What follows belongs to an exercise in optimizing a design on an open flow for small area, a short achievable clock period and few clock cycles; a production flow would make more cautious choices. Only simulation tests tie the RTL to the original design; equivalence was not proved. Not every run is shown, and edits may drop behaviour that the tests do not exercise.

## design.v

```verilog
package  miriscv_pkg;
  parameter     XLEN       = 32;     
  parameter     ILEN       = 32;     
  parameter bit RV32M      = 1;      
  parameter bit RV32C      = 1;      
  parameter     DUAL_ISSUE = 0;      
endpackage :  miriscv_pkg
package  miriscv_gpr_pkg;
  parameter RISCV_E         = 0;
  parameter GPR_ADDR_W      = 5 - RISCV_E;
  parameter GPR_DEPTH       = 2**GPR_ADDR_W;
endpackage:  miriscv_gpr_pkg
package  miriscv_alu_pkg;
  parameter ALU_OP_W = 5;
  parameter ALU_ADD  = 5'b00000;     
  parameter ALU_SUB  = 5'b00001;     
  parameter ALU_EQ   = 5'b00010;     
  parameter ALU_NE   = 5'b00011;     
  parameter ALU_LT   = 5'b00100;     
  parameter ALU_LTU  = 5'b00101;     
  parameter ALU_GE   = 5'b00110;     
  parameter ALU_GEU  = 5'b00111;     
  parameter ALU_SLT  = 5'b01000;     
  parameter ALU_SLTU = 5'b01001;     
  parameter ALU_SLL  = 5'b01010;     
  parameter ALU_SRL  = 5'b01011;     
  parameter ALU_SRA  = 5'b01100;     
  parameter ALU_XOR  = 5'b01101;     
  parameter ALU_OR   = 5'b01110;     
  parameter ALU_AND  = 5'b01111;     
  parameter ALU_JAL  = 5'b10000;     
endpackage :  miriscv_alu_pkg
package  miriscv_mdu_pkg;
  parameter MDU_OP_W   = 3;
  parameter MDU_MUL    = 3'd0;  
  parameter MDU_MULH   = 3'd1;  
  parameter MDU_MULHSU = 3'd2;  
  parameter MDU_MULHU  = 3'd3;  
  parameter MDU_DIV    = 3'd4;  
  parameter MDU_DIVU   = 3'd5;  
  parameter MDU_REM    = 3'd6;  
  parameter MDU_REMU   = 3'd7;  
endpackage :  miriscv_mdu_pkg
package  miriscv_lsu_pkg;
  parameter MEM_ACCESS_W     = 3;
  parameter MEM_ACCESS_WORD  = 3'd0;  
  parameter MEM_ACCESS_HALF  = 3'd1;  
  parameter MEM_ACCESS_BYTE  = 3'd2;  
  parameter MEM_ACCESS_UHALF = 3'd3;  
  parameter MEM_ACCESS_UBYTE = 3'd4;  
  parameter MEM_ACCESS_DWORD = 3'd5;
  parameter MEM_ACCESS_UWORD = 3'd6;
endpackage :  miriscv_lsu_pkg
package  miriscv_decode_pkg;
  parameter WB_SRC_W   = 2;
  parameter ALU_DATA   = 2'd0;
  parameter MDU_DATA   = 2'd1;
  parameter LSU_DATA   = 2'd2;
  parameter CSR_DATA   = 2'd3;
  parameter OP1_SEL_W  = 2;
  parameter RS1_DATA   = 2'd0;
  parameter CURRENT_PC = 2'd1;
  parameter ZERO       = 2'd3;
  parameter OP2_SEL_W  = 2;
  parameter RS2_DATA   = 2'd0;
  parameter IMM_I      = 2'd1;
  parameter IMM_U      = 2'd2;
  parameter NEXT_PC    = 2'd3;
endpackage
package  miriscv_opcodes_pkg;
    parameter logic [4:0] S_OPCODE_SYSTEM = 5'b11100;
    parameter logic [4:0] S_OPCODE_FENCE  = 5'b00011;
    parameter logic [4:0] S_OPCODE_OP     = 5'b01100;
    parameter logic [4:0] S_OPCODE_OPIMM  = 5'b00100;
    parameter logic [4:0] S_OPCODE_LOAD   = 5'b00000;
    parameter logic [4:0] S_OPCODE_STORE  = 5'b01000;
    parameter logic [4:0] S_OPCODE_BRANCH = 5'b11000;
    parameter logic [4:0] S_OPCODE_JAL    = 5'b11011;
    parameter logic [4:0] S_OPCODE_JALR   = 5'b11001;
    parameter logic [4:0] S_OPCODE_AUIPC  = 5'b00101;
    parameter logic [4:0] S_OPCODE_LUI    = 5'b01101;
    parameter logic [6:0] OPCODE_SYSTEM = {S_OPCODE_SYSTEM,2'b11};
    parameter logic [6:0] OPCODE_FENCE  = {S_OPCODE_FENCE ,2'b11};
    parameter logic [6:0] OPCODE_OP     = {S_OPCODE_OP    ,2'b11};
    parameter logic [6:0] OPCODE_OPIMM  = {S_OPCODE_OPIMM ,2'b11};
    parameter logic [6:0] OPCODE_LOAD   = {S_OPCODE_LOAD  ,2'b11};
    parameter logic [6:0] OPCODE_STORE  = {S_OPCODE_STORE ,2'b11};
    parameter logic [6:0] OPCODE_BRANCH = {S_OPCODE_BRANCH,2'b11};
    parameter logic [6:0] OPCODE_JAL    = {S_OPCODE_JAL   ,2'b11};
    parameter logic [6:0] OPCODE_JALR   = {S_OPCODE_JALR  ,2'b11};
    parameter logic [6:0] OPCODE_AUIPC  = {S_OPCODE_AUIPC ,2'b11};
    parameter logic [6:0] OPCODE_LUI    = {S_OPCODE_LUI   ,2'b11};
endpackage
package  miriscv_cu_pkg;
  parameter NO_BYPASS = 2'd0;
  parameter BYPASS_E  = 2'd1;
  parameter BYPASS_M  = 2'd2;
endpackage :  miriscv_cu_pkg
import miriscv_pkg::XLEN;
import miriscv_alu_pkg::*;
module miriscv_alu
(
  input  logic [XLEN-1:0]     alu_port_a_i,     
  input  logic [XLEN-1:0]     alu_port_b_i,     
  input  logic [ALU_OP_W-1:0] alu_op_i,         
  output logic [XLEN-1:0]     alu_result_o,     
  output logic                alu_branch_des_o  
);
  logic [XLEN-1:0]         alu_sum;
  logic                    alu_cmp;
  logic [XLEN-1:0]         alu_shift;
  logic [XLEN-1:0]         alu_bit;
  logic                    carry_out;
  logic                    op_add;
  logic                    signs_eq;
  logic                    signed_op;
  logic                    cmp_ne;
  logic                    cmp_lt;
  logic [$clog2(XLEN)-1:0] shift;
  logic signed [XLEN-1:0]  sra_res;
  assign op_add = (alu_op_i == ALU_ADD);
  assign {carry_out, alu_sum} = op_add ? (alu_port_a_i + alu_port_b_i)
                                       : (alu_port_a_i - alu_port_b_i);
  always_comb begin
    case (alu_op_i)
      ALU_LT,
      ALU_GE,
      ALU_SLT: signed_op = 1'b1;
      default: signed_op = 1'b0;
    endcase
  end
  assign signs_eq = (alu_port_a_i[XLEN-1] == alu_port_b_i[XLEN-1]);
  assign cmp_ne = |alu_bit;
  assign cmp_lt  = signs_eq ? carry_out
                            : (alu_port_a_i[XLEN-1] == signed_op);
  always_comb begin
    case (alu_op_i)
      ALU_EQ:  alu_branch_des_o = ~cmp_ne;
      ALU_NE:  alu_branch_des_o = cmp_ne;
      ALU_LT,
      ALU_LTU: alu_branch_des_o = cmp_lt;
      ALU_GE,
      ALU_GEU: alu_branch_des_o = ~cmp_lt;
      default: alu_branch_des_o = 1'b0;
    endcase
  end
  assign alu_cmp = cmp_lt;
  assign shift = alu_port_b_i[$clog2(XLEN)-1:0];
  assign sra_res = $signed(alu_port_a_i) >>> shift;
  always_comb begin
    case (alu_op_i)
      ALU_SLL: alu_shift = alu_port_a_i << shift;
      ALU_SRL: alu_shift = alu_port_a_i >> shift;
      default: alu_shift = sra_res;  
   endcase
  end
  always_comb begin
    case (alu_op_i)
      ALU_OR:  alu_bit = alu_port_a_i | alu_port_b_i;
      ALU_AND: alu_bit = alu_port_a_i & alu_port_b_i;
      default: alu_bit = alu_port_a_i ^ alu_port_b_i;  
    endcase
  end
  always_comb begin
    case (alu_op_i)
      ALU_ADD,
      ALU_SUB:  alu_result_o = alu_sum;
      ALU_SLT,
      ALU_SLTU: alu_result_o = {{(XLEN-1){1'b0}}, alu_cmp};
      ALU_SLL,
      ALU_SRL,
      ALU_SRA:  alu_result_o = alu_shift;
      ALU_XOR,
      ALU_OR,
      ALU_AND:  alu_result_o = alu_bit;
      default: alu_result_o = alu_port_b_i;  
    endcase
  end
endmodule
import miriscv_pkg::XLEN;
import miriscv_pkg::ILEN;
import miriscv_pkg::RV32M;
import miriscv_opcodes_pkg::*;
import miriscv_alu_pkg::*;
import miriscv_mdu_pkg::*;
import miriscv_decode_pkg::*;
import miriscv_lsu_pkg::*;
module miriscv_decoder
(
  input  logic [ILEN-1:0]         decode_instr_i,
  output logic                    decode_rs1_re_o,
  output logic                    decode_rs2_re_o,
  output logic [OP1_SEL_W-1:0]    decode_ex_op1_sel_o,
  output logic [OP2_SEL_W-1:0]    decode_ex_op2_sel_o,
  output logic [ALU_OP_W-1:0]     decode_alu_operation_o,
  output logic [MDU_OP_W-1:0]     decode_mdu_operation_o,
  output logic                    decode_ex_mdu_req_o,
  output logic                    decode_mem_we_o,
  output logic [MEM_ACCESS_W-1:0] decode_mem_size_o,
  output logic                    decode_mem_req_o,
  output logic [WB_SRC_W-1:0]     decode_wb_src_sel_o,
  output logic                    decode_wb_we_o,
  output logic                    decode_fence_o,
  output logic                    decode_branch_o,
  output logic                    decode_jal_o,
  output logic                    decode_jalr_o,
  output logic                    decode_load_o,
  output logic                    decode_illegal_instr_o
);
  logic [6:0] funct7;
  logic [4:0] opcode;
  logic [2:0] funct3;
  logic [ALU_OP_W-1:0] alu_op;
  logic       ill_fence;
  logic       ill_op;
  logic       ill_opimm;
  logic       ill_load;
  logic       ill_store;
  logic       ill_branch;
  logic       ill_opcode;
  logic       ill_op_mul;
  logic       ill_op_s;
  logic       ill_op_others;
  logic       ill_last_bits;
  assign opcode = decode_instr_i[6:2];
  assign funct3 = decode_instr_i[14:12];
  assign funct7 = decode_instr_i[31:25];
  assign decode_rs1_re_o        = (decode_ex_op1_sel_o == RS1_DATA) && !decode_illegal_instr_o;
  assign decode_rs2_re_o        = (decode_ex_op2_sel_o == RS2_DATA) && !decode_illegal_instr_o;
  assign decode_ex_mdu_req_o    = (opcode == S_OPCODE_OP) && (funct7 == 1'b1) && !(ill_last_bits || ill_op_mul);
  assign decode_wb_we_o         = !((opcode == S_OPCODE_FENCE) || decode_illegal_instr_o ||
                                    (opcode[3:0] == 4'b1000));  
  assign decode_mem_req_o       = ((opcode == S_OPCODE_LOAD) || (opcode == S_OPCODE_STORE)) &&
                                    !(ill_load|| ill_store || ill_last_bits);
  assign decode_mem_we_o        = (opcode == S_OPCODE_STORE) && !(ill_store || ill_last_bits);
  assign decode_load_o          = ((opcode == S_OPCODE_LOAD)) &&
                                    !(ill_load || ill_last_bits);
  assign decode_illegal_instr_o = ill_fence || ill_op || ill_opimm ||
                                  ill_load || ill_store || ill_branch ||
                                  ill_opcode || ill_last_bits;
  assign decode_fence_o         = (opcode == S_OPCODE_FENCE) && !(ill_fence || ill_last_bits);
  assign ill_last_bits = (decode_instr_i[1:0] != 2'b11);
  always_comb begin
    ill_fence     = 1'b0;
    ill_op        = 1'b0;
    ill_opimm     = 1'b0;
    ill_load      = 1'b0;
    ill_store     = 1'b0;
    ill_branch    = 1'b0;
    ill_op_mul    = 1'b0;
    ill_op_s      = 1'b0;
    ill_op_others = 1'b0;
    if(opcode == S_OPCODE_FENCE || opcode == S_OPCODE_JALR) begin
      if(funct3 != 3'b0) begin
        ill_fence = 1'b1;
      end
    end
    if(funct7 != 7'd0 && funct7 != 7'b010_0000 && funct7 != 3'd1) begin
      ill_op_others = 1'b1;
    end
    if(funct7 == 7'b010_0000 && funct3 != 3'b000 && funct3 != 3'b101) begin
      ill_op_s = 1'b1;
    end
    if(funct7 == 7'd1 && !RV32M) begin
      ill_op_mul = 1'b1;
    end
    if(opcode == S_OPCODE_OP) begin
      ill_op = ill_op_others || ill_op_s || ill_op_mul;
    end
    if(opcode == S_OPCODE_OPIMM) begin
      if((funct3[1:0] == 2'b01 && {funct7[6], funct7[4:0]} != 6'd0) ||
         (funct3 == 3'b001 && funct7[5] == 1'b1)) begin
        ill_opimm = 1'b1;
      end
    end
    if(opcode == S_OPCODE_LOAD) begin
      if(funct3 == 3 || funct3 > 5) begin
        ill_load = 1'b1;
      end
    end
    if(opcode == S_OPCODE_STORE) begin
      if(funct3 > 2) begin
          ill_store = 1'b1;
      end
    end
    if(opcode == S_OPCODE_BRANCH) begin
      if(funct3 == 3'b010 || funct3 == 3'b011) begin
        ill_branch = 1'b1;
      end
    end
    case(opcode)
      S_OPCODE_FENCE:  ill_opcode = 1'b0;
      S_OPCODE_OP:     ill_opcode = 1'b0;
      S_OPCODE_OPIMM:  ill_opcode = 1'b0;
      S_OPCODE_LOAD:   ill_opcode = 1'b0;
      S_OPCODE_STORE:  ill_opcode = 1'b0;
      S_OPCODE_BRANCH: ill_opcode = 1'b0;
      S_OPCODE_JAL:    ill_opcode = 1'b0;
      S_OPCODE_JALR:   ill_opcode = 1'b0;
      S_OPCODE_AUIPC:  ill_opcode = 1'b0;
      S_OPCODE_LUI:    ill_opcode = 1'b0;
      default:         ill_opcode = 1'b1;
    endcase
  end
  always_comb begin
    decode_jal_o    = 1'b0;
    decode_jalr_o   = 1'b0;
    decode_branch_o = 1'b0;
    unique case(opcode)
      S_OPCODE_LUI:   decode_ex_op1_sel_o = ZERO;
      S_OPCODE_AUIPC: decode_ex_op1_sel_o = CURRENT_PC;
      S_OPCODE_JAL:   decode_ex_op1_sel_o = ZERO;
      S_OPCODE_FENCE: decode_ex_op1_sel_o = ZERO;
      default:        decode_ex_op1_sel_o = RS1_DATA;
    endcase
    unique case(opcode)
      S_OPCODE_OP,
      S_OPCODE_BRANCH,
      S_OPCODE_STORE:   decode_ex_op2_sel_o = RS2_DATA;
      S_OPCODE_AUIPC,
      S_OPCODE_LUI:     decode_ex_op2_sel_o = IMM_U;
      S_OPCODE_JAL,
      S_OPCODE_JALR:    decode_ex_op2_sel_o = NEXT_PC;
      default:          decode_ex_op2_sel_o = IMM_I;
    endcase
    unique case(opcode)
      S_OPCODE_LOAD: decode_wb_src_sel_o = LSU_DATA;
      default:       decode_wb_src_sel_o = decode_ex_mdu_req_o ? MDU_DATA : ALU_DATA;
    endcase
    unique case(funct3)
      3'b000:  decode_mem_size_o = MEM_ACCESS_BYTE;
      3'b001:  decode_mem_size_o = MEM_ACCESS_HALF;
      3'b100:  decode_mem_size_o = MEM_ACCESS_UBYTE;
      3'b101:  decode_mem_size_o = MEM_ACCESS_UHALF;
      default: decode_mem_size_o = MEM_ACCESS_WORD;
    endcase
    unique case(funct3)
      3'b000:  decode_mdu_operation_o = MDU_MUL;
      3'b001:  decode_mdu_operation_o = MDU_MULH;
      3'b010:  decode_mdu_operation_o = MDU_MULHSU;
      3'b011:  decode_mdu_operation_o = MDU_MULHU;
      3'b100:  decode_mdu_operation_o = MDU_DIV;
      3'b101:  decode_mdu_operation_o = MDU_DIVU;
      3'b110:  decode_mdu_operation_o = MDU_REM;
      default: decode_mdu_operation_o = MDU_REMU;
    endcase
    casez ({funct7[5],funct3,opcode})
      {1'b1,3'b000,S_OPCODE_OP}:      alu_op = ALU_SUB;
      {1'b?,3'b010,5'b0?100}:         alu_op = ALU_SLT;
      {1'b?,3'b011,5'b0?100}:         alu_op = ALU_SLTU;
      {1'b?,3'b100,5'b0?100}:         alu_op = ALU_XOR;
      {1'b?,3'b110,5'b0?100}:         alu_op = ALU_OR;
      {1'b?,3'b111,5'b0?100}:         alu_op = ALU_AND;
      {1'b?,3'b001,5'b0?100}:         alu_op = ALU_SLL;
      {1'b0,3'b101,5'b0?100}:         alu_op = ALU_SRL;
      {1'b1,3'b101,5'b0?100}:         alu_op = ALU_SRA;
      {1'b?,3'b000,S_OPCODE_BRANCH}:  alu_op = ALU_EQ;
      {1'b?,3'b001,S_OPCODE_BRANCH}:  alu_op = ALU_NE;
      {1'b?,3'b100,S_OPCODE_BRANCH}:  alu_op = ALU_LT;
      {1'b?,3'b101,S_OPCODE_BRANCH}:  alu_op = ALU_GE;
      {1'b?,3'b110,S_OPCODE_BRANCH}:  alu_op = ALU_LTU;
      {1'b?,3'b111,S_OPCODE_BRANCH}:  alu_op = ALU_GEU;
      {1'b?,3'b???,S_OPCODE_JALR},
      {1'b?,3'b???,S_OPCODE_JAL}:     alu_op = ALU_JAL;
      default:                        alu_op = ALU_ADD;
    endcase
    if (decode_illegal_instr_o) begin
      decode_alu_operation_o = ALU_ADD;
    end
    else if(decode_ex_mdu_req_o == 1'b1) begin
      decode_alu_operation_o = ALU_ADD;
    end
    else begin
      decode_alu_operation_o = alu_op;
    end
    if(opcode[4:2] == 3'b110) begin
      case(opcode[1:0])
        2'b01:    decode_jalr_o   = !(ill_last_bits || ill_fence);
        2'b11:    decode_jal_o    = !(ill_last_bits);
        default:  decode_branch_o = !(ill_last_bits || ill_branch);
      endcase
    end
  end
endmodule
module miriscv_signextend
#(
  parameter IN_WIDTH  = 12,
  parameter OUT_WIDTH = 32
) (
  input  logic [IN_WIDTH-1:0]  data_i,
  output logic [OUT_WIDTH-1:0] data_o
);
  assign data_o = {{(OUT_WIDTH - IN_WIDTH){data_i[IN_WIDTH-1]}}, data_i};
endmodule
import miriscv_pkg::XLEN;
import miriscv_gpr_pkg::*;
 module miriscv_gpr
(
  input  logic                  clk_i,
  input  logic                  arstn_i,
  input  logic                  wr_en_i,
  input  logic [GPR_ADDR_W-1:0] wr_addr_i,
  input  logic [XLEN-1:0]       wr_data_i,
  input  logic [GPR_ADDR_W-1:0] r1_addr_i,
  output logic [XLEN-1:0]       r1_data_o,
  input  logic [GPR_ADDR_W-1:0] r2_addr_i,
  output logic [XLEN-1:0]       r2_data_o
  );
  localparam NUM_WORDS = 2**GPR_ADDR_W;
  logic [NUM_WORDS-1:0][XLEN-1:0] rf_reg;
  logic [NUM_WORDS-1:0][XLEN-1:0] rf_reg_tmp_ff;
  logic [NUM_WORDS-1:0]           wr_en_dec;
  always_comb begin : wr_en_decoder
    for (int i = 0; i < NUM_WORDS; i++) begin
      if (wr_addr_i == i)
        wr_en_dec[i] = wr_en_i;
      else
        wr_en_dec[i] = 1'b0;
    end
  end
  genvar i;
  generate
    for (i = 1; i < NUM_WORDS; i++) begin : rf_gen
      always_ff @(posedge clk_i or negedge arstn_i) begin : register_write_behavioral
        if (arstn_i==1'b0) begin
          rf_reg_tmp_ff[i] <= 'b0;
        end else begin
          if (wr_en_dec[i])
            rf_reg_tmp_ff[i] <= wr_data_i;
        end
      end
    end
    assign rf_reg[0] = '0;
    assign rf_reg[NUM_WORDS-1:1] = rf_reg_tmp_ff[NUM_WORDS-1:1];
  endgenerate
  assign r1_data_o = rf_reg[r1_addr_i];
  assign r2_data_o = rf_reg[r2_addr_i];
endmodule: miriscv_gpr
import miriscv_pkg::XLEN;
import miriscv_pkg::ILEN;
module miriscv_fetch_unit
(
  input  logic            clk_i,
  input  logic            arstn_i,
  input  logic            instr_rvalid_i,
  input  logic [XLEN-1:0] instr_rdata_i,
  output logic            instr_req_o,
  output logic [XLEN-1:0] instr_addr_o,
  input  logic            cu_stall_f_i,
  input  logic [XLEN-1:0] cu_force_pc_i,
  input  logic            cu_force_f_i,
  output logic [XLEN-1:0] fetched_pc_addr_o,
  output logic [XLEN-1:0] fetched_pc_next_addr_o,
  output logic [ILEN-1:0] instr_o,
  output logic            fetch_rvalid_o
);
  localparam BYTE_ADDR_W = $clog2(XLEN/8);
  logic [15:0]     instr_rdata_s;
  logic            misaligned_access;
  logic [XLEN-1:0] pc_ff;
  logic [XLEN-1:0] pc_next;
  logic [XLEN-1:0] pc_plus_inc;
  logic            fetch_en;
  logic            compr_instr;
  logic [XLEN-1:0] fetched_pc_ff;
  logic [XLEN-1:0] fetched_pc_next_ff;
  assign fetch_en = instr_req_o | cu_force_f_i | cu_stall_f_i;
  always_ff @(posedge clk_i or negedge arstn_i) begin
    if (~arstn_i) begin
      pc_ff <= {XLEN{1'b0}};
    end
    else if (fetch_en) begin
      pc_ff <= pc_next;
    end
  end
  assign pc_plus_inc  = pc_ff + 'd4;
  assign pc_next      = cu_force_f_i ? cu_force_pc_i :
                        cu_stall_f_i ? fetched_pc_ff : pc_plus_inc;
  assign instr_req_o  = ~cu_force_f_i & ~cu_stall_f_i;
  assign instr_addr_o = pc_ff;
  always_ff @(posedge clk_i or negedge arstn_i) begin
    if (~arstn_i) begin
      fetched_pc_ff      <= '0;
      fetched_pc_next_ff <= '0;
    end
    else if (instr_req_o) begin
      fetched_pc_ff      <= pc_ff;
      fetched_pc_next_ff <= pc_next;
    end
  end
  assign fetched_pc_addr_o       = fetched_pc_ff;
  assign fetched_pc_next_addr_o  = fetched_pc_next_ff;
  assign instr_o                 = instr_rdata_i;
  assign fetch_rvalid_o          = instr_rvalid_i & ~cu_force_f_i;
endmodule
import miriscv_pkg::XLEN;
import miriscv_pkg::ILEN;
module miriscv_fetch_stage
#(
  parameter bit RVFI = 1'b0
) (
  input  logic            clk_i,
  input  logic            arstn_i,
  input  logic            cu_kill_f_i,
  input  logic            cu_stall_f_i,
  input  logic            cu_force_f_i,
  input  logic [XLEN-1:0] cu_force_pc_i,
  output logic            f_stall_req_o,
  input  logic            instr_rvalid_i,
  input  logic [XLEN-1:0] instr_rdata_i,
  output logic            instr_req_o,
  output logic [XLEN-1:0] instr_addr_o,
  output logic [ILEN-1:0] f_instr_o,
  output logic [XLEN-1:0] f_current_pc_o,
  output logic [XLEN-1:0] f_next_pc_o,
  output logic            f_valid_o
);
  logic [ILEN-1:0] fetch_instr;
  logic [XLEN-1:0] f_current_pc;
  logic [XLEN-1:0] f_next_pc;
  logic            fetch_instr_valid;
  logic [ILEN-1:0] f_instr_ff;
  logic [XLEN-1:0] f_current_pc_ff;
  logic [XLEN-1:0] f_next_pc_ff;
  logic            f_valid_ff;
  miriscv_fetch_unit
  i_fetch_unit
  (
    .clk_i                  ( clk_i             ),
    .arstn_i                ( arstn_i           ),
    .instr_rvalid_i         ( instr_rvalid_i    ),
    .instr_rdata_i          ( instr_rdata_i     ),
    .instr_req_o            ( instr_req_o       ),
    .instr_addr_o           ( instr_addr_o      ),
    .cu_stall_f_i           ( cu_stall_f_i      ),
    .cu_force_f_i           ( cu_force_f_i      ),
    .cu_force_pc_i          ( cu_force_pc_i     ),
    .fetched_pc_addr_o      ( f_current_pc      ),
    .fetched_pc_next_addr_o ( f_next_pc         ),
    .instr_o                ( fetch_instr       ),
    .fetch_rvalid_o         ( fetch_instr_valid )
  );
  always_ff @(posedge clk_i or negedge arstn_i) begin
    if(~arstn_i)
      f_valid_ff <= '0;
    else if (cu_kill_f_i)
      f_valid_ff <= '0;
    else if (~cu_stall_f_i)
      f_valid_ff <= fetch_instr_valid;
  end
  always_ff @(posedge clk_i) begin
    if (~cu_stall_f_i) begin
      f_instr_ff      <= fetch_instr;
      f_current_pc_ff <= f_current_pc;
      f_next_pc_ff    <= f_next_pc;
    end
  end
  assign f_instr_o      = f_instr_ff;
  assign f_current_pc_o = f_current_pc_ff;
  assign f_next_pc_o    = f_next_pc_ff;
  assign f_valid_o      = f_valid_ff;
  assign f_stall_req_o  = '0;
endmodule
import miriscv_pkg::XLEN;
import miriscv_pkg::ILEN;
import miriscv_gpr_pkg::GPR_ADDR_W;
import miriscv_alu_pkg::ALU_OP_W;
import miriscv_mdu_pkg::MDU_OP_W;
import miriscv_lsu_pkg::MEM_ACCESS_W;
import miriscv_decode_pkg::*;
module miriscv_decode_stage
#(
  parameter bit RVFI = 1'b0
) (
  input  logic                    clk_i,
  input  logic                    arstn_i,
  input  logic                    cu_kill_d_i,
  input  logic                    cu_stall_d_i,
  input  logic                    cu_stall_f_i,
  output logic                    d_stall_req_o,
  input  logic [ILEN-1:0]         f_instr_i,
  input  logic [XLEN-1:0]         f_current_pc_i,
  input  logic [XLEN-1:0]         f_next_pc_i,
  input  logic                    f_valid_i,
  input  logic                    m_gpr_wr_en_i,
  input  logic [XLEN-1:0]         m_gpr_wr_data_i,
  input  logic [GPR_ADDR_W-1:0]   m_gpr_wr_addr_i,
  output logic                    d_valid_o,
  output logic [XLEN-1:0]         d_op1_o,
  output logic [XLEN-1:0]         d_op2_o,
  output logic [ALU_OP_W-1:0]     d_alu_operation_o,
  output logic                    d_mdu_req_o,
  output logic [MDU_OP_W-1:0]     d_mdu_operation_o,
  output logic                    d_mem_req_o,
  output logic                    d_mem_we_o,
  output logic [MEM_ACCESS_W-1:0] d_mem_size_o,
  output logic [XLEN-1:0]         d_mem_addr_o,
  output logic [XLEN-1:0]         d_mem_data_o,
  output logic                    d_gpr_wr_en_o,
  output logic [GPR_ADDR_W-1:0]   d_gpr_wr_addr_o,
  output logic [WB_SRC_W-1:0]     d_gpr_src_sel_o,
  output logic                    d_branch_o,
  output logic                    d_jal_o,
  output logic                    d_jalr_o,
  output logic [XLEN-1:0]         d_target_pc_o,
  output logic [XLEN-1:0]         d_next_pc_o,
  output logic                    d_prediction_o,
  output logic                    d_br_j_taken_o,
  output logic [GPR_ADDR_W-1:0]   f_cu_rs1_addr_o,
  output logic                    f_cu_rs1_req_o,
  output logic [GPR_ADDR_W-1:0]   f_cu_rs2_addr_o,
  output logic                    f_cu_rs2_req_o,
  output logic                    d_rvfi_wb_we_o,
  output logic [GPR_ADDR_W-1:0]   d_rvfi_wb_rd_addr_o,
  output logic [ILEN-1:0]         d_rvfi_instr_o,
  output logic [GPR_ADDR_W-1:0]   d_rvfi_rs1_addr_o,
  output logic [GPR_ADDR_W-1:0]   d_rvfi_rs2_addr_o,
  output logic                    d_rvfi_op1_gpr_o,
  output logic                    d_rvfi_op2_gpr_o,
  output logic [XLEN-1:0]         d_rvfi_rs1_rdata_o,
  output logic [XLEN-1:0]         d_rvfi_rs2_rdata_o,
  output logic [XLEN-1:0]         d_rvfi_current_pc_o,
  output logic [XLEN-1:0]         d_rvfi_next_pc_o,
  output logic                    d_rvfi_valid_o,
  output logic                    d_rvfi_trap_o,
  output logic                    d_rvfi_intr_o,
  output logic                    d_rvfi_mem_req_o,
  output logic                    d_rvfi_mem_we_o,
  output logic [MEM_ACCESS_W-1:0] d_rvfi_mem_size_o,
  output logic [XLEN-1:0]         d_rvfi_mem_addr_o,
  output logic [XLEN-1:0]         d_rvfi_mem_wdata_o
);
  logic                    decode_rs1_re;
  logic                    decode_rs2_re;
  logic [OP1_SEL_W-1:0]    decode_ex_op1_sel;
  logic [OP2_SEL_W-1:0]    decode_ex_op2_sel;
  logic [ALU_OP_W-1:0]     decode_alu_operation;
  logic [MDU_OP_W-1:0]     decode_mdu_operation;
  logic                    decode_ex_mdu_req;
  logic                    decode_ex_result_sel;
  logic                    decode_mem_we;
  logic [MEM_ACCESS_W-1:0] decode_mem_size;
  logic                    decode_mem_req;
  logic [WB_SRC_W-1:0]     decode_wb_src_sel;
  logic                    decode_wb_we;
  logic [XLEN-1:0]         decode_mem_addr_imm;
  logic [XLEN-1:0]         decode_mem_addr;
  logic [XLEN-1:0]         decode_mem_data;
  logic                    decode_load;
  logic                    d_illegal_instr;
  logic                    d_ebreak;
  logic                    d_ecall;
  logic                    d_mret;
  logic                    d_fence;
  logic                    d_branch;
  logic                    d_jal;
  logic                    d_jalr;
  logic [GPR_ADDR_W-1:0]   r1_addr;
  logic [XLEN-1:0]         r1_data;
  logic [GPR_ADDR_W-1:0]   r2_addr;
  logic [XLEN-1:0]         r2_data;
  logic [GPR_ADDR_W-1:0]   rd_addr;
  logic                    gpr_wr_en;
  logic [GPR_ADDR_W-1:0]   gpr_wr_addr;
  logic [XLEN-1:0]         gpr_wr_data;
  logic [XLEN-1:0]         imm_i;
  logic [XLEN-1:0]         imm_u;
  logic [XLEN-1:0]         imm_s;
  logic [XLEN-1:0]         imm_b;
  logic [XLEN-1:0]         imm_j;
  logic [XLEN-1:0]         op1;
  logic [XLEN-1:0]         op2;
  logic [XLEN-1:0]         jalr_pc;
  logic [XLEN-1:0]         branch_pc;
  logic [XLEN-1:0]         jal_pc;
  logic [XLEN-1:0]         d_target_pc;
  logic                    f_handshake;
  logic                    d_valid_ff;
  logic [XLEN-1:0]         d_op1_ff;
  logic [XLEN-1:0]         d_op2_ff;
  logic [ALU_OP_W-1:0]     d_alu_operation_ff;
  logic                    d_mdu_req_ff;
  logic [MDU_OP_W-1:0]     d_mdu_operation_ff;
  logic                    d_mem_req_ff;
  logic                    d_mem_we_ff;
  logic [MEM_ACCESS_W-1:0] d_mem_size_ff;
  logic [XLEN-1:0]         d_mem_addr_ff;
  logic [XLEN-1:0]         d_mem_data_ff;
  logic                    d_gpr_wr_en_ff;
  logic [GPR_ADDR_W-1:0]   d_gpr_wr_addr_ff;
  logic [WB_SRC_W-1:0]     d_gpr_src_sel_ff;
  logic                    d_branch_ff;
  logic                    d_jal_ff;
  logic                    d_jalr_ff;
  logic [XLEN-1:0]         d_target_pc_ff;
  logic [XLEN-1:0]         d_next_pc_ff;
  logic                    d_prediction_ff;
  logic                    d_br_j_taken_ff;
  enum logic [3:0] {
    PC_INCR,
    PC_JAL,
    PC_JALR,
    PC_BRANCH,
    PC_MRET,
    PC_ECALL,
    PC_FENCE,
    PC_WFI,
    PC_IRQ,
    PC_EXCEPT
  } next_pc_sel;
  miriscv_decoder
  i_decoder
  (
    .decode_instr_i         ( f_instr_i            ),
    .decode_rs1_re_o        ( decode_rs1_re        ),
    .decode_rs2_re_o        ( decode_rs2_re        ),
    .decode_ex_op1_sel_o    ( decode_ex_op1_sel    ),
    .decode_ex_op2_sel_o    ( decode_ex_op2_sel    ),
    .decode_alu_operation_o ( decode_alu_operation ),
    .decode_mdu_operation_o ( decode_mdu_operation ),
    .decode_ex_mdu_req_o    ( decode_ex_mdu_req    ),
    .decode_mem_we_o        ( decode_mem_we        ),
    .decode_mem_size_o      ( decode_mem_size      ),
    .decode_mem_req_o       ( decode_mem_req       ),
    .decode_wb_src_sel_o    ( decode_wb_src_sel    ),
    .decode_wb_we_o         ( decode_wb_we         ),
    .decode_fence_o         ( d_fence              ),
    .decode_branch_o        ( d_branch             ),
    .decode_jal_o           ( d_jal                ),
    .decode_jalr_o          ( d_jalr               ),
    .decode_load_o          ( decode_load          ),
    .decode_illegal_instr_o ( d_illegal_instr      )
  );
  assign gpr_wr_en   = m_gpr_wr_en_i;
  assign gpr_wr_addr = m_gpr_wr_addr_i;
  assign gpr_wr_data = m_gpr_wr_data_i;
  assign r1_addr = f_instr_i[19:15];
  assign r2_addr = f_instr_i[24:20];
  assign rd_addr = f_instr_i[11:7];
  miriscv_gpr
  i_gpr
  (
    .clk_i      ( clk_i       ),
    .arstn_i    ( arstn_i     ),
    .wr_en_i    ( gpr_wr_en   ),
    .wr_addr_i  ( gpr_wr_addr ),
    .wr_data_i  ( gpr_wr_data ),
    .r1_addr_i  ( r1_addr     ),
    .r1_data_o  ( r1_data     ),
    .r2_addr_i  ( r2_addr     ),
    .r2_data_o  ( r2_data     )
  );
  miriscv_signextend
  #(
    .IN_WIDTH  ( 12   ),
    .OUT_WIDTH ( XLEN )
  )
  extend_imm_i
  (
    .data_i ( f_instr_i[31:20] ),
    .data_o ( imm_i            )
  );
  assign imm_u = {f_instr_i[31:12], 12'd0};
  miriscv_signextend
  #(
    .IN_WIDTH  ( 12   ),
    .OUT_WIDTH ( XLEN )
  )
  extend_imm_s
  (
    .data_i ( {f_instr_i[31:25], f_instr_i[11:7]} ),
    .data_o ( imm_s                               )
  );
  miriscv_signextend
  #(
    .IN_WIDTH  ( 13   ),
    .OUT_WIDTH ( XLEN )
  )
  extend_imm_b
  (
    .data_i ( {f_instr_i[31], f_instr_i[7], f_instr_i[30:25], f_instr_i[11:8], 1'b0} ),
    .data_o ( imm_b                                                                  )
  );
  miriscv_signextend
  #(
    .IN_WIDTH  ( 21   ),
    .OUT_WIDTH ( XLEN )
  )
  extend_imm_j
  (
    .data_i ( {f_instr_i[31], f_instr_i[19:12], f_instr_i[20], f_instr_i[30:21], 1'b0} ),
    .data_o ( imm_j                                                                    )
  );
  always_comb begin
    unique case (decode_ex_op1_sel)
      RS1_DATA:   op1 = r1_data;
      CURRENT_PC: op1 = f_current_pc_i;
      ZERO:       op1 = {XLEN{1'b0}};
    endcase
  end
  always_comb begin
    unique case (decode_ex_op2_sel)
      RS2_DATA: op2 = r2_data;
      IMM_I:    op2 = imm_i;
      IMM_U:    op2 = imm_u;
      NEXT_PC:  op2 = f_next_pc_i;
    endcase
  end
  assign decode_mem_data     = op2;
  assign decode_mem_addr_imm = decode_load ? imm_i : imm_s;
  assign decode_mem_addr     = op1 + decode_mem_addr_imm;
  assign jalr_pc   = (op1 + imm_i) & (~'b1);
  assign branch_pc = f_current_pc_i  + imm_b;
  assign jal_pc    = f_current_pc_i  + imm_j;
  always_comb begin
    case ({d_branch, d_jalr, d_jal})
      3'b100:  next_pc_sel = PC_BRANCH;
      3'b010:  next_pc_sel = PC_JALR;
      3'b001:  next_pc_sel = PC_JAL;
      default: next_pc_sel = PC_INCR;
    endcase
  end
  always_comb begin
    case (next_pc_sel)
      PC_JAL:    d_target_pc = jal_pc;
      PC_JALR:   d_target_pc = jalr_pc;
      PC_BRANCH: d_target_pc = branch_pc;
      default:   d_target_pc = branch_pc;  
    endcase
  end
  assign f_handshake = f_valid_i & ~cu_stall_f_i;
  always_ff @(posedge clk_i or negedge arstn_i) begin
    if (~arstn_i)
      d_valid_ff <= '0;
    else if (cu_kill_d_i)
      d_valid_ff <= '0;
    else if (~cu_stall_d_i)
      d_valid_ff <= f_handshake;
  end
  always_ff @(posedge clk_i) begin
    if (f_handshake & ~cu_stall_d_i) begin
      d_op1_ff           <= op1;
      d_op2_ff           <= op2;
      d_alu_operation_ff <= decode_alu_operation;
      d_mdu_req_ff       <= decode_ex_mdu_req;
      d_mdu_operation_ff <= decode_mdu_operation;
      d_mem_req_ff       <= decode_mem_req;
      d_mem_we_ff        <= decode_mem_we;
      d_mem_size_ff      <= decode_mem_size;
      d_mem_addr_ff      <= decode_mem_addr;
      d_mem_data_ff      <= decode_mem_data;
      d_gpr_wr_en_ff     <= decode_wb_we;
      d_gpr_wr_addr_ff   <= rd_addr;
      d_gpr_src_sel_ff   <= decode_wb_src_sel;
      d_branch_ff        <= d_branch;
      d_jal_ff           <= d_jal;
      d_jalr_ff          <= d_jalr;
      d_target_pc_ff     <= d_target_pc;
      d_next_pc_ff       <= f_next_pc_i;
      d_prediction_ff    <= '0;  
      d_br_j_taken_ff    <= d_jal | d_jalr;
    end
  end
  assign d_valid_o         = d_valid_ff;
  assign d_op1_o           = d_op1_ff;
  assign d_op2_o           = d_op2_ff;
  assign d_alu_operation_o = d_alu_operation_ff;
  assign d_mdu_req_o       = d_mdu_req_ff;
  assign d_mdu_operation_o = d_mdu_operation_ff;
  assign d_mem_req_o       = d_mem_req_ff;
  assign d_mem_we_o        = d_mem_we_ff;
  assign d_mem_size_o      = d_mem_size_ff;
  assign d_mem_addr_o      = d_mem_addr_ff;
  assign d_mem_data_o      = d_mem_data_ff;
  assign d_gpr_wr_en_o     = d_gpr_wr_en_ff;
  assign d_gpr_wr_addr_o   = d_gpr_wr_addr_ff;
  assign d_gpr_src_sel_o   = d_gpr_src_sel_ff;
  assign d_branch_o        = d_branch_ff;
  assign d_jal_o           = d_jal_ff;
  assign d_jalr_o          = d_jalr_ff;
  assign d_target_pc_o     = d_target_pc_ff;
  assign d_next_pc_o       = d_next_pc_ff;
  assign d_prediction_o    = d_prediction_ff;
  assign d_br_j_taken_o    = d_br_j_taken_ff;
  assign d_stall_req_o     = '0;
  assign f_cu_rs1_addr_o   = r1_addr;
  assign f_cu_rs1_req_o    = decode_rs1_re;
  assign f_cu_rs2_addr_o   = r2_addr;
  assign f_cu_rs2_req_o    = decode_rs2_re;
  if (RVFI) begin
    always_ff @(posedge clk_i or negedge arstn_i) begin
      if(~arstn_i) begin
        d_rvfi_wb_we_o          <= '0;
        d_rvfi_wb_rd_addr_o     <= '0;
        d_rvfi_instr_o          <= '0;
        d_rvfi_rs1_addr_o       <= '0;
        d_rvfi_rs2_addr_o       <= '0;
        d_rvfi_op1_gpr_o        <= '0;
        d_rvfi_op2_gpr_o        <= '0;
        d_rvfi_rs1_rdata_o      <= '0;
        d_rvfi_rs2_rdata_o      <= '0;
        d_rvfi_current_pc_o     <= '0;
        d_rvfi_next_pc_o        <= '0;
        d_rvfi_valid_o          <= '0;
        d_rvfi_trap_o           <= '0;
        d_rvfi_intr_o           <= '0;
        d_rvfi_mem_req_o        <= '0;
        d_rvfi_mem_we_o         <= '0;
        d_rvfi_mem_size_o       <= '0;
        d_rvfi_mem_addr_o       <= '0;
        d_rvfi_mem_wdata_o      <= '0;
      end
      else if (cu_kill_d_i) begin
        d_rvfi_wb_we_o          <= '0;
        d_rvfi_wb_rd_addr_o     <= '0;
        d_rvfi_instr_o          <= '0;
        d_rvfi_rs1_addr_o       <= '0;
        d_rvfi_rs2_addr_o       <= '0;
        d_rvfi_op1_gpr_o        <= '0;
        d_rvfi_op2_gpr_o        <= '0;
        d_rvfi_rs1_rdata_o      <= '0;
        d_rvfi_rs2_rdata_o      <= '0;
        d_rvfi_current_pc_o     <= '0;
        d_rvfi_next_pc_o        <= '0;
        d_rvfi_valid_o          <= '0;
        d_rvfi_trap_o           <= '0;
        d_rvfi_intr_o           <= '0;
        d_rvfi_mem_req_o        <= '0;
        d_rvfi_mem_we_o         <= '0;
        d_rvfi_mem_size_o       <= '0;
        d_rvfi_mem_addr_o       <= '0;
        d_rvfi_mem_wdata_o      <= '0;
      end
      else if (~cu_stall_d_i) begin
        d_rvfi_wb_we_o          <= decode_wb_we;
        d_rvfi_wb_rd_addr_o     <= rd_addr;
        d_rvfi_instr_o          <= f_instr_i;
        d_rvfi_rs1_addr_o       <= r1_addr;
        d_rvfi_rs2_addr_o       <= r2_addr;
        d_rvfi_op1_gpr_o        <= decode_rs1_re;
        d_rvfi_op2_gpr_o        <= decode_rs2_re;
        d_rvfi_rs1_rdata_o      <= op1;
        d_rvfi_rs2_rdata_o      <= op2;
        d_rvfi_current_pc_o     <= f_current_pc_i;
        d_rvfi_next_pc_o        <= f_next_pc_i;
        d_rvfi_valid_o          <= f_handshake;
        d_rvfi_trap_o           <= '0;
        d_rvfi_intr_o           <= '0;
        d_rvfi_mem_req_o        <= decode_mem_req;
        d_rvfi_mem_we_o         <= decode_mem_we;
        d_rvfi_mem_size_o       <= decode_mem_size;
        d_rvfi_mem_addr_o       <= decode_mem_addr;
        d_rvfi_mem_wdata_o      <= decode_mem_data;
      end
    end
  end
  else begin
    assign d_rvfi_wb_we_o          = '0;
    assign d_rvfi_wb_rd_addr_o     = '0;
    assign d_rvfi_instr_o          = '0;
    assign d_rvfi_rs1_addr_o       = '0;
    assign d_rvfi_rs2_addr_o       = '0;
    assign d_rvfi_op1_gpr_o        = '0;
    assign d_rvfi_op2_gpr_o        = '0;
    assign d_rvfi_rs1_rdata_o      = '0;
    assign d_rvfi_rs2_rdata_o      = '0;
    assign d_rvfi_current_pc_o     = '0;
    assign d_rvfi_next_pc_o        = '0;
    assign d_rvfi_valid_o          = '0;
    assign d_rvfi_trap_o           = '0;
    assign d_rvfi_intr_o           = '0;
    assign d_rvfi_mem_req_o        = '0;
    assign d_rvfi_mem_we_o         = '0;
    assign d_rvfi_mem_size_o       = '0;
    assign d_rvfi_mem_addr_o       = '0;
    assign d_rvfi_mem_wdata_o      = '0;
  end
endmodule
import miriscv_pkg::XLEN;
import miriscv_mdu_pkg::*;
module miriscv_div
#(
  parameter DIV_IMPLEMENTATION = "GENERIC"  
) (
  input  logic                clk_i,
  input  logic                arstn_i,
  input  logic                div_start_i,
  input  logic [XLEN-1:0]     port_a_i,
  input  logic [XLEN-1:0]     port_b_i,
  input  logic [MDU_OP_W-1:0] mdu_op_i,
  input  logic                zero_i,
  input  logic                kill_i,
  input  logic                keep_i,
  output logic [XLEN-1:0]     div_result_o,
  output logic [XLEN-1:0]     rem_result_o,
  output logic                div_stall_req_o
);
  enum logic [2:0] {DIV_IDLE, DIV_FIRST, DIV_COMP, DIV_LAST,
                    DIV_SIGN_CHANGE, DIV_FINISH} d_state_ff, d_next_state;
  logic        [XLEN-1:0]         div_result_ff;
  logic signed [2*XLEN:0]         rem_result_ff;
  logic        [XLEN-1:0]         div_operand_a_ff;
  logic        [XLEN-1:0]         div_operand_b_ff;
  logic                           sign_inv_ff;
  logic        [$clog2(XLEN)-1:0] iter_ff;
  logic                           sign_a;
  logic                           sign_b;
  logic                           div_done;
  assign sign_a = port_a_i[XLEN-1];
  assign sign_b = port_b_i[XLEN-1];
  assign div_done = (d_state_ff == DIV_FINISH);
  assign div_stall_req_o = (div_start_i && !div_done);
  always_ff @(posedge clk_i) begin
    if (~arstn_i) begin
      d_state_ff <= DIV_IDLE;
    end
    else begin
      if (kill_i)
        d_state_ff <= DIV_IDLE;
      else
        d_state_ff <= d_next_state;
    end
  end
  always_comb begin
    case (d_state_ff)
      DIV_IDLE: begin
        if (div_start_i)
          d_next_state = DIV_FIRST;
        else
          d_next_state = DIV_IDLE;
      end
      DIV_FIRST: begin
        if (zero_i)
          d_next_state = DIV_FINISH;
        else
          d_next_state = DIV_COMP;
      end
      DIV_COMP: begin
        if (iter_ff == 'd1)
          d_next_state = DIV_LAST;
        else
          d_next_state = DIV_COMP;
      end
      DIV_LAST: begin
        if (sign_inv_ff) begin
          d_next_state = DIV_SIGN_CHANGE;
        end
        else begin
          d_next_state = DIV_FINISH;
        end
      end
      DIV_SIGN_CHANGE: begin
        d_next_state = DIV_FINISH;
      end
      DIV_FINISH: begin
        if (~keep_i)
          d_next_state = DIV_IDLE;
        else
          d_next_state = DIV_FINISH;
      end
      default: begin
        d_next_state = DIV_IDLE;
      end
    endcase
  end
  generate
    if (DIV_IMPLEMENTATION == "XILINX_7_SERIES") begin : dsp_div
      logic        [6:0]  dsp48_opmode;
      logic        [3:0]  dsp48_alumode;
      logic signed [29:0] dsp48_A;
      logic signed [17:0] dsp48_B;
      logic signed [47:0] dsp48_C;
      logic signed [47:0] dsp48_P;
      localparam [1:0] OPMODE_X_AB_CONCAT = 2'b11;
      localparam [1:0] OPMODE_Y_ZERO      = 2'b00;
      localparam [2:0] OPMODE_Z_C         = 3'b011;
      localparam [3:0] ALUMODE_SUM        = 4'b0000;
      localparam [3:0] ALUMODE_INV_Z      = 4'b0001;
      localparam [3:0] ALUMODE_SUB        = 4'b0011;
      mrv1f_dsp48_wrapper
      #(
        .A_INPUT_SOURCE ( "DIRECT" ),
        .B_INPUT_SOURCE ( "DIRECT" ),
        .USE_MULT       ( "NONE"   ),
        .A_REG          ( 2'b0     ),
        .B_REG          ( 2'b0     ),
        .P_REG          ( 1'b0     )
      )
      i_dsp48
      (
        .clk_i   ( clk_i         ),
        .srstn_i ( arstn_i       ),
        .enable  ( 1'b1          ),
        .OPMODE  ( dsp48_opmode  ),
        .ALUMODE ( dsp48_alumode ),
        .A       ( dsp48_A       ),
        .B       ( dsp48_B       ),
        .C       ( dsp48_C       ),
        .P       ( dsp48_P       )
      );
      assign dsp48_opmode[6:4] = OPMODE_Z_C;
      assign dsp48_opmode[3:2] = OPMODE_Y_ZERO;
      assign dsp48_opmode[1:0] = OPMODE_X_AB_CONCAT;
      always_comb begin
        casez ({rem_result_ff[2*XLEN], d_state_ff})
          {1'b0, DIV_LAST},
          {1'b?, DIV_SIGN_CHANGE}: dsp48_A = 'd0;
          default:                 dsp48_A = {'0, div_operand_b_ff[XLEN-1:18]};
        endcase
        casez ({rem_result_ff[2*XLEN], d_state_ff})
          {1'b0, DIV_LAST}:        dsp48_B = 'd0;
          {1'b?, DIV_SIGN_CHANGE}: dsp48_B = 'd1;
          default:                 dsp48_B = div_operand_b_ff[17:0];
        endcase
        case (d_state_ff)
          DIV_FIRST: dsp48_C = div_operand_a_ff[XLEN-1];
          DIV_COMP:  dsp48_C = rem_result_ff[2*XLEN-1:XLEN-1];
          default:   dsp48_C = rem_result_ff[2*XLEN:XLEN];
        endcase
        casez ({rem_result_ff[2*XLEN], d_state_ff})
          {1'b1, DIV_COMP},
          {1'b1, DIV_LAST}:        dsp48_alumode = ALUMODE_SUM;
          {1'b?, DIV_SIGN_CHANGE}: dsp48_alumode = ALUMODE_INV_Z;
          default:                 dsp48_alumode = ALUMODE_SUB;
        endcase
      end
      always_ff @(posedge clk_i) begin
        if (~arstn_i) begin
          div_result_ff    <= {XLEN{1'b0}};
          rem_result_ff    <= {(2*XLEN+1){1'b0}};
          div_operand_a_ff <= {(XLEN){1'b0}};
          div_operand_b_ff <= {(XLEN){1'b0}};
          sign_inv_ff      <= 1'b0;
          iter_ff          <= {($clog2(XLEN)){1'b0}};
        end
        else begin
          rem_result_ff[2*XLEN:XLEN] <= dsp48_P[XLEN:0];
          case (d_state_ff)
            DIV_IDLE: begin
              case (mdu_op_i)
                MDU_DIV,
                MDU_REM:  begin
                  div_operand_a_ff <= sign_a ? (~port_a_i + 'd1) : (port_a_i);
                  div_operand_b_ff <= sign_b ? (~port_b_i + 'd1) : (port_b_i);
                end
                MDU_DIVU,
                MDU_REMU: begin
                  div_operand_a_ff <= port_a_i;
                  div_operand_b_ff <= port_b_i;
                end
                default: ;
              endcase
              case (mdu_op_i)
                MDU_DIV: sign_inv_ff <= (sign_a ^ sign_b);
                MDU_REM: sign_inv_ff <= sign_a;
                default: sign_inv_ff <= 1'b0;
              endcase
            end
            DIV_FIRST: begin
              iter_ff <= XLEN - 1;
              if (zero_i) begin
                div_result_ff <= '1;
                rem_result_ff[2*XLEN-1:XLEN] <= port_a_i;
              end
              else begin
                div_result_ff           <= {{(XLEN-1){~sign_inv_ff}}, 1'b1};
                rem_result_ff[XLEN-1:0] <= {div_operand_a_ff[XLEN-2:0], 1'b0};
              end
            end
            DIV_COMP,
            DIV_LAST: begin
              iter_ff <= iter_ff - 1;
              rem_result_ff[XLEN-1:0] <= {rem_result_ff[XLEN-2:0], 1'b0};
              div_result_ff[iter_ff]  <= !rem_result_ff[2*XLEN];
            end
            DIV_SIGN_CHANGE: begin
              div_result_ff <= ~div_result_ff + 'd1;
            end
            default: ;
          endcase
        end
      end
    end
    else if (DIV_IMPLEMENTATION == "GENERIC") begin
      always_ff @(posedge clk_i) begin
        if (~arstn_i) begin
          div_result_ff    <= {XLEN{1'b0}};
          rem_result_ff    <= {(2*XLEN+1){1'b0}};
          div_operand_a_ff <= {(XLEN){1'b0}};
          div_operand_b_ff <= {(XLEN){1'b0}};
          sign_inv_ff      <= 1'b0;
          iter_ff          <= {($clog2(XLEN)){1'b0}};
        end
        else begin
          case (d_state_ff)
            DIV_IDLE: begin
              case (mdu_op_i)
                MDU_DIV,
                MDU_REM:  begin
                  div_operand_a_ff <= sign_a ? (~port_a_i + 'd1) : port_a_i;
                  div_operand_b_ff <= sign_b ? (~port_b_i + 'd1) : port_b_i;
                end
                MDU_DIVU,
                MDU_REMU: begin
                  div_operand_a_ff <= port_a_i;
                  div_operand_b_ff <= port_b_i;
                end
                default: ;
              endcase
              case (mdu_op_i)
                MDU_DIV: sign_inv_ff <= (sign_a ^ sign_b);
                MDU_REM: sign_inv_ff <= sign_a;
                default: sign_inv_ff <= 1'b0;
              endcase
            end
            DIV_FIRST: begin
              iter_ff <= XLEN - 'd1;
              if (zero_i) begin
                div_result_ff <= '1;
                rem_result_ff[2*XLEN-1:XLEN] <= port_a_i;
              end
              else begin
                div_result_ff <= {{(XLEN-1){~sign_inv_ff}}, 1'b1};
                rem_result_ff[2*XLEN:XLEN] <= div_operand_a_ff[XLEN-1] - div_operand_b_ff[XLEN-1:0];
                rem_result_ff[XLEN-1:0] <= {div_operand_a_ff[XLEN-2:0], 1'b0};
              end
            end
            DIV_COMP: begin
              iter_ff <= iter_ff - 'd1;
              div_result_ff[iter_ff] <= !rem_result_ff[2*XLEN];
              rem_result_ff[XLEN-1:0] <= {rem_result_ff[XLEN-2:0], 1'b0};
              if (rem_result_ff[2*XLEN]) begin
                rem_result_ff[2*XLEN:XLEN] <= rem_result_ff[2*XLEN-1:XLEN-1] + div_operand_b_ff[XLEN-1:0];
              end
              else begin
                rem_result_ff[2*XLEN:XLEN] <= rem_result_ff[2*XLEN-1:XLEN-1] - div_operand_b_ff[XLEN-1:0];
              end
            end
            DIV_LAST: begin
              div_result_ff[0] <= !rem_result_ff[2*XLEN];
              if (rem_result_ff[2*XLEN]) begin
                rem_result_ff[2*XLEN:XLEN] <= rem_result_ff[2*XLEN:XLEN] + div_operand_b_ff[XLEN-1:0];
              end
            end
            DIV_SIGN_CHANGE: begin
              rem_result_ff[2*XLEN:XLEN] <= ~rem_result_ff[2*XLEN:XLEN] + 'd1;
              div_result_ff <= ~div_result_ff + 'd1;
            end
            default: ;
          endcase
        end
      end
    end
  endgenerate
  assign div_result_o = div_result_ff;
  assign rem_result_o = rem_result_ff[2*XLEN-1:XLEN];
  initial begin
    if ((DIV_IMPLEMENTATION != "XILINX_7_SERIES") &&
         (DIV_IMPLEMENTATION != "GENERIC")) begin
      $error("Illegal parameter 'DIV_IMPLEMENTATION' in module 'mrv1f_div': %s", DIV_IMPLEMENTATION);
    end
  end
endmodule
import miriscv_pkg::XLEN;
import miriscv_mdu_pkg::*;
module miriscv_mdu
(
  input  logic                clk_i,
  input  logic                arstn_i,
  input  logic                mdu_req_i,         
  input  logic [XLEN-1:0]     mdu_port_a_i,      
  input  logic [XLEN-1:0]     mdu_port_b_i,      
  input  logic [MDU_OP_W-1:0] mdu_op_i,          
  input  logic                mdu_kill_i,        
  input  logic                mdu_keep_i,        
  output logic [XLEN-1:0]     mdu_result_o,      
  output logic                mdu_stall_req_o    
);
  logic                     sign_a;
  logic                     sign_b;
  logic                     msb_a;
  logic                     msb_b;
  logic                     b_is_zero;
  logic                     mult_op;
  logic signed [XLEN:0]     mul_operand_a;
  logic signed [XLEN:0]     mul_operand_b;
  logic signed [2*XLEN+1:0] mult_result_full;
  logic        [2*XLEN-1:0] mult_result;
  logic        [XLEN-1:0]   div_result;
  logic signed [XLEN-1:0]   rem_result;
  logic                     div_start;
  logic                     div_stall;
  logic                     mult_stall;
  logic                     b_zero_flag_ff;
  assign sign_a = mdu_port_a_i[XLEN-1];
  assign sign_b = mdu_port_b_i[XLEN-1];
  assign b_is_zero = ~|mdu_port_b_i;
  always_comb begin
    case (mdu_op_i)
      MDU_MUL,
      MDU_MULH,
      MDU_MULHU,
      MDU_MULHSU:
        mult_op = 1'b1;
      MDU_DIV,
      MDU_REM,
      MDU_DIVU,
      MDU_REMU:
        mult_op = 1'b0;
      default:
        mult_op = 1'b0;
    endcase
  end
  assign mul_operand_a = {msb_a, mdu_port_a_i};
  assign mul_operand_b = {msb_b, mdu_port_b_i};
  always_comb begin
    case (mdu_op_i)
      MDU_MUL,
      MDU_MULH: begin
        msb_a = sign_a;
        msb_b = sign_b;
      end
      MDU_MULHU: begin
        msb_a = 1'b0;
        msb_b = 1'b0;
      end
      MDU_MULHSU: begin
        msb_a = sign_a;
        msb_b = 1'b0;
      end
      default: begin
        msb_a = 1'b0;
        msb_b = 1'b0;
      end
    endcase
  end
  assign mult_stall = 1'b0;
  assign mult_result_full = mul_operand_a * mul_operand_b;
  assign mult_result = mult_result_full[2*XLEN-1:0];
  assign div_start = !mult_op && mdu_req_i;
  always_ff @(posedge clk_i or negedge arstn_i) begin
    if (~arstn_i) begin
      b_zero_flag_ff <= 1'b0;
    end
    else begin
      b_zero_flag_ff <= b_is_zero;
    end
  end
  miriscv_div
  #(
    .DIV_IMPLEMENTATION( "GENERIC" )
  )
  i_div_unit
  (
    .clk_i           ( clk_i          ),
    .arstn_i         ( arstn_i        ),
    .div_start_i     ( div_start      ),
    .port_a_i        ( mdu_port_a_i   ),
    .port_b_i        ( mdu_port_b_i   ),
    .mdu_op_i        ( mdu_op_i       ),
    .zero_i          ( b_zero_flag_ff ),
    .kill_i          ( mdu_kill_i     ),
    .keep_i          ( mdu_keep_i     ),
    .div_result_o    ( div_result     ),
    .rem_result_o    ( rem_result     ),
    .div_stall_req_o ( div_stall      )
  );
  assign mdu_stall_req_o = div_stall || mult_stall;
  always_comb begin
    case (mdu_op_i)
      MDU_MUL:    mdu_result_o = mult_result[XLEN-1:0];
      MDU_MULH,
      MDU_MULHSU,
      MDU_MULHU:  mdu_result_o = mult_result[2*XLEN-1:XLEN];
      MDU_DIV,
      MDU_DIVU:   mdu_result_o = div_result;
      MDU_REM,
      MDU_REMU:   mdu_result_o = rem_result;
      default:    mdu_result_o = {XLEN{1'b0}};
    endcase
  end
endmodule
import miriscv_pkg::XLEN;
import miriscv_pkg::ILEN;
import miriscv_gpr_pkg::GPR_ADDR_W;
import miriscv_alu_pkg::ALU_OP_W;
import miriscv_mdu_pkg::MDU_OP_W;
import miriscv_lsu_pkg::MEM_ACCESS_W;
import miriscv_decode_pkg::WB_SRC_W;
module miriscv_execute_stage
#(
  parameter bit RVFI = 1'b0
) (
  input  logic                    clk_i,
  input  logic                    arstn_i,
  input  logic                    cu_kill_e_i,
  input  logic                    cu_stall_e_i,
  input  logic                    cu_stall_m_i,
  output logic                    e_stall_req_o,
  input  logic                    d_valid_i,
  input  logic [XLEN-1:0]         d_op1_i,
  input  logic [XLEN-1:0]         d_op2_i,
  input  logic [ALU_OP_W-1:0]     d_alu_operation_i,
  input  logic                    d_mdu_req_i,
  input  logic [MDU_OP_W-1:0]     d_mdu_operation_i,
  input  logic                    d_mem_req_i,
  input  logic                    d_mem_we_i,
  input  logic [MEM_ACCESS_W-1:0] d_mem_size_i,
  input  logic [XLEN-1:0]         d_mem_addr_i,
  input  logic [XLEN-1:0]         d_mem_data_i,
  input  logic                    d_gpr_wr_en_i,
  input  logic [GPR_ADDR_W-1:0]   d_gpr_wr_addr_i,
  input  logic [WB_SRC_W-1:0]     d_gpr_src_sel_i,
  input  logic                    d_branch_i,
  input  logic                    d_jal_i,
  input  logic                    d_jalr_i,
  input  logic [XLEN-1:0]         d_target_pc_i,
  input  logic [XLEN-1:0]         d_next_pc_i,
  input  logic                    d_prediction_i,
  input  logic                    d_br_j_taken_i,
  output logic                    e_valid_o,
  output logic [XLEN-1:0]         e_alu_result_o,
  output logic [XLEN-1:0]         e_mdu_result_o,
  output logic                    e_mem_req_o,
  output logic                    e_mem_we_o,
  output logic [MEM_ACCESS_W-1:0] e_mem_size_o,
  output logic [XLEN-1:0]         e_mem_addr_o,
  output logic [XLEN-1:0]         e_mem_data_o,
  output logic                    e_gpr_wr_en_o,
  output logic [GPR_ADDR_W-1:0]   e_gpr_wr_addr_o,
  output logic [WB_SRC_W-1:0]     e_gpr_src_sel_o,
  output logic                    e_branch_o,
  output logic                    e_jal_o,
  output logic                    e_jalr_o,
  output logic [XLEN-1:0]         e_target_pc_o,
  output logic [XLEN-1:0]         e_next_pc_o,
  output logic                    e_prediction_o,
  output logic                    e_br_j_taken_o,
  input  logic                    d_rvfi_wb_we_i,
  input  logic [GPR_ADDR_W-1:0]   d_rvfi_wb_rd_addr_i,
  input  logic [ILEN-1:0]         d_rvfi_instr_i,
  input  logic [GPR_ADDR_W-1:0]   d_rvfi_rs1_addr_i,
  input  logic [GPR_ADDR_W-1:0]   d_rvfi_rs2_addr_i,
  input  logic                    d_rvfi_op1_gpr_i,
  input  logic                    d_rvfi_op2_gpr_i,
  input  logic [XLEN-1:0]         d_rvfi_rs1_rdata_i,
  input  logic [XLEN-1:0]         d_rvfi_rs2_rdata_i,
  input  logic [XLEN-1:0]         d_rvfi_current_pc_i,
  input  logic [XLEN-1:0]         d_rvfi_next_pc_i,
  input  logic                    d_rvfi_valid_i,
  input  logic                    d_rvfi_trap_i,
  input  logic                    d_rvfi_intr_i,
  input  logic                    d_rvfi_mem_req_i,
  input  logic                    d_rvfi_mem_we_i,
  input  logic [MEM_ACCESS_W-1:0] d_rvfi_mem_size_i,
  input  logic [XLEN-1:0]         d_rvfi_mem_addr_i,
  input  logic [XLEN-1:0]         d_rvfi_mem_wdata_i,
  output logic                    e_rvfi_wb_we_o,
  output logic [GPR_ADDR_W-1:0]   e_rvfi_wb_rd_addr_o,
  output logic [ILEN-1:0]         e_rvfi_instr_o,
  output logic [GPR_ADDR_W-1:0]   e_rvfi_rs1_addr_o,
  output logic [GPR_ADDR_W-1:0]   e_rvfi_rs2_addr_o,
  output logic                    e_rvfi_op1_gpr_o,
  output logic                    e_rvfi_op2_gpr_o,
  output logic [XLEN-1:0]         e_rvfi_rs1_rdata_o,
  output logic [XLEN-1:0]         e_rvfi_rs2_rdata_o,
  output logic [XLEN-1:0]         e_rvfi_current_pc_o,
  output logic [XLEN-1:0]         e_rvfi_next_pc_o,
  output logic                    e_rvfi_valid_o,
  output logic                    e_rvfi_trap_o,
  output logic                    e_rvfi_intr_o,
  output logic                    e_rvfi_mem_req_o,
  output logic                    e_rvfi_mem_we_o,
  output logic [MEM_ACCESS_W-1:0] e_rvfi_mem_size_o,
  output logic [XLEN-1:0]         e_rvfi_mem_addr_o,
  output logic [XLEN-1:0]         e_rvfi_mem_wdata_o
);
  logic [XLEN-1:0]         alu_result;
  logic                    branch_des;
  logic [XLEN-1:0]         mdu_result;
  logic                    mdu_stall_req;
  logic                    mdu_req;
  logic                    e_valid_ff;
  logic [XLEN-1:0]         e_alu_result_ff;
  logic [XLEN-1:0]         e_mdu_result_ff;
  logic                    e_mem_req_ff;
  logic                    e_mem_we_ff;
  logic [MEM_ACCESS_W-1:0] e_mem_size_ff;
  logic [XLEN-1:0]         e_mem_addr_ff;
  logic [XLEN-1:0]         e_mem_data_ff;
  logic                    e_gpr_wr_en_ff;
  logic [GPR_ADDR_W-1:0]   e_gpr_wr_addr_ff;
  logic [WB_SRC_W-1:0]     e_gpr_src_sel_ff;
  logic                    e_branch_ff;
  logic                    e_jal_ff;
  logic                    e_jalr_ff;
  logic [XLEN-1:0]         e_target_pc_ff;
  logic [XLEN-1:0]         e_next_pc_ff;
  logic                    e_prediction_ff;
  logic                    e_br_j_taken_ff;
  miriscv_alu
  i_alu
  (
    .alu_port_a_i      ( d_op1_i           ),
    .alu_port_b_i      ( d_op2_i           ),
    .alu_op_i          ( d_alu_operation_i ),
    .alu_result_o      ( alu_result        ),
    .alu_branch_des_o  ( branch_des        )
  );
  assign mdu_req = d_mdu_req_i & d_valid_i;
  miriscv_mdu
  i_mdu
  (
    .clk_i           ( clk_i             ),
    .arstn_i         ( arstn_i           ),
    .mdu_req_i       ( mdu_req           ),
    .mdu_port_a_i    ( d_op1_i           ),
    .mdu_port_b_i    ( d_op2_i           ),
    .mdu_op_i        ( d_mdu_operation_i ),
    .mdu_kill_i      ( cu_kill_e_i       ),
    .mdu_keep_i      ( 1'b0              ),
    .mdu_result_o    ( mdu_result        ),
    .mdu_stall_req_o ( mdu_stall_req     )
  );
  always_ff @(posedge clk_i or negedge arstn_i) begin
    if (~arstn_i)
      e_valid_ff <= '0;
    else if (cu_kill_e_i)
      e_valid_ff <= '0;
    else if (~cu_stall_e_i)
      e_valid_ff <= d_valid_i;
    else if (~cu_stall_m_i)
      e_valid_ff <= '0;  
  end
  always_ff @(posedge clk_i) begin
    if (d_valid_i & ~cu_stall_e_i) begin
      e_alu_result_ff  <= alu_result;
      e_mdu_result_ff  <= mdu_result;
      e_mem_req_ff     <= d_mem_req_i;
      e_mem_we_ff      <= d_mem_we_i;
      e_mem_size_ff    <= d_mem_size_i;
      e_mem_addr_ff    <= d_mem_addr_i;
      e_mem_data_ff    <= d_mem_data_i;
      e_gpr_wr_en_ff   <= d_gpr_wr_en_i;
      e_gpr_wr_addr_ff <= d_gpr_wr_addr_i;
      e_gpr_src_sel_ff <= d_gpr_src_sel_i;
      e_branch_ff      <= d_branch_i;
      e_jal_ff         <= d_jal_i;
      e_jalr_ff        <= d_jalr_i;
      e_target_pc_ff   <= d_target_pc_i;
      e_next_pc_ff     <= d_next_pc_i;
      e_prediction_ff  <= d_prediction_i;
      e_br_j_taken_ff  <= d_br_j_taken_i | (d_branch_i & branch_des);
    end
  end
  assign e_valid_o       = e_valid_ff;
  assign e_alu_result_o  = e_alu_result_ff;
  assign e_mdu_result_o  = e_mdu_result_ff;
  assign e_mem_req_o     = e_mem_req_ff;
  assign e_mem_we_o      = e_mem_we_ff;
  assign e_mem_size_o    = e_mem_size_ff;
  assign e_mem_addr_o    = e_mem_addr_ff;
  assign e_mem_data_o    = e_mem_data_ff;
  assign e_gpr_wr_en_o   = e_gpr_wr_en_ff;
  assign e_gpr_wr_addr_o = e_gpr_wr_addr_ff;
  assign e_gpr_src_sel_o = e_gpr_src_sel_ff;
  assign e_branch_o      = e_branch_ff;
  assign e_jal_o         = e_jal_ff;
  assign e_jalr_o        = e_jalr_ff;
  assign e_target_pc_o   = e_target_pc_ff;
  assign e_next_pc_o     = e_next_pc_ff;
  assign e_prediction_o  = e_prediction_ff;
  assign e_br_j_taken_o  = e_br_j_taken_ff;
  assign e_stall_req_o   = mdu_stall_req;
  if (RVFI) begin
    always_ff @(posedge clk_i or negedge arstn_i) begin
      if(~arstn_i) begin
        e_rvfi_wb_we_o          <= '0;
        e_rvfi_wb_rd_addr_o     <= '0;
        e_rvfi_instr_o          <= '0;
        e_rvfi_rs1_addr_o       <= '0;
        e_rvfi_rs2_addr_o       <= '0;
        e_rvfi_op1_gpr_o        <= '0;
        e_rvfi_op2_gpr_o        <= '0;
        e_rvfi_rs1_rdata_o      <= '0;
        e_rvfi_rs2_rdata_o      <= '0;
        e_rvfi_current_pc_o     <= '0;
        e_rvfi_next_pc_o        <= '0;
        e_rvfi_valid_o          <= '0;
        e_rvfi_trap_o           <= '0;
        e_rvfi_intr_o           <= '0;
        e_rvfi_mem_req_o        <= '0;
        e_rvfi_mem_we_o         <= '0;
        e_rvfi_mem_size_o       <= '0;
        e_rvfi_mem_addr_o       <= '0;
        e_rvfi_mem_wdata_o      <= '0;
      end
      else if (cu_kill_e_i) begin
        e_rvfi_wb_we_o          <= '0;
        e_rvfi_wb_rd_addr_o     <= '0;
        e_rvfi_instr_o          <= '0;
        e_rvfi_rs1_addr_o       <= '0;
        e_rvfi_rs2_addr_o       <= '0;
        e_rvfi_op1_gpr_o        <= '0;
        e_rvfi_op2_gpr_o        <= '0;
        e_rvfi_rs1_rdata_o      <= '0;
        e_rvfi_rs2_rdata_o      <= '0;
        e_rvfi_current_pc_o     <= '0;
        e_rvfi_next_pc_o        <= '0;
        e_rvfi_valid_o          <= '0;
        e_rvfi_trap_o           <= '0;
        e_rvfi_intr_o           <= '0;
        e_rvfi_mem_req_o        <= '0;
        e_rvfi_mem_we_o         <= '0;
        e_rvfi_mem_size_o       <= '0;
        e_rvfi_mem_addr_o       <= '0;
        e_rvfi_mem_wdata_o      <= '0;
      end
      else if (~cu_stall_e_i) begin
        e_rvfi_wb_we_o          <= d_rvfi_wb_we_i;
        e_rvfi_wb_rd_addr_o     <= d_rvfi_wb_rd_addr_i;
        e_rvfi_instr_o          <= d_rvfi_instr_i;
        e_rvfi_rs1_addr_o       <= d_rvfi_rs1_addr_i;
        e_rvfi_rs2_addr_o       <= d_rvfi_rs2_addr_i;
        e_rvfi_op1_gpr_o        <= d_rvfi_op1_gpr_i;
        e_rvfi_op2_gpr_o        <= d_rvfi_op2_gpr_i;
        e_rvfi_rs1_rdata_o      <= d_rvfi_rs1_rdata_i;
        e_rvfi_rs2_rdata_o      <= d_rvfi_rs2_rdata_i;
        e_rvfi_current_pc_o     <= d_rvfi_current_pc_i;
        e_rvfi_next_pc_o        <= d_rvfi_next_pc_i;
        e_rvfi_valid_o          <= d_rvfi_valid_i;
        e_rvfi_trap_o           <= d_rvfi_trap_i;
        e_rvfi_intr_o           <= d_rvfi_intr_i;
        e_rvfi_mem_req_o        <= d_rvfi_mem_req_i;
        e_rvfi_mem_we_o         <= d_rvfi_mem_we_i;
        e_rvfi_mem_size_o       <= d_rvfi_mem_size_i;
        e_rvfi_mem_addr_o       <= d_rvfi_mem_addr_i;
        e_rvfi_mem_wdata_o      <= d_rvfi_mem_wdata_i;
      end
    end
  end
  else begin
    assign e_rvfi_wb_we_o          = '0;
    assign e_rvfi_wb_rd_addr_o     = '0;
    assign e_rvfi_instr_o          = '0;
    assign e_rvfi_rs1_addr_o       = '0;
    assign e_rvfi_rs2_addr_o       = '0;
    assign e_rvfi_op1_gpr_o        = '0;
    assign e_rvfi_op2_gpr_o        = '0;
    assign e_rvfi_rs1_rdata_o      = '0;
    assign e_rvfi_rs2_rdata_o      = '0;
    assign e_rvfi_current_pc_o     = '0;
    assign e_rvfi_next_pc_o        = '0;
    assign e_rvfi_valid_o          = '0;
    assign e_rvfi_trap_o           = '0;
    assign e_rvfi_intr_o           = '0;
    assign e_rvfi_mem_req_o        = '0;
    assign e_rvfi_mem_we_o         = '0;
    assign e_rvfi_mem_size_o       = '0;
    assign e_rvfi_mem_addr_o       = '0;
    assign e_rvfi_mem_wdata_o      = '0;
  end
endmodule
import miriscv_pkg::XLEN;
import miriscv_lsu_pkg::*;
module miriscv_lsu
(
  input  logic                    clk_i,
  input  logic                    arstn_i,
  input  logic                    data_rvalid_i,
  input  logic [XLEN-1:0]         data_rdata_i,
  output logic                    data_req_o,
  output logic                    data_we_o,
  output logic [XLEN/8-1:0]       data_be_o,
  output logic [XLEN-1:0]         data_addr_o,
  output logic [XLEN-1:0]         data_wdata_o,
  input  logic                    lsu_req_i,
  input  logic                    lsu_kill_i,
  input  logic                    lsu_keep_i,
  input  logic                    lsu_we_i,
  input  logic [MEM_ACCESS_W-1:0] lsu_size_i,
  input  logic [XLEN-1:0]         lsu_addr_i,
  input  logic [XLEN-1:0]         lsu_data_i,
  output logic [XLEN-1:0]         lsu_data_o,
  output logic                    lsu_stall_o
);
  localparam BYTE_ADDR_W = $clog2(XLEN/8);
  logic [XLEN/8-1:0] data_be;
  logic [XLEN-1:0]   lsu_data;
  always_comb begin
    case (lsu_size_i)
      MEM_ACCESS_WORD: begin
        data_be = 4'b1111;
      end
      MEM_ACCESS_UHALF,
      MEM_ACCESS_HALF: begin
        data_be = (4'b0011 << lsu_addr_i[1:0]);
      end
      MEM_ACCESS_UBYTE,
      MEM_ACCESS_BYTE: begin
        data_be = (4'b0001 << lsu_addr_i[1:0]);
      end
      default: begin
        data_be = {(XLEN/8){1'b0}};
      end
    endcase
    case (lsu_addr_i[1:0])
      2'b00:   data_wdata_o = {lsu_data_i[31:0]};
      2'b01:   data_wdata_o = {lsu_data_i[23:0], lsu_data_i[31:24]};
      2'b10:   data_wdata_o = {lsu_data_i[15:0], lsu_data_i[31:16]};
      2'b11:   data_wdata_o = {lsu_data_i[ 7:0], lsu_data_i[31: 8]};
      default: data_wdata_o = {XLEN{1'b0}};
    endcase
  end
  always_comb begin
    case (lsu_size_i)
      MEM_ACCESS_WORD: begin
        case (lsu_addr_i[1:0])
          2'b00:   lsu_data_o = data_rdata_i[31:0];
          default: lsu_data_o = {XLEN{1'b0}};
        endcase
      end
      MEM_ACCESS_HALF: begin
        case (lsu_addr_i[1:0])
          2'b00:   lsu_data_o = {{(XLEN-16){data_rdata_i[15]}}, data_rdata_i[15: 0]};
          2'b01:   lsu_data_o = {{(XLEN-16){data_rdata_i[23]}}, data_rdata_i[23: 8]};
          2'b10:   lsu_data_o = {{(XLEN-16){data_rdata_i[31]}}, data_rdata_i[31:16]};
          default: lsu_data_o = {XLEN{1'b0}};
        endcase
      end
      MEM_ACCESS_BYTE: begin
        case (lsu_addr_i[1:0])
          2'b00:   lsu_data_o = {{(XLEN-8){data_rdata_i[ 7]}}, data_rdata_i[ 7: 0]};
          2'b01:   lsu_data_o = {{(XLEN-8){data_rdata_i[15]}}, data_rdata_i[15: 8]};
          2'b10:   lsu_data_o = {{(XLEN-8){data_rdata_i[23]}}, data_rdata_i[23:16]};
          2'b11:   lsu_data_o = {{(XLEN-8){data_rdata_i[31]}}, data_rdata_i[31:24]};
          default: lsu_data_o = {XLEN{1'b0}};
        endcase
      end
      MEM_ACCESS_UHALF: begin
        case (lsu_addr_i[1:0])
          2'b00:   lsu_data_o = {{(XLEN-16){1'b0}}, data_rdata_i[15: 0]};
          2'b01:   lsu_data_o = {{(XLEN-16){1'b0}}, data_rdata_i[23: 8]};
          2'b10:   lsu_data_o = {{(XLEN-16){1'b0}}, data_rdata_i[31:16]};
          default: lsu_data_o = {XLEN{1'b0}};
        endcase
      end
      MEM_ACCESS_UBYTE: begin
        case (lsu_addr_i[1:0])
          2'b00:   lsu_data_o = {{(XLEN-8){1'b0}}, data_rdata_i[ 7: 0]};
          2'b01:   lsu_data_o = {{(XLEN-8){1'b0}}, data_rdata_i[15: 8]};
          2'b10:   lsu_data_o = {{(XLEN-8){1'b0}}, data_rdata_i[23:16]};
          2'b11:   lsu_data_o = {{(XLEN-8){1'b0}}, data_rdata_i[31:24]};
          default: lsu_data_o = {XLEN{1'b0}};
        endcase
      end
      default: begin
        lsu_data_o = {XLEN{1'b0}};
      end
    endcase
  end
  assign data_req_o  = lsu_req_i & ~lsu_kill_i & ~data_rvalid_i;
  assign data_addr_o = lsu_addr_i;
  assign data_we_o   = lsu_we_i;
  assign data_be_o   = data_be;
  assign lsu_stall_o = data_req_o;
endmodule
import miriscv_pkg::XLEN;
import miriscv_pkg::ILEN;
import miriscv_gpr_pkg::GPR_ADDR_W;
import miriscv_decode_pkg::LSU_DATA;
import miriscv_decode_pkg::ALU_DATA;
import miriscv_decode_pkg::MDU_DATA;
import miriscv_lsu_pkg::MEM_ACCESS_W;
import miriscv_decode_pkg::WB_SRC_W;
module miriscv_memory_stage
#(
  parameter bit RVFI = 1'b0
) (
  input  logic                    clk_i,
  input  logic                    arstn_i,
  input  logic                    cu_kill_m_i,
  input  logic                    cu_stall_m_i,
  output logic                    m_stall_req_o,
  input  logic                    e_valid_i,
  input  logic [XLEN-1:0]         e_alu_result_i,
  input  logic [XLEN-1:0]         e_mdu_result_i,
  input  logic                    e_mem_req_i,
  input  logic                    e_mem_we_i,
  input  logic [MEM_ACCESS_W-1:0] e_mem_size_i,
  input  logic [XLEN-1:0]         e_mem_addr_i,
  input  logic [XLEN-1:0]         e_mem_data_i,
  input  logic                    e_gpr_wr_en_i,
  input  logic [GPR_ADDR_W-1:0]   e_gpr_wr_addr_i,
  input  logic [WB_SRC_W-1:0]     e_gpr_src_sel_i,
  input  logic                    e_branch_i,
  input  logic                    e_jal_i,
  input  logic                    e_jalr_i,
  input  logic [XLEN-1:0]         e_target_pc_i,
  input  logic [XLEN-1:0]         e_next_pc_i,
  input  logic                    e_prediction_i,
  input  logic                    e_br_j_taken_i,
  output logic                    m_valid_o,
  output logic                    m_gpr_wr_en_o,
  output logic [GPR_ADDR_W-1:0]   m_gpr_wr_addr_o,
  output logic [XLEN-1:0]         m_gpr_wr_data_o,
  output logic                    m_branch_o,
  output logic                    m_jal_o,
  output logic                    m_jalr_o,
  output logic [XLEN-1:0]         m_target_pc_o,
  output logic [XLEN-1:0]         m_next_pc_o,
  output logic                    m_prediction_o,
  output logic                    m_br_j_taken_o,
  input  logic                    data_rvalid_i,
  input  logic [XLEN-1:0]         data_rdata_i,
  output logic                    data_req_o,
  output logic                    data_we_o,
  output logic [XLEN/8-1:0]       data_be_o,
  output logic [XLEN-1:0]         data_addr_o,
  output logic [XLEN-1:0]         data_wdata_o,
  input  logic                    e_rvfi_wb_we_i,
  input  logic [GPR_ADDR_W-1:0]   e_rvfi_wb_rd_addr_i,
  input  logic [ILEN-1:0]         e_rvfi_instr_i,
  input  logic [GPR_ADDR_W-1:0]   e_rvfi_rs1_addr_i,
  input  logic [GPR_ADDR_W-1:0]   e_rvfi_rs2_addr_i,
  input  logic                    e_rvfi_op1_gpr_i,
  input  logic                    e_rvfi_op2_gpr_i,
  input  logic [XLEN-1:0]         e_rvfi_rs1_rdata_i,
  input  logic [XLEN-1:0]         e_rvfi_rs2_rdata_i,
  input  logic [XLEN-1:0]         e_rvfi_current_pc_i,
  input  logic [XLEN-1:0]         e_rvfi_next_pc_i,
  input  logic                    e_rvfi_valid_i,
  input  logic                    e_rvfi_trap_i,
  input  logic                    e_rvfi_intr_i,
  input  logic                    e_rvfi_mem_req_i,
  input  logic                    e_rvfi_mem_we_i,
  input  logic [MEM_ACCESS_W-1:0] e_rvfi_mem_size_i,
  input  logic [XLEN-1:0]         e_rvfi_mem_addr_i,
  input  logic [XLEN-1:0]         e_rvfi_mem_wdata_i,
  output logic [XLEN-1:0]         m_rvfi_wb_data_o,
  output logic                    m_rvfi_wb_we_o,
  output logic [GPR_ADDR_W-1:0]   m_rvfi_wb_rd_addr_o,
  output logic [ILEN-1:0]         m_rvfi_instr_o,
  output logic [GPR_ADDR_W-1:0]   m_rvfi_rs1_addr_o,
  output logic [GPR_ADDR_W-1:0]   m_rvfi_rs2_addr_o,
  output logic                    m_rvfi_op1_gpr_o,
  output logic                    m_rvfi_op2_gpr_o,
  output logic [XLEN-1:0]         m_rvfi_rs1_rdata_o,
  output logic [XLEN-1:0]         m_rvfi_rs2_rdata_o,
  output logic [XLEN-1:0]         m_rvfi_current_pc_o,
  output logic [XLEN-1:0]         m_rvfi_next_pc_o,
  output logic                    m_rvfi_valid_o,
  output logic                    m_rvfi_trap_o,
  output logic                    m_rvfi_intr_o,
  output logic                    m_rvfi_mem_req_o,
  output logic                    m_rvfi_mem_we_o,
  output logic [MEM_ACCESS_W-1:0] m_rvfi_mem_size_o,
  output logic [XLEN-1:0]         m_rvfi_mem_addr_o,
  output logic [XLEN-1:0]         m_rvfi_mem_wdata_o,
  output logic [XLEN-1:0]         m_rvfi_mem_rdata_o
);
  logic [XLEN-1:0] lsu_result;
  logic            lsu_stall_req;
  logic            lsu_req;
  logic [XLEN-1:0] m_result;
  assign lsu_req = e_mem_req_i & e_valid_i;
  miriscv_lsu
  i_lsu
  (
    .clk_i                   ( clk_i         ),
    .arstn_i                 ( arstn_i       ),
    .data_rvalid_i           ( data_rvalid_i ),
    .data_rdata_i            ( data_rdata_i  ),
    .data_req_o              ( data_req_o    ),
    .data_we_o               ( data_we_o     ),
    .data_be_o               ( data_be_o     ),
    .data_addr_o             ( data_addr_o   ),
    .data_wdata_o            ( data_wdata_o  ),
    .lsu_req_i               ( lsu_req       ),
    .lsu_kill_i              ( cu_kill_m_i   ),
    .lsu_keep_i              ( 1'b0          ),
    .lsu_we_i                ( e_mem_we_i    ),
    .lsu_size_i              ( e_mem_size_i  ),
    .lsu_addr_i              ( e_mem_addr_i  ),
    .lsu_data_i              ( e_mem_data_i  ),
    .lsu_data_o              ( lsu_result    ),
    .lsu_stall_o             ( lsu_stall_req )
  );
  always_comb begin
    unique case (e_gpr_src_sel_i)
      LSU_DATA : m_result = lsu_result;
      ALU_DATA : m_result = e_alu_result_i;
      MDU_DATA : m_result = e_mdu_result_i;
      default  : m_result = e_alu_result_i;
    endcase
  end
  assign m_valid_o       = e_valid_i;
  assign m_gpr_wr_en_o   = e_gpr_wr_en_i & e_valid_i & ~cu_stall_m_i;
  assign m_gpr_wr_addr_o = e_gpr_wr_addr_i;
  assign m_gpr_wr_data_o = m_result;
  assign m_branch_o      = e_branch_i;
  assign m_jal_o         = e_jal_i;
  assign m_jalr_o        = e_jalr_i;
  assign m_target_pc_o   = e_target_pc_i;
  assign m_next_pc_o     = e_next_pc_i;
  assign m_prediction_o  = e_prediction_i;
  assign m_br_j_taken_o  = e_br_j_taken_i;
  assign m_stall_req_o   = lsu_stall_req;
  assign m_rvfi_wb_data_o        = m_result;
  assign m_rvfi_wb_we_o          = e_rvfi_wb_we_i;
  assign m_rvfi_wb_rd_addr_o     = e_rvfi_wb_rd_addr_i;
  assign m_rvfi_instr_o          = e_rvfi_instr_i;
  assign m_rvfi_rs1_addr_o       = e_rvfi_rs1_addr_i;
  assign m_rvfi_rs2_addr_o       = e_rvfi_rs2_addr_i;
  assign m_rvfi_op1_gpr_o        = e_rvfi_op1_gpr_i;
  assign m_rvfi_op2_gpr_o        = e_rvfi_op2_gpr_i;
  assign m_rvfi_rs1_rdata_o      = e_rvfi_rs1_rdata_i;
  assign m_rvfi_rs2_rdata_o      = e_rvfi_rs2_rdata_i;
  assign m_rvfi_current_pc_o     = e_rvfi_current_pc_i;
  assign m_rvfi_next_pc_o        = e_rvfi_next_pc_i;
  assign m_rvfi_valid_o          = e_rvfi_valid_i & ~cu_stall_m_i;
  assign m_rvfi_trap_o           = e_rvfi_trap_i;
  assign m_rvfi_intr_o           = e_rvfi_intr_i;
  assign m_rvfi_mem_req_o        = e_rvfi_mem_req_i;
  assign m_rvfi_mem_we_o         = e_rvfi_mem_we_i;
  assign m_rvfi_mem_size_o       = e_rvfi_mem_size_i;
  assign m_rvfi_mem_addr_o       = e_rvfi_mem_addr_i;
  assign m_rvfi_mem_wdata_o      = e_rvfi_mem_wdata_i;
  assign m_rvfi_mem_rdata_o      = lsu_result;
endmodule
import miriscv_pkg::XLEN;
import miriscv_gpr_pkg::GPR_ADDR_W;
module miriscv_control_unit
(
  input  logic                  clk_i,
  input  logic                  arstn_i,
  input  logic [XLEN-1:0]       boot_addr_i,
  input  logic                  f_stall_req_i,
  input  logic                  d_stall_req_i,
  input  logic                  e_stall_req_i,
  input  logic                  m_stall_req_i,
  input  logic [GPR_ADDR_W-1:0] f_cu_rs1_addr_i,
  input  logic                  f_cu_rs1_req_i,
  input  logic [GPR_ADDR_W-1:0] f_cu_rs2_addr_i,
  input  logic                  f_cu_rs2_req_i,
  input  logic [GPR_ADDR_W-1:0] d_cu_rd_addr_i,
  input  logic                  d_cu_rd_we_i,
  input  logic [GPR_ADDR_W-1:0] e_cu_rd_addr_i,
  input  logic                  e_cu_rd_we_i,
  input  logic                  f_valid_i,
  input  logic                  d_valid_i,
  input  logic                  e_valid_i,
  input  logic                  m_valid_i,
  input  logic                  m_branch_i,
  input  logic                  m_jal_i,
  input  logic                  m_jalr_i,
  input  logic [XLEN-1:0]       m_target_pc_i,
  input  logic [XLEN-1:0]       m_next_pc_i,
  input  logic                  m_prediction_i,
  input  logic                  m_br_j_taken_i,
  output logic                  cu_stall_f_o,
  output logic                  cu_stall_d_o,
  output logic                  cu_stall_e_o,
  output logic                  cu_stall_m_o,
  output logic                  cu_kill_f_o,
  output logic                  cu_kill_d_o,
  output logic                  cu_kill_e_o,
  output logic                  cu_kill_m_o,
  output logic [XLEN-1:0]       cu_force_pc_o,
  output logic                  cu_force_f_o
);
  logic [1:0] boot_addr_load_ff;
  logic       cu_boot_addr_load_en;
  logic       cu_mispredict;
  logic       e_raw_hazard_rs1;
  logic       e_raw_hazard_rs2;
  logic       e_raw_hazard;
  logic       m_raw_hazard_rs1;
  logic       m_raw_hazard_rs2;
  logic       m_raw_hazard;
  always_ff @(posedge clk_i or negedge arstn_i) begin
    if(~arstn_i) begin
      boot_addr_load_ff <= 2'b00;
    end
    else begin
      boot_addr_load_ff <= {boot_addr_load_ff[0], 1'b1};
    end
  end
  assign cu_boot_addr_load_en = ~boot_addr_load_ff[1];
  assign e_raw_hazard_rs1 = f_cu_rs1_req_i & f_valid_i
                          & d_cu_rd_we_i   & d_valid_i
                          & (f_cu_rs1_addr_i == d_cu_rd_addr_i)
                          & (d_cu_rd_addr_i != '0);  
  assign e_raw_hazard_rs2 = f_cu_rs2_req_i & f_valid_i
                          & d_cu_rd_we_i   & d_valid_i
                          & (f_cu_rs2_addr_i == d_cu_rd_addr_i)
                          & (d_cu_rd_addr_i != '0);  
  assign e_raw_hazard = e_raw_hazard_rs1
                      | e_raw_hazard_rs2;
  assign m_raw_hazard_rs1 = f_cu_rs1_req_i & f_valid_i
                          & e_cu_rd_we_i & e_valid_i
                          & (f_cu_rs1_addr_i == e_cu_rd_addr_i)
                          & (e_cu_rd_addr_i != '0);  
  assign m_raw_hazard_rs2 = f_cu_rs2_req_i & f_valid_i
                          & e_cu_rd_we_i & e_valid_i
                          & (f_cu_rs2_addr_i == e_cu_rd_addr_i)
                          & (e_cu_rd_addr_i != '0);  
  assign m_raw_hazard = m_raw_hazard_rs1
                      | m_raw_hazard_rs2;
  assign cu_stall_f_o = m_stall_req_i | e_stall_req_i | d_stall_req_i | e_raw_hazard | m_raw_hazard;
  assign cu_stall_d_o = m_stall_req_i | e_stall_req_i | d_stall_req_i;
  assign cu_stall_e_o = m_stall_req_i | e_stall_req_i;
  assign cu_stall_m_o = m_stall_req_i;
  assign cu_mispredict = m_valid_i & (m_prediction_i ^ m_br_j_taken_i) ;
  assign cu_kill_f_o = cu_mispredict;
  assign cu_kill_d_o = cu_mispredict;
  assign cu_kill_e_o = cu_mispredict;
  assign cu_kill_m_o = cu_mispredict;
  assign cu_force_pc_o = cu_boot_addr_load_en ? boot_addr_i
                                              : m_br_j_taken_i ? m_target_pc_i
                                                               : m_next_pc_i;
  assign cu_force_f_o = cu_boot_addr_load_en | cu_mispredict;
endmodule
import miriscv_pkg::XLEN;
import miriscv_pkg::ILEN;
import miriscv_gpr_pkg::GPR_ADDR_W;
import miriscv_decode_pkg::*;
import miriscv_lsu_pkg::*;
module miriscv_rvfi_controller
(
  input  logic                    clk_i,
  input  logic                    aresetn_i,
  input  logic [ILEN-1:0]         w_instr_i,
  input  logic [GPR_ADDR_W-1:0]   w_rs1_addr_i,
  input  logic [GPR_ADDR_W-1:0]   w_rs2_addr_i,
  input  logic                    w_op1_gpr_i,
  input  logic                    w_op2_gpr_i,
  input  logic [XLEN-1:0]         w_rs1_rdata_i,
  input  logic [XLEN-1:0]         w_rs2_rdata_i,
  input  logic [GPR_ADDR_W-1:0]   w_wb_rd_addr_i,
  input  logic [XLEN-1:0]         w_wb_data_i,
  input  logic                    w_wb_we_i,
  input  logic                    w_data_we_i,
  input  logic                    w_data_req_i,
  input  logic [MEM_ACCESS_W-1:0] w_data_size_i,
  input  logic [XLEN-1:0]         w_data_addr_i,
  input  logic [XLEN-1:0]         w_data_wdata_i,
  input  logic [XLEN-1:0]         w_data_rdata_i,
  input  logic [XLEN-1:0]         w_current_pc_i,
  input  logic [XLEN-1:0]         w_next_pc_i,
  input  logic                    w_valid_i,
  input  logic                    w_intr_i,
  input  logic                    w_trap_i,
  output logic                    rvfi_valid_o,
  output logic [63:0]             rvfi_order_o,
  output logic [31:0]             rvfi_insn_o,
  output logic                    rvfi_trap_o,
  output logic                    rvfi_halt_o,
  output logic                    rvfi_intr_o,
  output logic [ 1:0]             rvfi_mode_o,
  output logic [ 1:0]             rvfi_ixl_o,
  output logic [ 4:0]             rvfi_rs1_addr_o,
  output logic [ 4:0]             rvfi_rs2_addr_o,
  output logic [31:0]             rvfi_rs1_rdata_o,
  output logic [31:0]             rvfi_rs2_rdata_o,
  output logic [ 4:0]             rvfi_rd_addr_o,
  output logic [31:0]             rvfi_rd_wdata_o,
  output logic [31:0]             rvfi_pc_rdata_o,
  output logic [31:0]             rvfi_pc_wdata_o,
  output logic [31:0]             rvfi_mem_addr_o,
  output logic [ 3:0]             rvfi_mem_rmask_o,
  output logic [ 3:0]             rvfi_mem_wmask_o,
  output logic [31:0]             rvfi_mem_rdata_o,
  output logic [31:0]             rvfi_mem_wdata_o
);
  assign rvfi_mode_o = 2'd3;  
  assign rvfi_ixl_o  = 2'd1;
  assign rvfi_halt_o = 1'b0;
  always_ff @(posedge clk_i, negedge aresetn_i) begin
    if (~aresetn_i) begin
      rvfi_rs1_addr_o  <= '0;
      rvfi_rs1_rdata_o <= '0;
    end
    else begin
      if (w_op1_gpr_i) begin
        rvfi_rs1_addr_o  <= w_rs1_addr_i;
        rvfi_rs1_rdata_o <= w_rs1_rdata_i;
      end
      else begin
        rvfi_rs1_addr_o  <= '0;
        rvfi_rs1_rdata_o <= '0;
      end
    end
  end
  always_ff @(posedge clk_i, negedge aresetn_i) begin
    if (~aresetn_i) begin
      rvfi_rs2_addr_o  <= '0;
      rvfi_rs2_rdata_o <= '0;
    end
    else begin
      if (w_op2_gpr_i) begin
        rvfi_rs2_addr_o  <= w_rs2_addr_i;
        rvfi_rs2_rdata_o <= w_rs2_rdata_i;
      end
      else begin
        rvfi_rs2_addr_o  <= '0;
        rvfi_rs2_rdata_o <= '0;
      end
    end
  end
  always_ff @(posedge clk_i, negedge aresetn_i) begin
    if (~aresetn_i) begin
      rvfi_rd_addr_o  <= '0;
      rvfi_rd_wdata_o <= '0;
    end
    else begin
      if (w_wb_we_i) begin
        rvfi_rd_addr_o  <= w_wb_rd_addr_i;
        if (w_wb_rd_addr_i == 0) begin
          rvfi_rd_wdata_o <=  '0;
        end
        else begin
          rvfi_rd_wdata_o <=  w_wb_data_i;
        end
      end
      else begin
        rvfi_rd_addr_o  <= '0;
        rvfi_rd_wdata_o <= '0;
      end
    end
  end
  always_ff @(posedge clk_i, negedge aresetn_i) begin
    if (~aresetn_i) begin
      rvfi_insn_o <= '0;
    end
    else begin
      rvfi_insn_o <= w_instr_i;
    end
  end
  logic [3:0] w_data_mask;
  always_comb begin
    if (w_data_size_i == MEM_ACCESS_WORD) begin
      w_data_mask = 4'b1111;
    end
    else if (w_data_size_i == MEM_ACCESS_HALF ||
             w_data_size_i == MEM_ACCESS_UHALF) begin
      w_data_mask = 4'b0011;
    end
    else if (w_data_size_i == MEM_ACCESS_BYTE ||
             w_data_size_i == MEM_ACCESS_UBYTE) begin
      w_data_mask = 4'b0001;
    end
    else begin
      w_data_mask = 'bx;
    end
  end
  always_ff @(posedge clk_i, negedge aresetn_i) begin
    if (~aresetn_i) begin
      rvfi_mem_addr_o  <= '0;
      rvfi_mem_rmask_o <= '0;
      rvfi_mem_wmask_o <= '0;
      rvfi_mem_rdata_o <= '0;
      rvfi_mem_wdata_o <= '0;
    end
    else begin
      if (w_data_req_i) begin
        rvfi_mem_addr_o  <= w_data_addr_i;
        rvfi_mem_wmask_o <= '0;
        rvfi_mem_wdata_o <= '0;
        rvfi_mem_rmask_o <= '0;
        rvfi_mem_rdata_o <= '0;
        if (w_data_we_i) begin
          rvfi_mem_wmask_o <= w_data_mask;
          rvfi_mem_wdata_o <= w_data_wdata_i;
        end
        else begin
          rvfi_mem_rmask_o <= w_data_mask;
          rvfi_mem_rdata_o <= w_data_rdata_i;
        end
      end
      else begin
        rvfi_mem_addr_o  <= '0;
        rvfi_mem_rmask_o <= '0;
        rvfi_mem_wmask_o <= '0;
        rvfi_mem_rdata_o <= '0;
        rvfi_mem_wdata_o <= '0;
      end
    end
  end
  always_ff @(posedge clk_i, negedge aresetn_i) begin
    if (~aresetn_i) begin
      rvfi_valid_o <= '0;
      rvfi_order_o <= '0;
    end
    else begin
      rvfi_valid_o <= w_valid_i;
      rvfi_order_o <= rvfi_order_o + rvfi_valid_o;
    end
  end
  always_ff @(posedge clk_i, negedge aresetn_i) begin
    if (~aresetn_i) begin
      rvfi_pc_rdata_o <= '0;
      rvfi_pc_wdata_o <= '0;
    end
    else begin
      rvfi_pc_rdata_o <= w_current_pc_i;
      rvfi_pc_wdata_o <= w_next_pc_i;
    end
  end
  always_ff @(posedge clk_i, negedge aresetn_i) begin
    if (~aresetn_i) begin
      rvfi_trap_o <= '0;
    end
    else begin
      rvfi_trap_o <= w_trap_i;
    end
  end
  always_ff @(posedge clk_i, negedge aresetn_i) begin
    if (~aresetn_i) begin
      rvfi_intr_o <= '0;
    end
    else begin
      rvfi_intr_o <= w_intr_i;
    end
  end
endmodule
import miriscv_pkg::XLEN;
import miriscv_pkg::ILEN;
import miriscv_gpr_pkg::GPR_ADDR_W;
import miriscv_alu_pkg::ALU_OP_W;
import miriscv_mdu_pkg::MDU_OP_W;
import miriscv_lsu_pkg::MEM_ACCESS_W;
import miriscv_decode_pkg::WB_SRC_W;
module miriscv_core
#(
  parameter bit RVFI = 1'b1
) (
  input  logic              clk_i,
  input  logic              arstn_i,
  input  logic [XLEN-1:0]   boot_addr_i,
  input  logic              instr_rvalid_i,
  input  logic [XLEN-1:0]   instr_rdata_i,
  output logic              instr_req_o,
  output logic [XLEN-1:0]   instr_addr_o,
  input  logic              data_rvalid_i,
  input  logic [XLEN-1:0]   data_rdata_i,
  output logic              data_req_o,
  output logic              data_we_o,
  output logic [XLEN/8-1:0] data_be_o,
  output logic [XLEN-1:0]   data_addr_o,
  output logic [XLEN-1:0]   data_wdata_o,
  output logic              rvfi_valid_o,
  output logic [63:0]       rvfi_order_o,
  output logic [31:0]       rvfi_insn_o,
  output logic              rvfi_trap_o,
  output logic              rvfi_halt_o,
  output logic              rvfi_intr_o,
  output logic [ 1:0]       rvfi_mode_o,
  output logic [ 1:0]       rvfi_ixl_o,
  output logic [ 4:0]       rvfi_rs1_addr_o,
  output logic [ 4:0]       rvfi_rs2_addr_o,
  output logic [31:0]       rvfi_rs1_rdata_o,
  output logic [31:0]       rvfi_rs2_rdata_o,
  output logic [ 4:0]       rvfi_rd_addr_o,
  output logic [31:0]       rvfi_rd_wdata_o,
  output logic [31:0]       rvfi_pc_rdata_o,
  output logic [31:0]       rvfi_pc_wdata_o,
  output logic [31:0]       rvfi_mem_addr_o,
  output logic [ 3:0]       rvfi_mem_rmask_o,
  output logic [ 3:0]       rvfi_mem_wmask_o,
  output logic [31:0]       rvfi_mem_rdata_o,
  output logic [31:0]       rvfi_mem_wdata_o
);
  localparam f = 3'd0;  
  localparam d = 3'd1;  
  localparam e = 3'd2;  
  localparam m = 3'd3;  
  localparam w = 3'd4;  
  logic [XLEN-1:0]         current_pc      [f:f];
  logic [XLEN-1:0]         next_pc         [f:m];
  logic [ILEN-1:0]         instr           [f:f];
  logic                    valid           [f:m];
  logic                    gpr_wr_en       [d:m];
  logic [GPR_ADDR_W-1:0]   gpr_wr_addr     [d:m];
  logic [WB_SRC_W-1:0]     gpr_src_sel     [d:e];
  logic [XLEN-1:0]         gpr_wr_data     [m:m];
  logic [XLEN-1:0]         op1             [d:d];
  logic [XLEN-1:0]         op2             [d:d];
  logic [XLEN-1:0]         alu_result      [e:e];
  logic [XLEN-1:0]         mdu_result      [e:e];
  logic [ALU_OP_W-1:0]     alu_operation   [d:d];
  logic                    mdu_req         [d:d];
  logic [MDU_OP_W-1:0]     mdu_operation   [d:d];
  logic                    mem_req         [d:e];
  logic                    mem_we          [d:e];
  logic [MEM_ACCESS_W-1:0] mem_size        [d:e];
  logic [XLEN-1:0]         mem_addr        [d:e];
  logic [XLEN-1:0]         mem_data        [d:e];
  logic                    branch          [d:m];
  logic                    jal             [d:m];
  logic                    jalr            [d:m];
  logic [XLEN-1:0]         target_pc       [d:m];
  logic                    prediction      [d:m];
  logic                    br_j_taken      [d:m];
  logic                    cu_stall_req    [f:m];
  logic                    cu_stall        [f:m];
  logic                    cu_kill         [f:m];
  logic                    cu_force        [f:f];
  logic [XLEN-1:0]         cu_force_pc     [f:f];
  logic [GPR_ADDR_W-1:0]   cu_rs1_addr     [f:f];
  logic                    cu_rs1_req      [f:f];
  logic [GPR_ADDR_W-1:0]   cu_rs2_addr     [f:f];
  logic                    cu_rs2_req      [f:f];
  logic [XLEN-1:0]         rvfi_wb_data    [m:w];
  logic                    rvfi_wb_we      [f:w];
  logic [GPR_ADDR_W-1:0]   rvfi_wb_rd_addr [f:w];
  logic [ILEN-1:0]         rvfi_instr      [f:w];
  logic [GPR_ADDR_W-1:0]   rvfi_rs1_addr   [f:w];
  logic [GPR_ADDR_W-1:0]   rvfi_rs2_addr   [f:w];
  logic                    rvfi_op1_gpr    [f:w];
  logic                    rvfi_op2_gpr    [f:w];
  logic [XLEN-1:0]         rvfi_rs1_rdata  [f:w];
  logic [XLEN-1:0]         rvfi_rs2_rdata  [f:w];
  logic [XLEN-1:0]         rvfi_current_pc [f:w];
  logic [XLEN-1:0]         rvfi_next_pc    [f:w];
  logic                    rvfi_valid      [f:w];
  logic                    rvfi_trap       [f:w];
  logic                    rvfi_intr       [f:w];
  logic                    rvfi_mem_req    [f:w];
  logic                    rvfi_mem_we     [f:w];
  logic [MEM_ACCESS_W-1:0] rvfi_mem_size   [f:w];
  logic [XLEN-1:0]         rvfi_mem_addr   [f:w];
  logic [XLEN-1:0]         rvfi_mem_wdata  [f:w];
  logic [XLEN-1:0]         rvfi_mem_rdata  [m:w];
  miriscv_fetch_stage
  #(
    .RVFI ( RVFI )
  )
  i_fetch_stage
  (
    .clk_i          ( clk_i              ),
    .arstn_i        ( arstn_i            ),
    .cu_kill_f_i    ( cu_kill        [f] ),
    .cu_stall_f_i   ( cu_stall       [f] ),
    .cu_force_f_i   ( cu_force       [f] ),
    .cu_force_pc_i  ( cu_force_pc    [f] ),
    .f_stall_req_o  ( cu_stall_req   [f] ),
    .instr_rvalid_i ( instr_rvalid_i     ),
    .instr_rdata_i  ( instr_rdata_i      ),
    .instr_req_o    ( instr_req_o        ),
    .instr_addr_o   ( instr_addr_o       ),
    .f_instr_o      ( instr          [f] ),
    .f_current_pc_o ( current_pc     [f] ),
    .f_next_pc_o    ( next_pc        [f] ),
    .f_valid_o      ( valid          [f] )
  );
  miriscv_decode_stage
  #(
    .RVFI ( RVFI )
  )
  i_decode_stage
  (
    .clk_i               ( clk_i               ),
    .arstn_i             ( arstn_i             ),
    .cu_kill_d_i         ( cu_kill         [d] ),
    .cu_stall_d_i        ( cu_stall        [d] ),
    .cu_stall_f_i        ( cu_stall        [f] ),
    .d_stall_req_o       ( cu_stall_req    [d] ),
    .f_instr_i           ( instr           [f] ),
    .f_current_pc_i      ( current_pc      [f] ),
    .f_next_pc_i         ( next_pc         [f] ),
    .f_valid_i           ( valid           [f] ),
    .m_gpr_wr_en_i       ( gpr_wr_en       [m] ),
    .m_gpr_wr_data_i     ( gpr_wr_data     [m] ),
    .m_gpr_wr_addr_i     ( gpr_wr_addr     [m] ),
    .d_valid_o           ( valid           [d] ),
    .d_op1_o             ( op1             [d] ),
    .d_op2_o             ( op2             [d] ),
    .d_alu_operation_o   ( alu_operation   [d] ),
    .d_mdu_req_o         ( mdu_req         [d] ),
    .d_mdu_operation_o   ( mdu_operation   [d] ),
    .d_mem_req_o         ( mem_req         [d] ),
    .d_mem_we_o          ( mem_we          [d] ),
    .d_mem_size_o        ( mem_size        [d] ),
    .d_mem_addr_o        ( mem_addr        [d] ),
    .d_mem_data_o        ( mem_data        [d] ),
    .d_gpr_wr_en_o       ( gpr_wr_en       [d] ),
    .d_gpr_wr_addr_o     ( gpr_wr_addr     [d] ),
    .d_gpr_src_sel_o     ( gpr_src_sel     [d] ),
    .d_branch_o          ( branch          [d] ),
    .d_jal_o             ( jal             [d] ),
    .d_jalr_o            ( jalr            [d] ),
    .d_target_pc_o       ( target_pc       [d] ),
    .d_next_pc_o         ( next_pc         [d] ),
    .d_prediction_o      ( prediction      [d] ),
    .d_br_j_taken_o      ( br_j_taken      [d] ),
    .f_cu_rs1_addr_o     ( cu_rs1_addr     [f] ),
    .f_cu_rs1_req_o      ( cu_rs1_req      [f] ),
    .f_cu_rs2_addr_o     ( cu_rs2_addr     [f] ),
    .f_cu_rs2_req_o      ( cu_rs2_req      [f] ),
    .d_rvfi_wb_we_o      ( rvfi_wb_we      [d] ),
    .d_rvfi_wb_rd_addr_o ( rvfi_wb_rd_addr [d] ),
    .d_rvfi_instr_o      ( rvfi_instr      [d] ),
    .d_rvfi_rs1_addr_o   ( rvfi_rs1_addr   [d] ),
    .d_rvfi_rs2_addr_o   ( rvfi_rs2_addr   [d] ),
    .d_rvfi_op1_gpr_o    ( rvfi_op1_gpr    [d] ),
    .d_rvfi_op2_gpr_o    ( rvfi_op2_gpr    [d] ),
    .d_rvfi_rs1_rdata_o  ( rvfi_rs1_rdata  [d] ),
    .d_rvfi_rs2_rdata_o  ( rvfi_rs2_rdata  [d] ),
    .d_rvfi_current_pc_o ( rvfi_current_pc [d] ),
    .d_rvfi_next_pc_o    ( rvfi_next_pc    [d] ),
    .d_rvfi_valid_o      ( rvfi_valid      [d] ),
    .d_rvfi_trap_o       ( rvfi_trap       [d] ),
    .d_rvfi_intr_o       ( rvfi_intr       [d] ),
    .d_rvfi_mem_req_o    ( rvfi_mem_req    [d] ),
    .d_rvfi_mem_we_o     ( rvfi_mem_we     [d] ),
    .d_rvfi_mem_size_o   ( rvfi_mem_size   [d] ),
    .d_rvfi_mem_addr_o   ( rvfi_mem_addr   [d] ),
    .d_rvfi_mem_wdata_o  ( rvfi_mem_wdata  [d] )
  );
  miriscv_execute_stage
  #(
    .RVFI ( RVFI )
  )
  i_execute_stage
  (
    .clk_i               ( clk_i               ),
    .arstn_i             ( arstn_i             ),
    .cu_kill_e_i         ( cu_kill         [e] ),
    .cu_stall_e_i        ( cu_stall        [e] ),
    .cu_stall_m_i        ( cu_stall        [m] ),
    .e_stall_req_o       ( cu_stall_req    [e] ),
    .d_valid_i           ( valid           [d] ),
    .d_op1_i             ( op1             [d] ),
    .d_op2_i             ( op2             [d] ),
    .d_alu_operation_i   ( alu_operation   [d] ),
    .d_mdu_req_i         ( mdu_req         [d] ),
    .d_mdu_operation_i   ( mdu_operation   [d] ),
    .d_mem_req_i         ( mem_req         [d] ),
    .d_mem_we_i          ( mem_we          [d] ),
    .d_mem_size_i        ( mem_size        [d] ),
    .d_mem_addr_i        ( mem_addr        [d] ),
    .d_mem_data_i        ( mem_data        [d] ),
    .d_gpr_wr_en_i       ( gpr_wr_en       [d] ),
    .d_gpr_wr_addr_i     ( gpr_wr_addr     [d] ),
    .d_gpr_src_sel_i     ( gpr_src_sel     [d] ),
    .d_branch_i          ( branch          [d] ),
    .d_jal_i             ( jal             [d] ),
    .d_jalr_i            ( jalr            [d] ),
    .d_target_pc_i       ( target_pc       [d] ),
    .d_next_pc_i         ( next_pc         [d] ),
    .d_prediction_i      ( prediction      [d] ),
    .d_br_j_taken_i      ( br_j_taken      [d] ),
    .e_valid_o           ( valid           [e] ),
    .e_alu_result_o      ( alu_result      [e] ),
    .e_mdu_result_o      ( mdu_result      [e] ),
    .e_mem_req_o         ( mem_req         [e] ),
    .e_mem_we_o          ( mem_we          [e] ),
    .e_mem_size_o        ( mem_size        [e] ),
    .e_mem_addr_o        ( mem_addr        [e] ),
    .e_mem_data_o        ( mem_data        [e] ),
    .e_gpr_wr_en_o       ( gpr_wr_en       [e] ),
    .e_gpr_wr_addr_o     ( gpr_wr_addr     [e] ),
    .e_gpr_src_sel_o     ( gpr_src_sel     [e] ),
    .e_branch_o          ( branch          [e] ),
    .e_jal_o             ( jal             [e] ),
    .e_jalr_o            ( jalr            [e] ),
    .e_target_pc_o       ( target_pc       [e] ),
    .e_next_pc_o         ( next_pc         [e] ),
    .e_prediction_o      ( prediction      [e] ),
    .e_br_j_taken_o      ( br_j_taken      [e] ),
    .d_rvfi_wb_we_i      ( rvfi_wb_we      [d] ),
    .d_rvfi_wb_rd_addr_i ( rvfi_wb_rd_addr [d] ),
    .d_rvfi_instr_i      ( rvfi_instr      [d] ),
    .d_rvfi_rs1_addr_i   ( rvfi_rs1_addr   [d] ),
    .d_rvfi_rs2_addr_i   ( rvfi_rs2_addr   [d] ),
    .d_rvfi_op1_gpr_i    ( rvfi_op1_gpr    [d] ),
    .d_rvfi_op2_gpr_i    ( rvfi_op2_gpr    [d] ),
    .d_rvfi_rs1_rdata_i  ( rvfi_rs1_rdata  [d] ),
    .d_rvfi_rs2_rdata_i  ( rvfi_rs2_rdata  [d] ),
    .d_rvfi_current_pc_i ( rvfi_current_pc [d] ),
    .d_rvfi_next_pc_i    ( rvfi_next_pc    [d] ),
    .d_rvfi_valid_i      ( rvfi_valid      [d] ),
    .d_rvfi_trap_i       ( rvfi_trap       [d] ),
    .d_rvfi_intr_i       ( rvfi_intr       [d] ),
    .d_rvfi_mem_req_i    ( rvfi_mem_req    [d] ),
    .d_rvfi_mem_we_i     ( rvfi_mem_we     [d] ),
    .d_rvfi_mem_size_i   ( rvfi_mem_size   [d] ),
    .d_rvfi_mem_addr_i   ( rvfi_mem_addr   [d] ),
    .d_rvfi_mem_wdata_i  ( rvfi_mem_wdata  [d] ),
    .e_rvfi_wb_we_o      ( rvfi_wb_we      [e] ),
    .e_rvfi_wb_rd_addr_o ( rvfi_wb_rd_addr [e] ),
    .e_rvfi_instr_o      ( rvfi_instr      [e] ),
    .e_rvfi_rs1_addr_o   ( rvfi_rs1_addr   [e] ),
    .e_rvfi_rs2_addr_o   ( rvfi_rs2_addr   [e] ),
    .e_rvfi_op1_gpr_o    ( rvfi_op1_gpr    [e] ),
    .e_rvfi_op2_gpr_o    ( rvfi_op2_gpr    [e] ),
    .e_rvfi_rs1_rdata_o  ( rvfi_rs1_rdata  [e] ),
    .e_rvfi_rs2_rdata_o  ( rvfi_rs2_rdata  [e] ),
    .e_rvfi_current_pc_o ( rvfi_current_pc [e] ),
    .e_rvfi_next_pc_o    ( rvfi_next_pc    [e] ),
    .e_rvfi_valid_o      ( rvfi_valid      [e] ),
    .e_rvfi_trap_o       ( rvfi_trap       [e] ),
    .e_rvfi_intr_o       ( rvfi_intr       [e] ),
    .e_rvfi_mem_req_o    ( rvfi_mem_req    [e] ),
    .e_rvfi_mem_we_o     ( rvfi_mem_we     [e] ),
    .e_rvfi_mem_size_o   ( rvfi_mem_size   [e] ),
    .e_rvfi_mem_addr_o   ( rvfi_mem_addr   [e] ),
    .e_rvfi_mem_wdata_o  ( rvfi_mem_wdata  [e] )
  );
  miriscv_memory_stage
  #(
    .RVFI ( RVFI )
  )
  i_memory_stage
  (
    .clk_i               ( clk_i               ),
    .arstn_i             ( arstn_i             ),
    .cu_kill_m_i         ( cu_kill         [m] ),
    .cu_stall_m_i        ( cu_stall        [m] ),
    .m_stall_req_o       ( cu_stall_req    [m] ),
    .e_valid_i           ( valid           [e] ),
    .e_alu_result_i      ( alu_result      [e] ),
    .e_mdu_result_i      ( mdu_result      [e] ),
    .e_mem_req_i         ( mem_req         [e] ),
    .e_mem_we_i          ( mem_we          [e] ),
    .e_mem_size_i        ( mem_size        [e] ),
    .e_mem_addr_i        ( mem_addr        [e] ),
    .e_mem_data_i        ( mem_data        [e] ),
    .e_gpr_wr_en_i       ( gpr_wr_en       [e] ),
    .e_gpr_wr_addr_i     ( gpr_wr_addr     [e] ),
    .e_gpr_src_sel_i     ( gpr_src_sel     [e] ),
    .e_branch_i          ( branch          [e] ),
    .e_jal_i             ( jal             [e] ),
    .e_jalr_i            ( jalr            [e] ),
    .e_target_pc_i       ( target_pc       [e] ),
    .e_next_pc_i         ( next_pc         [e] ),
    .e_prediction_i      ( prediction      [e] ),
    .e_br_j_taken_i      ( br_j_taken      [e] ),
    .m_valid_o           ( valid           [m] ),
    .m_gpr_wr_en_o       ( gpr_wr_en       [m] ),
    .m_gpr_wr_addr_o     ( gpr_wr_addr     [m] ),
    .m_gpr_wr_data_o     ( gpr_wr_data     [m] ),
    .m_branch_o          ( branch          [m] ),
    .m_jal_o             ( jal             [m] ),
    .m_jalr_o            ( jalr            [m] ),
    .m_target_pc_o       ( target_pc       [m] ),
    .m_next_pc_o         ( next_pc         [m] ),
    .m_prediction_o      ( prediction      [m] ),
    .m_br_j_taken_o      ( br_j_taken      [m] ),
    .data_rvalid_i       ( data_rvalid_i       ),
    .data_rdata_i        ( data_rdata_i        ),
    .data_req_o          ( data_req_o          ),
    .data_we_o           ( data_we_o           ),
    .data_be_o           ( data_be_o           ),
    .data_addr_o         ( data_addr_o         ),
    .data_wdata_o        ( data_wdata_o        ),
    .e_rvfi_wb_we_i      ( rvfi_wb_we      [e] ),
    .e_rvfi_wb_rd_addr_i ( rvfi_wb_rd_addr [e] ),
    .e_rvfi_instr_i      ( rvfi_instr      [e] ),
    .e_rvfi_rs1_addr_i   ( rvfi_rs1_addr   [e] ),
    .e_rvfi_rs2_addr_i   ( rvfi_rs2_addr   [e] ),
    .e_rvfi_op1_gpr_i    ( rvfi_op1_gpr    [e] ),
    .e_rvfi_op2_gpr_i    ( rvfi_op2_gpr    [e] ),
    .e_rvfi_rs1_rdata_i  ( rvfi_rs1_rdata  [e] ),
    .e_rvfi_rs2_rdata_i  ( rvfi_rs2_rdata  [e] ),
    .e_rvfi_current_pc_i ( rvfi_current_pc [e] ),
    .e_rvfi_next_pc_i    ( rvfi_next_pc    [e] ),
    .e_rvfi_valid_i      ( rvfi_valid      [e] ),
    .e_rvfi_trap_i       ( rvfi_trap       [e] ),
    .e_rvfi_intr_i       ( rvfi_intr       [e] ),
    .e_rvfi_mem_req_i    ( rvfi_mem_req    [e] ),
    .e_rvfi_mem_we_i     ( rvfi_mem_we     [e] ),
    .e_rvfi_mem_size_i   ( rvfi_mem_size   [e] ),
    .e_rvfi_mem_addr_i   ( rvfi_mem_addr   [e] ),
    .e_rvfi_mem_wdata_i  ( rvfi_mem_wdata  [e] ),
    .m_rvfi_wb_data_o    ( rvfi_wb_data    [m] ),
    .m_rvfi_wb_we_o      ( rvfi_wb_we      [m] ),
    .m_rvfi_wb_rd_addr_o ( rvfi_wb_rd_addr [m] ),
    .m_rvfi_instr_o      ( rvfi_instr      [m] ),
    .m_rvfi_rs1_addr_o   ( rvfi_rs1_addr   [m] ),
    .m_rvfi_rs2_addr_o   ( rvfi_rs2_addr   [m] ),
    .m_rvfi_op1_gpr_o    ( rvfi_op1_gpr    [m] ),
    .m_rvfi_op2_gpr_o    ( rvfi_op2_gpr    [m] ),
    .m_rvfi_rs1_rdata_o  ( rvfi_rs1_rdata  [m] ),
    .m_rvfi_rs2_rdata_o  ( rvfi_rs2_rdata  [m] ),
    .m_rvfi_current_pc_o ( rvfi_current_pc [m] ),
    .m_rvfi_next_pc_o    ( rvfi_next_pc    [m] ),
    .m_rvfi_valid_o      ( rvfi_valid      [m] ),
    .m_rvfi_trap_o       ( rvfi_trap       [m] ),
    .m_rvfi_intr_o       ( rvfi_intr       [m] ),
    .m_rvfi_mem_req_o    ( rvfi_mem_req    [m] ),
    .m_rvfi_mem_we_o     ( rvfi_mem_we     [m] ),
    .m_rvfi_mem_size_o   ( rvfi_mem_size   [m] ),
    .m_rvfi_mem_addr_o   ( rvfi_mem_addr   [m] ),
    .m_rvfi_mem_wdata_o  ( rvfi_mem_wdata  [m] ),
    .m_rvfi_mem_rdata_o  ( rvfi_mem_rdata  [m] )
  );
  miriscv_control_unit
  i_control_unit
  (
    .clk_i              ( clk_i              ),
    .arstn_i            ( arstn_i            ),
    .boot_addr_i        ( boot_addr_i        ),
    .f_stall_req_i      ( cu_stall_req   [f] ),
    .d_stall_req_i      ( cu_stall_req   [d] ),
    .e_stall_req_i      ( cu_stall_req   [e] ),
    .m_stall_req_i      ( cu_stall_req   [m] ),
    .f_valid_i          ( valid          [f] ),
    .d_valid_i          ( valid          [d] ),
    .e_valid_i          ( valid          [e] ),
    .m_valid_i          ( valid          [m] ),
    .f_cu_rs1_addr_i    ( cu_rs1_addr    [f] ),
    .f_cu_rs1_req_i     ( cu_rs1_req     [f] ),
    .f_cu_rs2_addr_i    ( cu_rs2_addr    [f] ),
    .f_cu_rs2_req_i     ( cu_rs2_req     [f] ),
    .d_cu_rd_addr_i     ( gpr_wr_addr    [d] ),
    .d_cu_rd_we_i       ( gpr_wr_en      [d] ),
    .e_cu_rd_addr_i     ( gpr_wr_addr    [e] ),
    .e_cu_rd_we_i       ( gpr_wr_en      [e] ),
    .m_branch_i         ( branch         [m] ),
    .m_jal_i            ( jal            [m] ),
    .m_jalr_i           ( jalr           [m] ),
    .m_target_pc_i      ( target_pc      [m] ),
    .m_next_pc_i        ( next_pc        [m] ),
    .m_prediction_i     ( prediction     [m] ),
    .m_br_j_taken_i     ( br_j_taken     [m] ),
    .cu_stall_f_o       ( cu_stall       [f] ),
    .cu_stall_d_o       ( cu_stall       [d] ),
    .cu_stall_e_o       ( cu_stall       [e] ),
    .cu_stall_m_o       ( cu_stall       [m] ),
    .cu_kill_f_o        ( cu_kill        [f] ),
    .cu_kill_d_o        ( cu_kill        [d] ),
    .cu_kill_e_o        ( cu_kill        [e] ),
    .cu_kill_m_o        ( cu_kill        [m] ),
    .cu_force_pc_o      ( cu_force_pc    [f] ),
    .cu_force_f_o       ( cu_force       [f] )
  );
  assign rvfi_instr      [w] = rvfi_instr      [m];
  assign rvfi_rs1_addr   [w] = rvfi_rs1_addr   [m];
  assign rvfi_rs2_addr   [w] = rvfi_rs2_addr   [m];
  assign rvfi_op1_gpr    [w] = rvfi_op1_gpr    [m];
  assign rvfi_op2_gpr    [w] = rvfi_op2_gpr    [m];
  assign rvfi_rs1_rdata  [w] = rvfi_rs1_rdata  [m];
  assign rvfi_rs2_rdata  [w] = rvfi_rs2_rdata  [m];
  assign rvfi_wb_rd_addr [w] = rvfi_wb_rd_addr [m];
  assign rvfi_wb_we      [w] = rvfi_wb_we      [m];
  assign rvfi_wb_data    [w] = rvfi_wb_data    [m];
  assign rvfi_mem_we     [w] = rvfi_mem_we     [m];
  assign rvfi_mem_req    [w] = rvfi_mem_req    [m];
  assign rvfi_mem_size   [w] = rvfi_mem_size   [m];
  assign rvfi_mem_addr   [w] = rvfi_mem_addr   [m];
  assign rvfi_mem_wdata  [w] = rvfi_mem_wdata  [m];
  assign rvfi_mem_rdata  [w] = rvfi_mem_rdata  [m];
  assign rvfi_current_pc [w] = rvfi_current_pc [m];
  assign rvfi_next_pc    [w] = rvfi_next_pc    [m];
  assign rvfi_valid      [w] = rvfi_valid      [m];
  assign rvfi_intr       [w] = rvfi_intr       [m];
  assign rvfi_trap       [w] = rvfi_trap       [m];
  if (RVFI) begin
    miriscv_rvfi_controller
    i_rvfi
    (
      .clk_i            ( clk_i                ),
      .aresetn_i        ( arstn_i              ),
      .w_instr_i        ( rvfi_instr       [w] ),
      .w_rs1_addr_i     ( rvfi_rs1_addr    [w] ),
      .w_rs2_addr_i     ( rvfi_rs2_addr    [w] ),
      .w_op1_gpr_i      ( rvfi_op1_gpr     [w] ),
      .w_op2_gpr_i      ( rvfi_op2_gpr     [w] ),
      .w_rs1_rdata_i    ( rvfi_rs1_rdata   [w] ),
      .w_rs2_rdata_i    ( rvfi_rs2_rdata   [w] ),
      .w_wb_rd_addr_i   ( rvfi_wb_rd_addr  [w] ),
      .w_wb_we_i        ( rvfi_wb_we       [w] ),
      .w_wb_data_i      ( rvfi_wb_data     [w] ),
      .w_data_we_i      ( rvfi_mem_we      [w] ),
      .w_data_req_i     ( rvfi_mem_req     [w] ),
      .w_data_size_i    ( rvfi_mem_size    [w] ),
      .w_data_addr_i    ( rvfi_mem_addr    [w] ),
      .w_data_wdata_i   ( rvfi_mem_wdata   [w] ),
      .w_data_rdata_i   ( rvfi_mem_rdata   [w] ),
      .w_current_pc_i   ( rvfi_current_pc  [w] ),
      .w_next_pc_i      ( rvfi_next_pc     [w] ),
      .w_valid_i        ( rvfi_valid       [w] ),
      .w_intr_i         ( rvfi_intr        [w] ),
      .w_trap_i         ( rvfi_trap        [w] ),
      .rvfi_valid_o     ( rvfi_valid_o         ),
      .rvfi_order_o     ( rvfi_order_o         ),
      .rvfi_insn_o      ( rvfi_insn_o          ),
      .rvfi_trap_o      ( rvfi_trap_o          ),
      .rvfi_halt_o      ( rvfi_halt_o          ),
      .rvfi_intr_o      ( rvfi_intr_o          ),
      .rvfi_mode_o      ( rvfi_mode_o          ),
      .rvfi_ixl_o       ( rvfi_ixl_o           ),
      .rvfi_rs1_addr_o  ( rvfi_rs1_addr_o      ),
      .rvfi_rs2_addr_o  ( rvfi_rs2_addr_o      ),
      .rvfi_rs1_rdata_o ( rvfi_rs1_rdata_o     ),
      .rvfi_rs2_rdata_o ( rvfi_rs2_rdata_o     ),
      .rvfi_rd_addr_o   ( rvfi_rd_addr_o       ),
      .rvfi_rd_wdata_o  ( rvfi_rd_wdata_o      ),
      .rvfi_pc_rdata_o  ( rvfi_pc_rdata_o      ),
      .rvfi_pc_wdata_o  ( rvfi_pc_wdata_o      ),
      .rvfi_mem_addr_o  ( rvfi_mem_addr_o      ),
      .rvfi_mem_rmask_o ( rvfi_mem_rmask_o     ),
      .rvfi_mem_wmask_o ( rvfi_mem_wmask_o     ),
      .rvfi_mem_rdata_o ( rvfi_mem_rdata_o     ),
      .rvfi_mem_wdata_o ( rvfi_mem_wdata_o     )
    );
  end
  else begin
    assign rvfi_valid_o     = '0;
    assign rvfi_order_o     = '0;
    assign rvfi_insn_o      = '0;
    assign rvfi_trap_o      = '0;
    assign rvfi_halt_o      = '0;
    assign rvfi_intr_o      = '0;
    assign rvfi_mode_o      = '0;
    assign rvfi_ixl_o       = '0;
    assign rvfi_rs1_addr_o  = '0;
    assign rvfi_rs2_addr_o  = '0;
    assign rvfi_rs1_rdata_o = '0;
    assign rvfi_rs2_rdata_o = '0;
    assign rvfi_rd_addr_o   = '0;
    assign rvfi_rd_wdata_o  = '0;
    assign rvfi_pc_rdata_o  = '0;
    assign rvfi_pc_wdata_o  = '0;
    assign rvfi_mem_addr_o  = '0;
    assign rvfi_mem_rmask_o = '0;
    assign rvfi_mem_wmask_o = '0;
    assign rvfi_mem_rdata_o = '0;
    assign rvfi_mem_wdata_o = '0;
  end
endmodule
module miriscv_top (
  input  logic        clk_i,
  input  logic        arstn_i,
  input  logic [31:0] boot_addr_i,
  input  logic        instr_rvalid_i,
  input  logic [31:0] instr_rdata_i,
  output logic        instr_req_o,
  output logic [31:0] instr_addr_o,
  input  logic        data_rvalid_i,
  input  logic [31:0] data_rdata_i,
  output logic        data_req_o,
  output logic        data_we_o,
  output logic [3:0]  data_be_o,
  output logic [31:0] data_addr_o,
  output logic [31:0] data_wdata_o
);
  miriscv_core #(
    .RVFI ( 1'b0 )
  ) i_core (
    .clk_i            ( clk_i          ),
    .arstn_i          ( arstn_i        ),
    .boot_addr_i      ( boot_addr_i    ),
    .instr_rvalid_i   ( instr_rvalid_i ),
    .instr_rdata_i    ( instr_rdata_i  ),
    .instr_req_o      ( instr_req_o    ),
    .instr_addr_o     ( instr_addr_o   ),
    .data_rvalid_i    ( data_rvalid_i  ),
    .data_rdata_i     ( data_rdata_i   ),
    .data_req_o       ( data_req_o     ),
    .data_we_o        ( data_we_o      ),
    .data_be_o        ( data_be_o      ),
    .data_addr_o      ( data_addr_o    ),
    .data_wdata_o     ( data_wdata_o   ),
    .rvfi_valid_o     (                ),
    .rvfi_order_o     (                ),
    .rvfi_insn_o      (                ),
    .rvfi_trap_o      (                ),
    .rvfi_halt_o      (                ),
    .rvfi_intr_o      (                ),
    .rvfi_mode_o      (                ),
    .rvfi_ixl_o       (                ),
    .rvfi_rs1_addr_o  (                ),
    .rvfi_rs2_addr_o  (                ),
    .rvfi_rs1_rdata_o (                ),
    .rvfi_rs2_rdata_o (                ),
    .rvfi_rd_addr_o   (                ),
    .rvfi_rd_wdata_o  (                ),
    .rvfi_pc_rdata_o  (                ),
    .rvfi_pc_wdata_o  (                ),
    .rvfi_mem_addr_o  (                ),
    .rvfi_mem_rmask_o (                ),
    .rvfi_mem_wmask_o (                ),
    .rvfi_mem_rdata_o (                ),
    .rvfi_mem_wdata_o (                )
  );
endmodule
```

## run.sh

```bash
#!/bin/bash
# synth_recipe.tcl (not shown) runs the flow's synth.tcl, then flattens the netlist and writes it again
# the make line also repeats each setting of config.mk as NAME=value (left out here)
make -C /OpenROAD-flow-scripts/flow DESIGN_CONFIG=/design/flow/config.mk WORK_HOME=/design/flow/orfs CLKGATE_MAP_FILE= SYNTH_SCRIPT=/design/flow/synth_recipe.tcl finish
```

## config.mk

```make
export PLATFORM = sky130hd
export DESIGN_NAME = miriscv_top
export DESIGN_NICKNAME = miriscv_top
export VERILOG_FILES = /design/flow/design.v
export SDC_FILE = /design/flow/constraint.sdc
export NUM_CORES = 4
export LEC_CHECK = 0
export CAP_MARGIN = 20
export CORE_MARGIN = 2
export CORE_UTILIZATION = 40
export SLEW_MARGIN = 20
```

## constraint.sdc

```tcl
create_clock -name core_clock -period 12.5 [get_ports {clk_i}]
set_input_delay 2.5000 -clock core_clock [delete_from_list [all_inputs] [get_ports {clk_i}]]
set_output_delay 2.5000 -clock core_clock [all_outputs]
set_load 0.01 [all_outputs]
```

==> run_1/port_nets.png <==
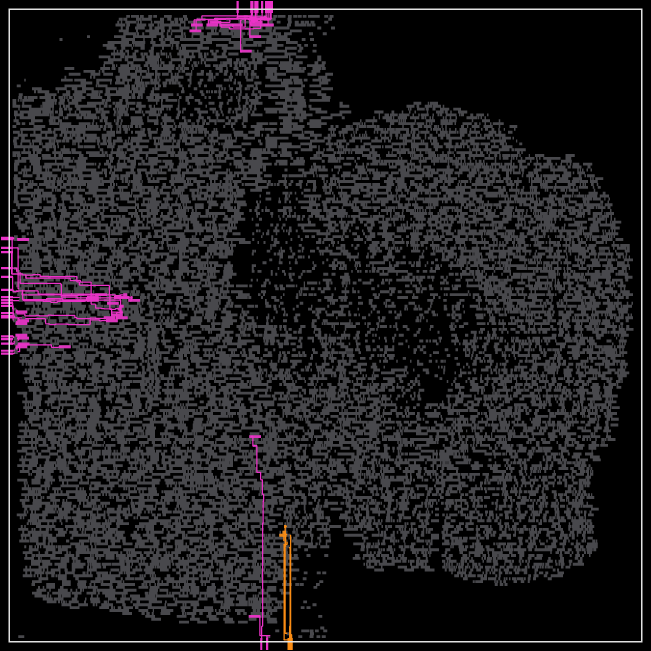
- magenta: `instr_rdata_i` (direction input; edge 19 left, 11 top, 2 bottom; end cells 38; buffers 32; wire 2170 um)
- orange: `data_be_o` (direction output; edge bottom; end cells 4; buffers 4; wire 419 um)

==> run_1/zoom.png <==
Scale bar: 20 um. Region (419, 123) to (469, 173) um. Cells in grey, sequential cells in the stronger grey; small squares are vias.
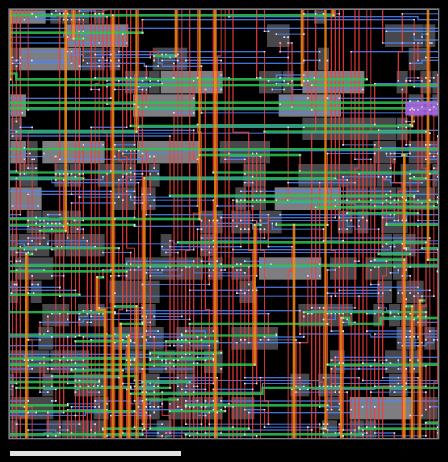
- purple: met5
- orange: met4
- red: met2
- blue: met1
- green: met3
- most frequent: nor2_1 (18), nand2_1 (13)
- sequential cells in the window: 12
- netlist names of flops here include: `i_core.i_execute_stage.i_mdu.i_div_unit.rem_result_ff` (6), `i_core.i_execute_stage.i_mdu.i_div_unit.div_operand_b_ff` (5)
- cells with their middle in the window: 143

==> out/summary.txt, run 1 <==
H-tree Lvls: 4
Status: no timing/DRC/antenna violations
Crit start category: flip-flop
Minimum clock period: 10.38 ns
Fin. Hold Viols: 0
Max Cap Viol: 0
Fraction of area in multi-input gates: 56.6%
Metal3 WL: 56.4 mm
Hold/Removal Path Class: reg -> reg
Critical Path End Type: flip-flop
Clock tree sinks: 1687
Worst-path fanout max: 16
Grt peak-use layer: met2
Clk root buf: clkbuf_16
Tcrit/Tclk final: 83.0%
Largest area contributor in the netlist: dfrtp_1
Final Net Count: 15700
Predominant post-synthesis flop cell: dfrtp_1
Max reg flops: 992
Chip Height: 592 um
TritonRoute pass-1 iters: 8
Via Count: 114000
Levels on crit path: 23
Fill count: 33100
Clock buffers: 255
Initial DRC count: 13600
Commonest cells in the netlist: nand2_1, o21ai_0, inv_1
Met3 Usage GRT: 7.44%
Non-filler cells in the finished layout: 18800
Top layer in use: met5
Fraction of the mapped netlist area in simple logic gates: 12.3%
First-pass GRT wire length: 824 mm
Critical Path Max Stage Delay: 1.05 ns
IO Pins: 203
TAP cells: 4557
Most flops, register: i_core.i_decode_stage.i_gpr.rf_reg_tmp_ff
Core Footprint: 344000 um2
Number of synthesized register bits: 1687
Reg-to-reg setup timing slack: 2.12 ns
FF-to-FF path depth: 23
Horiz. Die Dim: 592 um
Gate Count Post-Synth: 14400
WL met2: 256 mm
DPL Wire Length: 411 mm
Hold Path Depth: 0
Worst path slowest cell: a211oi_4
Final Slew Violations: 0
Total global routing overflow: 0
Routed Antenna Nets: 0
FFs w/ async S/R, synth: 64.8%
Logic inverters: 1404
Clk buf depth: 4
Grt met1 use: 42.0%
WP buf/inv: 3
Skew final: 0.110 ns
Initial Util: 40.3%
Buffers excl. clock: 542
Multi-input gate area: 86100 um2
Area share of the largest cell type after synthesis: 19.8%
Mapped cell area: 138000 um2
Crit-path most repeated cell: fa_1
Hold path start: i_core.i_control_unit.boot_addr_load_ff[0]
Area after DPL: 145000 um2
FF-to-FF Start: i_core.i_decode_stage.d_mdu_operation_ff[0]
Sequential standard cell area: 43500 um2
Fraction of area in registers: 28.6%
RSZ-0062 raised after global routing: false
CP required: 13.12 ns
# DRC: 0
TritonCTS clock tree: yes
Testbench counts for the RTL of run 1, summed over its fixed seeds: cycles 223,559.
==> run_1/cell_classes.png <==
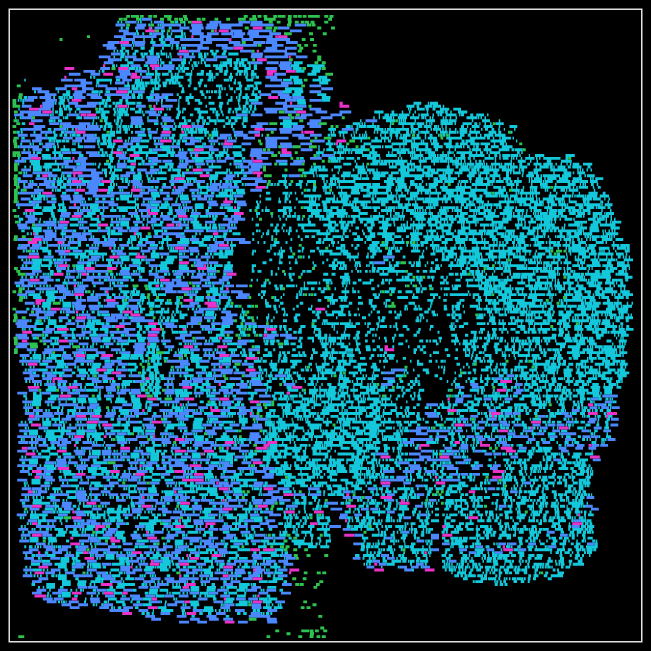
- magenta: clock drivers and dummy loads (cells 354; share of their area 4.5%)
- green: other buffers and delay cells (cells 542; share of their area 3.3%)
- blue: flip-flops (cells 1687; share of their area 30%)
- cyan: all other logic (cells 11599; share of their area 62%)

==> run 1: placed cells by master, fill, tap and decap left out, types with 113 or more instances in the layout <==
| cell type | count |
|---|---|
| fa_1 | 1131 |
| nor2_1 | 887 |
| mux4_2 | 651 |
| nand2_1 | 2473 |
| buf_4 | 322 |
| a21o_1 | 113 |
| mux2i_1 | 275 |
| a21oi_1 | 655 |
| nand3_1 | 118 |
| dfrtp_1 | 1093 |
| inv_1 | 1364 |
| nor3_1 | 124 |
| clkbuf_16 | 199 |
| xnor2_1 | 288 |
| dfxtp_1 | 170 |
| edfxtp_1 | 422 |
| o21ai_0 | 1525 |
| clkdlybuf4s50_1 | 201 |
| ha_1 | 485 |
==> run 1: through the flow <==
step / setup WS [ns] / hold WS [ns] / util, %
6_report: 2.12 / 0.348 / 44.3
5_1_grt: 1.82 / 0.358 / 44.2
4_1_cts: 2.20 / 0.350 / 44.2
3_5_place_dp: 2.25 / 0.336 / 42.3
3_3_place_gp: 2.26 / 0.333 / 42.3
2_1_floorplan: 3.22 / 0.331 / -
--- run 2 (changed files replaced; the others as in run 1) ---
==> design.v <==
module miriscv_mdu (
  input  logic        clk_i,
  input  logic        arstn_i,
  input  logic        start_i,
  input  logic [2:0]  op_i,      
  input  logic [31:0] a_i,
  input  logic [31:0] b_i,
  output logic        done_o,
  output logic [31:0] result_o
);
  typedef enum logic [2:0] {
    S_IDLE, S_MUL, S_DCHK, S_DIV, S_DONE
  } state_t;
  state_t      state;
  logic [3:0]  cnt;
  logic [4:0]  dcnt;
  logic [2:0]  op;
  logic [32:0] mcand;         
  logic [37:0] acc;           
  logic [35:0] lo;            
  logic        lo_m1;         
  logic [31:0] dq;            
  logic [31:0] dr;            
  logic [31:0] dd;            
  logic        neg_q, neg_r, bzero;
  logic a_signed, b_signed;
  assign a_signed = (op_i == 3'b001) | (op_i == 3'b010);       
  assign b_signed = (op_i == 3'b000) | (op_i == 3'b001);       
  logic div_signed;
  logic sa, sb;
  assign div_signed = ~op_i[0];                                
  assign sa = div_signed & a_i[31];
  assign sb = div_signed & b_i[31];
  function automatic logic [35:0] booth_pp(input logic [2:0] bits, input logic [32:0] m);
    logic [35:0] mx;
    mx = {{3{m[32]}}, m};
    case (bits)
      3'b001, 3'b010: booth_pp = mx;
      3'b011:         booth_pp = mx << 1;
      3'b100:         booth_pp = -(mx << 1);
      3'b101, 3'b110: booth_pp = -mx;
      default:        booth_pp = 36'd0;
    endcase
  endfunction
  logic [35:0] pp0, pp1;
  logic [37:0] x0, x1, x2, cs_s, cs_c, msum;
  assign pp0  = booth_pp({lo[1], lo[0], lo_m1}, mcand);
  assign pp1  = booth_pp({lo[3], lo[2], lo[1]}, mcand);
  assign x0   = acc;
  assign x1   = {{2{pp0[35]}}, pp0};
  assign x2   = {pp1, 2'b00};
  assign cs_s = x0 ^ x1 ^ x2;
  assign cs_c = {((x0 & x1) | (x0 & x2) | (x1 & x2)), 1'b0} ;
  assign msum = cs_s + cs_c;
  logic [32:0] rsh;
  logic [32:0] dif;
  assign rsh = {dr, dq[31]};
  assign dif = rsh - {1'b0, dd};
  logic [31:0] a_abs, b_abs;
  assign a_abs = sa ? -a_i : a_i;
  assign b_abs = sb ? -b_i : b_i;
  always_ff @(posedge clk_i or negedge arstn_i) begin
    if (~arstn_i)
      state <= S_IDLE;
    else begin
      case (state)
        S_IDLE:  if (start_i) state <= op_i[2] ? S_DCHK : S_MUL;
        S_MUL:   if (cnt == ((op == 3'b000) ? 4'd7 : 4'd8)) state <= S_DONE;
        S_DCHK:  if (bzero || (dq < dd)) state <= S_DONE; else state <= S_DIV;
        S_DIV:   if (dcnt == 5'd31) state <= S_DONE;
        default: state <= S_IDLE;
      endcase
    end
  end
  always_ff @(posedge clk_i) begin
    case (state)
      S_IDLE: begin
        op    <= op_i;
        cnt   <= 4'd0;
        dcnt  <= 5'd0;
        mcand <= {a_signed & a_i[31], a_i};
        acc   <= '0;
        lo    <= {{4{b_signed & b_i[31]}}, b_i};
        lo_m1 <= 1'b0;
        dq    <= a_abs;
        dd    <= b_abs;
        dr    <= '0;
        bzero <= (b_i == 32'd0);
        neg_q <= (sa ^ sb) & (b_i != 32'd0);
        neg_r <= sa;
      end
      S_MUL: begin
        cnt   <= cnt + 4'd1;
        acc   <= {{4{msum[37]}}, msum[37:4]};
        lo    <= {msum[3:0], lo[35:4]};
        lo_m1 <= lo[3];
      end
      S_DCHK: begin
        if (bzero) begin
          dr <= dq;
          dq <= '1;
        end else if (dq < dd) begin
          dr <= dq;
          dq <= '0;
        end
      end
      S_DIV: begin
        dcnt <= dcnt + 5'd1;
        if (!dif[32]) begin
          dr <= dif[31:0];
          dq <= {dq[30:0], 1'b1};
        end else begin
          dr <= rsh[31:0];
          dq <= {dq[30:0], 1'b0};
        end
      end
      default: ;
    endcase
  end
  assign done_o = (state == S_DONE);
  always_comb begin
    case (op)
      3'b000:         result_o = lo[35:4];
      3'b001, 3'b010,
      3'b011:         result_o = {acc[27:0], lo[35:32]};
      3'b100, 3'b101: result_o = neg_q ? -dq : dq;
      default:        result_o = neg_r ? -dr : dr;
    endcase
  end
endmodule
module miriscv_core (
  input  logic        clk_i,
  input  logic        arstn_i,
  input  logic [31:0] boot_addr_i,
  input  logic        instr_rvalid_i,
  input  logic [31:0] instr_rdata_i,
  output logic        instr_req_o,
  output logic [31:0] instr_addr_o,
  input  logic        data_rvalid_i,
  input  logic [31:0] data_rdata_i,
  output logic        data_req_o,
  output logic        data_we_o,
  output logic [3:0]  data_be_o,
  output logic [31:0] data_addr_o,
  output logic [31:0] data_wdata_o
);
  localparam logic [6:0] OPC_LUI    = 7'b0110111;
  localparam logic [6:0] OPC_AUIPC  = 7'b0010111;
  localparam logic [6:0] OPC_JAL    = 7'b1101111;
  localparam logic [6:0] OPC_JALR   = 7'b1100111;
  localparam logic [6:0] OPC_BRANCH = 7'b1100011;
  localparam logic [6:0] OPC_LOAD   = 7'b0000011;
  localparam logic [6:0] OPC_STORE  = 7'b0100011;
  localparam logic [6:0] OPC_OPIMM  = 7'b0010011;
  localparam logic [6:0] OPC_OP     = 7'b0110011;
  logic        redirect;       
  logic [31:2] redirect_pc;
  logic        e_stall;        
  logic        d_hold;         
  logic        w_wen;
  logic [4:0]  w_rd;
  logic [31:0] w_data;         
  logic        boot_q;
  logic        req_q;
  logic        infl_q;         
  logic [31:2] pc_f;
  always_ff @(posedge clk_i or negedge arstn_i) begin
    if (~arstn_i) begin
      boot_q <= 1'b1;
      req_q  <= 1'b0;
      infl_q <= 1'b0;
    end else begin
      boot_q <= 1'b0;
      req_q  <= 1'b1;
      infl_q <= ~boot_q & ~redirect & ~d_hold;
    end
  end
  always_ff @(posedge clk_i) begin
    if (boot_q)
      pc_f <= boot_addr_i[31:2];
    else if (redirect)
      pc_f <= redirect_pc;
    else if (~d_hold)
      pc_f <= pc_f + 30'd1;
  end
  assign instr_req_o  = req_q;
  assign instr_addr_o = {pc_f, 2'b00};
  logic [31:0] ir_q;
  logic        ir_v;
  always_ff @(posedge clk_i or negedge arstn_i) begin
    if (~arstn_i)
      ir_v <= 1'b0;
    else
      ir_v <= d_hold & ~redirect;
  end
  always_ff @(posedge clk_i) begin
    if (~ir_v)
      ir_q <= instr_rdata_i;
  end
  logic [31:0] instr;
  logic        d_valid;
  logic [31:2] pc_d;
  assign instr   = ir_v ? ir_q : instr_rdata_i;
  assign d_valid = ir_v | infl_q;
  assign pc_d    = pc_f - 30'd1;
  logic [6:0] opc;
  logic [4:0] rs1, rs2, rd;
  logic [2:0] f3;
  assign opc = instr[6:0];
  assign rd  = instr[11:7];
  assign f3  = instr[14:12];
  assign rs1 = instr[19:15];
  assign rs2 = instr[24:20];
  logic is_lui, is_auipc, is_jal, is_jalr, is_br, is_ld, is_st, is_opimm, is_op, is_md;
  assign is_lui   = (opc == OPC_LUI);
  assign is_auipc = (opc == OPC_AUIPC);
  assign is_jal   = (opc == OPC_JAL);
  assign is_jalr  = (opc == OPC_JALR);
  assign is_br    = (opc == OPC_BRANCH);
  assign is_ld    = (opc == OPC_LOAD);
  assign is_st    = (opc == OPC_STORE);
  assign is_opimm = (opc == OPC_OPIMM);
  assign is_op    = (opc == OPC_OP) & ~instr[25];
  assign is_md    = (opc == OPC_OP) &  instr[25];
  logic use_rs1, use_rs2, d_wen;
  assign use_rs1 = is_jalr | is_br | is_ld | is_st | is_opimm | is_op | is_md;
  assign use_rs2 = is_br | is_st | is_op | is_md;
  assign d_wen   = (is_lui | is_auipc | is_jal | is_jalr | is_ld | is_opimm | is_op | is_md)
                 & (rd != 5'd0);
  logic [31:0] imm;
  always_comb begin
    if (is_st)
      imm = {{20{instr[31]}}, instr[31:25], instr[11:7]};
    else if (is_br)
      imm = {{19{instr[31]}}, instr[31], instr[7], instr[30:25], instr[11:8], 1'b0};
    else if (is_lui | is_auipc)
      imm = {instr[31:12], 12'd0};
    else if (is_jal)
      imm = {{11{instr[31]}}, instr[31], instr[19:12], instr[20], instr[30:21], 1'b0};
    else
      imm = {{20{instr[31]}}, instr[31:20]};
  end
  logic [31:0] rf [1:31];
  logic [31:1] rf_v;
  always_ff @(posedge clk_i or negedge arstn_i) begin
    if (~arstn_i)
      rf_v <= '0;
    else if (w_wen)
      rf_v[w_rd] <= 1'b1;
  end
  always_ff @(posedge clk_i) begin
    if (w_wen)
      rf[w_rd] <= w_data;
  end
  logic [31:0] rs1_val, rs2_val;
  always_comb begin
    if (w_wen && (w_rd == rs1))
      rs1_val = w_data;
    else if (rs1 == 5'd0 || !rf_v[rs1])
      rs1_val = 32'd0;
    else
      rs1_val = rf[rs1];
    if (w_wen && (w_rd == rs2))
      rs2_val = w_data;
    else if (rs2 == 5'd0 || !rf_v[rs2])
      rs2_val = 32'd0;
    else
      rs2_val = rf[rs2];
  end
  logic        e_valid, e_wen, e_ld;
  logic [4:0]  e_rd;
  logic        m_valid, m_wen, m_ld;
  logic [4:0]  m_rd;
  logic hz_rs1, hz_rs2, load_hazard;
  assign hz_rs1 = use_rs1 & ((e_valid & e_ld & e_wen & (e_rd == rs1)) |
                             (m_valid & m_ld & m_wen & (m_rd == rs1)));
  assign hz_rs2 = use_rs2 & ((e_valid & e_ld & e_wen & (e_rd == rs2)) |
                             (m_valid & m_ld & m_wen & (m_rd == rs2)));
  assign load_hazard = hz_rs1 | hz_rs2;
  assign d_hold = d_valid & (load_hazard | e_stall);
  logic fa_m, fa_w, fb_m, fb_w;
  assign fa_m = use_rs1 & e_valid & e_wen & (e_rd == rs1);
  assign fa_w = use_rs1 & m_valid & m_wen & (m_rd == rs1);
  assign fb_m = use_rs2 & e_valid & e_wen & (e_rd == rs2);
  assign fb_w = use_rs2 & m_valid & m_wen & (m_rd == rs2);
  logic        e_jal, e_jalr, e_br, e_st, e_md, e_alu_imm, e_alu_reg;
  logic [2:0]  e_f3;
  logic        e_alt;
  logic [31:0] e_a, e_b, e_imm;
  logic [31:2] e_pc;
  logic        e_use_imm, e_fa_m, e_fa_w, e_fb_m, e_fb_w;
  always_ff @(posedge clk_i or negedge arstn_i) begin
    if (~arstn_i)
      e_valid <= 1'b0;
    else if (~e_stall)
      e_valid <= d_valid & ~d_hold & ~redirect;
  end
  always_ff @(posedge clk_i) begin
    if (~e_stall) begin
      e_wen     <= d_wen;
      e_rd      <= rd;
      e_ld      <= is_ld;
      e_st      <= is_st;
      e_jal     <= is_jal;
      e_jalr    <= is_jalr;
      e_br      <= is_br;
      e_md      <= is_md;
      e_alu_imm <= is_opimm;
      e_alu_reg <= is_op;
      e_f3      <= f3;
      e_alt     <= instr[30];
    end
  end
  always_ff @(posedge clk_i) begin
    e_a       <= is_auipc ? {pc_d, 2'b00} : (is_lui ? 32'd0 : rs1_val);
    e_b       <= rs2_val;
    e_imm     <= imm;
    e_pc      <= pc_d;
    e_use_imm <= ~(is_op | is_md | is_br);
    e_fa_m    <= fa_m;
    e_fa_w    <= fa_w & ~fa_m;
    e_fb_m    <= fb_m;
    e_fb_w    <= fb_w & ~fb_m;
  end
  logic [31:0] m_res;    
  logic [31:0] w_res;    
  logic [31:0] opa, opb, op2;
  assign opa = e_fa_m ? m_res : (e_fa_w ? w_res : e_a);
  assign opb = e_fb_m ? m_res : (e_fb_w ? w_res : e_b);
  assign op2 = e_use_imm ? e_imm : opb;
  logic        alu_any;
  logic        sub;
  logic [32:0] sum33;
  logic [31:0] sum;
  logic        lt, ltu, eq;
  assign alu_any = e_alu_imm | e_alu_reg;
  assign sub = e_br | (alu_any & (e_f3 == 3'b010 || e_f3 == 3'b011)) |
               (e_alu_reg & e_alt & (e_f3 == 3'b000));
  assign sum33 = {1'b0, opa} + {1'b0, sub ? ~op2 : op2} + {32'd0, sub};
  assign sum   = sum33[31:0];
  assign ltu   = ~sum33[32];
  assign lt    = (opa[31] ^ op2[31]) ? opa[31] : sum[31];
  assign eq    = (opa == opb);
  logic [4:0]  shamt;
  logic [31:0] shl, shr;
  logic [32:0] shr33;
  assign shamt = op2[4:0];
  assign shl   = opa << shamt;
  assign shr33 = $signed({e_alt & opa[31], opa}) >>> shamt;
  assign shr   = shr33[31:0];
  logic [31:0] alu_res;
  always_comb begin
    if (alu_any) begin
      case (e_f3)
        3'b000:  alu_res = sum;
        3'b001:  alu_res = shl;
        3'b010:  alu_res = {31'd0, lt};
        3'b011:  alu_res = {31'd0, ltu};
        3'b100:  alu_res = opa ^ op2;
        3'b101:  alu_res = shr;
        3'b110:  alu_res = opa | op2;
        default: alu_res = opa & op2;
      endcase
    end else begin
      alu_res = sum;
    end
  end
  logic        br_taken;
  always_comb begin
    case (e_f3)
      3'b000:  br_taken = eq;
      3'b001:  br_taken = ~eq;
      3'b100:  br_taken = lt;
      3'b101:  br_taken = ~lt;
      3'b110:  br_taken = ltu;
      default: br_taken = ~ltu;
    endcase
  end
  logic [31:2] tgt;
  logic [31:2] link;
  assign tgt  = e_pc + e_imm[31:2];
  assign link = e_pc + 30'd1;
  assign redirect    = e_valid & (e_jal | e_jalr | (e_br & br_taken));
  assign redirect_pc = e_jalr ? sum[31:2] : tgt;
  logic        md_done;
  logic [31:0] md_res;
  miriscv_mdu i_mdu (
    .clk_i    ( clk_i           ),
    .arstn_i  ( arstn_i         ),
    .start_i  ( e_valid & e_md  ),
    .op_i     ( e_f3            ),
    .a_i      ( opa             ),
    .b_i      ( opb             ),
    .done_o   ( md_done         ),
    .result_o ( md_res          )
  );
  assign e_stall = e_valid & e_md & ~md_done;
  logic [31:0] e_res;
  always_comb begin
    if (e_jal | e_jalr)
      e_res = {link, 2'b00};
    else if (e_md)
      e_res = md_res;
    else
      e_res = alu_res;
  end
  logic [31:0] st_data;
  logic [3:0]  st_be;
  always_comb begin
    case (e_f3[1:0])
      2'b00: begin
        st_data = {4{opb[7:0]}};
        st_be   = 4'b0001 << sum[1:0];
      end
      2'b01: begin
        st_data = {2{opb[15:0]}};
        st_be   = sum[1] ? 4'b1100 : 4'b0011;
      end
      default: begin
        st_data = opb;
        st_be   = 4'b1111;
      end
    endcase
  end
  logic        m_req, m_we;
  logic [3:0]  m_be;
  logic [31:0] m_wdata;
  logic [2:0]  m_f3;
  always_ff @(posedge clk_i or negedge arstn_i) begin
    if (~arstn_i) begin
      m_valid <= 1'b0;
      m_req   <= 1'b0;
      m_wen   <= 1'b0;
    end else begin
      m_valid <= e_valid & ~e_stall;
      m_req   <= e_valid & ~e_stall & (e_ld | e_st);
      m_wen   <= e_valid & ~e_stall & e_wen;
    end
  end
  always_ff @(posedge clk_i) begin
    m_res   <= e_res;
    m_rd    <= e_rd;
    m_ld    <= e_ld;
    m_we    <= e_st;
    m_be    <= st_be;
    m_wdata <= st_data;
    m_f3    <= e_f3;
  end
  assign data_req_o   = m_req;
  assign data_we_o    = m_we;
  assign data_be_o    = m_be;
  assign data_addr_o  = m_res;
  assign data_wdata_o = m_wdata;
  logic        w_ld;
  logic [2:0]  w_f3;
  always_ff @(posedge clk_i or negedge arstn_i) begin
    if (~arstn_i)
      w_wen <= 1'b0;
    else
      w_wen <= m_wen;
  end
  always_ff @(posedge clk_i) begin
    w_res <= m_res;
    w_rd  <= m_rd;
    w_ld  <= m_ld;
    w_f3  <= m_f3;
  end
  logic [31:0] ld_sh;
  logic [31:0] ld_val;
  assign ld_sh = data_rdata_i >> {w_res[1:0], 3'b000};
  always_comb begin
    case (w_f3)
      3'b000:  ld_val = {{24{ld_sh[7]}}, ld_sh[7:0]};
      3'b001:  ld_val = {{16{ld_sh[15]}}, ld_sh[15:0]};
      3'b100:  ld_val = {24'd0, ld_sh[7:0]};
      3'b101:  ld_val = {16'd0, ld_sh[15:0]};
      default: ld_val = data_rdata_i;
    endcase
  end
  assign w_data = w_ld ? ld_val : w_res;
endmodule
module miriscv_top (
  input  logic        clk_i,
  input  logic        arstn_i,
  input  logic [31:0] boot_addr_i,
  input  logic        instr_rvalid_i,
  input  logic [31:0] instr_rdata_i,
  output logic        instr_req_o,
  output logic [31:0] instr_addr_o,
  input  logic        data_rvalid_i,
  input  logic [31:0] data_rdata_i,
  output logic        data_req_o,
  output logic        data_we_o,
  output logic [3:0]  data_be_o,
  output logic [31:0] data_addr_o,
  output logic [31:0] data_wdata_o
);
  miriscv_core i_core (
    .clk_i          ( clk_i          ),
    .arstn_i        ( arstn_i        ),
    .boot_addr_i    ( boot_addr_i    ),
    .instr_rvalid_i ( instr_rvalid_i ),
    .instr_rdata_i  ( instr_rdata_i  ),
    .instr_req_o    ( instr_req_o    ),
    .instr_addr_o   ( instr_addr_o   ),
    .data_rvalid_i  ( data_rvalid_i  ),
    .data_rdata_i   ( data_rdata_i   ),
    .data_req_o     ( data_req_o     ),
    .data_we_o      ( data_we_o      ),
    .data_be_o      ( data_be_o      ),
    .data_addr_o    ( data_addr_o    ),
    .data_wdata_o   ( data_wdata_o   )
  );
endmodule
==> run_2/port_nets.png <==
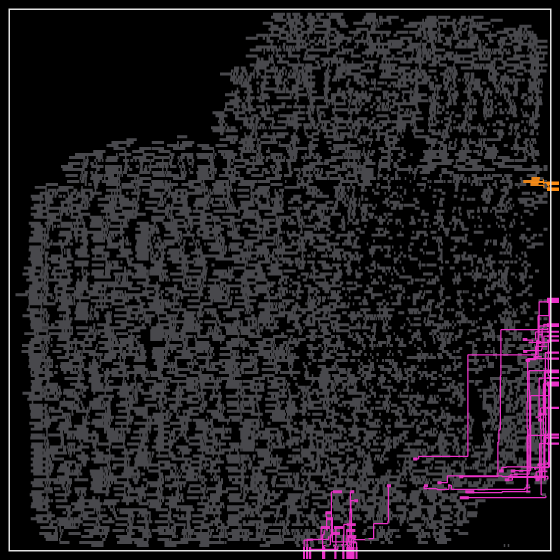
Port-buffer cells: 196
IO Pins: 203

==> run_2/cell_classes.png <==
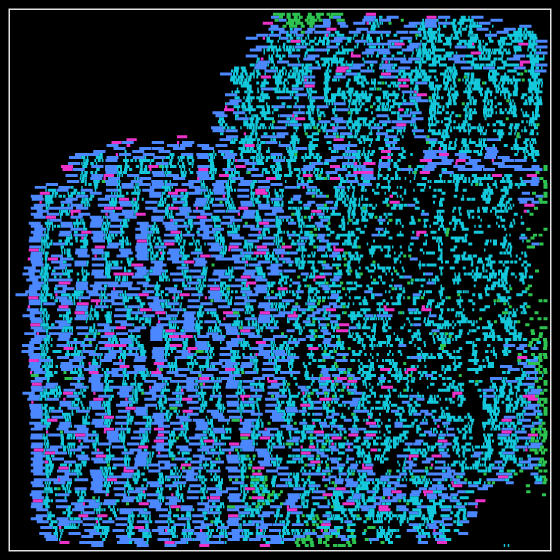
- magenta: clock drivers and dummy loads (cells 336; share of their area 5.8%)
- cyan: all other logic (cells 8132; share of their area 47%)
- blue: flip-flops (cells 1579; share of their area 43%)
- green: other buffers and delay cells (cells 455; share of their area 3.9%)

==> run 2 against run 1 <==
Via count is 24% lower. Maximum frequency is 40% higher. Critical path type unchanged. Still clean. Sequential cell count is 108 lower. Critical endpoint is now i_core.i_mdu.acc[36]. Register-to-register slack better by 3.0 ns.
==> out/summary.txt, run 2 <==
# DRC: 0
Tcrit/Tclk final: 59.4%
Fraction of area in multi-input gates: 44.3%
Via Count: 86700
Multi-input gate area: 47300 um2
Fin. Hold Viols: 0
RSZ-0062 raised after global routing: false
Metal3 WL: 45.2 mm
WL met2: 180 mm
Sequential standard cell area: 44400 um2
Core Footprint: 237000 um2
Hold Path Depth: 0
Levels on crit path: 19
Most flops, register: i_core.rf
Largest area contributor in the netlist: edfxtp_1
Max Cap Viol: 0
TritonCTS clock tree: yes
CP required: 13.07 ns
FF-to-FF Start: i_core.i_mdu.lo[1]
H-tree Lvls: 4
Grt met1 use: 44.6%
Clock buffers: 228
Clk root buf: clkbuf_16
Logic inverters: 275
Final Net Count: 10700
TAP cells: 3167
Clock tree sinks: 1579
WHS: 0.333 ns
Chip Height: 492 um
Gate Count Post-Synth: 10500
Routed Antenna Nets: 0
Met3 Usage GRT: 7.01%
Top layer in use: met5
Skew final: 0.0791 ns
Number of synthesized register bits: 1579
Crit start category: flip-flop
Buffers excl. clock: 455
Critical Path Max Stage Delay: 1.01 ns
Commonest cells in the netlist: nand2_1, edfxtp_1, nand3_1
Minimum clock period: 7.42 ns
Final Slew Violations: 0
Reg-to-reg setup timing slack: 5.08 ns
Max reg flops: 992
Worst path slowest cell: edfxtp_1
Fill count: 22500
Mapped cell area: 95300 um2
Hold/Removal Path Class: reg -> reg
Status: no timing/DRC/antenna violations
Testbench counts for the RTL of run 2, summed over its fixed seeds: cycles 151,966.
-- run 2: cell families (layout without fill, tap and decap cells) --
kind of cell / after synthesis / after routing / share of synthesized area [%]
multiplexers: 324 / 324 / 3.88
other: 2 / 13 / 0.00788
flip-flops: 1579 / 1579 / 46.6
AND/OR/NAND/NOR: 4526 / 4526 / 20.7
adder cells (fa/ha/maj): 291 / 291 / 4.13
AO/OA/AOI/OAI: 2241 / 2241 / 16.0
XOR/XNOR: 471 / 471 / 4.33
buffers and inverters: 1075 / 1066 / 4.39
-- run 2: per-stage QoR --
step	utilization, %	std cells	area (um2)	worst slack, ns
global placement	42.4	13300	101000	5.31
CTS	44.9	13700	107000	5.30
global route	44.9	13700	107000	4.67
floorplan	-	10500	95300	4.56
finish	44.9	13700	107000	5.08
detailed placement	42.4	13300	101000	5.33
## Run 3: files that changed since run 2, shown whole
removed: run.sh
==> design.v <==
module miriscv_mdu (
  input  logic        clk_i,
  input  logic        arstn_i,
  input  logic        start_i,
  input  logic [2:0]  op_i,      
  input  logic [31:0] a_i,
  input  logic [31:0] b_i,
  output logic        done_o,
  output logic [31:0] result_o
);
  localparam int W = 44;         
  typedef enum logic [2:0] {
    S_IDLE, S_MUL, S_DCHK, S_DIV, S_DONE
  } state_t;
  state_t       state;
  logic [4:0]   cnt;
  logic [2:0]   op;
  logic [32:0]  rb;            
  logic [31:0]  rq;            
  logic [W-1:0] rs;            
  logic [W-1:0] rc;            
  logic [1:0]   cin;           
  logic         lo_m1;         
  logic         hi_corr;       
  logic         neg_q, neg_r, bzero;
  logic a_signed, b_signed;
  assign a_signed = (op_i == 3'b001) | (op_i == 3'b010);       
  assign b_signed = (op_i == 3'b000) | (op_i == 3'b001);       
  logic div_signed;
  logic sa, sb;
  assign div_signed = ~op_i[0];                                
  assign sa = div_signed & a_i[31];
  assign sb = div_signed & b_i[31];
  logic [32:0]  mc;
  logic [31:0]  ml;
  logic         ml_m1;
  logic [W-1:0] as, ac;
  assign mc    = rb;
  assign ml    = rq;
  assign ml_m1 = lo_m1;
  assign as    = rs;
  assign ac    = rc;
  function automatic logic [W-1:0] booth_pp(input logic [2:0] bits, input logic [32:0] m);
    logic [W-1:0] mx;
    mx = {{(W-33){m[32]}}, m};
    case (bits)
      3'b001, 3'b010: booth_pp = mx;
      3'b011:         booth_pp = mx << 1;
      3'b100:         booth_pp = ~(mx << 1);
      3'b101, 3'b110: booth_pp = ~mx;
      default:        booth_pp = '0;
    endcase
  endfunction
  logic [2:0] bd0, bd1, bd2, bd3;
  logic       ng0, ng1, ng2, ng3;
  assign bd0 = {ml[1], ml[0], ml_m1};
  assign bd1 = {ml[3], ml[2], ml[1]};
  assign bd2 = {ml[5], ml[4], ml[3]};
  assign bd3 = {ml[7], ml[6], ml[5]};
  assign ng0 = bd0[2] & ~(bd0[1] & bd0[0]);
  assign ng1 = bd1[2] & ~(bd1[1] & bd1[0]);
  assign ng2 = bd2[2] & ~(bd2[1] & bd2[0]);
  assign ng3 = bd3[2] & ~(bd3[1] & bd3[0]);
  logic [W-1:0] x0, x1, x2, x3;
  assign x0 = booth_pp(bd0, mc);
  assign x1 = (booth_pp(bd1, mc) << 2) | {{(W-1){1'b0}}, ng0};
  assign x2 = (booth_pp(bd2, mc) << 4) | {{(W-3){1'b0}}, ng1, 2'b00};
  assign x3 = (booth_pp(bd3, mc) << 6) | {{(W-5){1'b0}}, ng2, 4'b0000};
  logic [W-1:0] s1, c1, s2, c2, s3, c3, s4, c4;
  assign s1 = as ^ ac ^ x0;
  assign c1 = {((as & ac) | (as & x0) | (ac & x0)), cin[0]};
  assign s2 = x1 ^ x2 ^ x3;
  assign c2 = {((x1 & x2) | (x1 & x3) | (x2 & x3)), cin[1]};
  assign s3 = s1 ^ c1 ^ s2;
  assign c3 = {((s1 & c1) | (s1 & s2) | (c1 & s2)), cin[1]};
  assign s4 = s3 ^ c3 ^ c2;
  assign c4 = {((s3 & c3) | (s3 & c2) | (c3 & c2)), 1'b0};
  logic [9:0] low;
  assign low = {2'b00, s4[7:0]} + {2'b00, c4[7:0]} + {3'b000, ng3, 6'd0};
  logic [32:0] rsh;
  logic [32:0] dif;
  assign rsh = {rs[31:0], rq[31]};
  assign dif = rsh - {1'b0, rb[31:0]};
  logic [31:0] a_abs, b_abs;
  assign a_abs = sa ? -a_i : a_i;
  assign b_abs = sb ? -b_i : b_i;
  always_ff @(posedge clk_i or negedge arstn_i) begin
    if (~arstn_i)
      state <= S_IDLE;
    else begin
      case (state)
        S_IDLE:  if (start_i) state <= op_i[2] ? S_DCHK : S_MUL;
        S_MUL:   if (cnt[1:0] == 2'd3) state <= S_DONE;
        S_DCHK:  if (bzero || (rq < rb[31:0])) state <= S_DONE; else state <= S_DIV;
        S_DIV:   if (cnt == 5'd31) state <= S_DONE;
        default: state <= S_IDLE;
      endcase
    end
  end
  always_ff @(posedge clk_i) begin
    case (state)
      S_MUL: begin
        rs    <= {{8{s4[W-1]}}, s4[W-1:8]};
        rc    <= {{8{c4[W-1]}}, c4[W-1:8]};
        cin   <= low[9:8];
        lo_m1 <= ml[7];
      end
      S_DCHK: begin
        rs    <= {{(W-32){1'b0}}, (bzero || (rq < rb[31:0])) ? rq : 32'd0};
        rc    <= '0;
        cin   <= 2'd0;
        lo_m1 <= 1'b0;
      end
      S_DIV: begin
        rs    <= {{(W-32){1'b0}}, dif[32] ? rsh[31:0] : dif[31:0]};
        rc    <= '0;
        cin   <= 2'd0;
        lo_m1 <= 1'b0;
      end
      default: begin
        rs    <= '0;
        rc    <= '0;
        cin   <= 2'd0;
        lo_m1 <= 1'b0;
      end
    endcase
  end
  always_ff @(posedge clk_i) begin
    case (state)
      S_IDLE: begin
        op      <= op_i;
        hi_corr <= ~b_signed & b_i[31];
        bzero   <= (b_i == 32'd0);
        neg_q   <= (sa ^ sb) & (b_i != 32'd0);
        neg_r   <= sa;
        cnt     <= 5'd0;
        if (op_i[2]) begin
          rb <= {1'b0, b_abs};
          rq <= a_abs;
        end else begin
          rb <= {a_signed & a_i[31], a_i};
          rq <= b_i;
        end
      end
      S_MUL: begin
        cnt <= cnt + 5'd1;
        rq  <= {low[7:0], ml[31:8]};
      end
      S_DCHK: begin
        if (bzero)
          rq <= '1;
        else if (rq < rb[31:0])
          rq <= '0;
      end
      S_DIV: begin
        cnt <= cnt + 5'd1;
        rq  <= {rq[30:0], ~dif[32]};
      end
      default: ;
    endcase
  end
  assign done_o = (state == S_DONE);
  logic [31:0] hc, hi_s, hi_c;
  assign hc   = hi_corr ? rb[31:0] : 32'd0;
  assign hi_s = rs[31:0] ^ rc[31:0] ^ hc;
  assign hi_c = {((rs[30:0] & rc[30:0]) | (rs[30:0] & hc[30:0]) |
                  (rc[30:0] & hc[30:0])), 1'b0};
  logic        is_rem, neg;
  logic [31:0] dval;
  logic [31:0] add_x, add_y;
  logic [1:0]  add_ci;
  assign is_rem = op[1];
  assign neg    = is_rem ? neg_r : neg_q;
  assign dval   = is_rem ? rs[31:0] : rq;
  assign add_x  = op[2] ? (dval ^ {32{neg}}) : hi_s;
  assign add_y  = op[2] ? 32'd0 : hi_c;
  assign add_ci = op[2] ? {1'b0, neg} : cin;
  logic [31:0] sum;
  assign sum = add_x + add_y + {30'd0, add_ci};
  assign result_o = (op == 3'b000) ? rq : sum;
endmodule
module miriscv_core (
  input  logic        clk_i,
  input  logic        arstn_i,
  input  logic [31:0] boot_addr_i,
  input  logic        instr_rvalid_i,
  input  logic [31:0] instr_rdata_i,
  output logic        instr_req_o,
  output logic [31:0] instr_addr_o,
  input  logic        data_rvalid_i,
  input  logic [31:0] data_rdata_i,
  output logic        data_req_o,
  output logic        data_we_o,
  output logic [3:0]  data_be_o,
  output logic [31:0] data_addr_o,
  output logic [31:0] data_wdata_o
);
  localparam logic [6:0] OPC_LUI    = 7'b0110111;
  localparam logic [6:0] OPC_AUIPC  = 7'b0010111;
  localparam logic [6:0] OPC_JAL    = 7'b1101111;
  localparam logic [6:0] OPC_JALR   = 7'b1100111;
  localparam logic [6:0] OPC_BRANCH = 7'b1100011;
  localparam logic [6:0] OPC_LOAD   = 7'b0000011;
  localparam logic [6:0] OPC_STORE  = 7'b0100011;
  localparam logic [6:0] OPC_OPIMM  = 7'b0010011;
  localparam logic [6:0] OPC_OP     = 7'b0110011;
  logic        kill;           
  logic [31:2] kill_pc;        
  logic        e_stall;        
  logic        d_hold;         
  logic        w_wen;
  logic [4:0]  w_rd;
  logic [31:0] w_data;         
  logic        boot_q;
  logic        req_q;
  logic        infl_q;         
  logic [31:2] pc_f;
  logic [31:2] pc_seq;
  always_ff @(posedge clk_i or negedge arstn_i) begin
    if (~arstn_i) begin
      boot_q <= 1'b1;
      req_q  <= 1'b0;
      infl_q <= 1'b0;
    end else begin
      boot_q <= 1'b0;
      req_q  <= 1'b1;
      infl_q <= ~boot_q & ~kill & ~d_hold;
    end
  end
  always_comb begin
    if (boot_q)
      pc_seq = boot_addr_i[31:2];
    else if (d_hold)
      pc_seq = pc_f;
    else
      pc_seq = pc_f + 30'd1;
  end
  always_ff @(posedge clk_i) begin
    pc_f <= kill ? kill_pc : pc_seq;
  end
  assign instr_req_o  = req_q;
  assign instr_addr_o = {pc_f, 2'b00};
  logic [31:0] ir_q;
  logic        ir_v;
  always_ff @(posedge clk_i or negedge arstn_i) begin
    if (~arstn_i)
      ir_v <= 1'b0;
    else
      ir_v <= d_hold & ~kill;
  end
  always_ff @(posedge clk_i) begin
    if (~ir_v)
      ir_q <= instr_rdata_i;
  end
  logic [31:0] instr;
  logic        d_valid;
  logic [31:2] pc_d;
  assign instr   = ir_v ? ir_q : instr_rdata_i;
  assign d_valid = ir_v | infl_q;
  assign pc_d    = pc_f - 30'd1;
  logic [6:0] opc;
  logic [4:0] rs1, rs2, rd;
  logic [2:0] f3;
  assign opc = instr[6:0];
  assign rd  = instr[11:7];
  assign f3  = instr[14:12];
  assign rs1 = instr[19:15];
  assign rs2 = instr[24:20];
  logic is_lui, is_auipc, is_jal, is_jalr, is_br, is_ld, is_st, is_opimm, is_op, is_md;
  assign is_lui   = (opc == OPC_LUI);
  assign is_auipc = (opc == OPC_AUIPC);
  assign is_jal   = (opc == OPC_JAL);
  assign is_jalr  = (opc == OPC_JALR);
  assign is_br    = (opc == OPC_BRANCH);
  assign is_ld    = (opc == OPC_LOAD);
  assign is_st    = (opc == OPC_STORE);
  assign is_opimm = (opc == OPC_OPIMM);
  assign is_op    = (opc == OPC_OP) & ~instr[25];
  assign is_md    = (opc == OPC_OP) &  instr[25];
  logic use_rs1, use_rs2, d_wen, b_is_rs2;
  assign use_rs1  = is_jalr | is_br | is_ld | is_st | is_opimm | is_op | is_md;
  assign use_rs2  = is_br | is_st | is_op | is_md;
  assign b_is_rs2 = is_br | is_op | is_md;
  assign d_wen    = (is_lui | is_auipc | is_jal | is_jalr | is_ld | is_opimm | is_op | is_md)
                  & (rd != 5'd0);
  logic [31:0] imm;
  always_comb begin
    if (is_st)
      imm = {{20{instr[31]}}, instr[31:25], instr[11:7]};
    else if (is_br)
      imm = {{19{instr[31]}}, instr[31], instr[7], instr[30:25], instr[11:8], 1'b0};
    else if (is_lui | is_auipc)
      imm = {instr[31:12], 12'd0};
    else if (is_jal)
      imm = {{11{instr[31]}}, instr[31], instr[19:12], instr[20], instr[30:21], 1'b0};
    else
      imm = {{20{instr[31]}}, instr[31:20]};
  end
  logic [31:0][31:0] rf;
  logic [31:0]       rf_v;
  assign rf[0]   = 32'd0;
  assign rf_v[0] = 1'b0;
  for (genvar i = 1; i < 32; i++) begin : g_rf
    always_ff @(posedge clk_i or negedge arstn_i) begin
      if (~arstn_i)
        rf_v[i] <= 1'b0;
      else if (w_wen && (w_rd == i))
        rf_v[i] <= 1'b1;
    end
    always_ff @(posedge clk_i) begin
      if (w_wen && (w_rd == i))
        rf[i] <= w_data;
    end
  end
  logic [31:0] sel1, sel2;
  logic [31:0] rs1_rf, rs2_rf;
  always_comb begin
    rs1_rf = '0;
    rs2_rf = '0;
    for (int i = 0; i < 32; i++) begin
      sel1[i] = (rs1 == i) & rf_v[i];
      sel2[i] = (rs2 == i) & rf_v[i];
      rs1_rf  = rs1_rf | (rf[i] & {32{sel1[i]}});
      rs2_rf  = rs2_rf | (rf[i] & {32{sel2[i]}});
    end
  end
  logic [31:0] rs1_val, rs2_val;
  assign rs1_val = (w_wen && (w_rd == rs1)) ? w_data : rs1_rf;
  assign rs2_val = (w_wen && (w_rd == rs2)) ? w_data : rs2_rf;
  logic        e_valid, e_wen, e_ld;
  logic [4:0]  e_rd;
  logic        m_valid, m_wen, m_ld;
  logic [4:0]  m_rd;
  logic hz_rs1, hz_rs2, load_hazard;
  assign hz_rs1 = use_rs1 & ((e_valid & e_ld & e_wen & (e_rd == rs1)) |
                             (m_valid & m_ld & m_wen & (m_rd == rs1)));
  assign hz_rs2 = use_rs2 & ((e_valid & e_ld & e_wen & (e_rd == rs2)) |
                             (m_valid & m_ld & m_wen & (m_rd == rs2)));
  assign load_hazard = hz_rs1 | hz_rs2;
  assign d_hold = d_valid & (load_hazard | e_stall);
  logic a_m, a_w, r2_m, r2_w;
  assign a_m  = use_rs1 & e_valid & e_wen & (e_rd == rs1);
  assign a_w  = use_rs1 & m_valid & m_wen & (m_rd == rs1);
  assign r2_m = use_rs2 & e_valid & e_wen & (e_rd == rs2);
  assign r2_w = use_rs2 & m_valid & m_wen & (m_rd == rs2);
  logic d_alu;
  assign d_alu = is_opimm | is_op;
  logic [9:0] d_rsel;
  assign d_rsel[0] = ~(d_alu & (f3 != 3'b000)) & ~is_jal & ~is_jalr & ~is_md;  
  assign d_rsel[1] = d_alu & (f3 == 3'b001);                                   
  assign d_rsel[2] = d_alu & (f3 == 3'b010);                                   
  assign d_rsel[3] = d_alu & (f3 == 3'b011);                                   
  assign d_rsel[4] = d_alu & (f3 == 3'b100);                                   
  assign d_rsel[5] = d_alu & (f3 == 3'b101);                                   
  assign d_rsel[6] = d_alu & (f3 == 3'b110);                                   
  assign d_rsel[7] = d_alu & (f3 == 3'b111);                                   
  assign d_rsel[8] = is_jal | is_jalr;                                         
  assign d_rsel[9] = is_md;                                                    
  logic d_sub;
  assign d_sub = (d_alu & ((f3 == 3'b010) | (f3 == 3'b011))) |
                 (is_op & instr[30] & (f3 == 3'b000));
  logic [5:0] d_bsel;
  assign d_bsel[0] = is_br & (f3 == 3'b000);   
  assign d_bsel[1] = is_br & (f3 == 3'b001);   
  assign d_bsel[2] = is_br & (f3 == 3'b100);   
  assign d_bsel[3] = is_br & (f3 == 3'b101);   
  assign d_bsel[4] = is_br & (f3 == 3'b110);   
  assign d_bsel[5] = is_br & (f3 == 3'b111);   
  logic        e_jal, e_jalr, e_st, e_md;
  logic [2:0]  e_f3;
  logic [9:0]  e_rsel;
  logic [5:0]  e_bsel;
  logic        e_sub, e_sra;
  logic [31:0] e_a, e_b, e_c;
  logic [31:2] e_pc;
  logic        e_a_m, e_a_w, e_b_m, e_b_w, e_c_m, e_c_w;
  always_ff @(posedge clk_i or negedge arstn_i) begin
    if (~arstn_i)
      e_valid <= 1'b0;
    else if (~e_stall)
      e_valid <= d_valid & ~d_hold & ~kill;
  end
  always_ff @(posedge clk_i) begin
    if (~e_stall) begin
      e_wen  <= d_wen;
      e_rd   <= rd;
      e_ld   <= is_ld;
      e_st   <= is_st;
      e_jal  <= is_jal;
      e_jalr <= is_jalr;
      e_md   <= is_md;
      e_f3   <= f3;
      e_rsel <= d_rsel;
      e_bsel <= d_bsel;
      e_sub  <= d_sub;
      e_sra  <= instr[30];
    end
  end
  always_ff @(posedge clk_i) begin
    e_a    <= is_auipc ? {pc_d, 2'b00} : (is_lui ? 32'd0 : rs1_val);
    e_b    <= b_is_rs2 ? rs2_val : imm;
    e_c    <= is_st ? rs2_val : imm;
    e_pc   <= pc_d;
    e_a_m  <= a_m;
    e_a_w  <= a_w & ~a_m;
    e_b_m  <= r2_m & b_is_rs2;
    e_b_w  <= r2_w & ~r2_m & b_is_rs2;
    e_c_m  <= r2_m & is_st;
    e_c_w  <= r2_w & ~r2_m & is_st;
  end
  logic [31:0] m_res;    
  logic [31:0] w_res;    
  logic [31:0] opa, opb, opc_v;
  assign opa   = e_a_m ? m_res : (e_a_w ? w_res : e_a);
  assign opb   = e_b_m ? m_res : (e_b_w ? w_res : e_b);
  assign opc_v = e_c_m ? m_res : (e_c_w ? w_res : e_c);
  logic [32:0] sum33;
  logic [31:0] sum;
  assign sum33 = {1'b0, opa} + {1'b0, opb ^ {32{e_sub}}} + {32'd0, e_sub};
  assign sum   = sum33[31:0];
  logic slt, sltu;
  assign sltu = ~sum33[32];
  assign slt  = (opa[31] ^ opb[31]) ? opa[31] : sum[31];
  logic [4:0]  shamt;
  logic [31:0] shl, shr;
  logic [32:0] shr33;
  assign shamt = opb[4:0];
  assign shl   = opa << shamt;
  assign shr33 = $signed({e_sra & opa[31], opa}) >>> shamt;
  assign shr   = shr33[31:0];
  logic        eq, lo_lt, lt, ltu;
  assign eq    = (opa == opb);
  assign lo_lt = (opa[30:0] < opb[30:0]);
  assign lt    = (opa[31] ^ opb[31]) ? opa[31] : lo_lt;
  assign ltu   = (opa[31] ^ opb[31]) ? opb[31] : lo_lt;
  logic br_taken;
  assign br_taken = (e_bsel[0] & eq) | (e_bsel[1] & ~eq) | (e_bsel[2] & lt) |
                    (e_bsel[3] & ~lt) | (e_bsel[4] & ltu) | (e_bsel[5] & ~ltu);
  logic [31:2] tgt, link;
  assign tgt  = e_pc + e_c[31:2];
  assign link = e_pc + 30'd1;
  assign kill    = e_valid & (e_jal | e_jalr | br_taken);
  assign kill_pc = e_jalr ? sum[31:2] : tgt;
  logic        md_done;
  logic [31:0] md_res;
  miriscv_mdu i_mdu (
    .clk_i    ( clk_i           ),
    .arstn_i  ( arstn_i         ),
    .start_i  ( e_valid & e_md  ),
    .op_i     ( e_f3            ),
    .a_i      ( opa             ),
    .b_i      ( opb             ),
    .done_o   ( md_done         ),
    .result_o ( md_res          )
  );
  assign e_stall = e_valid & e_md & ~md_done;
  logic [31:0] e_res;
  assign e_res = ({32{e_rsel[0]}} & sum)
               | ({32{e_rsel[1]}} & shl)
               | ({32{e_rsel[2]}} & {31'd0, slt})
               | ({32{e_rsel[3]}} & {31'd0, sltu})
               | ({32{e_rsel[4]}} & (opa ^ opb))
               | ({32{e_rsel[5]}} & shr)
               | ({32{e_rsel[6]}} & (opa | opb))
               | ({32{e_rsel[7]}} & (opa & opb))
               | ({32{e_rsel[8]}} & {link, 2'b00})
               | ({32{e_rsel[9]}} & md_res);
  logic [31:0] st_data;
  logic [3:0]  st_be;
  always_comb begin
    case (e_f3[1:0])
      2'b00: begin
        st_data = {4{opc_v[7:0]}};
        st_be   = 4'b0001 << sum[1:0];
      end
      2'b01: begin
        st_data = {2{opc_v[15:0]}};
        st_be   = sum[1] ? 4'b1100 : 4'b0011;
      end
      default: begin
        st_data = opc_v;
        st_be   = 4'b1111;
      end
    endcase
  end
  logic        m_req, m_we;
  logic [3:0]  m_be;
  logic [31:0] m_wdata;
  logic [2:0]  m_f3;
  always_ff @(posedge clk_i or negedge arstn_i) begin
    if (~arstn_i) begin
      m_valid <= 1'b0;
      m_req   <= 1'b0;
      m_wen   <= 1'b0;
    end else begin
      m_valid <= e_valid & ~e_stall;
      m_req   <= e_valid & ~e_stall & (e_ld | e_st);
      m_wen   <= e_valid & ~e_stall & e_wen;
    end
  end
  always_ff @(posedge clk_i) begin
    m_res   <= e_res;
    m_rd    <= e_rd;
    m_ld    <= e_ld;
    m_we    <= e_st;
    m_be    <= st_be;
    m_wdata <= st_data;
    m_f3    <= e_f3;
  end
  assign data_req_o   = m_req;
  assign data_we_o    = m_we;
  assign data_be_o    = m_be;
  assign data_addr_o  = m_res;
  assign data_wdata_o = m_wdata;
  logic        w_ld;
  logic [2:0]  w_f3;
  always_ff @(posedge clk_i or negedge arstn_i) begin
    if (~arstn_i)
      w_wen <= 1'b0;
    else
      w_wen <= m_wen;
  end
  always_ff @(posedge clk_i) begin
    w_res <= m_res;
    w_rd  <= m_rd;
    w_ld  <= m_ld;
    w_f3  <= m_f3;
  end
  logic [31:0] ld_sh;
  logic [31:0] ld_val;
  assign ld_sh = data_rdata_i >> {w_res[1:0], 3'b000};
  always_comb begin
    case (w_f3)
      3'b000:  ld_val = {{24{ld_sh[7]}}, ld_sh[7:0]};
      3'b001:  ld_val = {{16{ld_sh[15]}}, ld_sh[15:0]};
      3'b100:  ld_val = {24'd0, ld_sh[7:0]};
      3'b101:  ld_val = {16'd0, ld_sh[15:0]};
      default: ld_val = data_rdata_i;
    endcase
  end
  assign w_data = w_ld ? ld_val : w_res;
endmodule
module miriscv_top (
  input  logic        clk_i,
  input  logic        arstn_i,
  input  logic [31:0] boot_addr_i,
  input  logic        instr_rvalid_i,
  input  logic [31:0] instr_rdata_i,
  output logic        instr_req_o,
  output logic [31:0] instr_addr_o,
  input  logic        data_rvalid_i,
  input  logic [31:0] data_rdata_i,
  output logic        data_req_o,
  output logic        data_we_o,
  output logic [3:0]  data_be_o,
  output logic [31:0] data_addr_o,
  output logic [31:0] data_wdata_o
);
  miriscv_core i_core (
    .clk_i          ( clk_i          ),
    .arstn_i        ( arstn_i        ),
    .boot_addr_i    ( boot_addr_i    ),
    .instr_rvalid_i ( instr_rvalid_i ),
    .instr_rdata_i  ( instr_rdata_i  ),
    .instr_req_o    ( instr_req_o    ),
    .instr_addr_o   ( instr_addr_o   ),
    .data_rvalid_i  ( data_rvalid_i  ),
    .data_rdata_i   ( data_rdata_i   ),
    .data_req_o     ( data_req_o     ),
    .data_we_o      ( data_we_o      ),
    .data_be_o      ( data_be_o      ),
    .data_addr_o    ( data_addr_o    ),
    .data_wdata_o   ( data_wdata_o   )
  );
endmodule
==> flow/run.sh <==
#!/bin/bash
# Standard ORFS layout, with repair_timing aiming for a larger setup slack
# than the flow's default, so that gates on the critical paths get sized up.
set -euo pipefail
bash standard.sh SETUP_SLACK_MARGIN=7.5 finish > standard_flow.log 2>&1
==> standard.sh <==
#!/bin/bash
# synth_recipe.tcl (not shown) runs the flow's synth.tcl, then flattens the netlist and writes it again
# the make line also repeats each setting of config.mk as NAME=value (left out here)
make -C /OpenROAD-flow-scripts/flow DESIGN_CONFIG=/design/flow/config.mk WORK_HOME=/design/flow/orfs CLKGATE_MAP_FILE= SYNTH_SCRIPT=/design/flow/synth_recipe.tcl "${@:-finish}"
==> config.mk <==
export PLATFORM = sky130hd
export DESIGN_NAME = miriscv_top
export DESIGN_NICKNAME = miriscv_top
export VERILOG_FILES = /design/flow/design.v
export SDC_FILE = /design/flow/constraint.sdc
export NUM_CORES = 4
export LEC_CHECK = 0
export CAP_MARGIN = 20
export CORE_MARGIN = 2
export CORE_UTILIZATION = 55
export CTS_BUF_LIST = sky130_fd_sc_hd__clkbuf_8
export SLEW_MARGIN = 20
==> run_3/final_placement.png <==
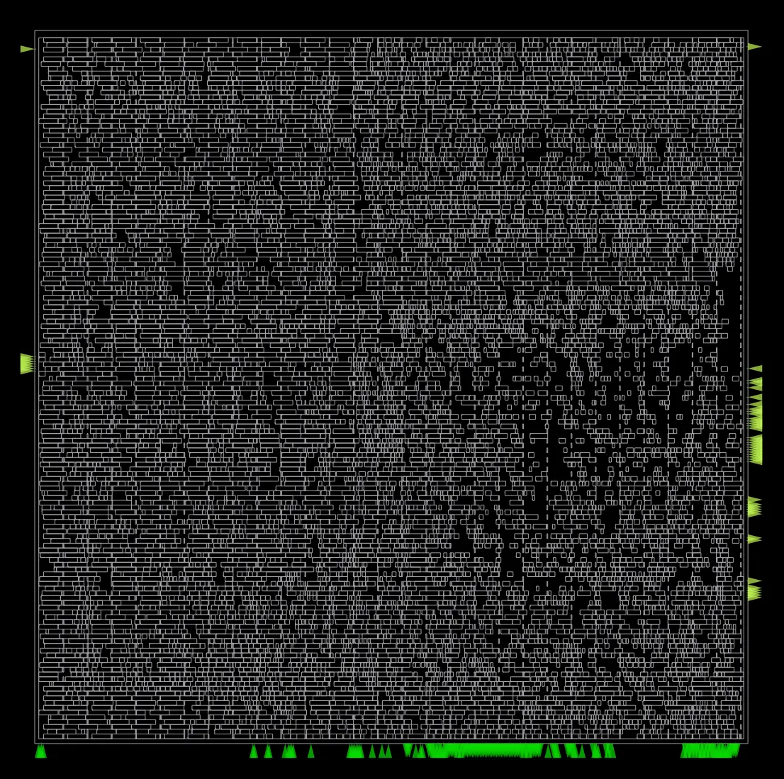
fill count: 13000
fin util: 63.4%
Core Footprint: 161000 um2
Row Count: 147
FF+latch count: 1526

==> run_3/cell_classes.png <==
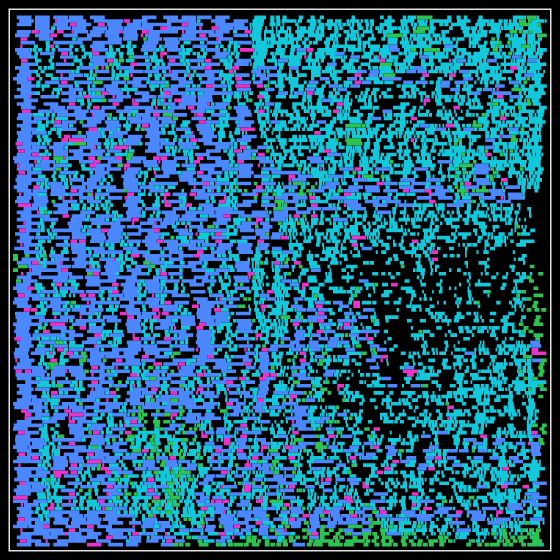
- magenta: clock drivers and dummy loads (cells 472; share of their area 5.3%)
- blue: flip-flops (cells 1526; share of their area 42%)
- cyan: all other logic (cells 6180; share of their area 47%)
- green: other buffers and delay cells (cells 560; share of their area 5.6%)

==> run 3 against run 2 <==
Cell count fell by 20%. Via count shrank 4.3%. Critical path type unchanged. Sequential cell count decreased by 53.
==> out/summary.txt, run 3 <==
Mux contribution to synthesized area: 4.36%
Clock tree sinks: 1526
Grt met1 use: 61.5%
Fin. Hold Viols: 0
H-tree Lvls: 5
DP Worst Slack: 5.81 ns
Hold/Removal Path Class: reg -> reg
Critical Path Max Stage Delay: 0.66 ns
TritonRoute pass-1 iters: 14
Area after DPL: 93400 um2
Critical Path End Type: flip-flop
Grt peak-use layer: met2
Predominant post-synthesis flop cell: edfxtp_1
Most common cell after layout, fill and taps aside: edfxtp_1
Commonest cells in the netlist: edfxtp_1, a22oi_1, nor2_1
IO Pins: 203
Crit start category: flip-flop
First-pass GRT wire length: 597 mm
Non-filler cells in the finished layout: 10900
Via Count: 83000
Worst path slowest cell: dfxtp_1
DPL Wire Length: 279 mm
Port-buffer cells: 196
Commonest non-fill, non-tap cells in the layout: edfxtp_1, a22oi_1, nand2_1, nor2_1, a21oi_1
Hold path start: i_core.m_f3[0]
Hold Path Depth: 0
FF-to-FF path depth: 15
FFs w/ async S/R, synth: 2.82%
Horiz. Die Dim: 407 um
Status: no timing/DRC/antenna violations
Initial DRC count: 15800
Final Slew Violations: 0
Skew final: 0.124 ns
Xor and xnor fraction of the mapped netlist area: 4.67%
Mapped cell area: 89200 um2
Number of synthesized register bits: 1526
Post-synthesis compound-gate area fraction: 20.7%
Clk buf depth: 4
FF-to-FF Start: i_core.w_res[10]
Met3 Usage GRT: 22.5%
Fraction of the mapped netlist area in simple logic gates: 10.6%
Tcrit/Tclk final: 42.4%
Final Net Count: 9133
Max Cap Viol: 0
Largest family of logic cells by synthesized area: compound AO/OA/AOI/OAI gates
Chip Height: 407 um
Worst-path fanout max: 17
RSZ-0062 raised after global routing: true
Routed Antenna Nets: 0
Most flops, register: i_core.rf
Minimum clock period: 5.29 ns
TritonCTS clock tree: yes
CP required: 13.22 ns
Final setup margin: 7.21 ns
Testbench counts for the RTL of run 3, summed over its fixed seeds: cycles 139,333.
## run 3: what timing repair did
action / CTS / global route
pin swaps: 27 / 55
gates resized for setup: 229 / 207
gates cloned: 11 / 12
buffers inserted: 51 / 64
endpoints found under the setup margin: 295 / 208
## run 3: worst max-delay path: cells and delay by family (launching register included)
| kind | cells | cell delay [ns] |
|---|---|---|
| flops | 1 | 0.66 |
| buf+inv | 3 | 0.63 |
| simple gates | 3 | 1.05 |
| mux | 1 | 0.30 |
| compound gates | 7 | 1.96 |
| fa+ha+maj | 1 | 0.36 |
## run 3: area by class of cell
type | instances | area [um2] | area share, %
Antenna cell | 19 | 47.5 | 0.0466
Clock buffer | 303 | 4170 | 4.09
Clock inverter | 169 | 1080 | 1.06
Inverter | 245 | 930 | 0.912
Multi-Input combinational cell | 5934 | 45400 | 44.5
Sequential cell | 1526 | 42100 | 41.3
Tap cell | 2160 | 2700 | 2.65
Timing Repair Buffer | 560 | 5550 | 5.45
Timing Repair inverter | 1 | 5.00 | 0.00491
## run 3: layer usage
metal	part of all wire [%]	vias up
met5	0.054	-
met1	33	39600
met3	16	2695
li1	-	32400
met2	40	8288
met4	11	30
--- run 4 (diff from run 3) ---
--- a/design.v
+++ b/design.v
@@ -5,12 +5,14 @@
   input  logic [2:0]  op_i,      
   input  logic [31:0] a_i,
   input  logic [31:0] b_i,
+  output logic        idle_o,
+  output logic        inject_o,
   output logic        done_o,
   output logic [31:0] result_o
 );
   localparam int W = 44;         
   typedef enum logic [2:0] {
-    S_IDLE, S_MUL, S_DCHK, S_DIV, S_DONE
+    S_IDLE, S_MUL, S_DCHK, S_DIV, S_WAIT, S_DONE
   } state_t;
   state_t       state;
   logic [4:0]   cnt;
@@ -91,7 +93,8 @@
       case (state)
         S_IDLE:  if (start_i) state <= op_i[2] ? S_DCHK : S_MUL;
         S_MUL:   if (cnt[1:0] == 2'd3) state <= S_DONE;
-        S_DCHK:  if (bzero || (rq < rb[31:0])) state <= S_DONE; else state <= S_DIV;
+        S_DCHK:  if (bzero || (rq < rb[31:0])) state <= S_WAIT; else state <= S_DIV;
+        S_WAIT:  state <= S_DONE;
         S_DIV:   if (cnt == 5'd31) state <= S_DONE;
         default: state <= S_IDLE;
       endcase
@@ -105,8 +108,8 @@
         cin   <= low[9:8];
         lo_m1 <= ml[7];
       end
-      S_DCHK: begin
-        rs    <= {{(W-32){1'b0}}, (bzero || (rq < rb[31:0])) ? rq : 32'd0};
+      S_WAIT: begin
+        rs    <= {{(W-32){1'b0}}, rq};
         rc    <= '0;
         cin   <= 2'd0;
         lo_m1 <= 1'b0;
@@ -146,11 +149,8 @@
         cnt <= cnt + 5'd1;
         rq  <= {low[7:0], ml[31:8]};
       end
-      S_DCHK: begin
-        if (bzero)
-          rq <= '1;
-        else if (rq < rb[31:0])
-          rq <= '0;
+      S_WAIT: begin
+        rq <= bzero ? '1 : '0;
       end
       S_DIV: begin
         cnt <= cnt + 5'd1;
@@ -159,7 +159,11 @@
       default: ;
     endcase
   end
-  assign done_o = (state == S_DONE);
+  assign idle_o   = (state == S_IDLE);
+  assign inject_o = ((state == S_MUL) & (cnt[1:0] == 2'd3)) |
+                    ((state == S_DIV) & (cnt == 5'd31)) |
+                    (state == S_WAIT);
+  assign done_o   = (state == S_DONE);
   logic [31:0] hc, hi_s, hi_c;
   assign hc   = hi_corr ? rb[31:0] : 32'd0;
   assign hi_s = rs[31:0] ^ rc[31:0] ^ hc;
@@ -206,7 +210,7 @@
   localparam logic [6:0] OPC_OP     = 7'b0110011;
   logic        kill;           
   logic [31:2] kill_pc;        
-  logic        e_stall;        
+  logic        md_inject;      
   logic        d_hold;         
   logic        w_wen;
   logic [4:0]  w_rd;
@@ -337,7 +341,19 @@
   assign hz_rs2 = use_rs2 & ((e_valid & e_ld & e_wen & (e_rd == rs2)) |
                              (m_valid & m_ld & m_wen & (m_rd == rs2)));
   assign load_hazard = hz_rs1 | hz_rs2;
-  assign d_hold = d_valid & (load_hazard | e_stall);
+  logic        md_idle, md_flight, md_wen_q;
+  logic [4:0]  md_rd_q;
+  logic        md_fwen;
+  logic [4:0]  md_frd;
+  logic        md_hazard;
+  assign md_flight = (~md_idle & ~md_inject & ~md_res_ok) | (e_valid & e_md);
+  assign md_fwen   = md_idle ? e_wen : md_wen_q;
+  assign md_frd    = md_idle ? e_rd  : md_rd_q;
+  assign md_hazard = (md_flight & md_fwen &
+                       ((use_rs1 & (rs1 == md_frd)) | (use_rs2 & (rs2 == md_frd)) |
+                        (d_wen & (rd == md_frd)))) |
+                     (is_md & (~md_idle | (e_valid & e_md)));
+  assign d_hold = d_valid & (load_hazard | md_hazard | md_inject);
   logic a_m, a_w, r2_m, r2_w;
   assign a_m  = use_rs1 & e_valid & e_wen & (e_rd == rs1);
   assign a_w  = use_rs1 & m_valid & m_wen & (m_rd == rs1);
@@ -377,11 +393,23 @@
   always_ff @(posedge clk_i or negedge arstn_i) begin
     if (~arstn_i)
       e_valid <= 1'b0;
-    else if (~e_stall)
+    else if (md_inject)
+      e_valid <= md_wen_q;
+    else
       e_valid <= d_valid & ~d_hold & ~kill;
   end
   always_ff @(posedge clk_i) begin
-    if (~e_stall) begin
+    if (md_inject) begin
+      e_wen  <= md_wen_q;
+      e_rd   <= md_rd_q;
+      e_ld   <= 1'b0;
+      e_st   <= 1'b0;
+      e_jal  <= 1'b0;
+      e_jalr <= 1'b0;
+      e_md   <= 1'b0;
+      e_rsel <= 10'b10_0000_0000;
+      e_bsel <= 6'd0;
+    end else begin
       e_wen  <= d_wen;
       e_rd   <= rd;
       e_ld   <= is_ld;
@@ -389,12 +417,12 @@
       e_jal  <= is_jal;
       e_jalr <= is_jalr;
       e_md   <= is_md;
-      e_f3   <= f3;
       e_rsel <= d_rsel;
       e_bsel <= d_bsel;
-      e_sub  <= d_sub;
-      e_sra  <= instr[30];
     end
+    e_f3  <= f3;
+    e_sub <= d_sub;
+    e_sra <= instr[30];
   end
   always_ff @(posedge clk_i) begin
     e_a    <= is_auipc ? {pc_d, 2'b00} : (is_lui ? 32'd0 : rs1_val);
@@ -441,7 +469,7 @@
   assign link = e_pc + 30'd1;
   assign kill    = e_valid & (e_jal | e_jalr | br_taken);
   assign kill_pc = e_jalr ? sum[31:2] : tgt;
-  logic        md_done;
+  logic        md_res_ok;
   logic [31:0] md_res;
   miriscv_mdu i_mdu (
     .clk_i    ( clk_i           ),
@@ -450,10 +478,17 @@
     .op_i     ( e_f3            ),
     .a_i      ( opa             ),
     .b_i      ( opb             ),
-    .done_o   ( md_done         ),
+    .idle_o   ( md_idle         ),
+    .inject_o ( md_inject       ),
+    .done_o   ( md_res_ok       ),
     .result_o ( md_res          )
   );
-  assign e_stall = e_valid & e_md & ~md_done;
+  always_ff @(posedge clk_i) begin
+    if (md_idle) begin
+      md_wen_q <= e_wen;
+      md_rd_q  <= e_rd;
+    end
+  end
   logic [31:0] e_res;
   assign e_res = ({32{e_rsel[0]}} & sum)
                | ({32{e_rsel[1]}} & shl)
@@ -493,9 +528,9 @@
       m_req   <= 1'b0;
       m_wen   <= 1'b0;
     end else begin
-      m_valid <= e_valid & ~e_stall;
-      m_req   <= e_valid & ~e_stall & (e_ld | e_st);
-      m_wen   <= e_valid & ~e_stall & e_wen;
+      m_valid <= e_valid & ~e_md;
+      m_req   <= e_valid & (e_ld | e_st);
+      m_wen   <= e_valid & ~e_md & e_wen;
     end
   end
   always_ff @(posedge clk_i) begin
==> run_4/final_placement.png <==
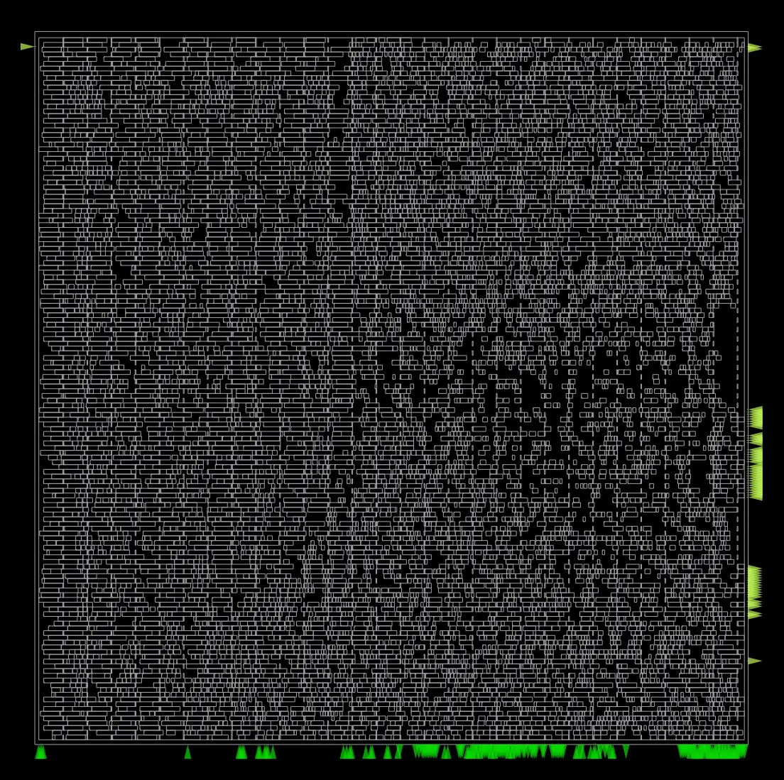
non-filler cells in the finished layout: 11000
Core Footprint: 163000 um2
fin util: 62.7%

==> run_4/zoom.png <==
Scale bar: 20 um. Region (282, 77) to (332, 127) um. Cells in grey, sequential cells in the stronger grey; small squares are vias.
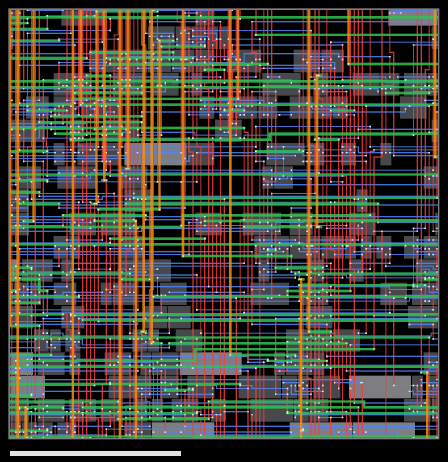

==> run 4 against run 3 <==
Highest routed layer unchanged. Cell count is 1.2% higher. Worst setup slack improved by 0.14 ns. First-iteration DRC count up 3.4%. Synthesized cell count rose by 1.4%. Still clean on timing, DRC and antenna.
==> out/summary.txt, run 4 <==
Met1 wire length: 147 mm
Fin area: 102000 um2
Hold/Removal Path Class: reg -> reg
WHS: 0.329 ns
Clk root buf: clkbuf_8
Metal3 WL: 73.9 mm
Number of synthesized register bits: 1529
Synth top area cells: edfxtp_1, dfxtp_1, ha_1, fa_1, mux2i_1
Tcrit/Tclk final: 41.3%
WL met2: 177 mm
Gate Count Post-Synth: 8494
Chip Height: 409 um
Total global routing overflow: 0
Fill count: 13100
Row Count: 148
First-pass GRT wire length: 601 mm
Fin. Hold Viols: 0
Critical Path End Type: flip-flop
# DRC: 0
Inst Count DP: 10500
Minimum clock period: 5.16 ns
Commonest non-fill, non-tap cells in the layout: edfxtp_1, nor2_1, nand2_1, a22oi_1, a21oi_1
Maximum number of pins on one net before global-route repair: 105
Max reg flops: 992
Area after DPL: 94600 um2
Area share of the largest cell type after synthesis: 36.6%
Mapped cell area: 90100 um2
Met3 Usage GRT: 22.5%
Predominant post-synthesis flop cell: edfxtp_1
Antenna violations before repair: 30
Clock tree sinks: 1529
IO Pins: 203
H-tree Lvls: 5
Most flops, register: i_core.rf
RSZ-0062 raised after global routing: true
TritonCTS clock tree: yes
Port-buffer cells: 196
Max Cap Viol: 0
Routed length per instance: 40.0 um
DP Worst Slack: 5.55 ns
Worst-path fanout max: 22
Reg-to-reg critical path endpoint: i_core.pc_f[31]
Skew final: 0.118 ns
Final Slew Violations: 0
DPL Wire Length: 283 mm
CP required: 13.47 ns
Clk slew on worst S/H paths: 0.06 ns
Routed Antenna Nets: 0
Hold Path Depth: 0
Top Registers: i_core.rf (992), i_core.i_mdu.rc (34)
Final Net Count: 9245
Via Count: 83300
FFs w/ async S/R, synth: 2.81%
FF-to-FF Start: i_core.e_a_w
Reg-to-reg setup timing slack: 7.46 ns
Horiz. Die Dim: 409 um
Initial Util: 55.4%
Top layer in use: met5
Largest area contributor in the netlist: edfxtp_1
Grt met1 use: 62.0%
TritonRoute pass-1 iters: 15
Initial DRC count: 16300
Cts repair resizes: 178
Most common cell after layout, fill and taps aside: edfxtp_1
Grt peak-use layer: met2
Final setup margin: 7.34 ns
Post-CTS setup buffers: 31
Clk buf depth: 4
Commonest cells in the netlist: edfxtp_1, nor2_1, nand2_1
Status: no timing/DRC/antenna violations
FF-to-FF path depth: 16
Hold path start: i_core.m_f3[2]
Crit start category: input port
Testbench counts for the RTL of run 4, summed over its fixed seeds: cycles 129,705.
run 4: area by class of cell:
| cell class | instances | area (um2) | share of cell area (%) |
|---|---|---|---|
| diodes | 25 | 62.6 | 0.0613 |
| clock buffers | 299 | 4120 | 4.03 |
| clock inverters | 168 | 1030 | 1.01 |
| inverters | 256 | 980 | 0.960 |
| multi-input cells | 6026 | 45900 | 44.9 |
| flip-flops and latches | 1529 | 41900 | 41.0 |
| well taps | 2175 | 2720 | 2.67 |
| repair buffers | 564 | 5430 | 5.32 |
| repair inverters | 3 | 17.5 | 0.0172 |
run 4: worst max-delay path, cell delays in order:
cell	delay [ns]
clkdlybuf4s50_1	0.48
or3_1	0.39
a21oi_1	0.44
and3_2	0.27
buf_6	0.37
buf_4	0.46
a22o_1	0.21
a221oi_1	0.05
nand4_1	0.14
nor3_1	0.07
mux2i_2	0.46
nand2_1	0.10
o21ai_0	0.10
run 4: kinds of logic (layout without fill, tap and decap cells):
logic type	after synthesis	in the layout	share of synthesized area (%)
compound gates	2584	2584	20.6
simple gates	2065	2067	11.0
flops	1529	1529	46.4
buf+inv	943	1290	4.34
fa+ha+maj	488	488	8.30
xor+xnor	478	478	4.64
mux	405	405	4.66
other cells	2	29	0.00833
--- run 5 (diff from run 4) ---
--- a/config.mk
+++ b/config.mk
@@ -5,8 +5,8 @@
 export SDC_FILE = /design/flow/constraint.sdc
 export NUM_CORES = 4
 export LEC_CHECK = 0
-export CAP_MARGIN = 20
+export CAP_MARGIN = 35
 export CORE_MARGIN = 2
 export CORE_UTILIZATION = 55
 export CTS_BUF_LIST = sky130_fd_sc_hd__clkbuf_8
-export SLEW_MARGIN = 20
+export SLEW_MARGIN = 25
==> run_5/zoom.png <==
Scale bar: 20 um. Region (282, 77) to (332, 127) um. Cells in grey, sequential cells in the stronger grey; small squares are vias.
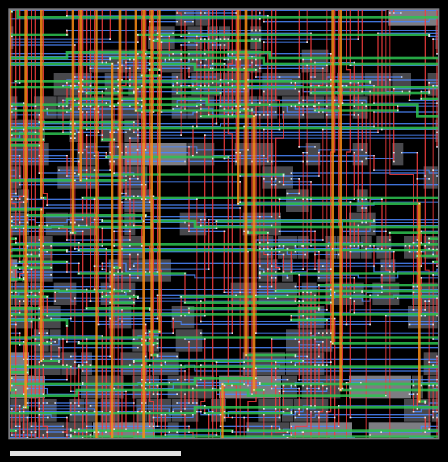

==> run_5/final_placement.png <==
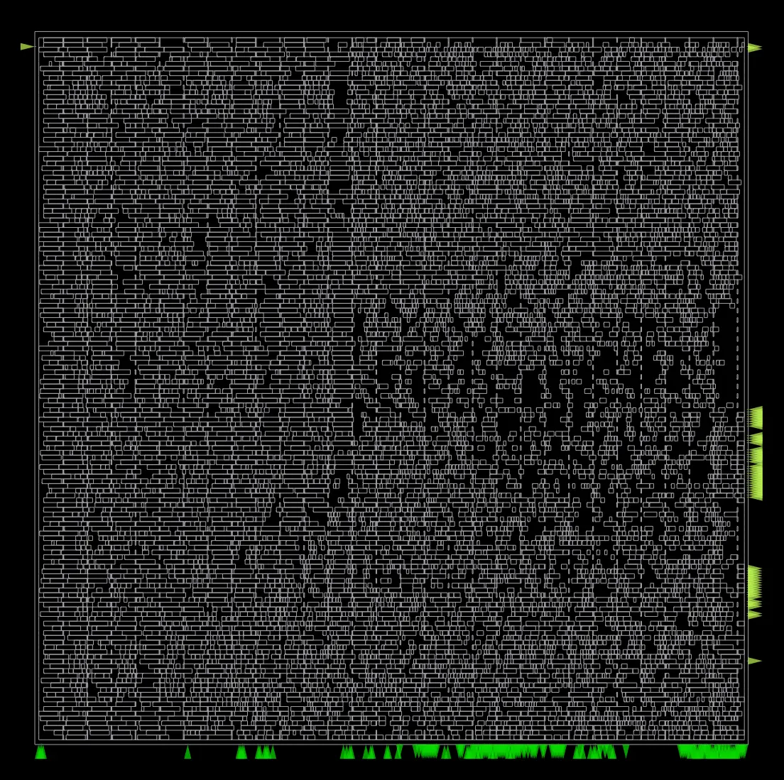
fraction of area in registers: 40.8%
non-filler cells in the finished layout: 11100
Row Count: 148
fin util: 63.0%

==> run 5 against run 4 <==
Via count about the same. Critical endpoint is now i_core.e_b[20]. Clock skew decreased by 0.013 ns. Still clean on timing, DRC and antenna. Sequential share of layout area shrank 0.20 points.
==> out/summary.txt, run 5 <==
Status: no timing/DRC/antenna violations
Inst Count DP: 10500
Area after DPL: 95000 um2
Maximum number of pins on one net before global-route repair: 105
Horiz. Die Dim: 409 um
Met3 Usage GRT: 22.7%
Port-buffer cells: 196
Post-CTS setup buffers: 36
Commonest non-fill, non-tap cells in the layout: edfxtp_1, nor2_1, nand2_1, a22oi_1, a21oi_1
Grt met1 use: 61.7%
CP required: 13.43 ns
TritonCTS clock tree: yes
WHS: 0.317 ns
Top Registers: i_core.rf (992), i_core.i_mdu.rc (34)
Grt peak-use layer: met2
Skew final: 0.105 ns
Core Footprint: 163000 um2
Reg-to-reg critical path endpoint: i_core.i_mdu.rq[31]
H-tree Lvls: 5
DPL Wire Length: 284 mm
Clk root buf: clkbuf_8
Final Slew Violations: 0
Family with the most delay on the worst path: buffers and inverters
Total global routing overflow: 0
Area share of the largest cell type after synthesis: 36.6%
WP buf/inv: 2
FFs w/ async S/R, synth: 2.81%
Sequential standard cell area: 41800 um2
Hold/Removal Path Class: reg -> reg
First-pass GRT wire length: 602 mm
Fin area: 103000 um2
RSZ-0062 raised after global routing: true
Worst-path fanout max: 32
Cts repair resizes: 190
DP Worst Slack: 5.65 ns
# DRC: 0
Predominant post-synthesis flop cell: edfxtp_1
Final setup margin: 7.29 ns
Routed length per instance: 40.0 um
FF-to-FF path depth: 17
Most flops, register: i_core.rf
Hold path start: i_core.m_f3[2]
Via Count: 83300
Critical Path End Type: flip-flop
Initial DRC count: 15800
## run 5: area by class of cell
type / count / share of cell area (%)
timing repair buffer: 620 / 6.09
sequential: 1529 / 40.8
antenna: 19 / 0.0464
clock inverter: 167 / 0.842
timing repair inverter: 5 / 0.0342
inverter: 256 / 0.967
tap: 2175 / 2.65
clock buffer: 288 / 3.86
multi-input combinational: 6027 / 44.7
## run 5: logic make-up (layout without fill, tap and decap cells)
family / after synthesis / after routing / share of synthesized area, %
AO/OA/AOI/OAI: 2584 / 2585 / 20.6
AND/OR/NAND/NOR: 2065 / 2067 / 11.0
flip-flops: 1529 / 1529 / 46.4
buffers and inverters: 943 / 1336 / 4.34
adder cells (fa/ha/maj): 488 / 488 / 8.30
XOR/XNOR: 478 / 478 / 4.64
multiplexers: 405 / 405 / 4.66
other: 2 / 23 / 0.00833
--- run 6 (diff from run 5) ---
--- a/design.v
+++ b/design.v
@@ -21,7 +21,9 @@
   logic [31:0]  rq;            
   logic [W-1:0] rs;            
   logic [W-1:0] rc;            
-  logic [1:0]   cin;           
+  logic [7:0]   pend_s;        
+  logic [7:0]   pend_c;
+  logic         pend_n;        
   logic         lo_m1;         
   logic         hi_corr;       
   logic         neg_q, neg_r, bzero;
@@ -37,6 +39,10 @@
   logic [31:0]  ml;
   logic         ml_m1;
   logic [W-1:0] as, ac;
+  logic [9:0]   pb;            
+  logic [1:0]   ci;
+  assign pb    = {2'b00, pend_s} + {2'b00, pend_c} + {3'b000, pend_n, 6'd0};
+  assign ci    = pb[9:8];
   assign mc    = rb;
   assign ml    = rq;
   assign ml_m1 = lo_m1;
@@ -70,15 +76,13 @@
   assign x3 = (booth_pp(bd3, mc) << 6) | {{(W-5){1'b0}}, ng2, 4'b0000};
   logic [W-1:0] s1, c1, s2, c2, s3, c3, s4, c4;
   assign s1 = as ^ ac ^ x0;
-  assign c1 = {((as & ac) | (as & x0) | (ac & x0)), cin[0]};
+  assign c1 = {((as & ac) | (as & x0) | (ac & x0)), ci[0]};
   assign s2 = x1 ^ x2 ^ x3;
-  assign c2 = {((x1 & x2) | (x1 & x3) | (x2 & x3)), cin[1]};
+  assign c2 = {((x1 & x2) | (x1 & x3) | (x2 & x3)), ci[1]};
   assign s3 = s1 ^ c1 ^ s2;
-  assign c3 = {((s1 & c1) | (s1 & s2) | (c1 & s2)), cin[1]};
+  assign c3 = {((s1 & c1) | (s1 & s2) | (c1 & s2)), ci[1]};
   assign s4 = s3 ^ c3 ^ c2;
   assign c4 = {((s3 & c3) | (s3 & c2) | (c3 & c2)), 1'b0};
-  logic [9:0] low;
-  assign low = {2'b00, s4[7:0]} + {2'b00, c4[7:0]} + {3'b000, ng3, 6'd0};
   logic [32:0] rsh;
   logic [32:0] dif;
   assign rsh = {rs[31:0], rq[31]};
@@ -103,28 +107,44 @@
   always_ff @(posedge clk_i) begin
     case (state)
       S_MUL: begin
-        rs    <= {{8{s4[W-1]}}, s4[W-1:8]};
-        rc    <= {{8{c4[W-1]}}, c4[W-1:8]};
-        cin   <= low[9:8];
-        lo_m1 <= ml[7];
+        rs     <= {{8{s4[W-1]}}, s4[W-1:8]};
+        rc     <= {{8{c4[W-1]}}, c4[W-1:8]};
+        pend_s <= s4[7:0];
+        pend_c <= c4[7:0];
+        pend_n <= ng3;
+        lo_m1  <= ml[7];
       end
       S_WAIT: begin
-        rs    <= {{(W-32){1'b0}}, rq};
-        rc    <= '0;
-        cin   <= 2'd0;
-        lo_m1 <= 1'b0;
+        rs     <= {{(W-32){1'b0}}, rq};
+        rc     <= '0;
+        pend_s <= '0;
+        pend_c <= '0;
+        pend_n <= 1'b0;
+        lo_m1  <= 1'b0;
       end
       S_DIV: begin
-        rs    <= {{(W-32){1'b0}}, dif[32] ? rsh[31:0] : dif[31:0]};
-        rc    <= '0;
-        cin   <= 2'd0;
-        lo_m1 <= 1'b0;
+        rs     <= {{(W-32){1'b0}}, dif[32] ? rsh[31:0] : dif[31:0]};
+        rc     <= '0;
+        pend_s <= '0;
+        pend_c <= '0;
+        pend_n <= 1'b0;
+        lo_m1  <= 1'b0;
+      end
+      S_DONE: begin
+        rs     <= '0;
+        rc     <= '0;
+        pend_s <= '0;
+        pend_c <= '0;
+        pend_n <= 1'b0;
+        lo_m1  <= 1'b0;
       end
       default: begin
-        rs    <= '0;
-        rc    <= '0;
-        cin   <= 2'd0;
-        lo_m1 <= 1'b0;
+        rs     <= '0;
+        rc     <= '0;
+        pend_s <= '0;
+        pend_c <= '0;
+        pend_n <= 1'b0;
+        lo_m1  <= 1'b0;
       end
     endcase
   end
@@ -147,7 +167,7 @@
       end
       S_MUL: begin
         cnt <= cnt + 5'd1;
-        rq  <= {low[7:0], ml[31:8]};
+        rq  <= {pb[7:0], ml[31:8]};
       end
       S_WAIT: begin
         rq <= bzero ? '1 : '0;
@@ -164,24 +184,25 @@
                     ((state == S_DIV) & (cnt == 5'd31)) |
                     (state == S_WAIT);
   assign done_o   = (state == S_DONE);
-  logic [31:0] hc, hi_s, hi_c;
-  assign hc   = hi_corr ? rb[31:0] : 32'd0;
-  assign hi_s = rs[31:0] ^ rc[31:0] ^ hc;
-  assign hi_c = {((rs[30:0] & rc[30:0]) | (rs[30:0] & hc[30:0]) |
-                  (rc[30:0] & hc[30:0])), 1'b0};
+  logic [39:0] hx, hy, hz, hi_s, hi_c;
+  assign hx   = {rs[31:0], pend_s};
+  assign hy   = {rc[31:0], pend_c};
+  assign hz   = {(hi_corr ? rb[31:0] : 32'd0), 1'b0, pend_n, 6'd0};
+  assign hi_s = hx ^ hy ^ hz;
+  assign hi_c = {((hx[38:0] & hy[38:0]) | (hx[38:0] & hz[38:0]) | (hy[38:0] & hz[38:0])), 1'b0};
   logic        is_rem, neg;
   logic [31:0] dval;
-  logic [31:0] add_x, add_y;
-  logic [1:0]  add_ci;
+  logic [39:0] add_x, add_y;
+  logic        add_ci;
   assign is_rem = op[1];
   assign neg    = is_rem ? neg_r : neg_q;
   assign dval   = is_rem ? rs[31:0] : rq;
-  assign add_x  = op[2] ? (dval ^ {32{neg}}) : hi_s;
-  assign add_y  = op[2] ? 32'd0 : hi_c;
-  assign add_ci = op[2] ? {1'b0, neg} : cin;
-  logic [31:0] sum;
-  assign sum = add_x + add_y + {30'd0, add_ci};
-  assign result_o = (op == 3'b000) ? rq : sum;
+  assign add_x  = op[2] ? {dval ^ {32{neg}}, 8'hff} : hi_s;
+  assign add_y  = op[2] ? 40'd0 : hi_c;
+  assign add_ci = op[2] & neg;
+  logic [39:0] sum;
+  assign sum = add_x + add_y + {39'd0, add_ci};
+  assign result_o = (op == 3'b000) ? {pb[7:0], rq[31:8]} : sum[39:8];
 endmodule
 module miriscv_core (
   input  logic        clk_i,
==> flow/run.sh (replaced) <==
#!/bin/bash
# Standard ORFS layout, with two changes in how it is made:
#  - repair_timing aims for a larger setup slack than the flow's default, so
#    that gates on the critical paths get sized up and buffered;
#  - the port buffers that the standard flow inserts are buf_2 cells.
set -euo pipefail
bash standard.sh SETUP_SLACK_MARGIN=8.1 "BUFFER_PORTS_ARGS=-buffer_cell sky130_fd_sc_hd__buf_2" finish > standard_flow.log 2>&1
--- a/config.mk
+++ b/config.mk
@@ -5,8 +5,8 @@
 export SDC_FILE = /design/flow/constraint.sdc
 export NUM_CORES = 4
 export LEC_CHECK = 0
-export CAP_MARGIN = 35
+export CAP_MARGIN = 20
 export CORE_MARGIN = 2
 export CORE_UTILIZATION = 55
 export CTS_BUF_LIST = sky130_fd_sc_hd__clkbuf_8
-export SLEW_MARGIN = 25
+export SLEW_MARGIN = 20
==> run_6/zoom.png <==
Scale bar: 20 um. Region (283, 78) to (333, 128) um. Cells in grey, sequential cells in the stronger grey; small squares are vias.
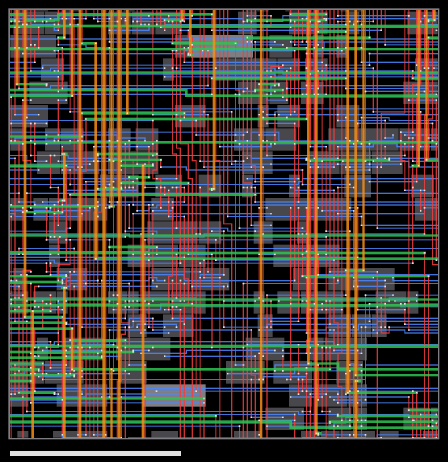
- blue: met1
- orange: met4
- green: met3
- red: met2
- netlist names of flops here include: `i_core.m_res` (2)
- sequential cells in the window: 2
- most frequent: mux2i_1 (13), nand2_1 (10), buf_4 (9)
- cells with their middle in the window: 123

==> run_6/cell_classes.png <==
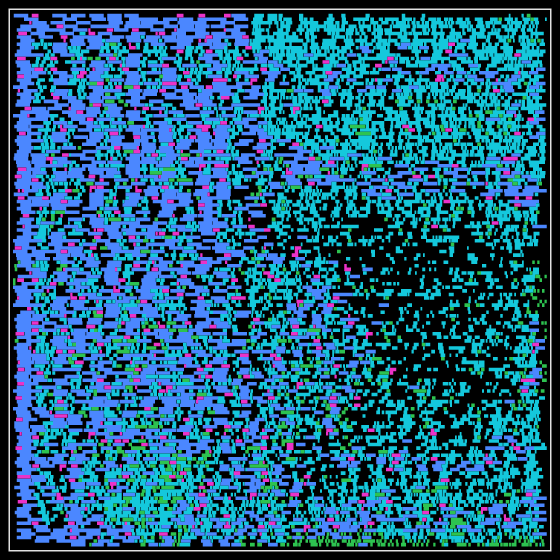
- cyan: all other logic (cells 6414; share of their area 48%)
- blue: flip-flops (cells 1543; share of their area 41%)
- green: other buffers and delay cells (cells 702; share of their area 6.0%)
- magenta: clock drivers and dummy loads (cells 475; share of their area 4.9%)

==> run 6 against run 5 <==
Design area up 2.2%. Clock-buffer cell count up 7. Maximum frequency up 7.7%. Non-clock buffer count up 82. Synthesized cell count up 1.7%. Cell count up 2.4%. Largest cell class unchanged. Highest routed layer unchanged.
==> out/summary.txt, run 6 <==
# DRC: 0
Core Footprint: 165000 um2
DR vias/cell: 7.63
Status: no timing/DRC/antenna violations
H-tree Lvls: 5
Worst path slowest cell: and3_4
Total global routing overflow: 0
Fraction of area in registers: 40.2%
Crit start category: input port
Total CTS buffers: 278
Commonest cells in the netlist: edfxtp_1, a22oi_1, nand2_1
Maximum number of pins on one net before global-route repair: 79
Clock tree sinks: 1543
Logic inverters: 273
Area share of the largest cell type after synthesis: 36.2%
Max Cap Viol: 0
Clk buf depth: 4
Hold/Removal Path Class: reg -> reg
Achievable Freq: 207 MHz
Largest area contributor in the netlist: edfxtp_1
Most common cell after layout, fill and taps aside: edfxtp_1
DP Worst Slack: 5.97 ns
Initial DRC count: 17100
Final Slew Violations: 0
Xor and xnor fraction of the mapped netlist area: 4.66%
WHS: 0.328 ns
IO Pins: 203
Clk slew on worst S/H paths: 0.06 ns
Hold path start: i_core.m_f3[1]
Chip Height: 411 um
Multi-input gates: 6141
Commonest non-fill, non-tap cells in the layout: edfxtp_1, a22oi_1, nand2_1, nor2_1, o21ai_0
RSZ-0062 raised after global routing: true
WP buf/inv: 2
Area-dominant cell class after layout: multi-input gates
Sequential standard cell area: 42200 um2
CP required: 13.46 ns
Routed length per instance: 41.1 um
Fraction of the mapped netlist area in simple logic gates: 11.5%
FF-to-FF Start: i_core.w_res[11]
Largest family of logic cells by synthesized area: compound AO/OA/AOI/OAI gates
TritonRoute pass-1 iters: 22
Family with the most delay on the worst path: simple AND/OR/NAND/NOR gates
Skew final: 0.161 ns
Clk root buf: clkbuf_8
Final setup margin: 7.66 ns
TritonCTS clock tree: yes
Area after DPL: 94800 um2
Buffers excl. clock: 702
Final Net Count: 9502
ClkCell Share: 4.78%
Tcrit/Tclk final: 38.7%
Predominant post-synthesis flop cell: edfxtp_1
Via Count: 86700
Most flops, register: i_core.rf
Critical Path Max Stage Delay: 0.54 ns
Mux contribution to synthesized area: 5.14%
Port-buffer cells: 196
Gate Count Post-Synth: 8637
Setup CP Type: in -> reg
First-pass GRT wire length: 630 mm
Clock buffers: 295
CP cell instances: buf_2 -> or3b_2 -> a21oi_2 -> and3_4 -> buf_8 -> a22o_1 -> a221oi_1 -> nand4_1 -> or3_1 -> o211ai_1 -> o31ai_1
Routed Antenna Nets: 0
Top Registers: i_core.rf (992), i_core.i_mdu.rc (34)
Fill count: 13300
Fin area: 105000 um2
FFs w/ async S/R, synth: 2.79%
Critical Path End Type: flip-flop
Horiz. Die Dim: 411 um
DPL Wire Length: 297 mm
Hold Buf Count CTS: 0
Inst Count DP: 10600
# diodes: 33
Antenna violations before repair: 48
FF+latch count: 1543
Mapped cell area: 91100 um2
Non-filler cells in the finished layout: 11400
Initial Util: 55.3%
Count leader, synth: edfxtp_1
Setup crit start: instr_rdata_i[19]
Non-clock buffer share: 5.80%
Fin. Hold Viols: 0
TAP cells: 2189
Synth top area cells: edfxtp_1, dfxtp_1, a22oi_1, fa_1, mux2i_1
Fraction of area in multi-input gates: 45.5%
Fin util: 63.7%
Syn. warnings: 2
Number of synthesized register bits: 1543
Minimum clock period: 4.84 ns
Row Count: 149
Synth Area in Adders: 7.85%
Post-synthesis compound-gate area fraction: 20.1%
Testbench counts for the RTL of run 6, summed over its fixed seeds: cycles 129,705.
## run 6: cell types whose count changed after synthesis, sizes merged, moves of 47 or more
cell,previous run,this run
nor2,613,499
a21oi,446,395
nand3,188,235
a221o,96,17
a221oi,321,201
a22o,276,161
a22oi,421,679
and3,87,191
o21ai,463,524
## run 6: final timing paths
check | cells past startpoint | slack (ns) | to
setup / recovery | 11 | 7.66 | i_core.e_a[3]
hold / removal | 0 | 0.33 | i_core.w_f3[1]
setup reg to reg | 16 | 7.80 | i_core.pc_f[31]
hold reg to reg | 0 | 0.33 | i_core.w_f3[1]
max in group asynchronous | 2 | 10.25 | i_core.ir_v
min in group asynchronous | 2 | 1.56 | i_core.rf_v[26]
## run 6: routing by layer
metal	part of all wire [%]	global-route usage, %	routed length [um]
met5	0.17	2.26	786
met4	11	43.7	52300
met3	16	23.4	74600
met2	40	75.2	186000
met1	33	63.0	153000
## run 6: timing repair
action	4_1_cts	5_1_grt
endpoints found under the setup margin	243	203
gates cloned	13	7
pin swaps	40	62
resized for setup	393	217
setup buffers	120	102
--- run 7 (diff from run 6) ---
--- a/config.mk
+++ b/config.mk
@@ -5,8 +5,8 @@
 export SDC_FILE = /design/flow/constraint.sdc
 export NUM_CORES = 4
 export LEC_CHECK = 0
-export CAP_MARGIN = 20
+export CAP_MARGIN = 35
 export CORE_MARGIN = 2
 export CORE_UTILIZATION = 55
 export CTS_BUF_LIST = sky130_fd_sc_hd__clkbuf_8
-export SLEW_MARGIN = 20
+export SLEW_MARGIN = 25
==> run_7/metal_stack.png <==
Only two layers are drawn.
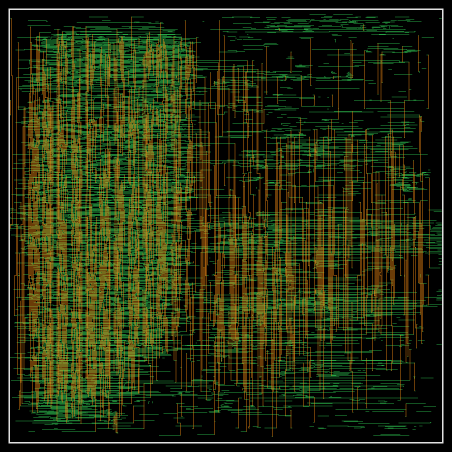
- orange: met4 (wire length 52.5 mm)
- green: met3 (wire length 74.5 mm)

==> run_7/cell_classes.png <==
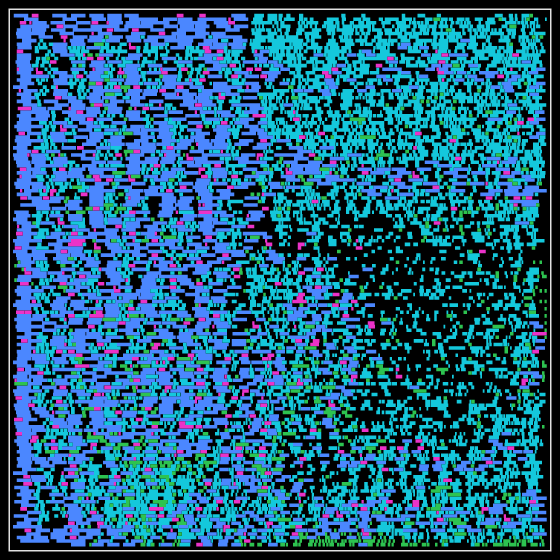
- green: other buffers and delay cells (cells 742; share of their area 6.4%)
- magenta: clock drivers and dummy loads (cells 461; share of their area 4.9%)
- blue: flip-flops (cells 1543; share of their area 41%)
- cyan: all other logic (cells 6412; share of their area 48%)

==> run 7 against run 6 <==
Non-clock buffer count up 40. Largest cell class unchanged. Clock-buffer cell count up 3. Worst hold slack worse by 0.0041 ns. Critical path depth up 1.
==> out/summary.txt, run 7 <==
Sequential standard cell area: 42200 um2
Family with the most delay on the worst path: simple AND/OR/NAND/NOR gates
Fin util: 64.0%
Number of synthesized register bits: 1543
Skew final: 0.120 ns
ClkCell Share: 4.76%
Initial Util: 55.3%
Top Registers: i_core.rf (992), i_core.i_mdu.rc (34)
Achievable Freq: 213 MHz
Synth Area in Adders: 7.85%
Non-clock buffer share: 6.27%
Hold/Removal Path Class: reg -> reg
Predominant post-synthesis flop cell: edfxtp_1
Status: no timing/DRC/antenna violations
Most flops, register: i_core.rf
Initial DRC count: 16600
Clk slew on worst S/H paths: 0.06 ns
TritonRoute pass-1 iters: 14
Fin area: 105000 um2
Fill count: 13300
Area share of the largest cell type after synthesis: 36.2%
Hold Buf Count CTS: 0
Multi-input gates: 6139
TAP cells: 2189
Mux contribution to synthesized area: 5.14%
Crit start category: input port
Via Count: 86200
Maximum number of pins on one net before global-route repair: 79
Total global routing overflow: 0
RSZ-0062 raised after global routing: true
Setup CP Type: in -> reg
Commonest non-fill, non-tap cells in the layout: edfxtp_1, a22oi_1, nand2_1, o21ai_0, nor2_1
Core Footprint: 165000 um2
Largest area contributor in the netlist: edfxtp_1
Largest family of logic cells by synthesized area: compound AO/OA/AOI/OAI gates
Xor and xnor fraction of the mapped netlist area: 4.66%
Port-buffer cells: 196
DP Worst Slack: 5.89 ns
Row Count: 149
Antenna violations before repair: 47
Critical Path Max Stage Delay: 0.46 ns
Routed length per instance: 40.8 um
Final Net Count: 9541
DPL Wire Length: 298 mm
# diodes: 36
Final setup margin: 7.80 ns
First-pass GRT wire length: 627 mm
CP cell instances: buf_2 -> or3b_1 -> a21oi_2 -> buf_4 -> and2_2 -> buf_8 -> a22oi_1 -> nand4_1 -> nor2_1 -> nand3_1 -> o21ai_2 -> o21ai_0
Mapped cell area: 91100 um2
Syn. warnings: 2
Minimum clock period: 4.70 ns
Horiz. Die Dim: 411 um
Tcrit/Tclk final: 37.6%
Critical Path End Type: flip-flop
FF+latch count: 1543
Post-route setup TNS: 0 ns
Most common cell after layout, fill and taps aside: edfxtp_1
# DRC: 0
WP buf/inv: 3
Inst Count DP: 10600
H-tree Lvls: 5
Logic inverters: 273
Clk root buf: clkbuf_8
Post-synthesis compound-gate area fraction: 20.1%
Commonest cells in the netlist: edfxtp_1, a22oi_1, nand2_1
Worst path slowest cell: and2_2
Area-dominant cell class after layout: multi-input gates
Reg-to-reg setup timing slack: 7.92 ns
Max reg flops: 992
Fraction of area in multi-input gates: 45.2%
Fraction of area in registers: 40.0%
Clock tree sinks: 1543
Final Slew Violations: 0
CP required: 13.45 ns
Fin. Hold Viols: 0
FFs w/ async S/R, synth: 2.79%
Synth top area cells: edfxtp_1, dfxtp_1, a22oi_1, fa_1, mux2i_1
IO Pins: 203
Routed Antenna Nets: 0
Buffers excl. clock: 742
WHS: 0.324 ns
Fraction of the mapped netlist area in simple logic gates: 11.5%
Non-filler cells in the finished layout: 11400
TritonCTS clock tree: yes
Area after DPL: 95200 um2
Count leader, synth: edfxtp_1
Gate Count Post-Synth: 8637
## run 7: what timing repair did
| item | in CTS | in global routing |
|---|---|---|
| gates cloned | 11 | 9 |
| pin swaps | 34 | 58 |
| resized for setup | 344 | 232 |
| buffers inserted | 108 | 114 |
| endpoints found under the setup margin | 243 | 195 |
## run 7: final timing paths
path | from | cells past startpoint | endpoint
max | instr_rdata_i[20] | 12 | i_core.e_c[10]
min | i_core.m_f3[1] | 0 | i_core.w_f3[1]
max reg2reg | i_core.w_res[11] | 16 | i_core.pc_f[31]
min reg2reg | i_core.m_f3[1] | 0 | i_core.w_f3[1]
max in group asynchronous | arstn_i | 2 | i_core.ir_v
min in group asynchronous | arstn_i | 2 | i_core.rf_v[24]
## run 7: per-layer routing
| metal | GRT usage [%] | routed length (um) |
|---|---|---|
| met1 | 62.3 | 151000 |
| met2 | 74.7 | 185000 |
| met3 | 24.2 | 74500 |
| met4 | 44.2 | 52500 |
| met5 | 2.23 | 774 |

-- port drivers added, routing unchanged --
How much do the figures lean on ideal ports? The routed layouts below were timed once more, with nothing changed but the port constraints.
Step 1: set_driving_cell puts a clkbuf_16 on clk_i and a buf_2 on each other input, an assumption about the parent block.
Step 2 also shifts input and output timing later by t, the mid clock arrival at the registers, as if the neighbouring blocks saw the same clock.
Three values: ideal, step 1, step 2; two values: the first two.
run | t (ns) | setup slack, ns | worst slew at a driven data input, ns
run 1 | 0.988 | 2.123 / 2.123 / 2.123 | 0.16
run 2 | 0.944 | 5.080 / 5.080 / 5.063 | 0.12
run 3 | 1.107 | 7.206 / 7.206 / 6.320 | 0.06
run 4 | 1.115 | 7.341 / 7.387 / 6.275 | 0.07
run 5 | 1.093 | 7.293 / 7.358 / 6.265 | 0.06
run 6 | 1.122 | 7.664 / 7.734 / 6.612 | 0.26
run 7 | 1.136 | 7.796 / 7.872 / 6.736 | 0.27
After both steps every run listed still meets setup and hold. For run 4, which loses most, drivers alone change the setup slack by +0.046 ns; drivers and shift together by -1.066 ns.
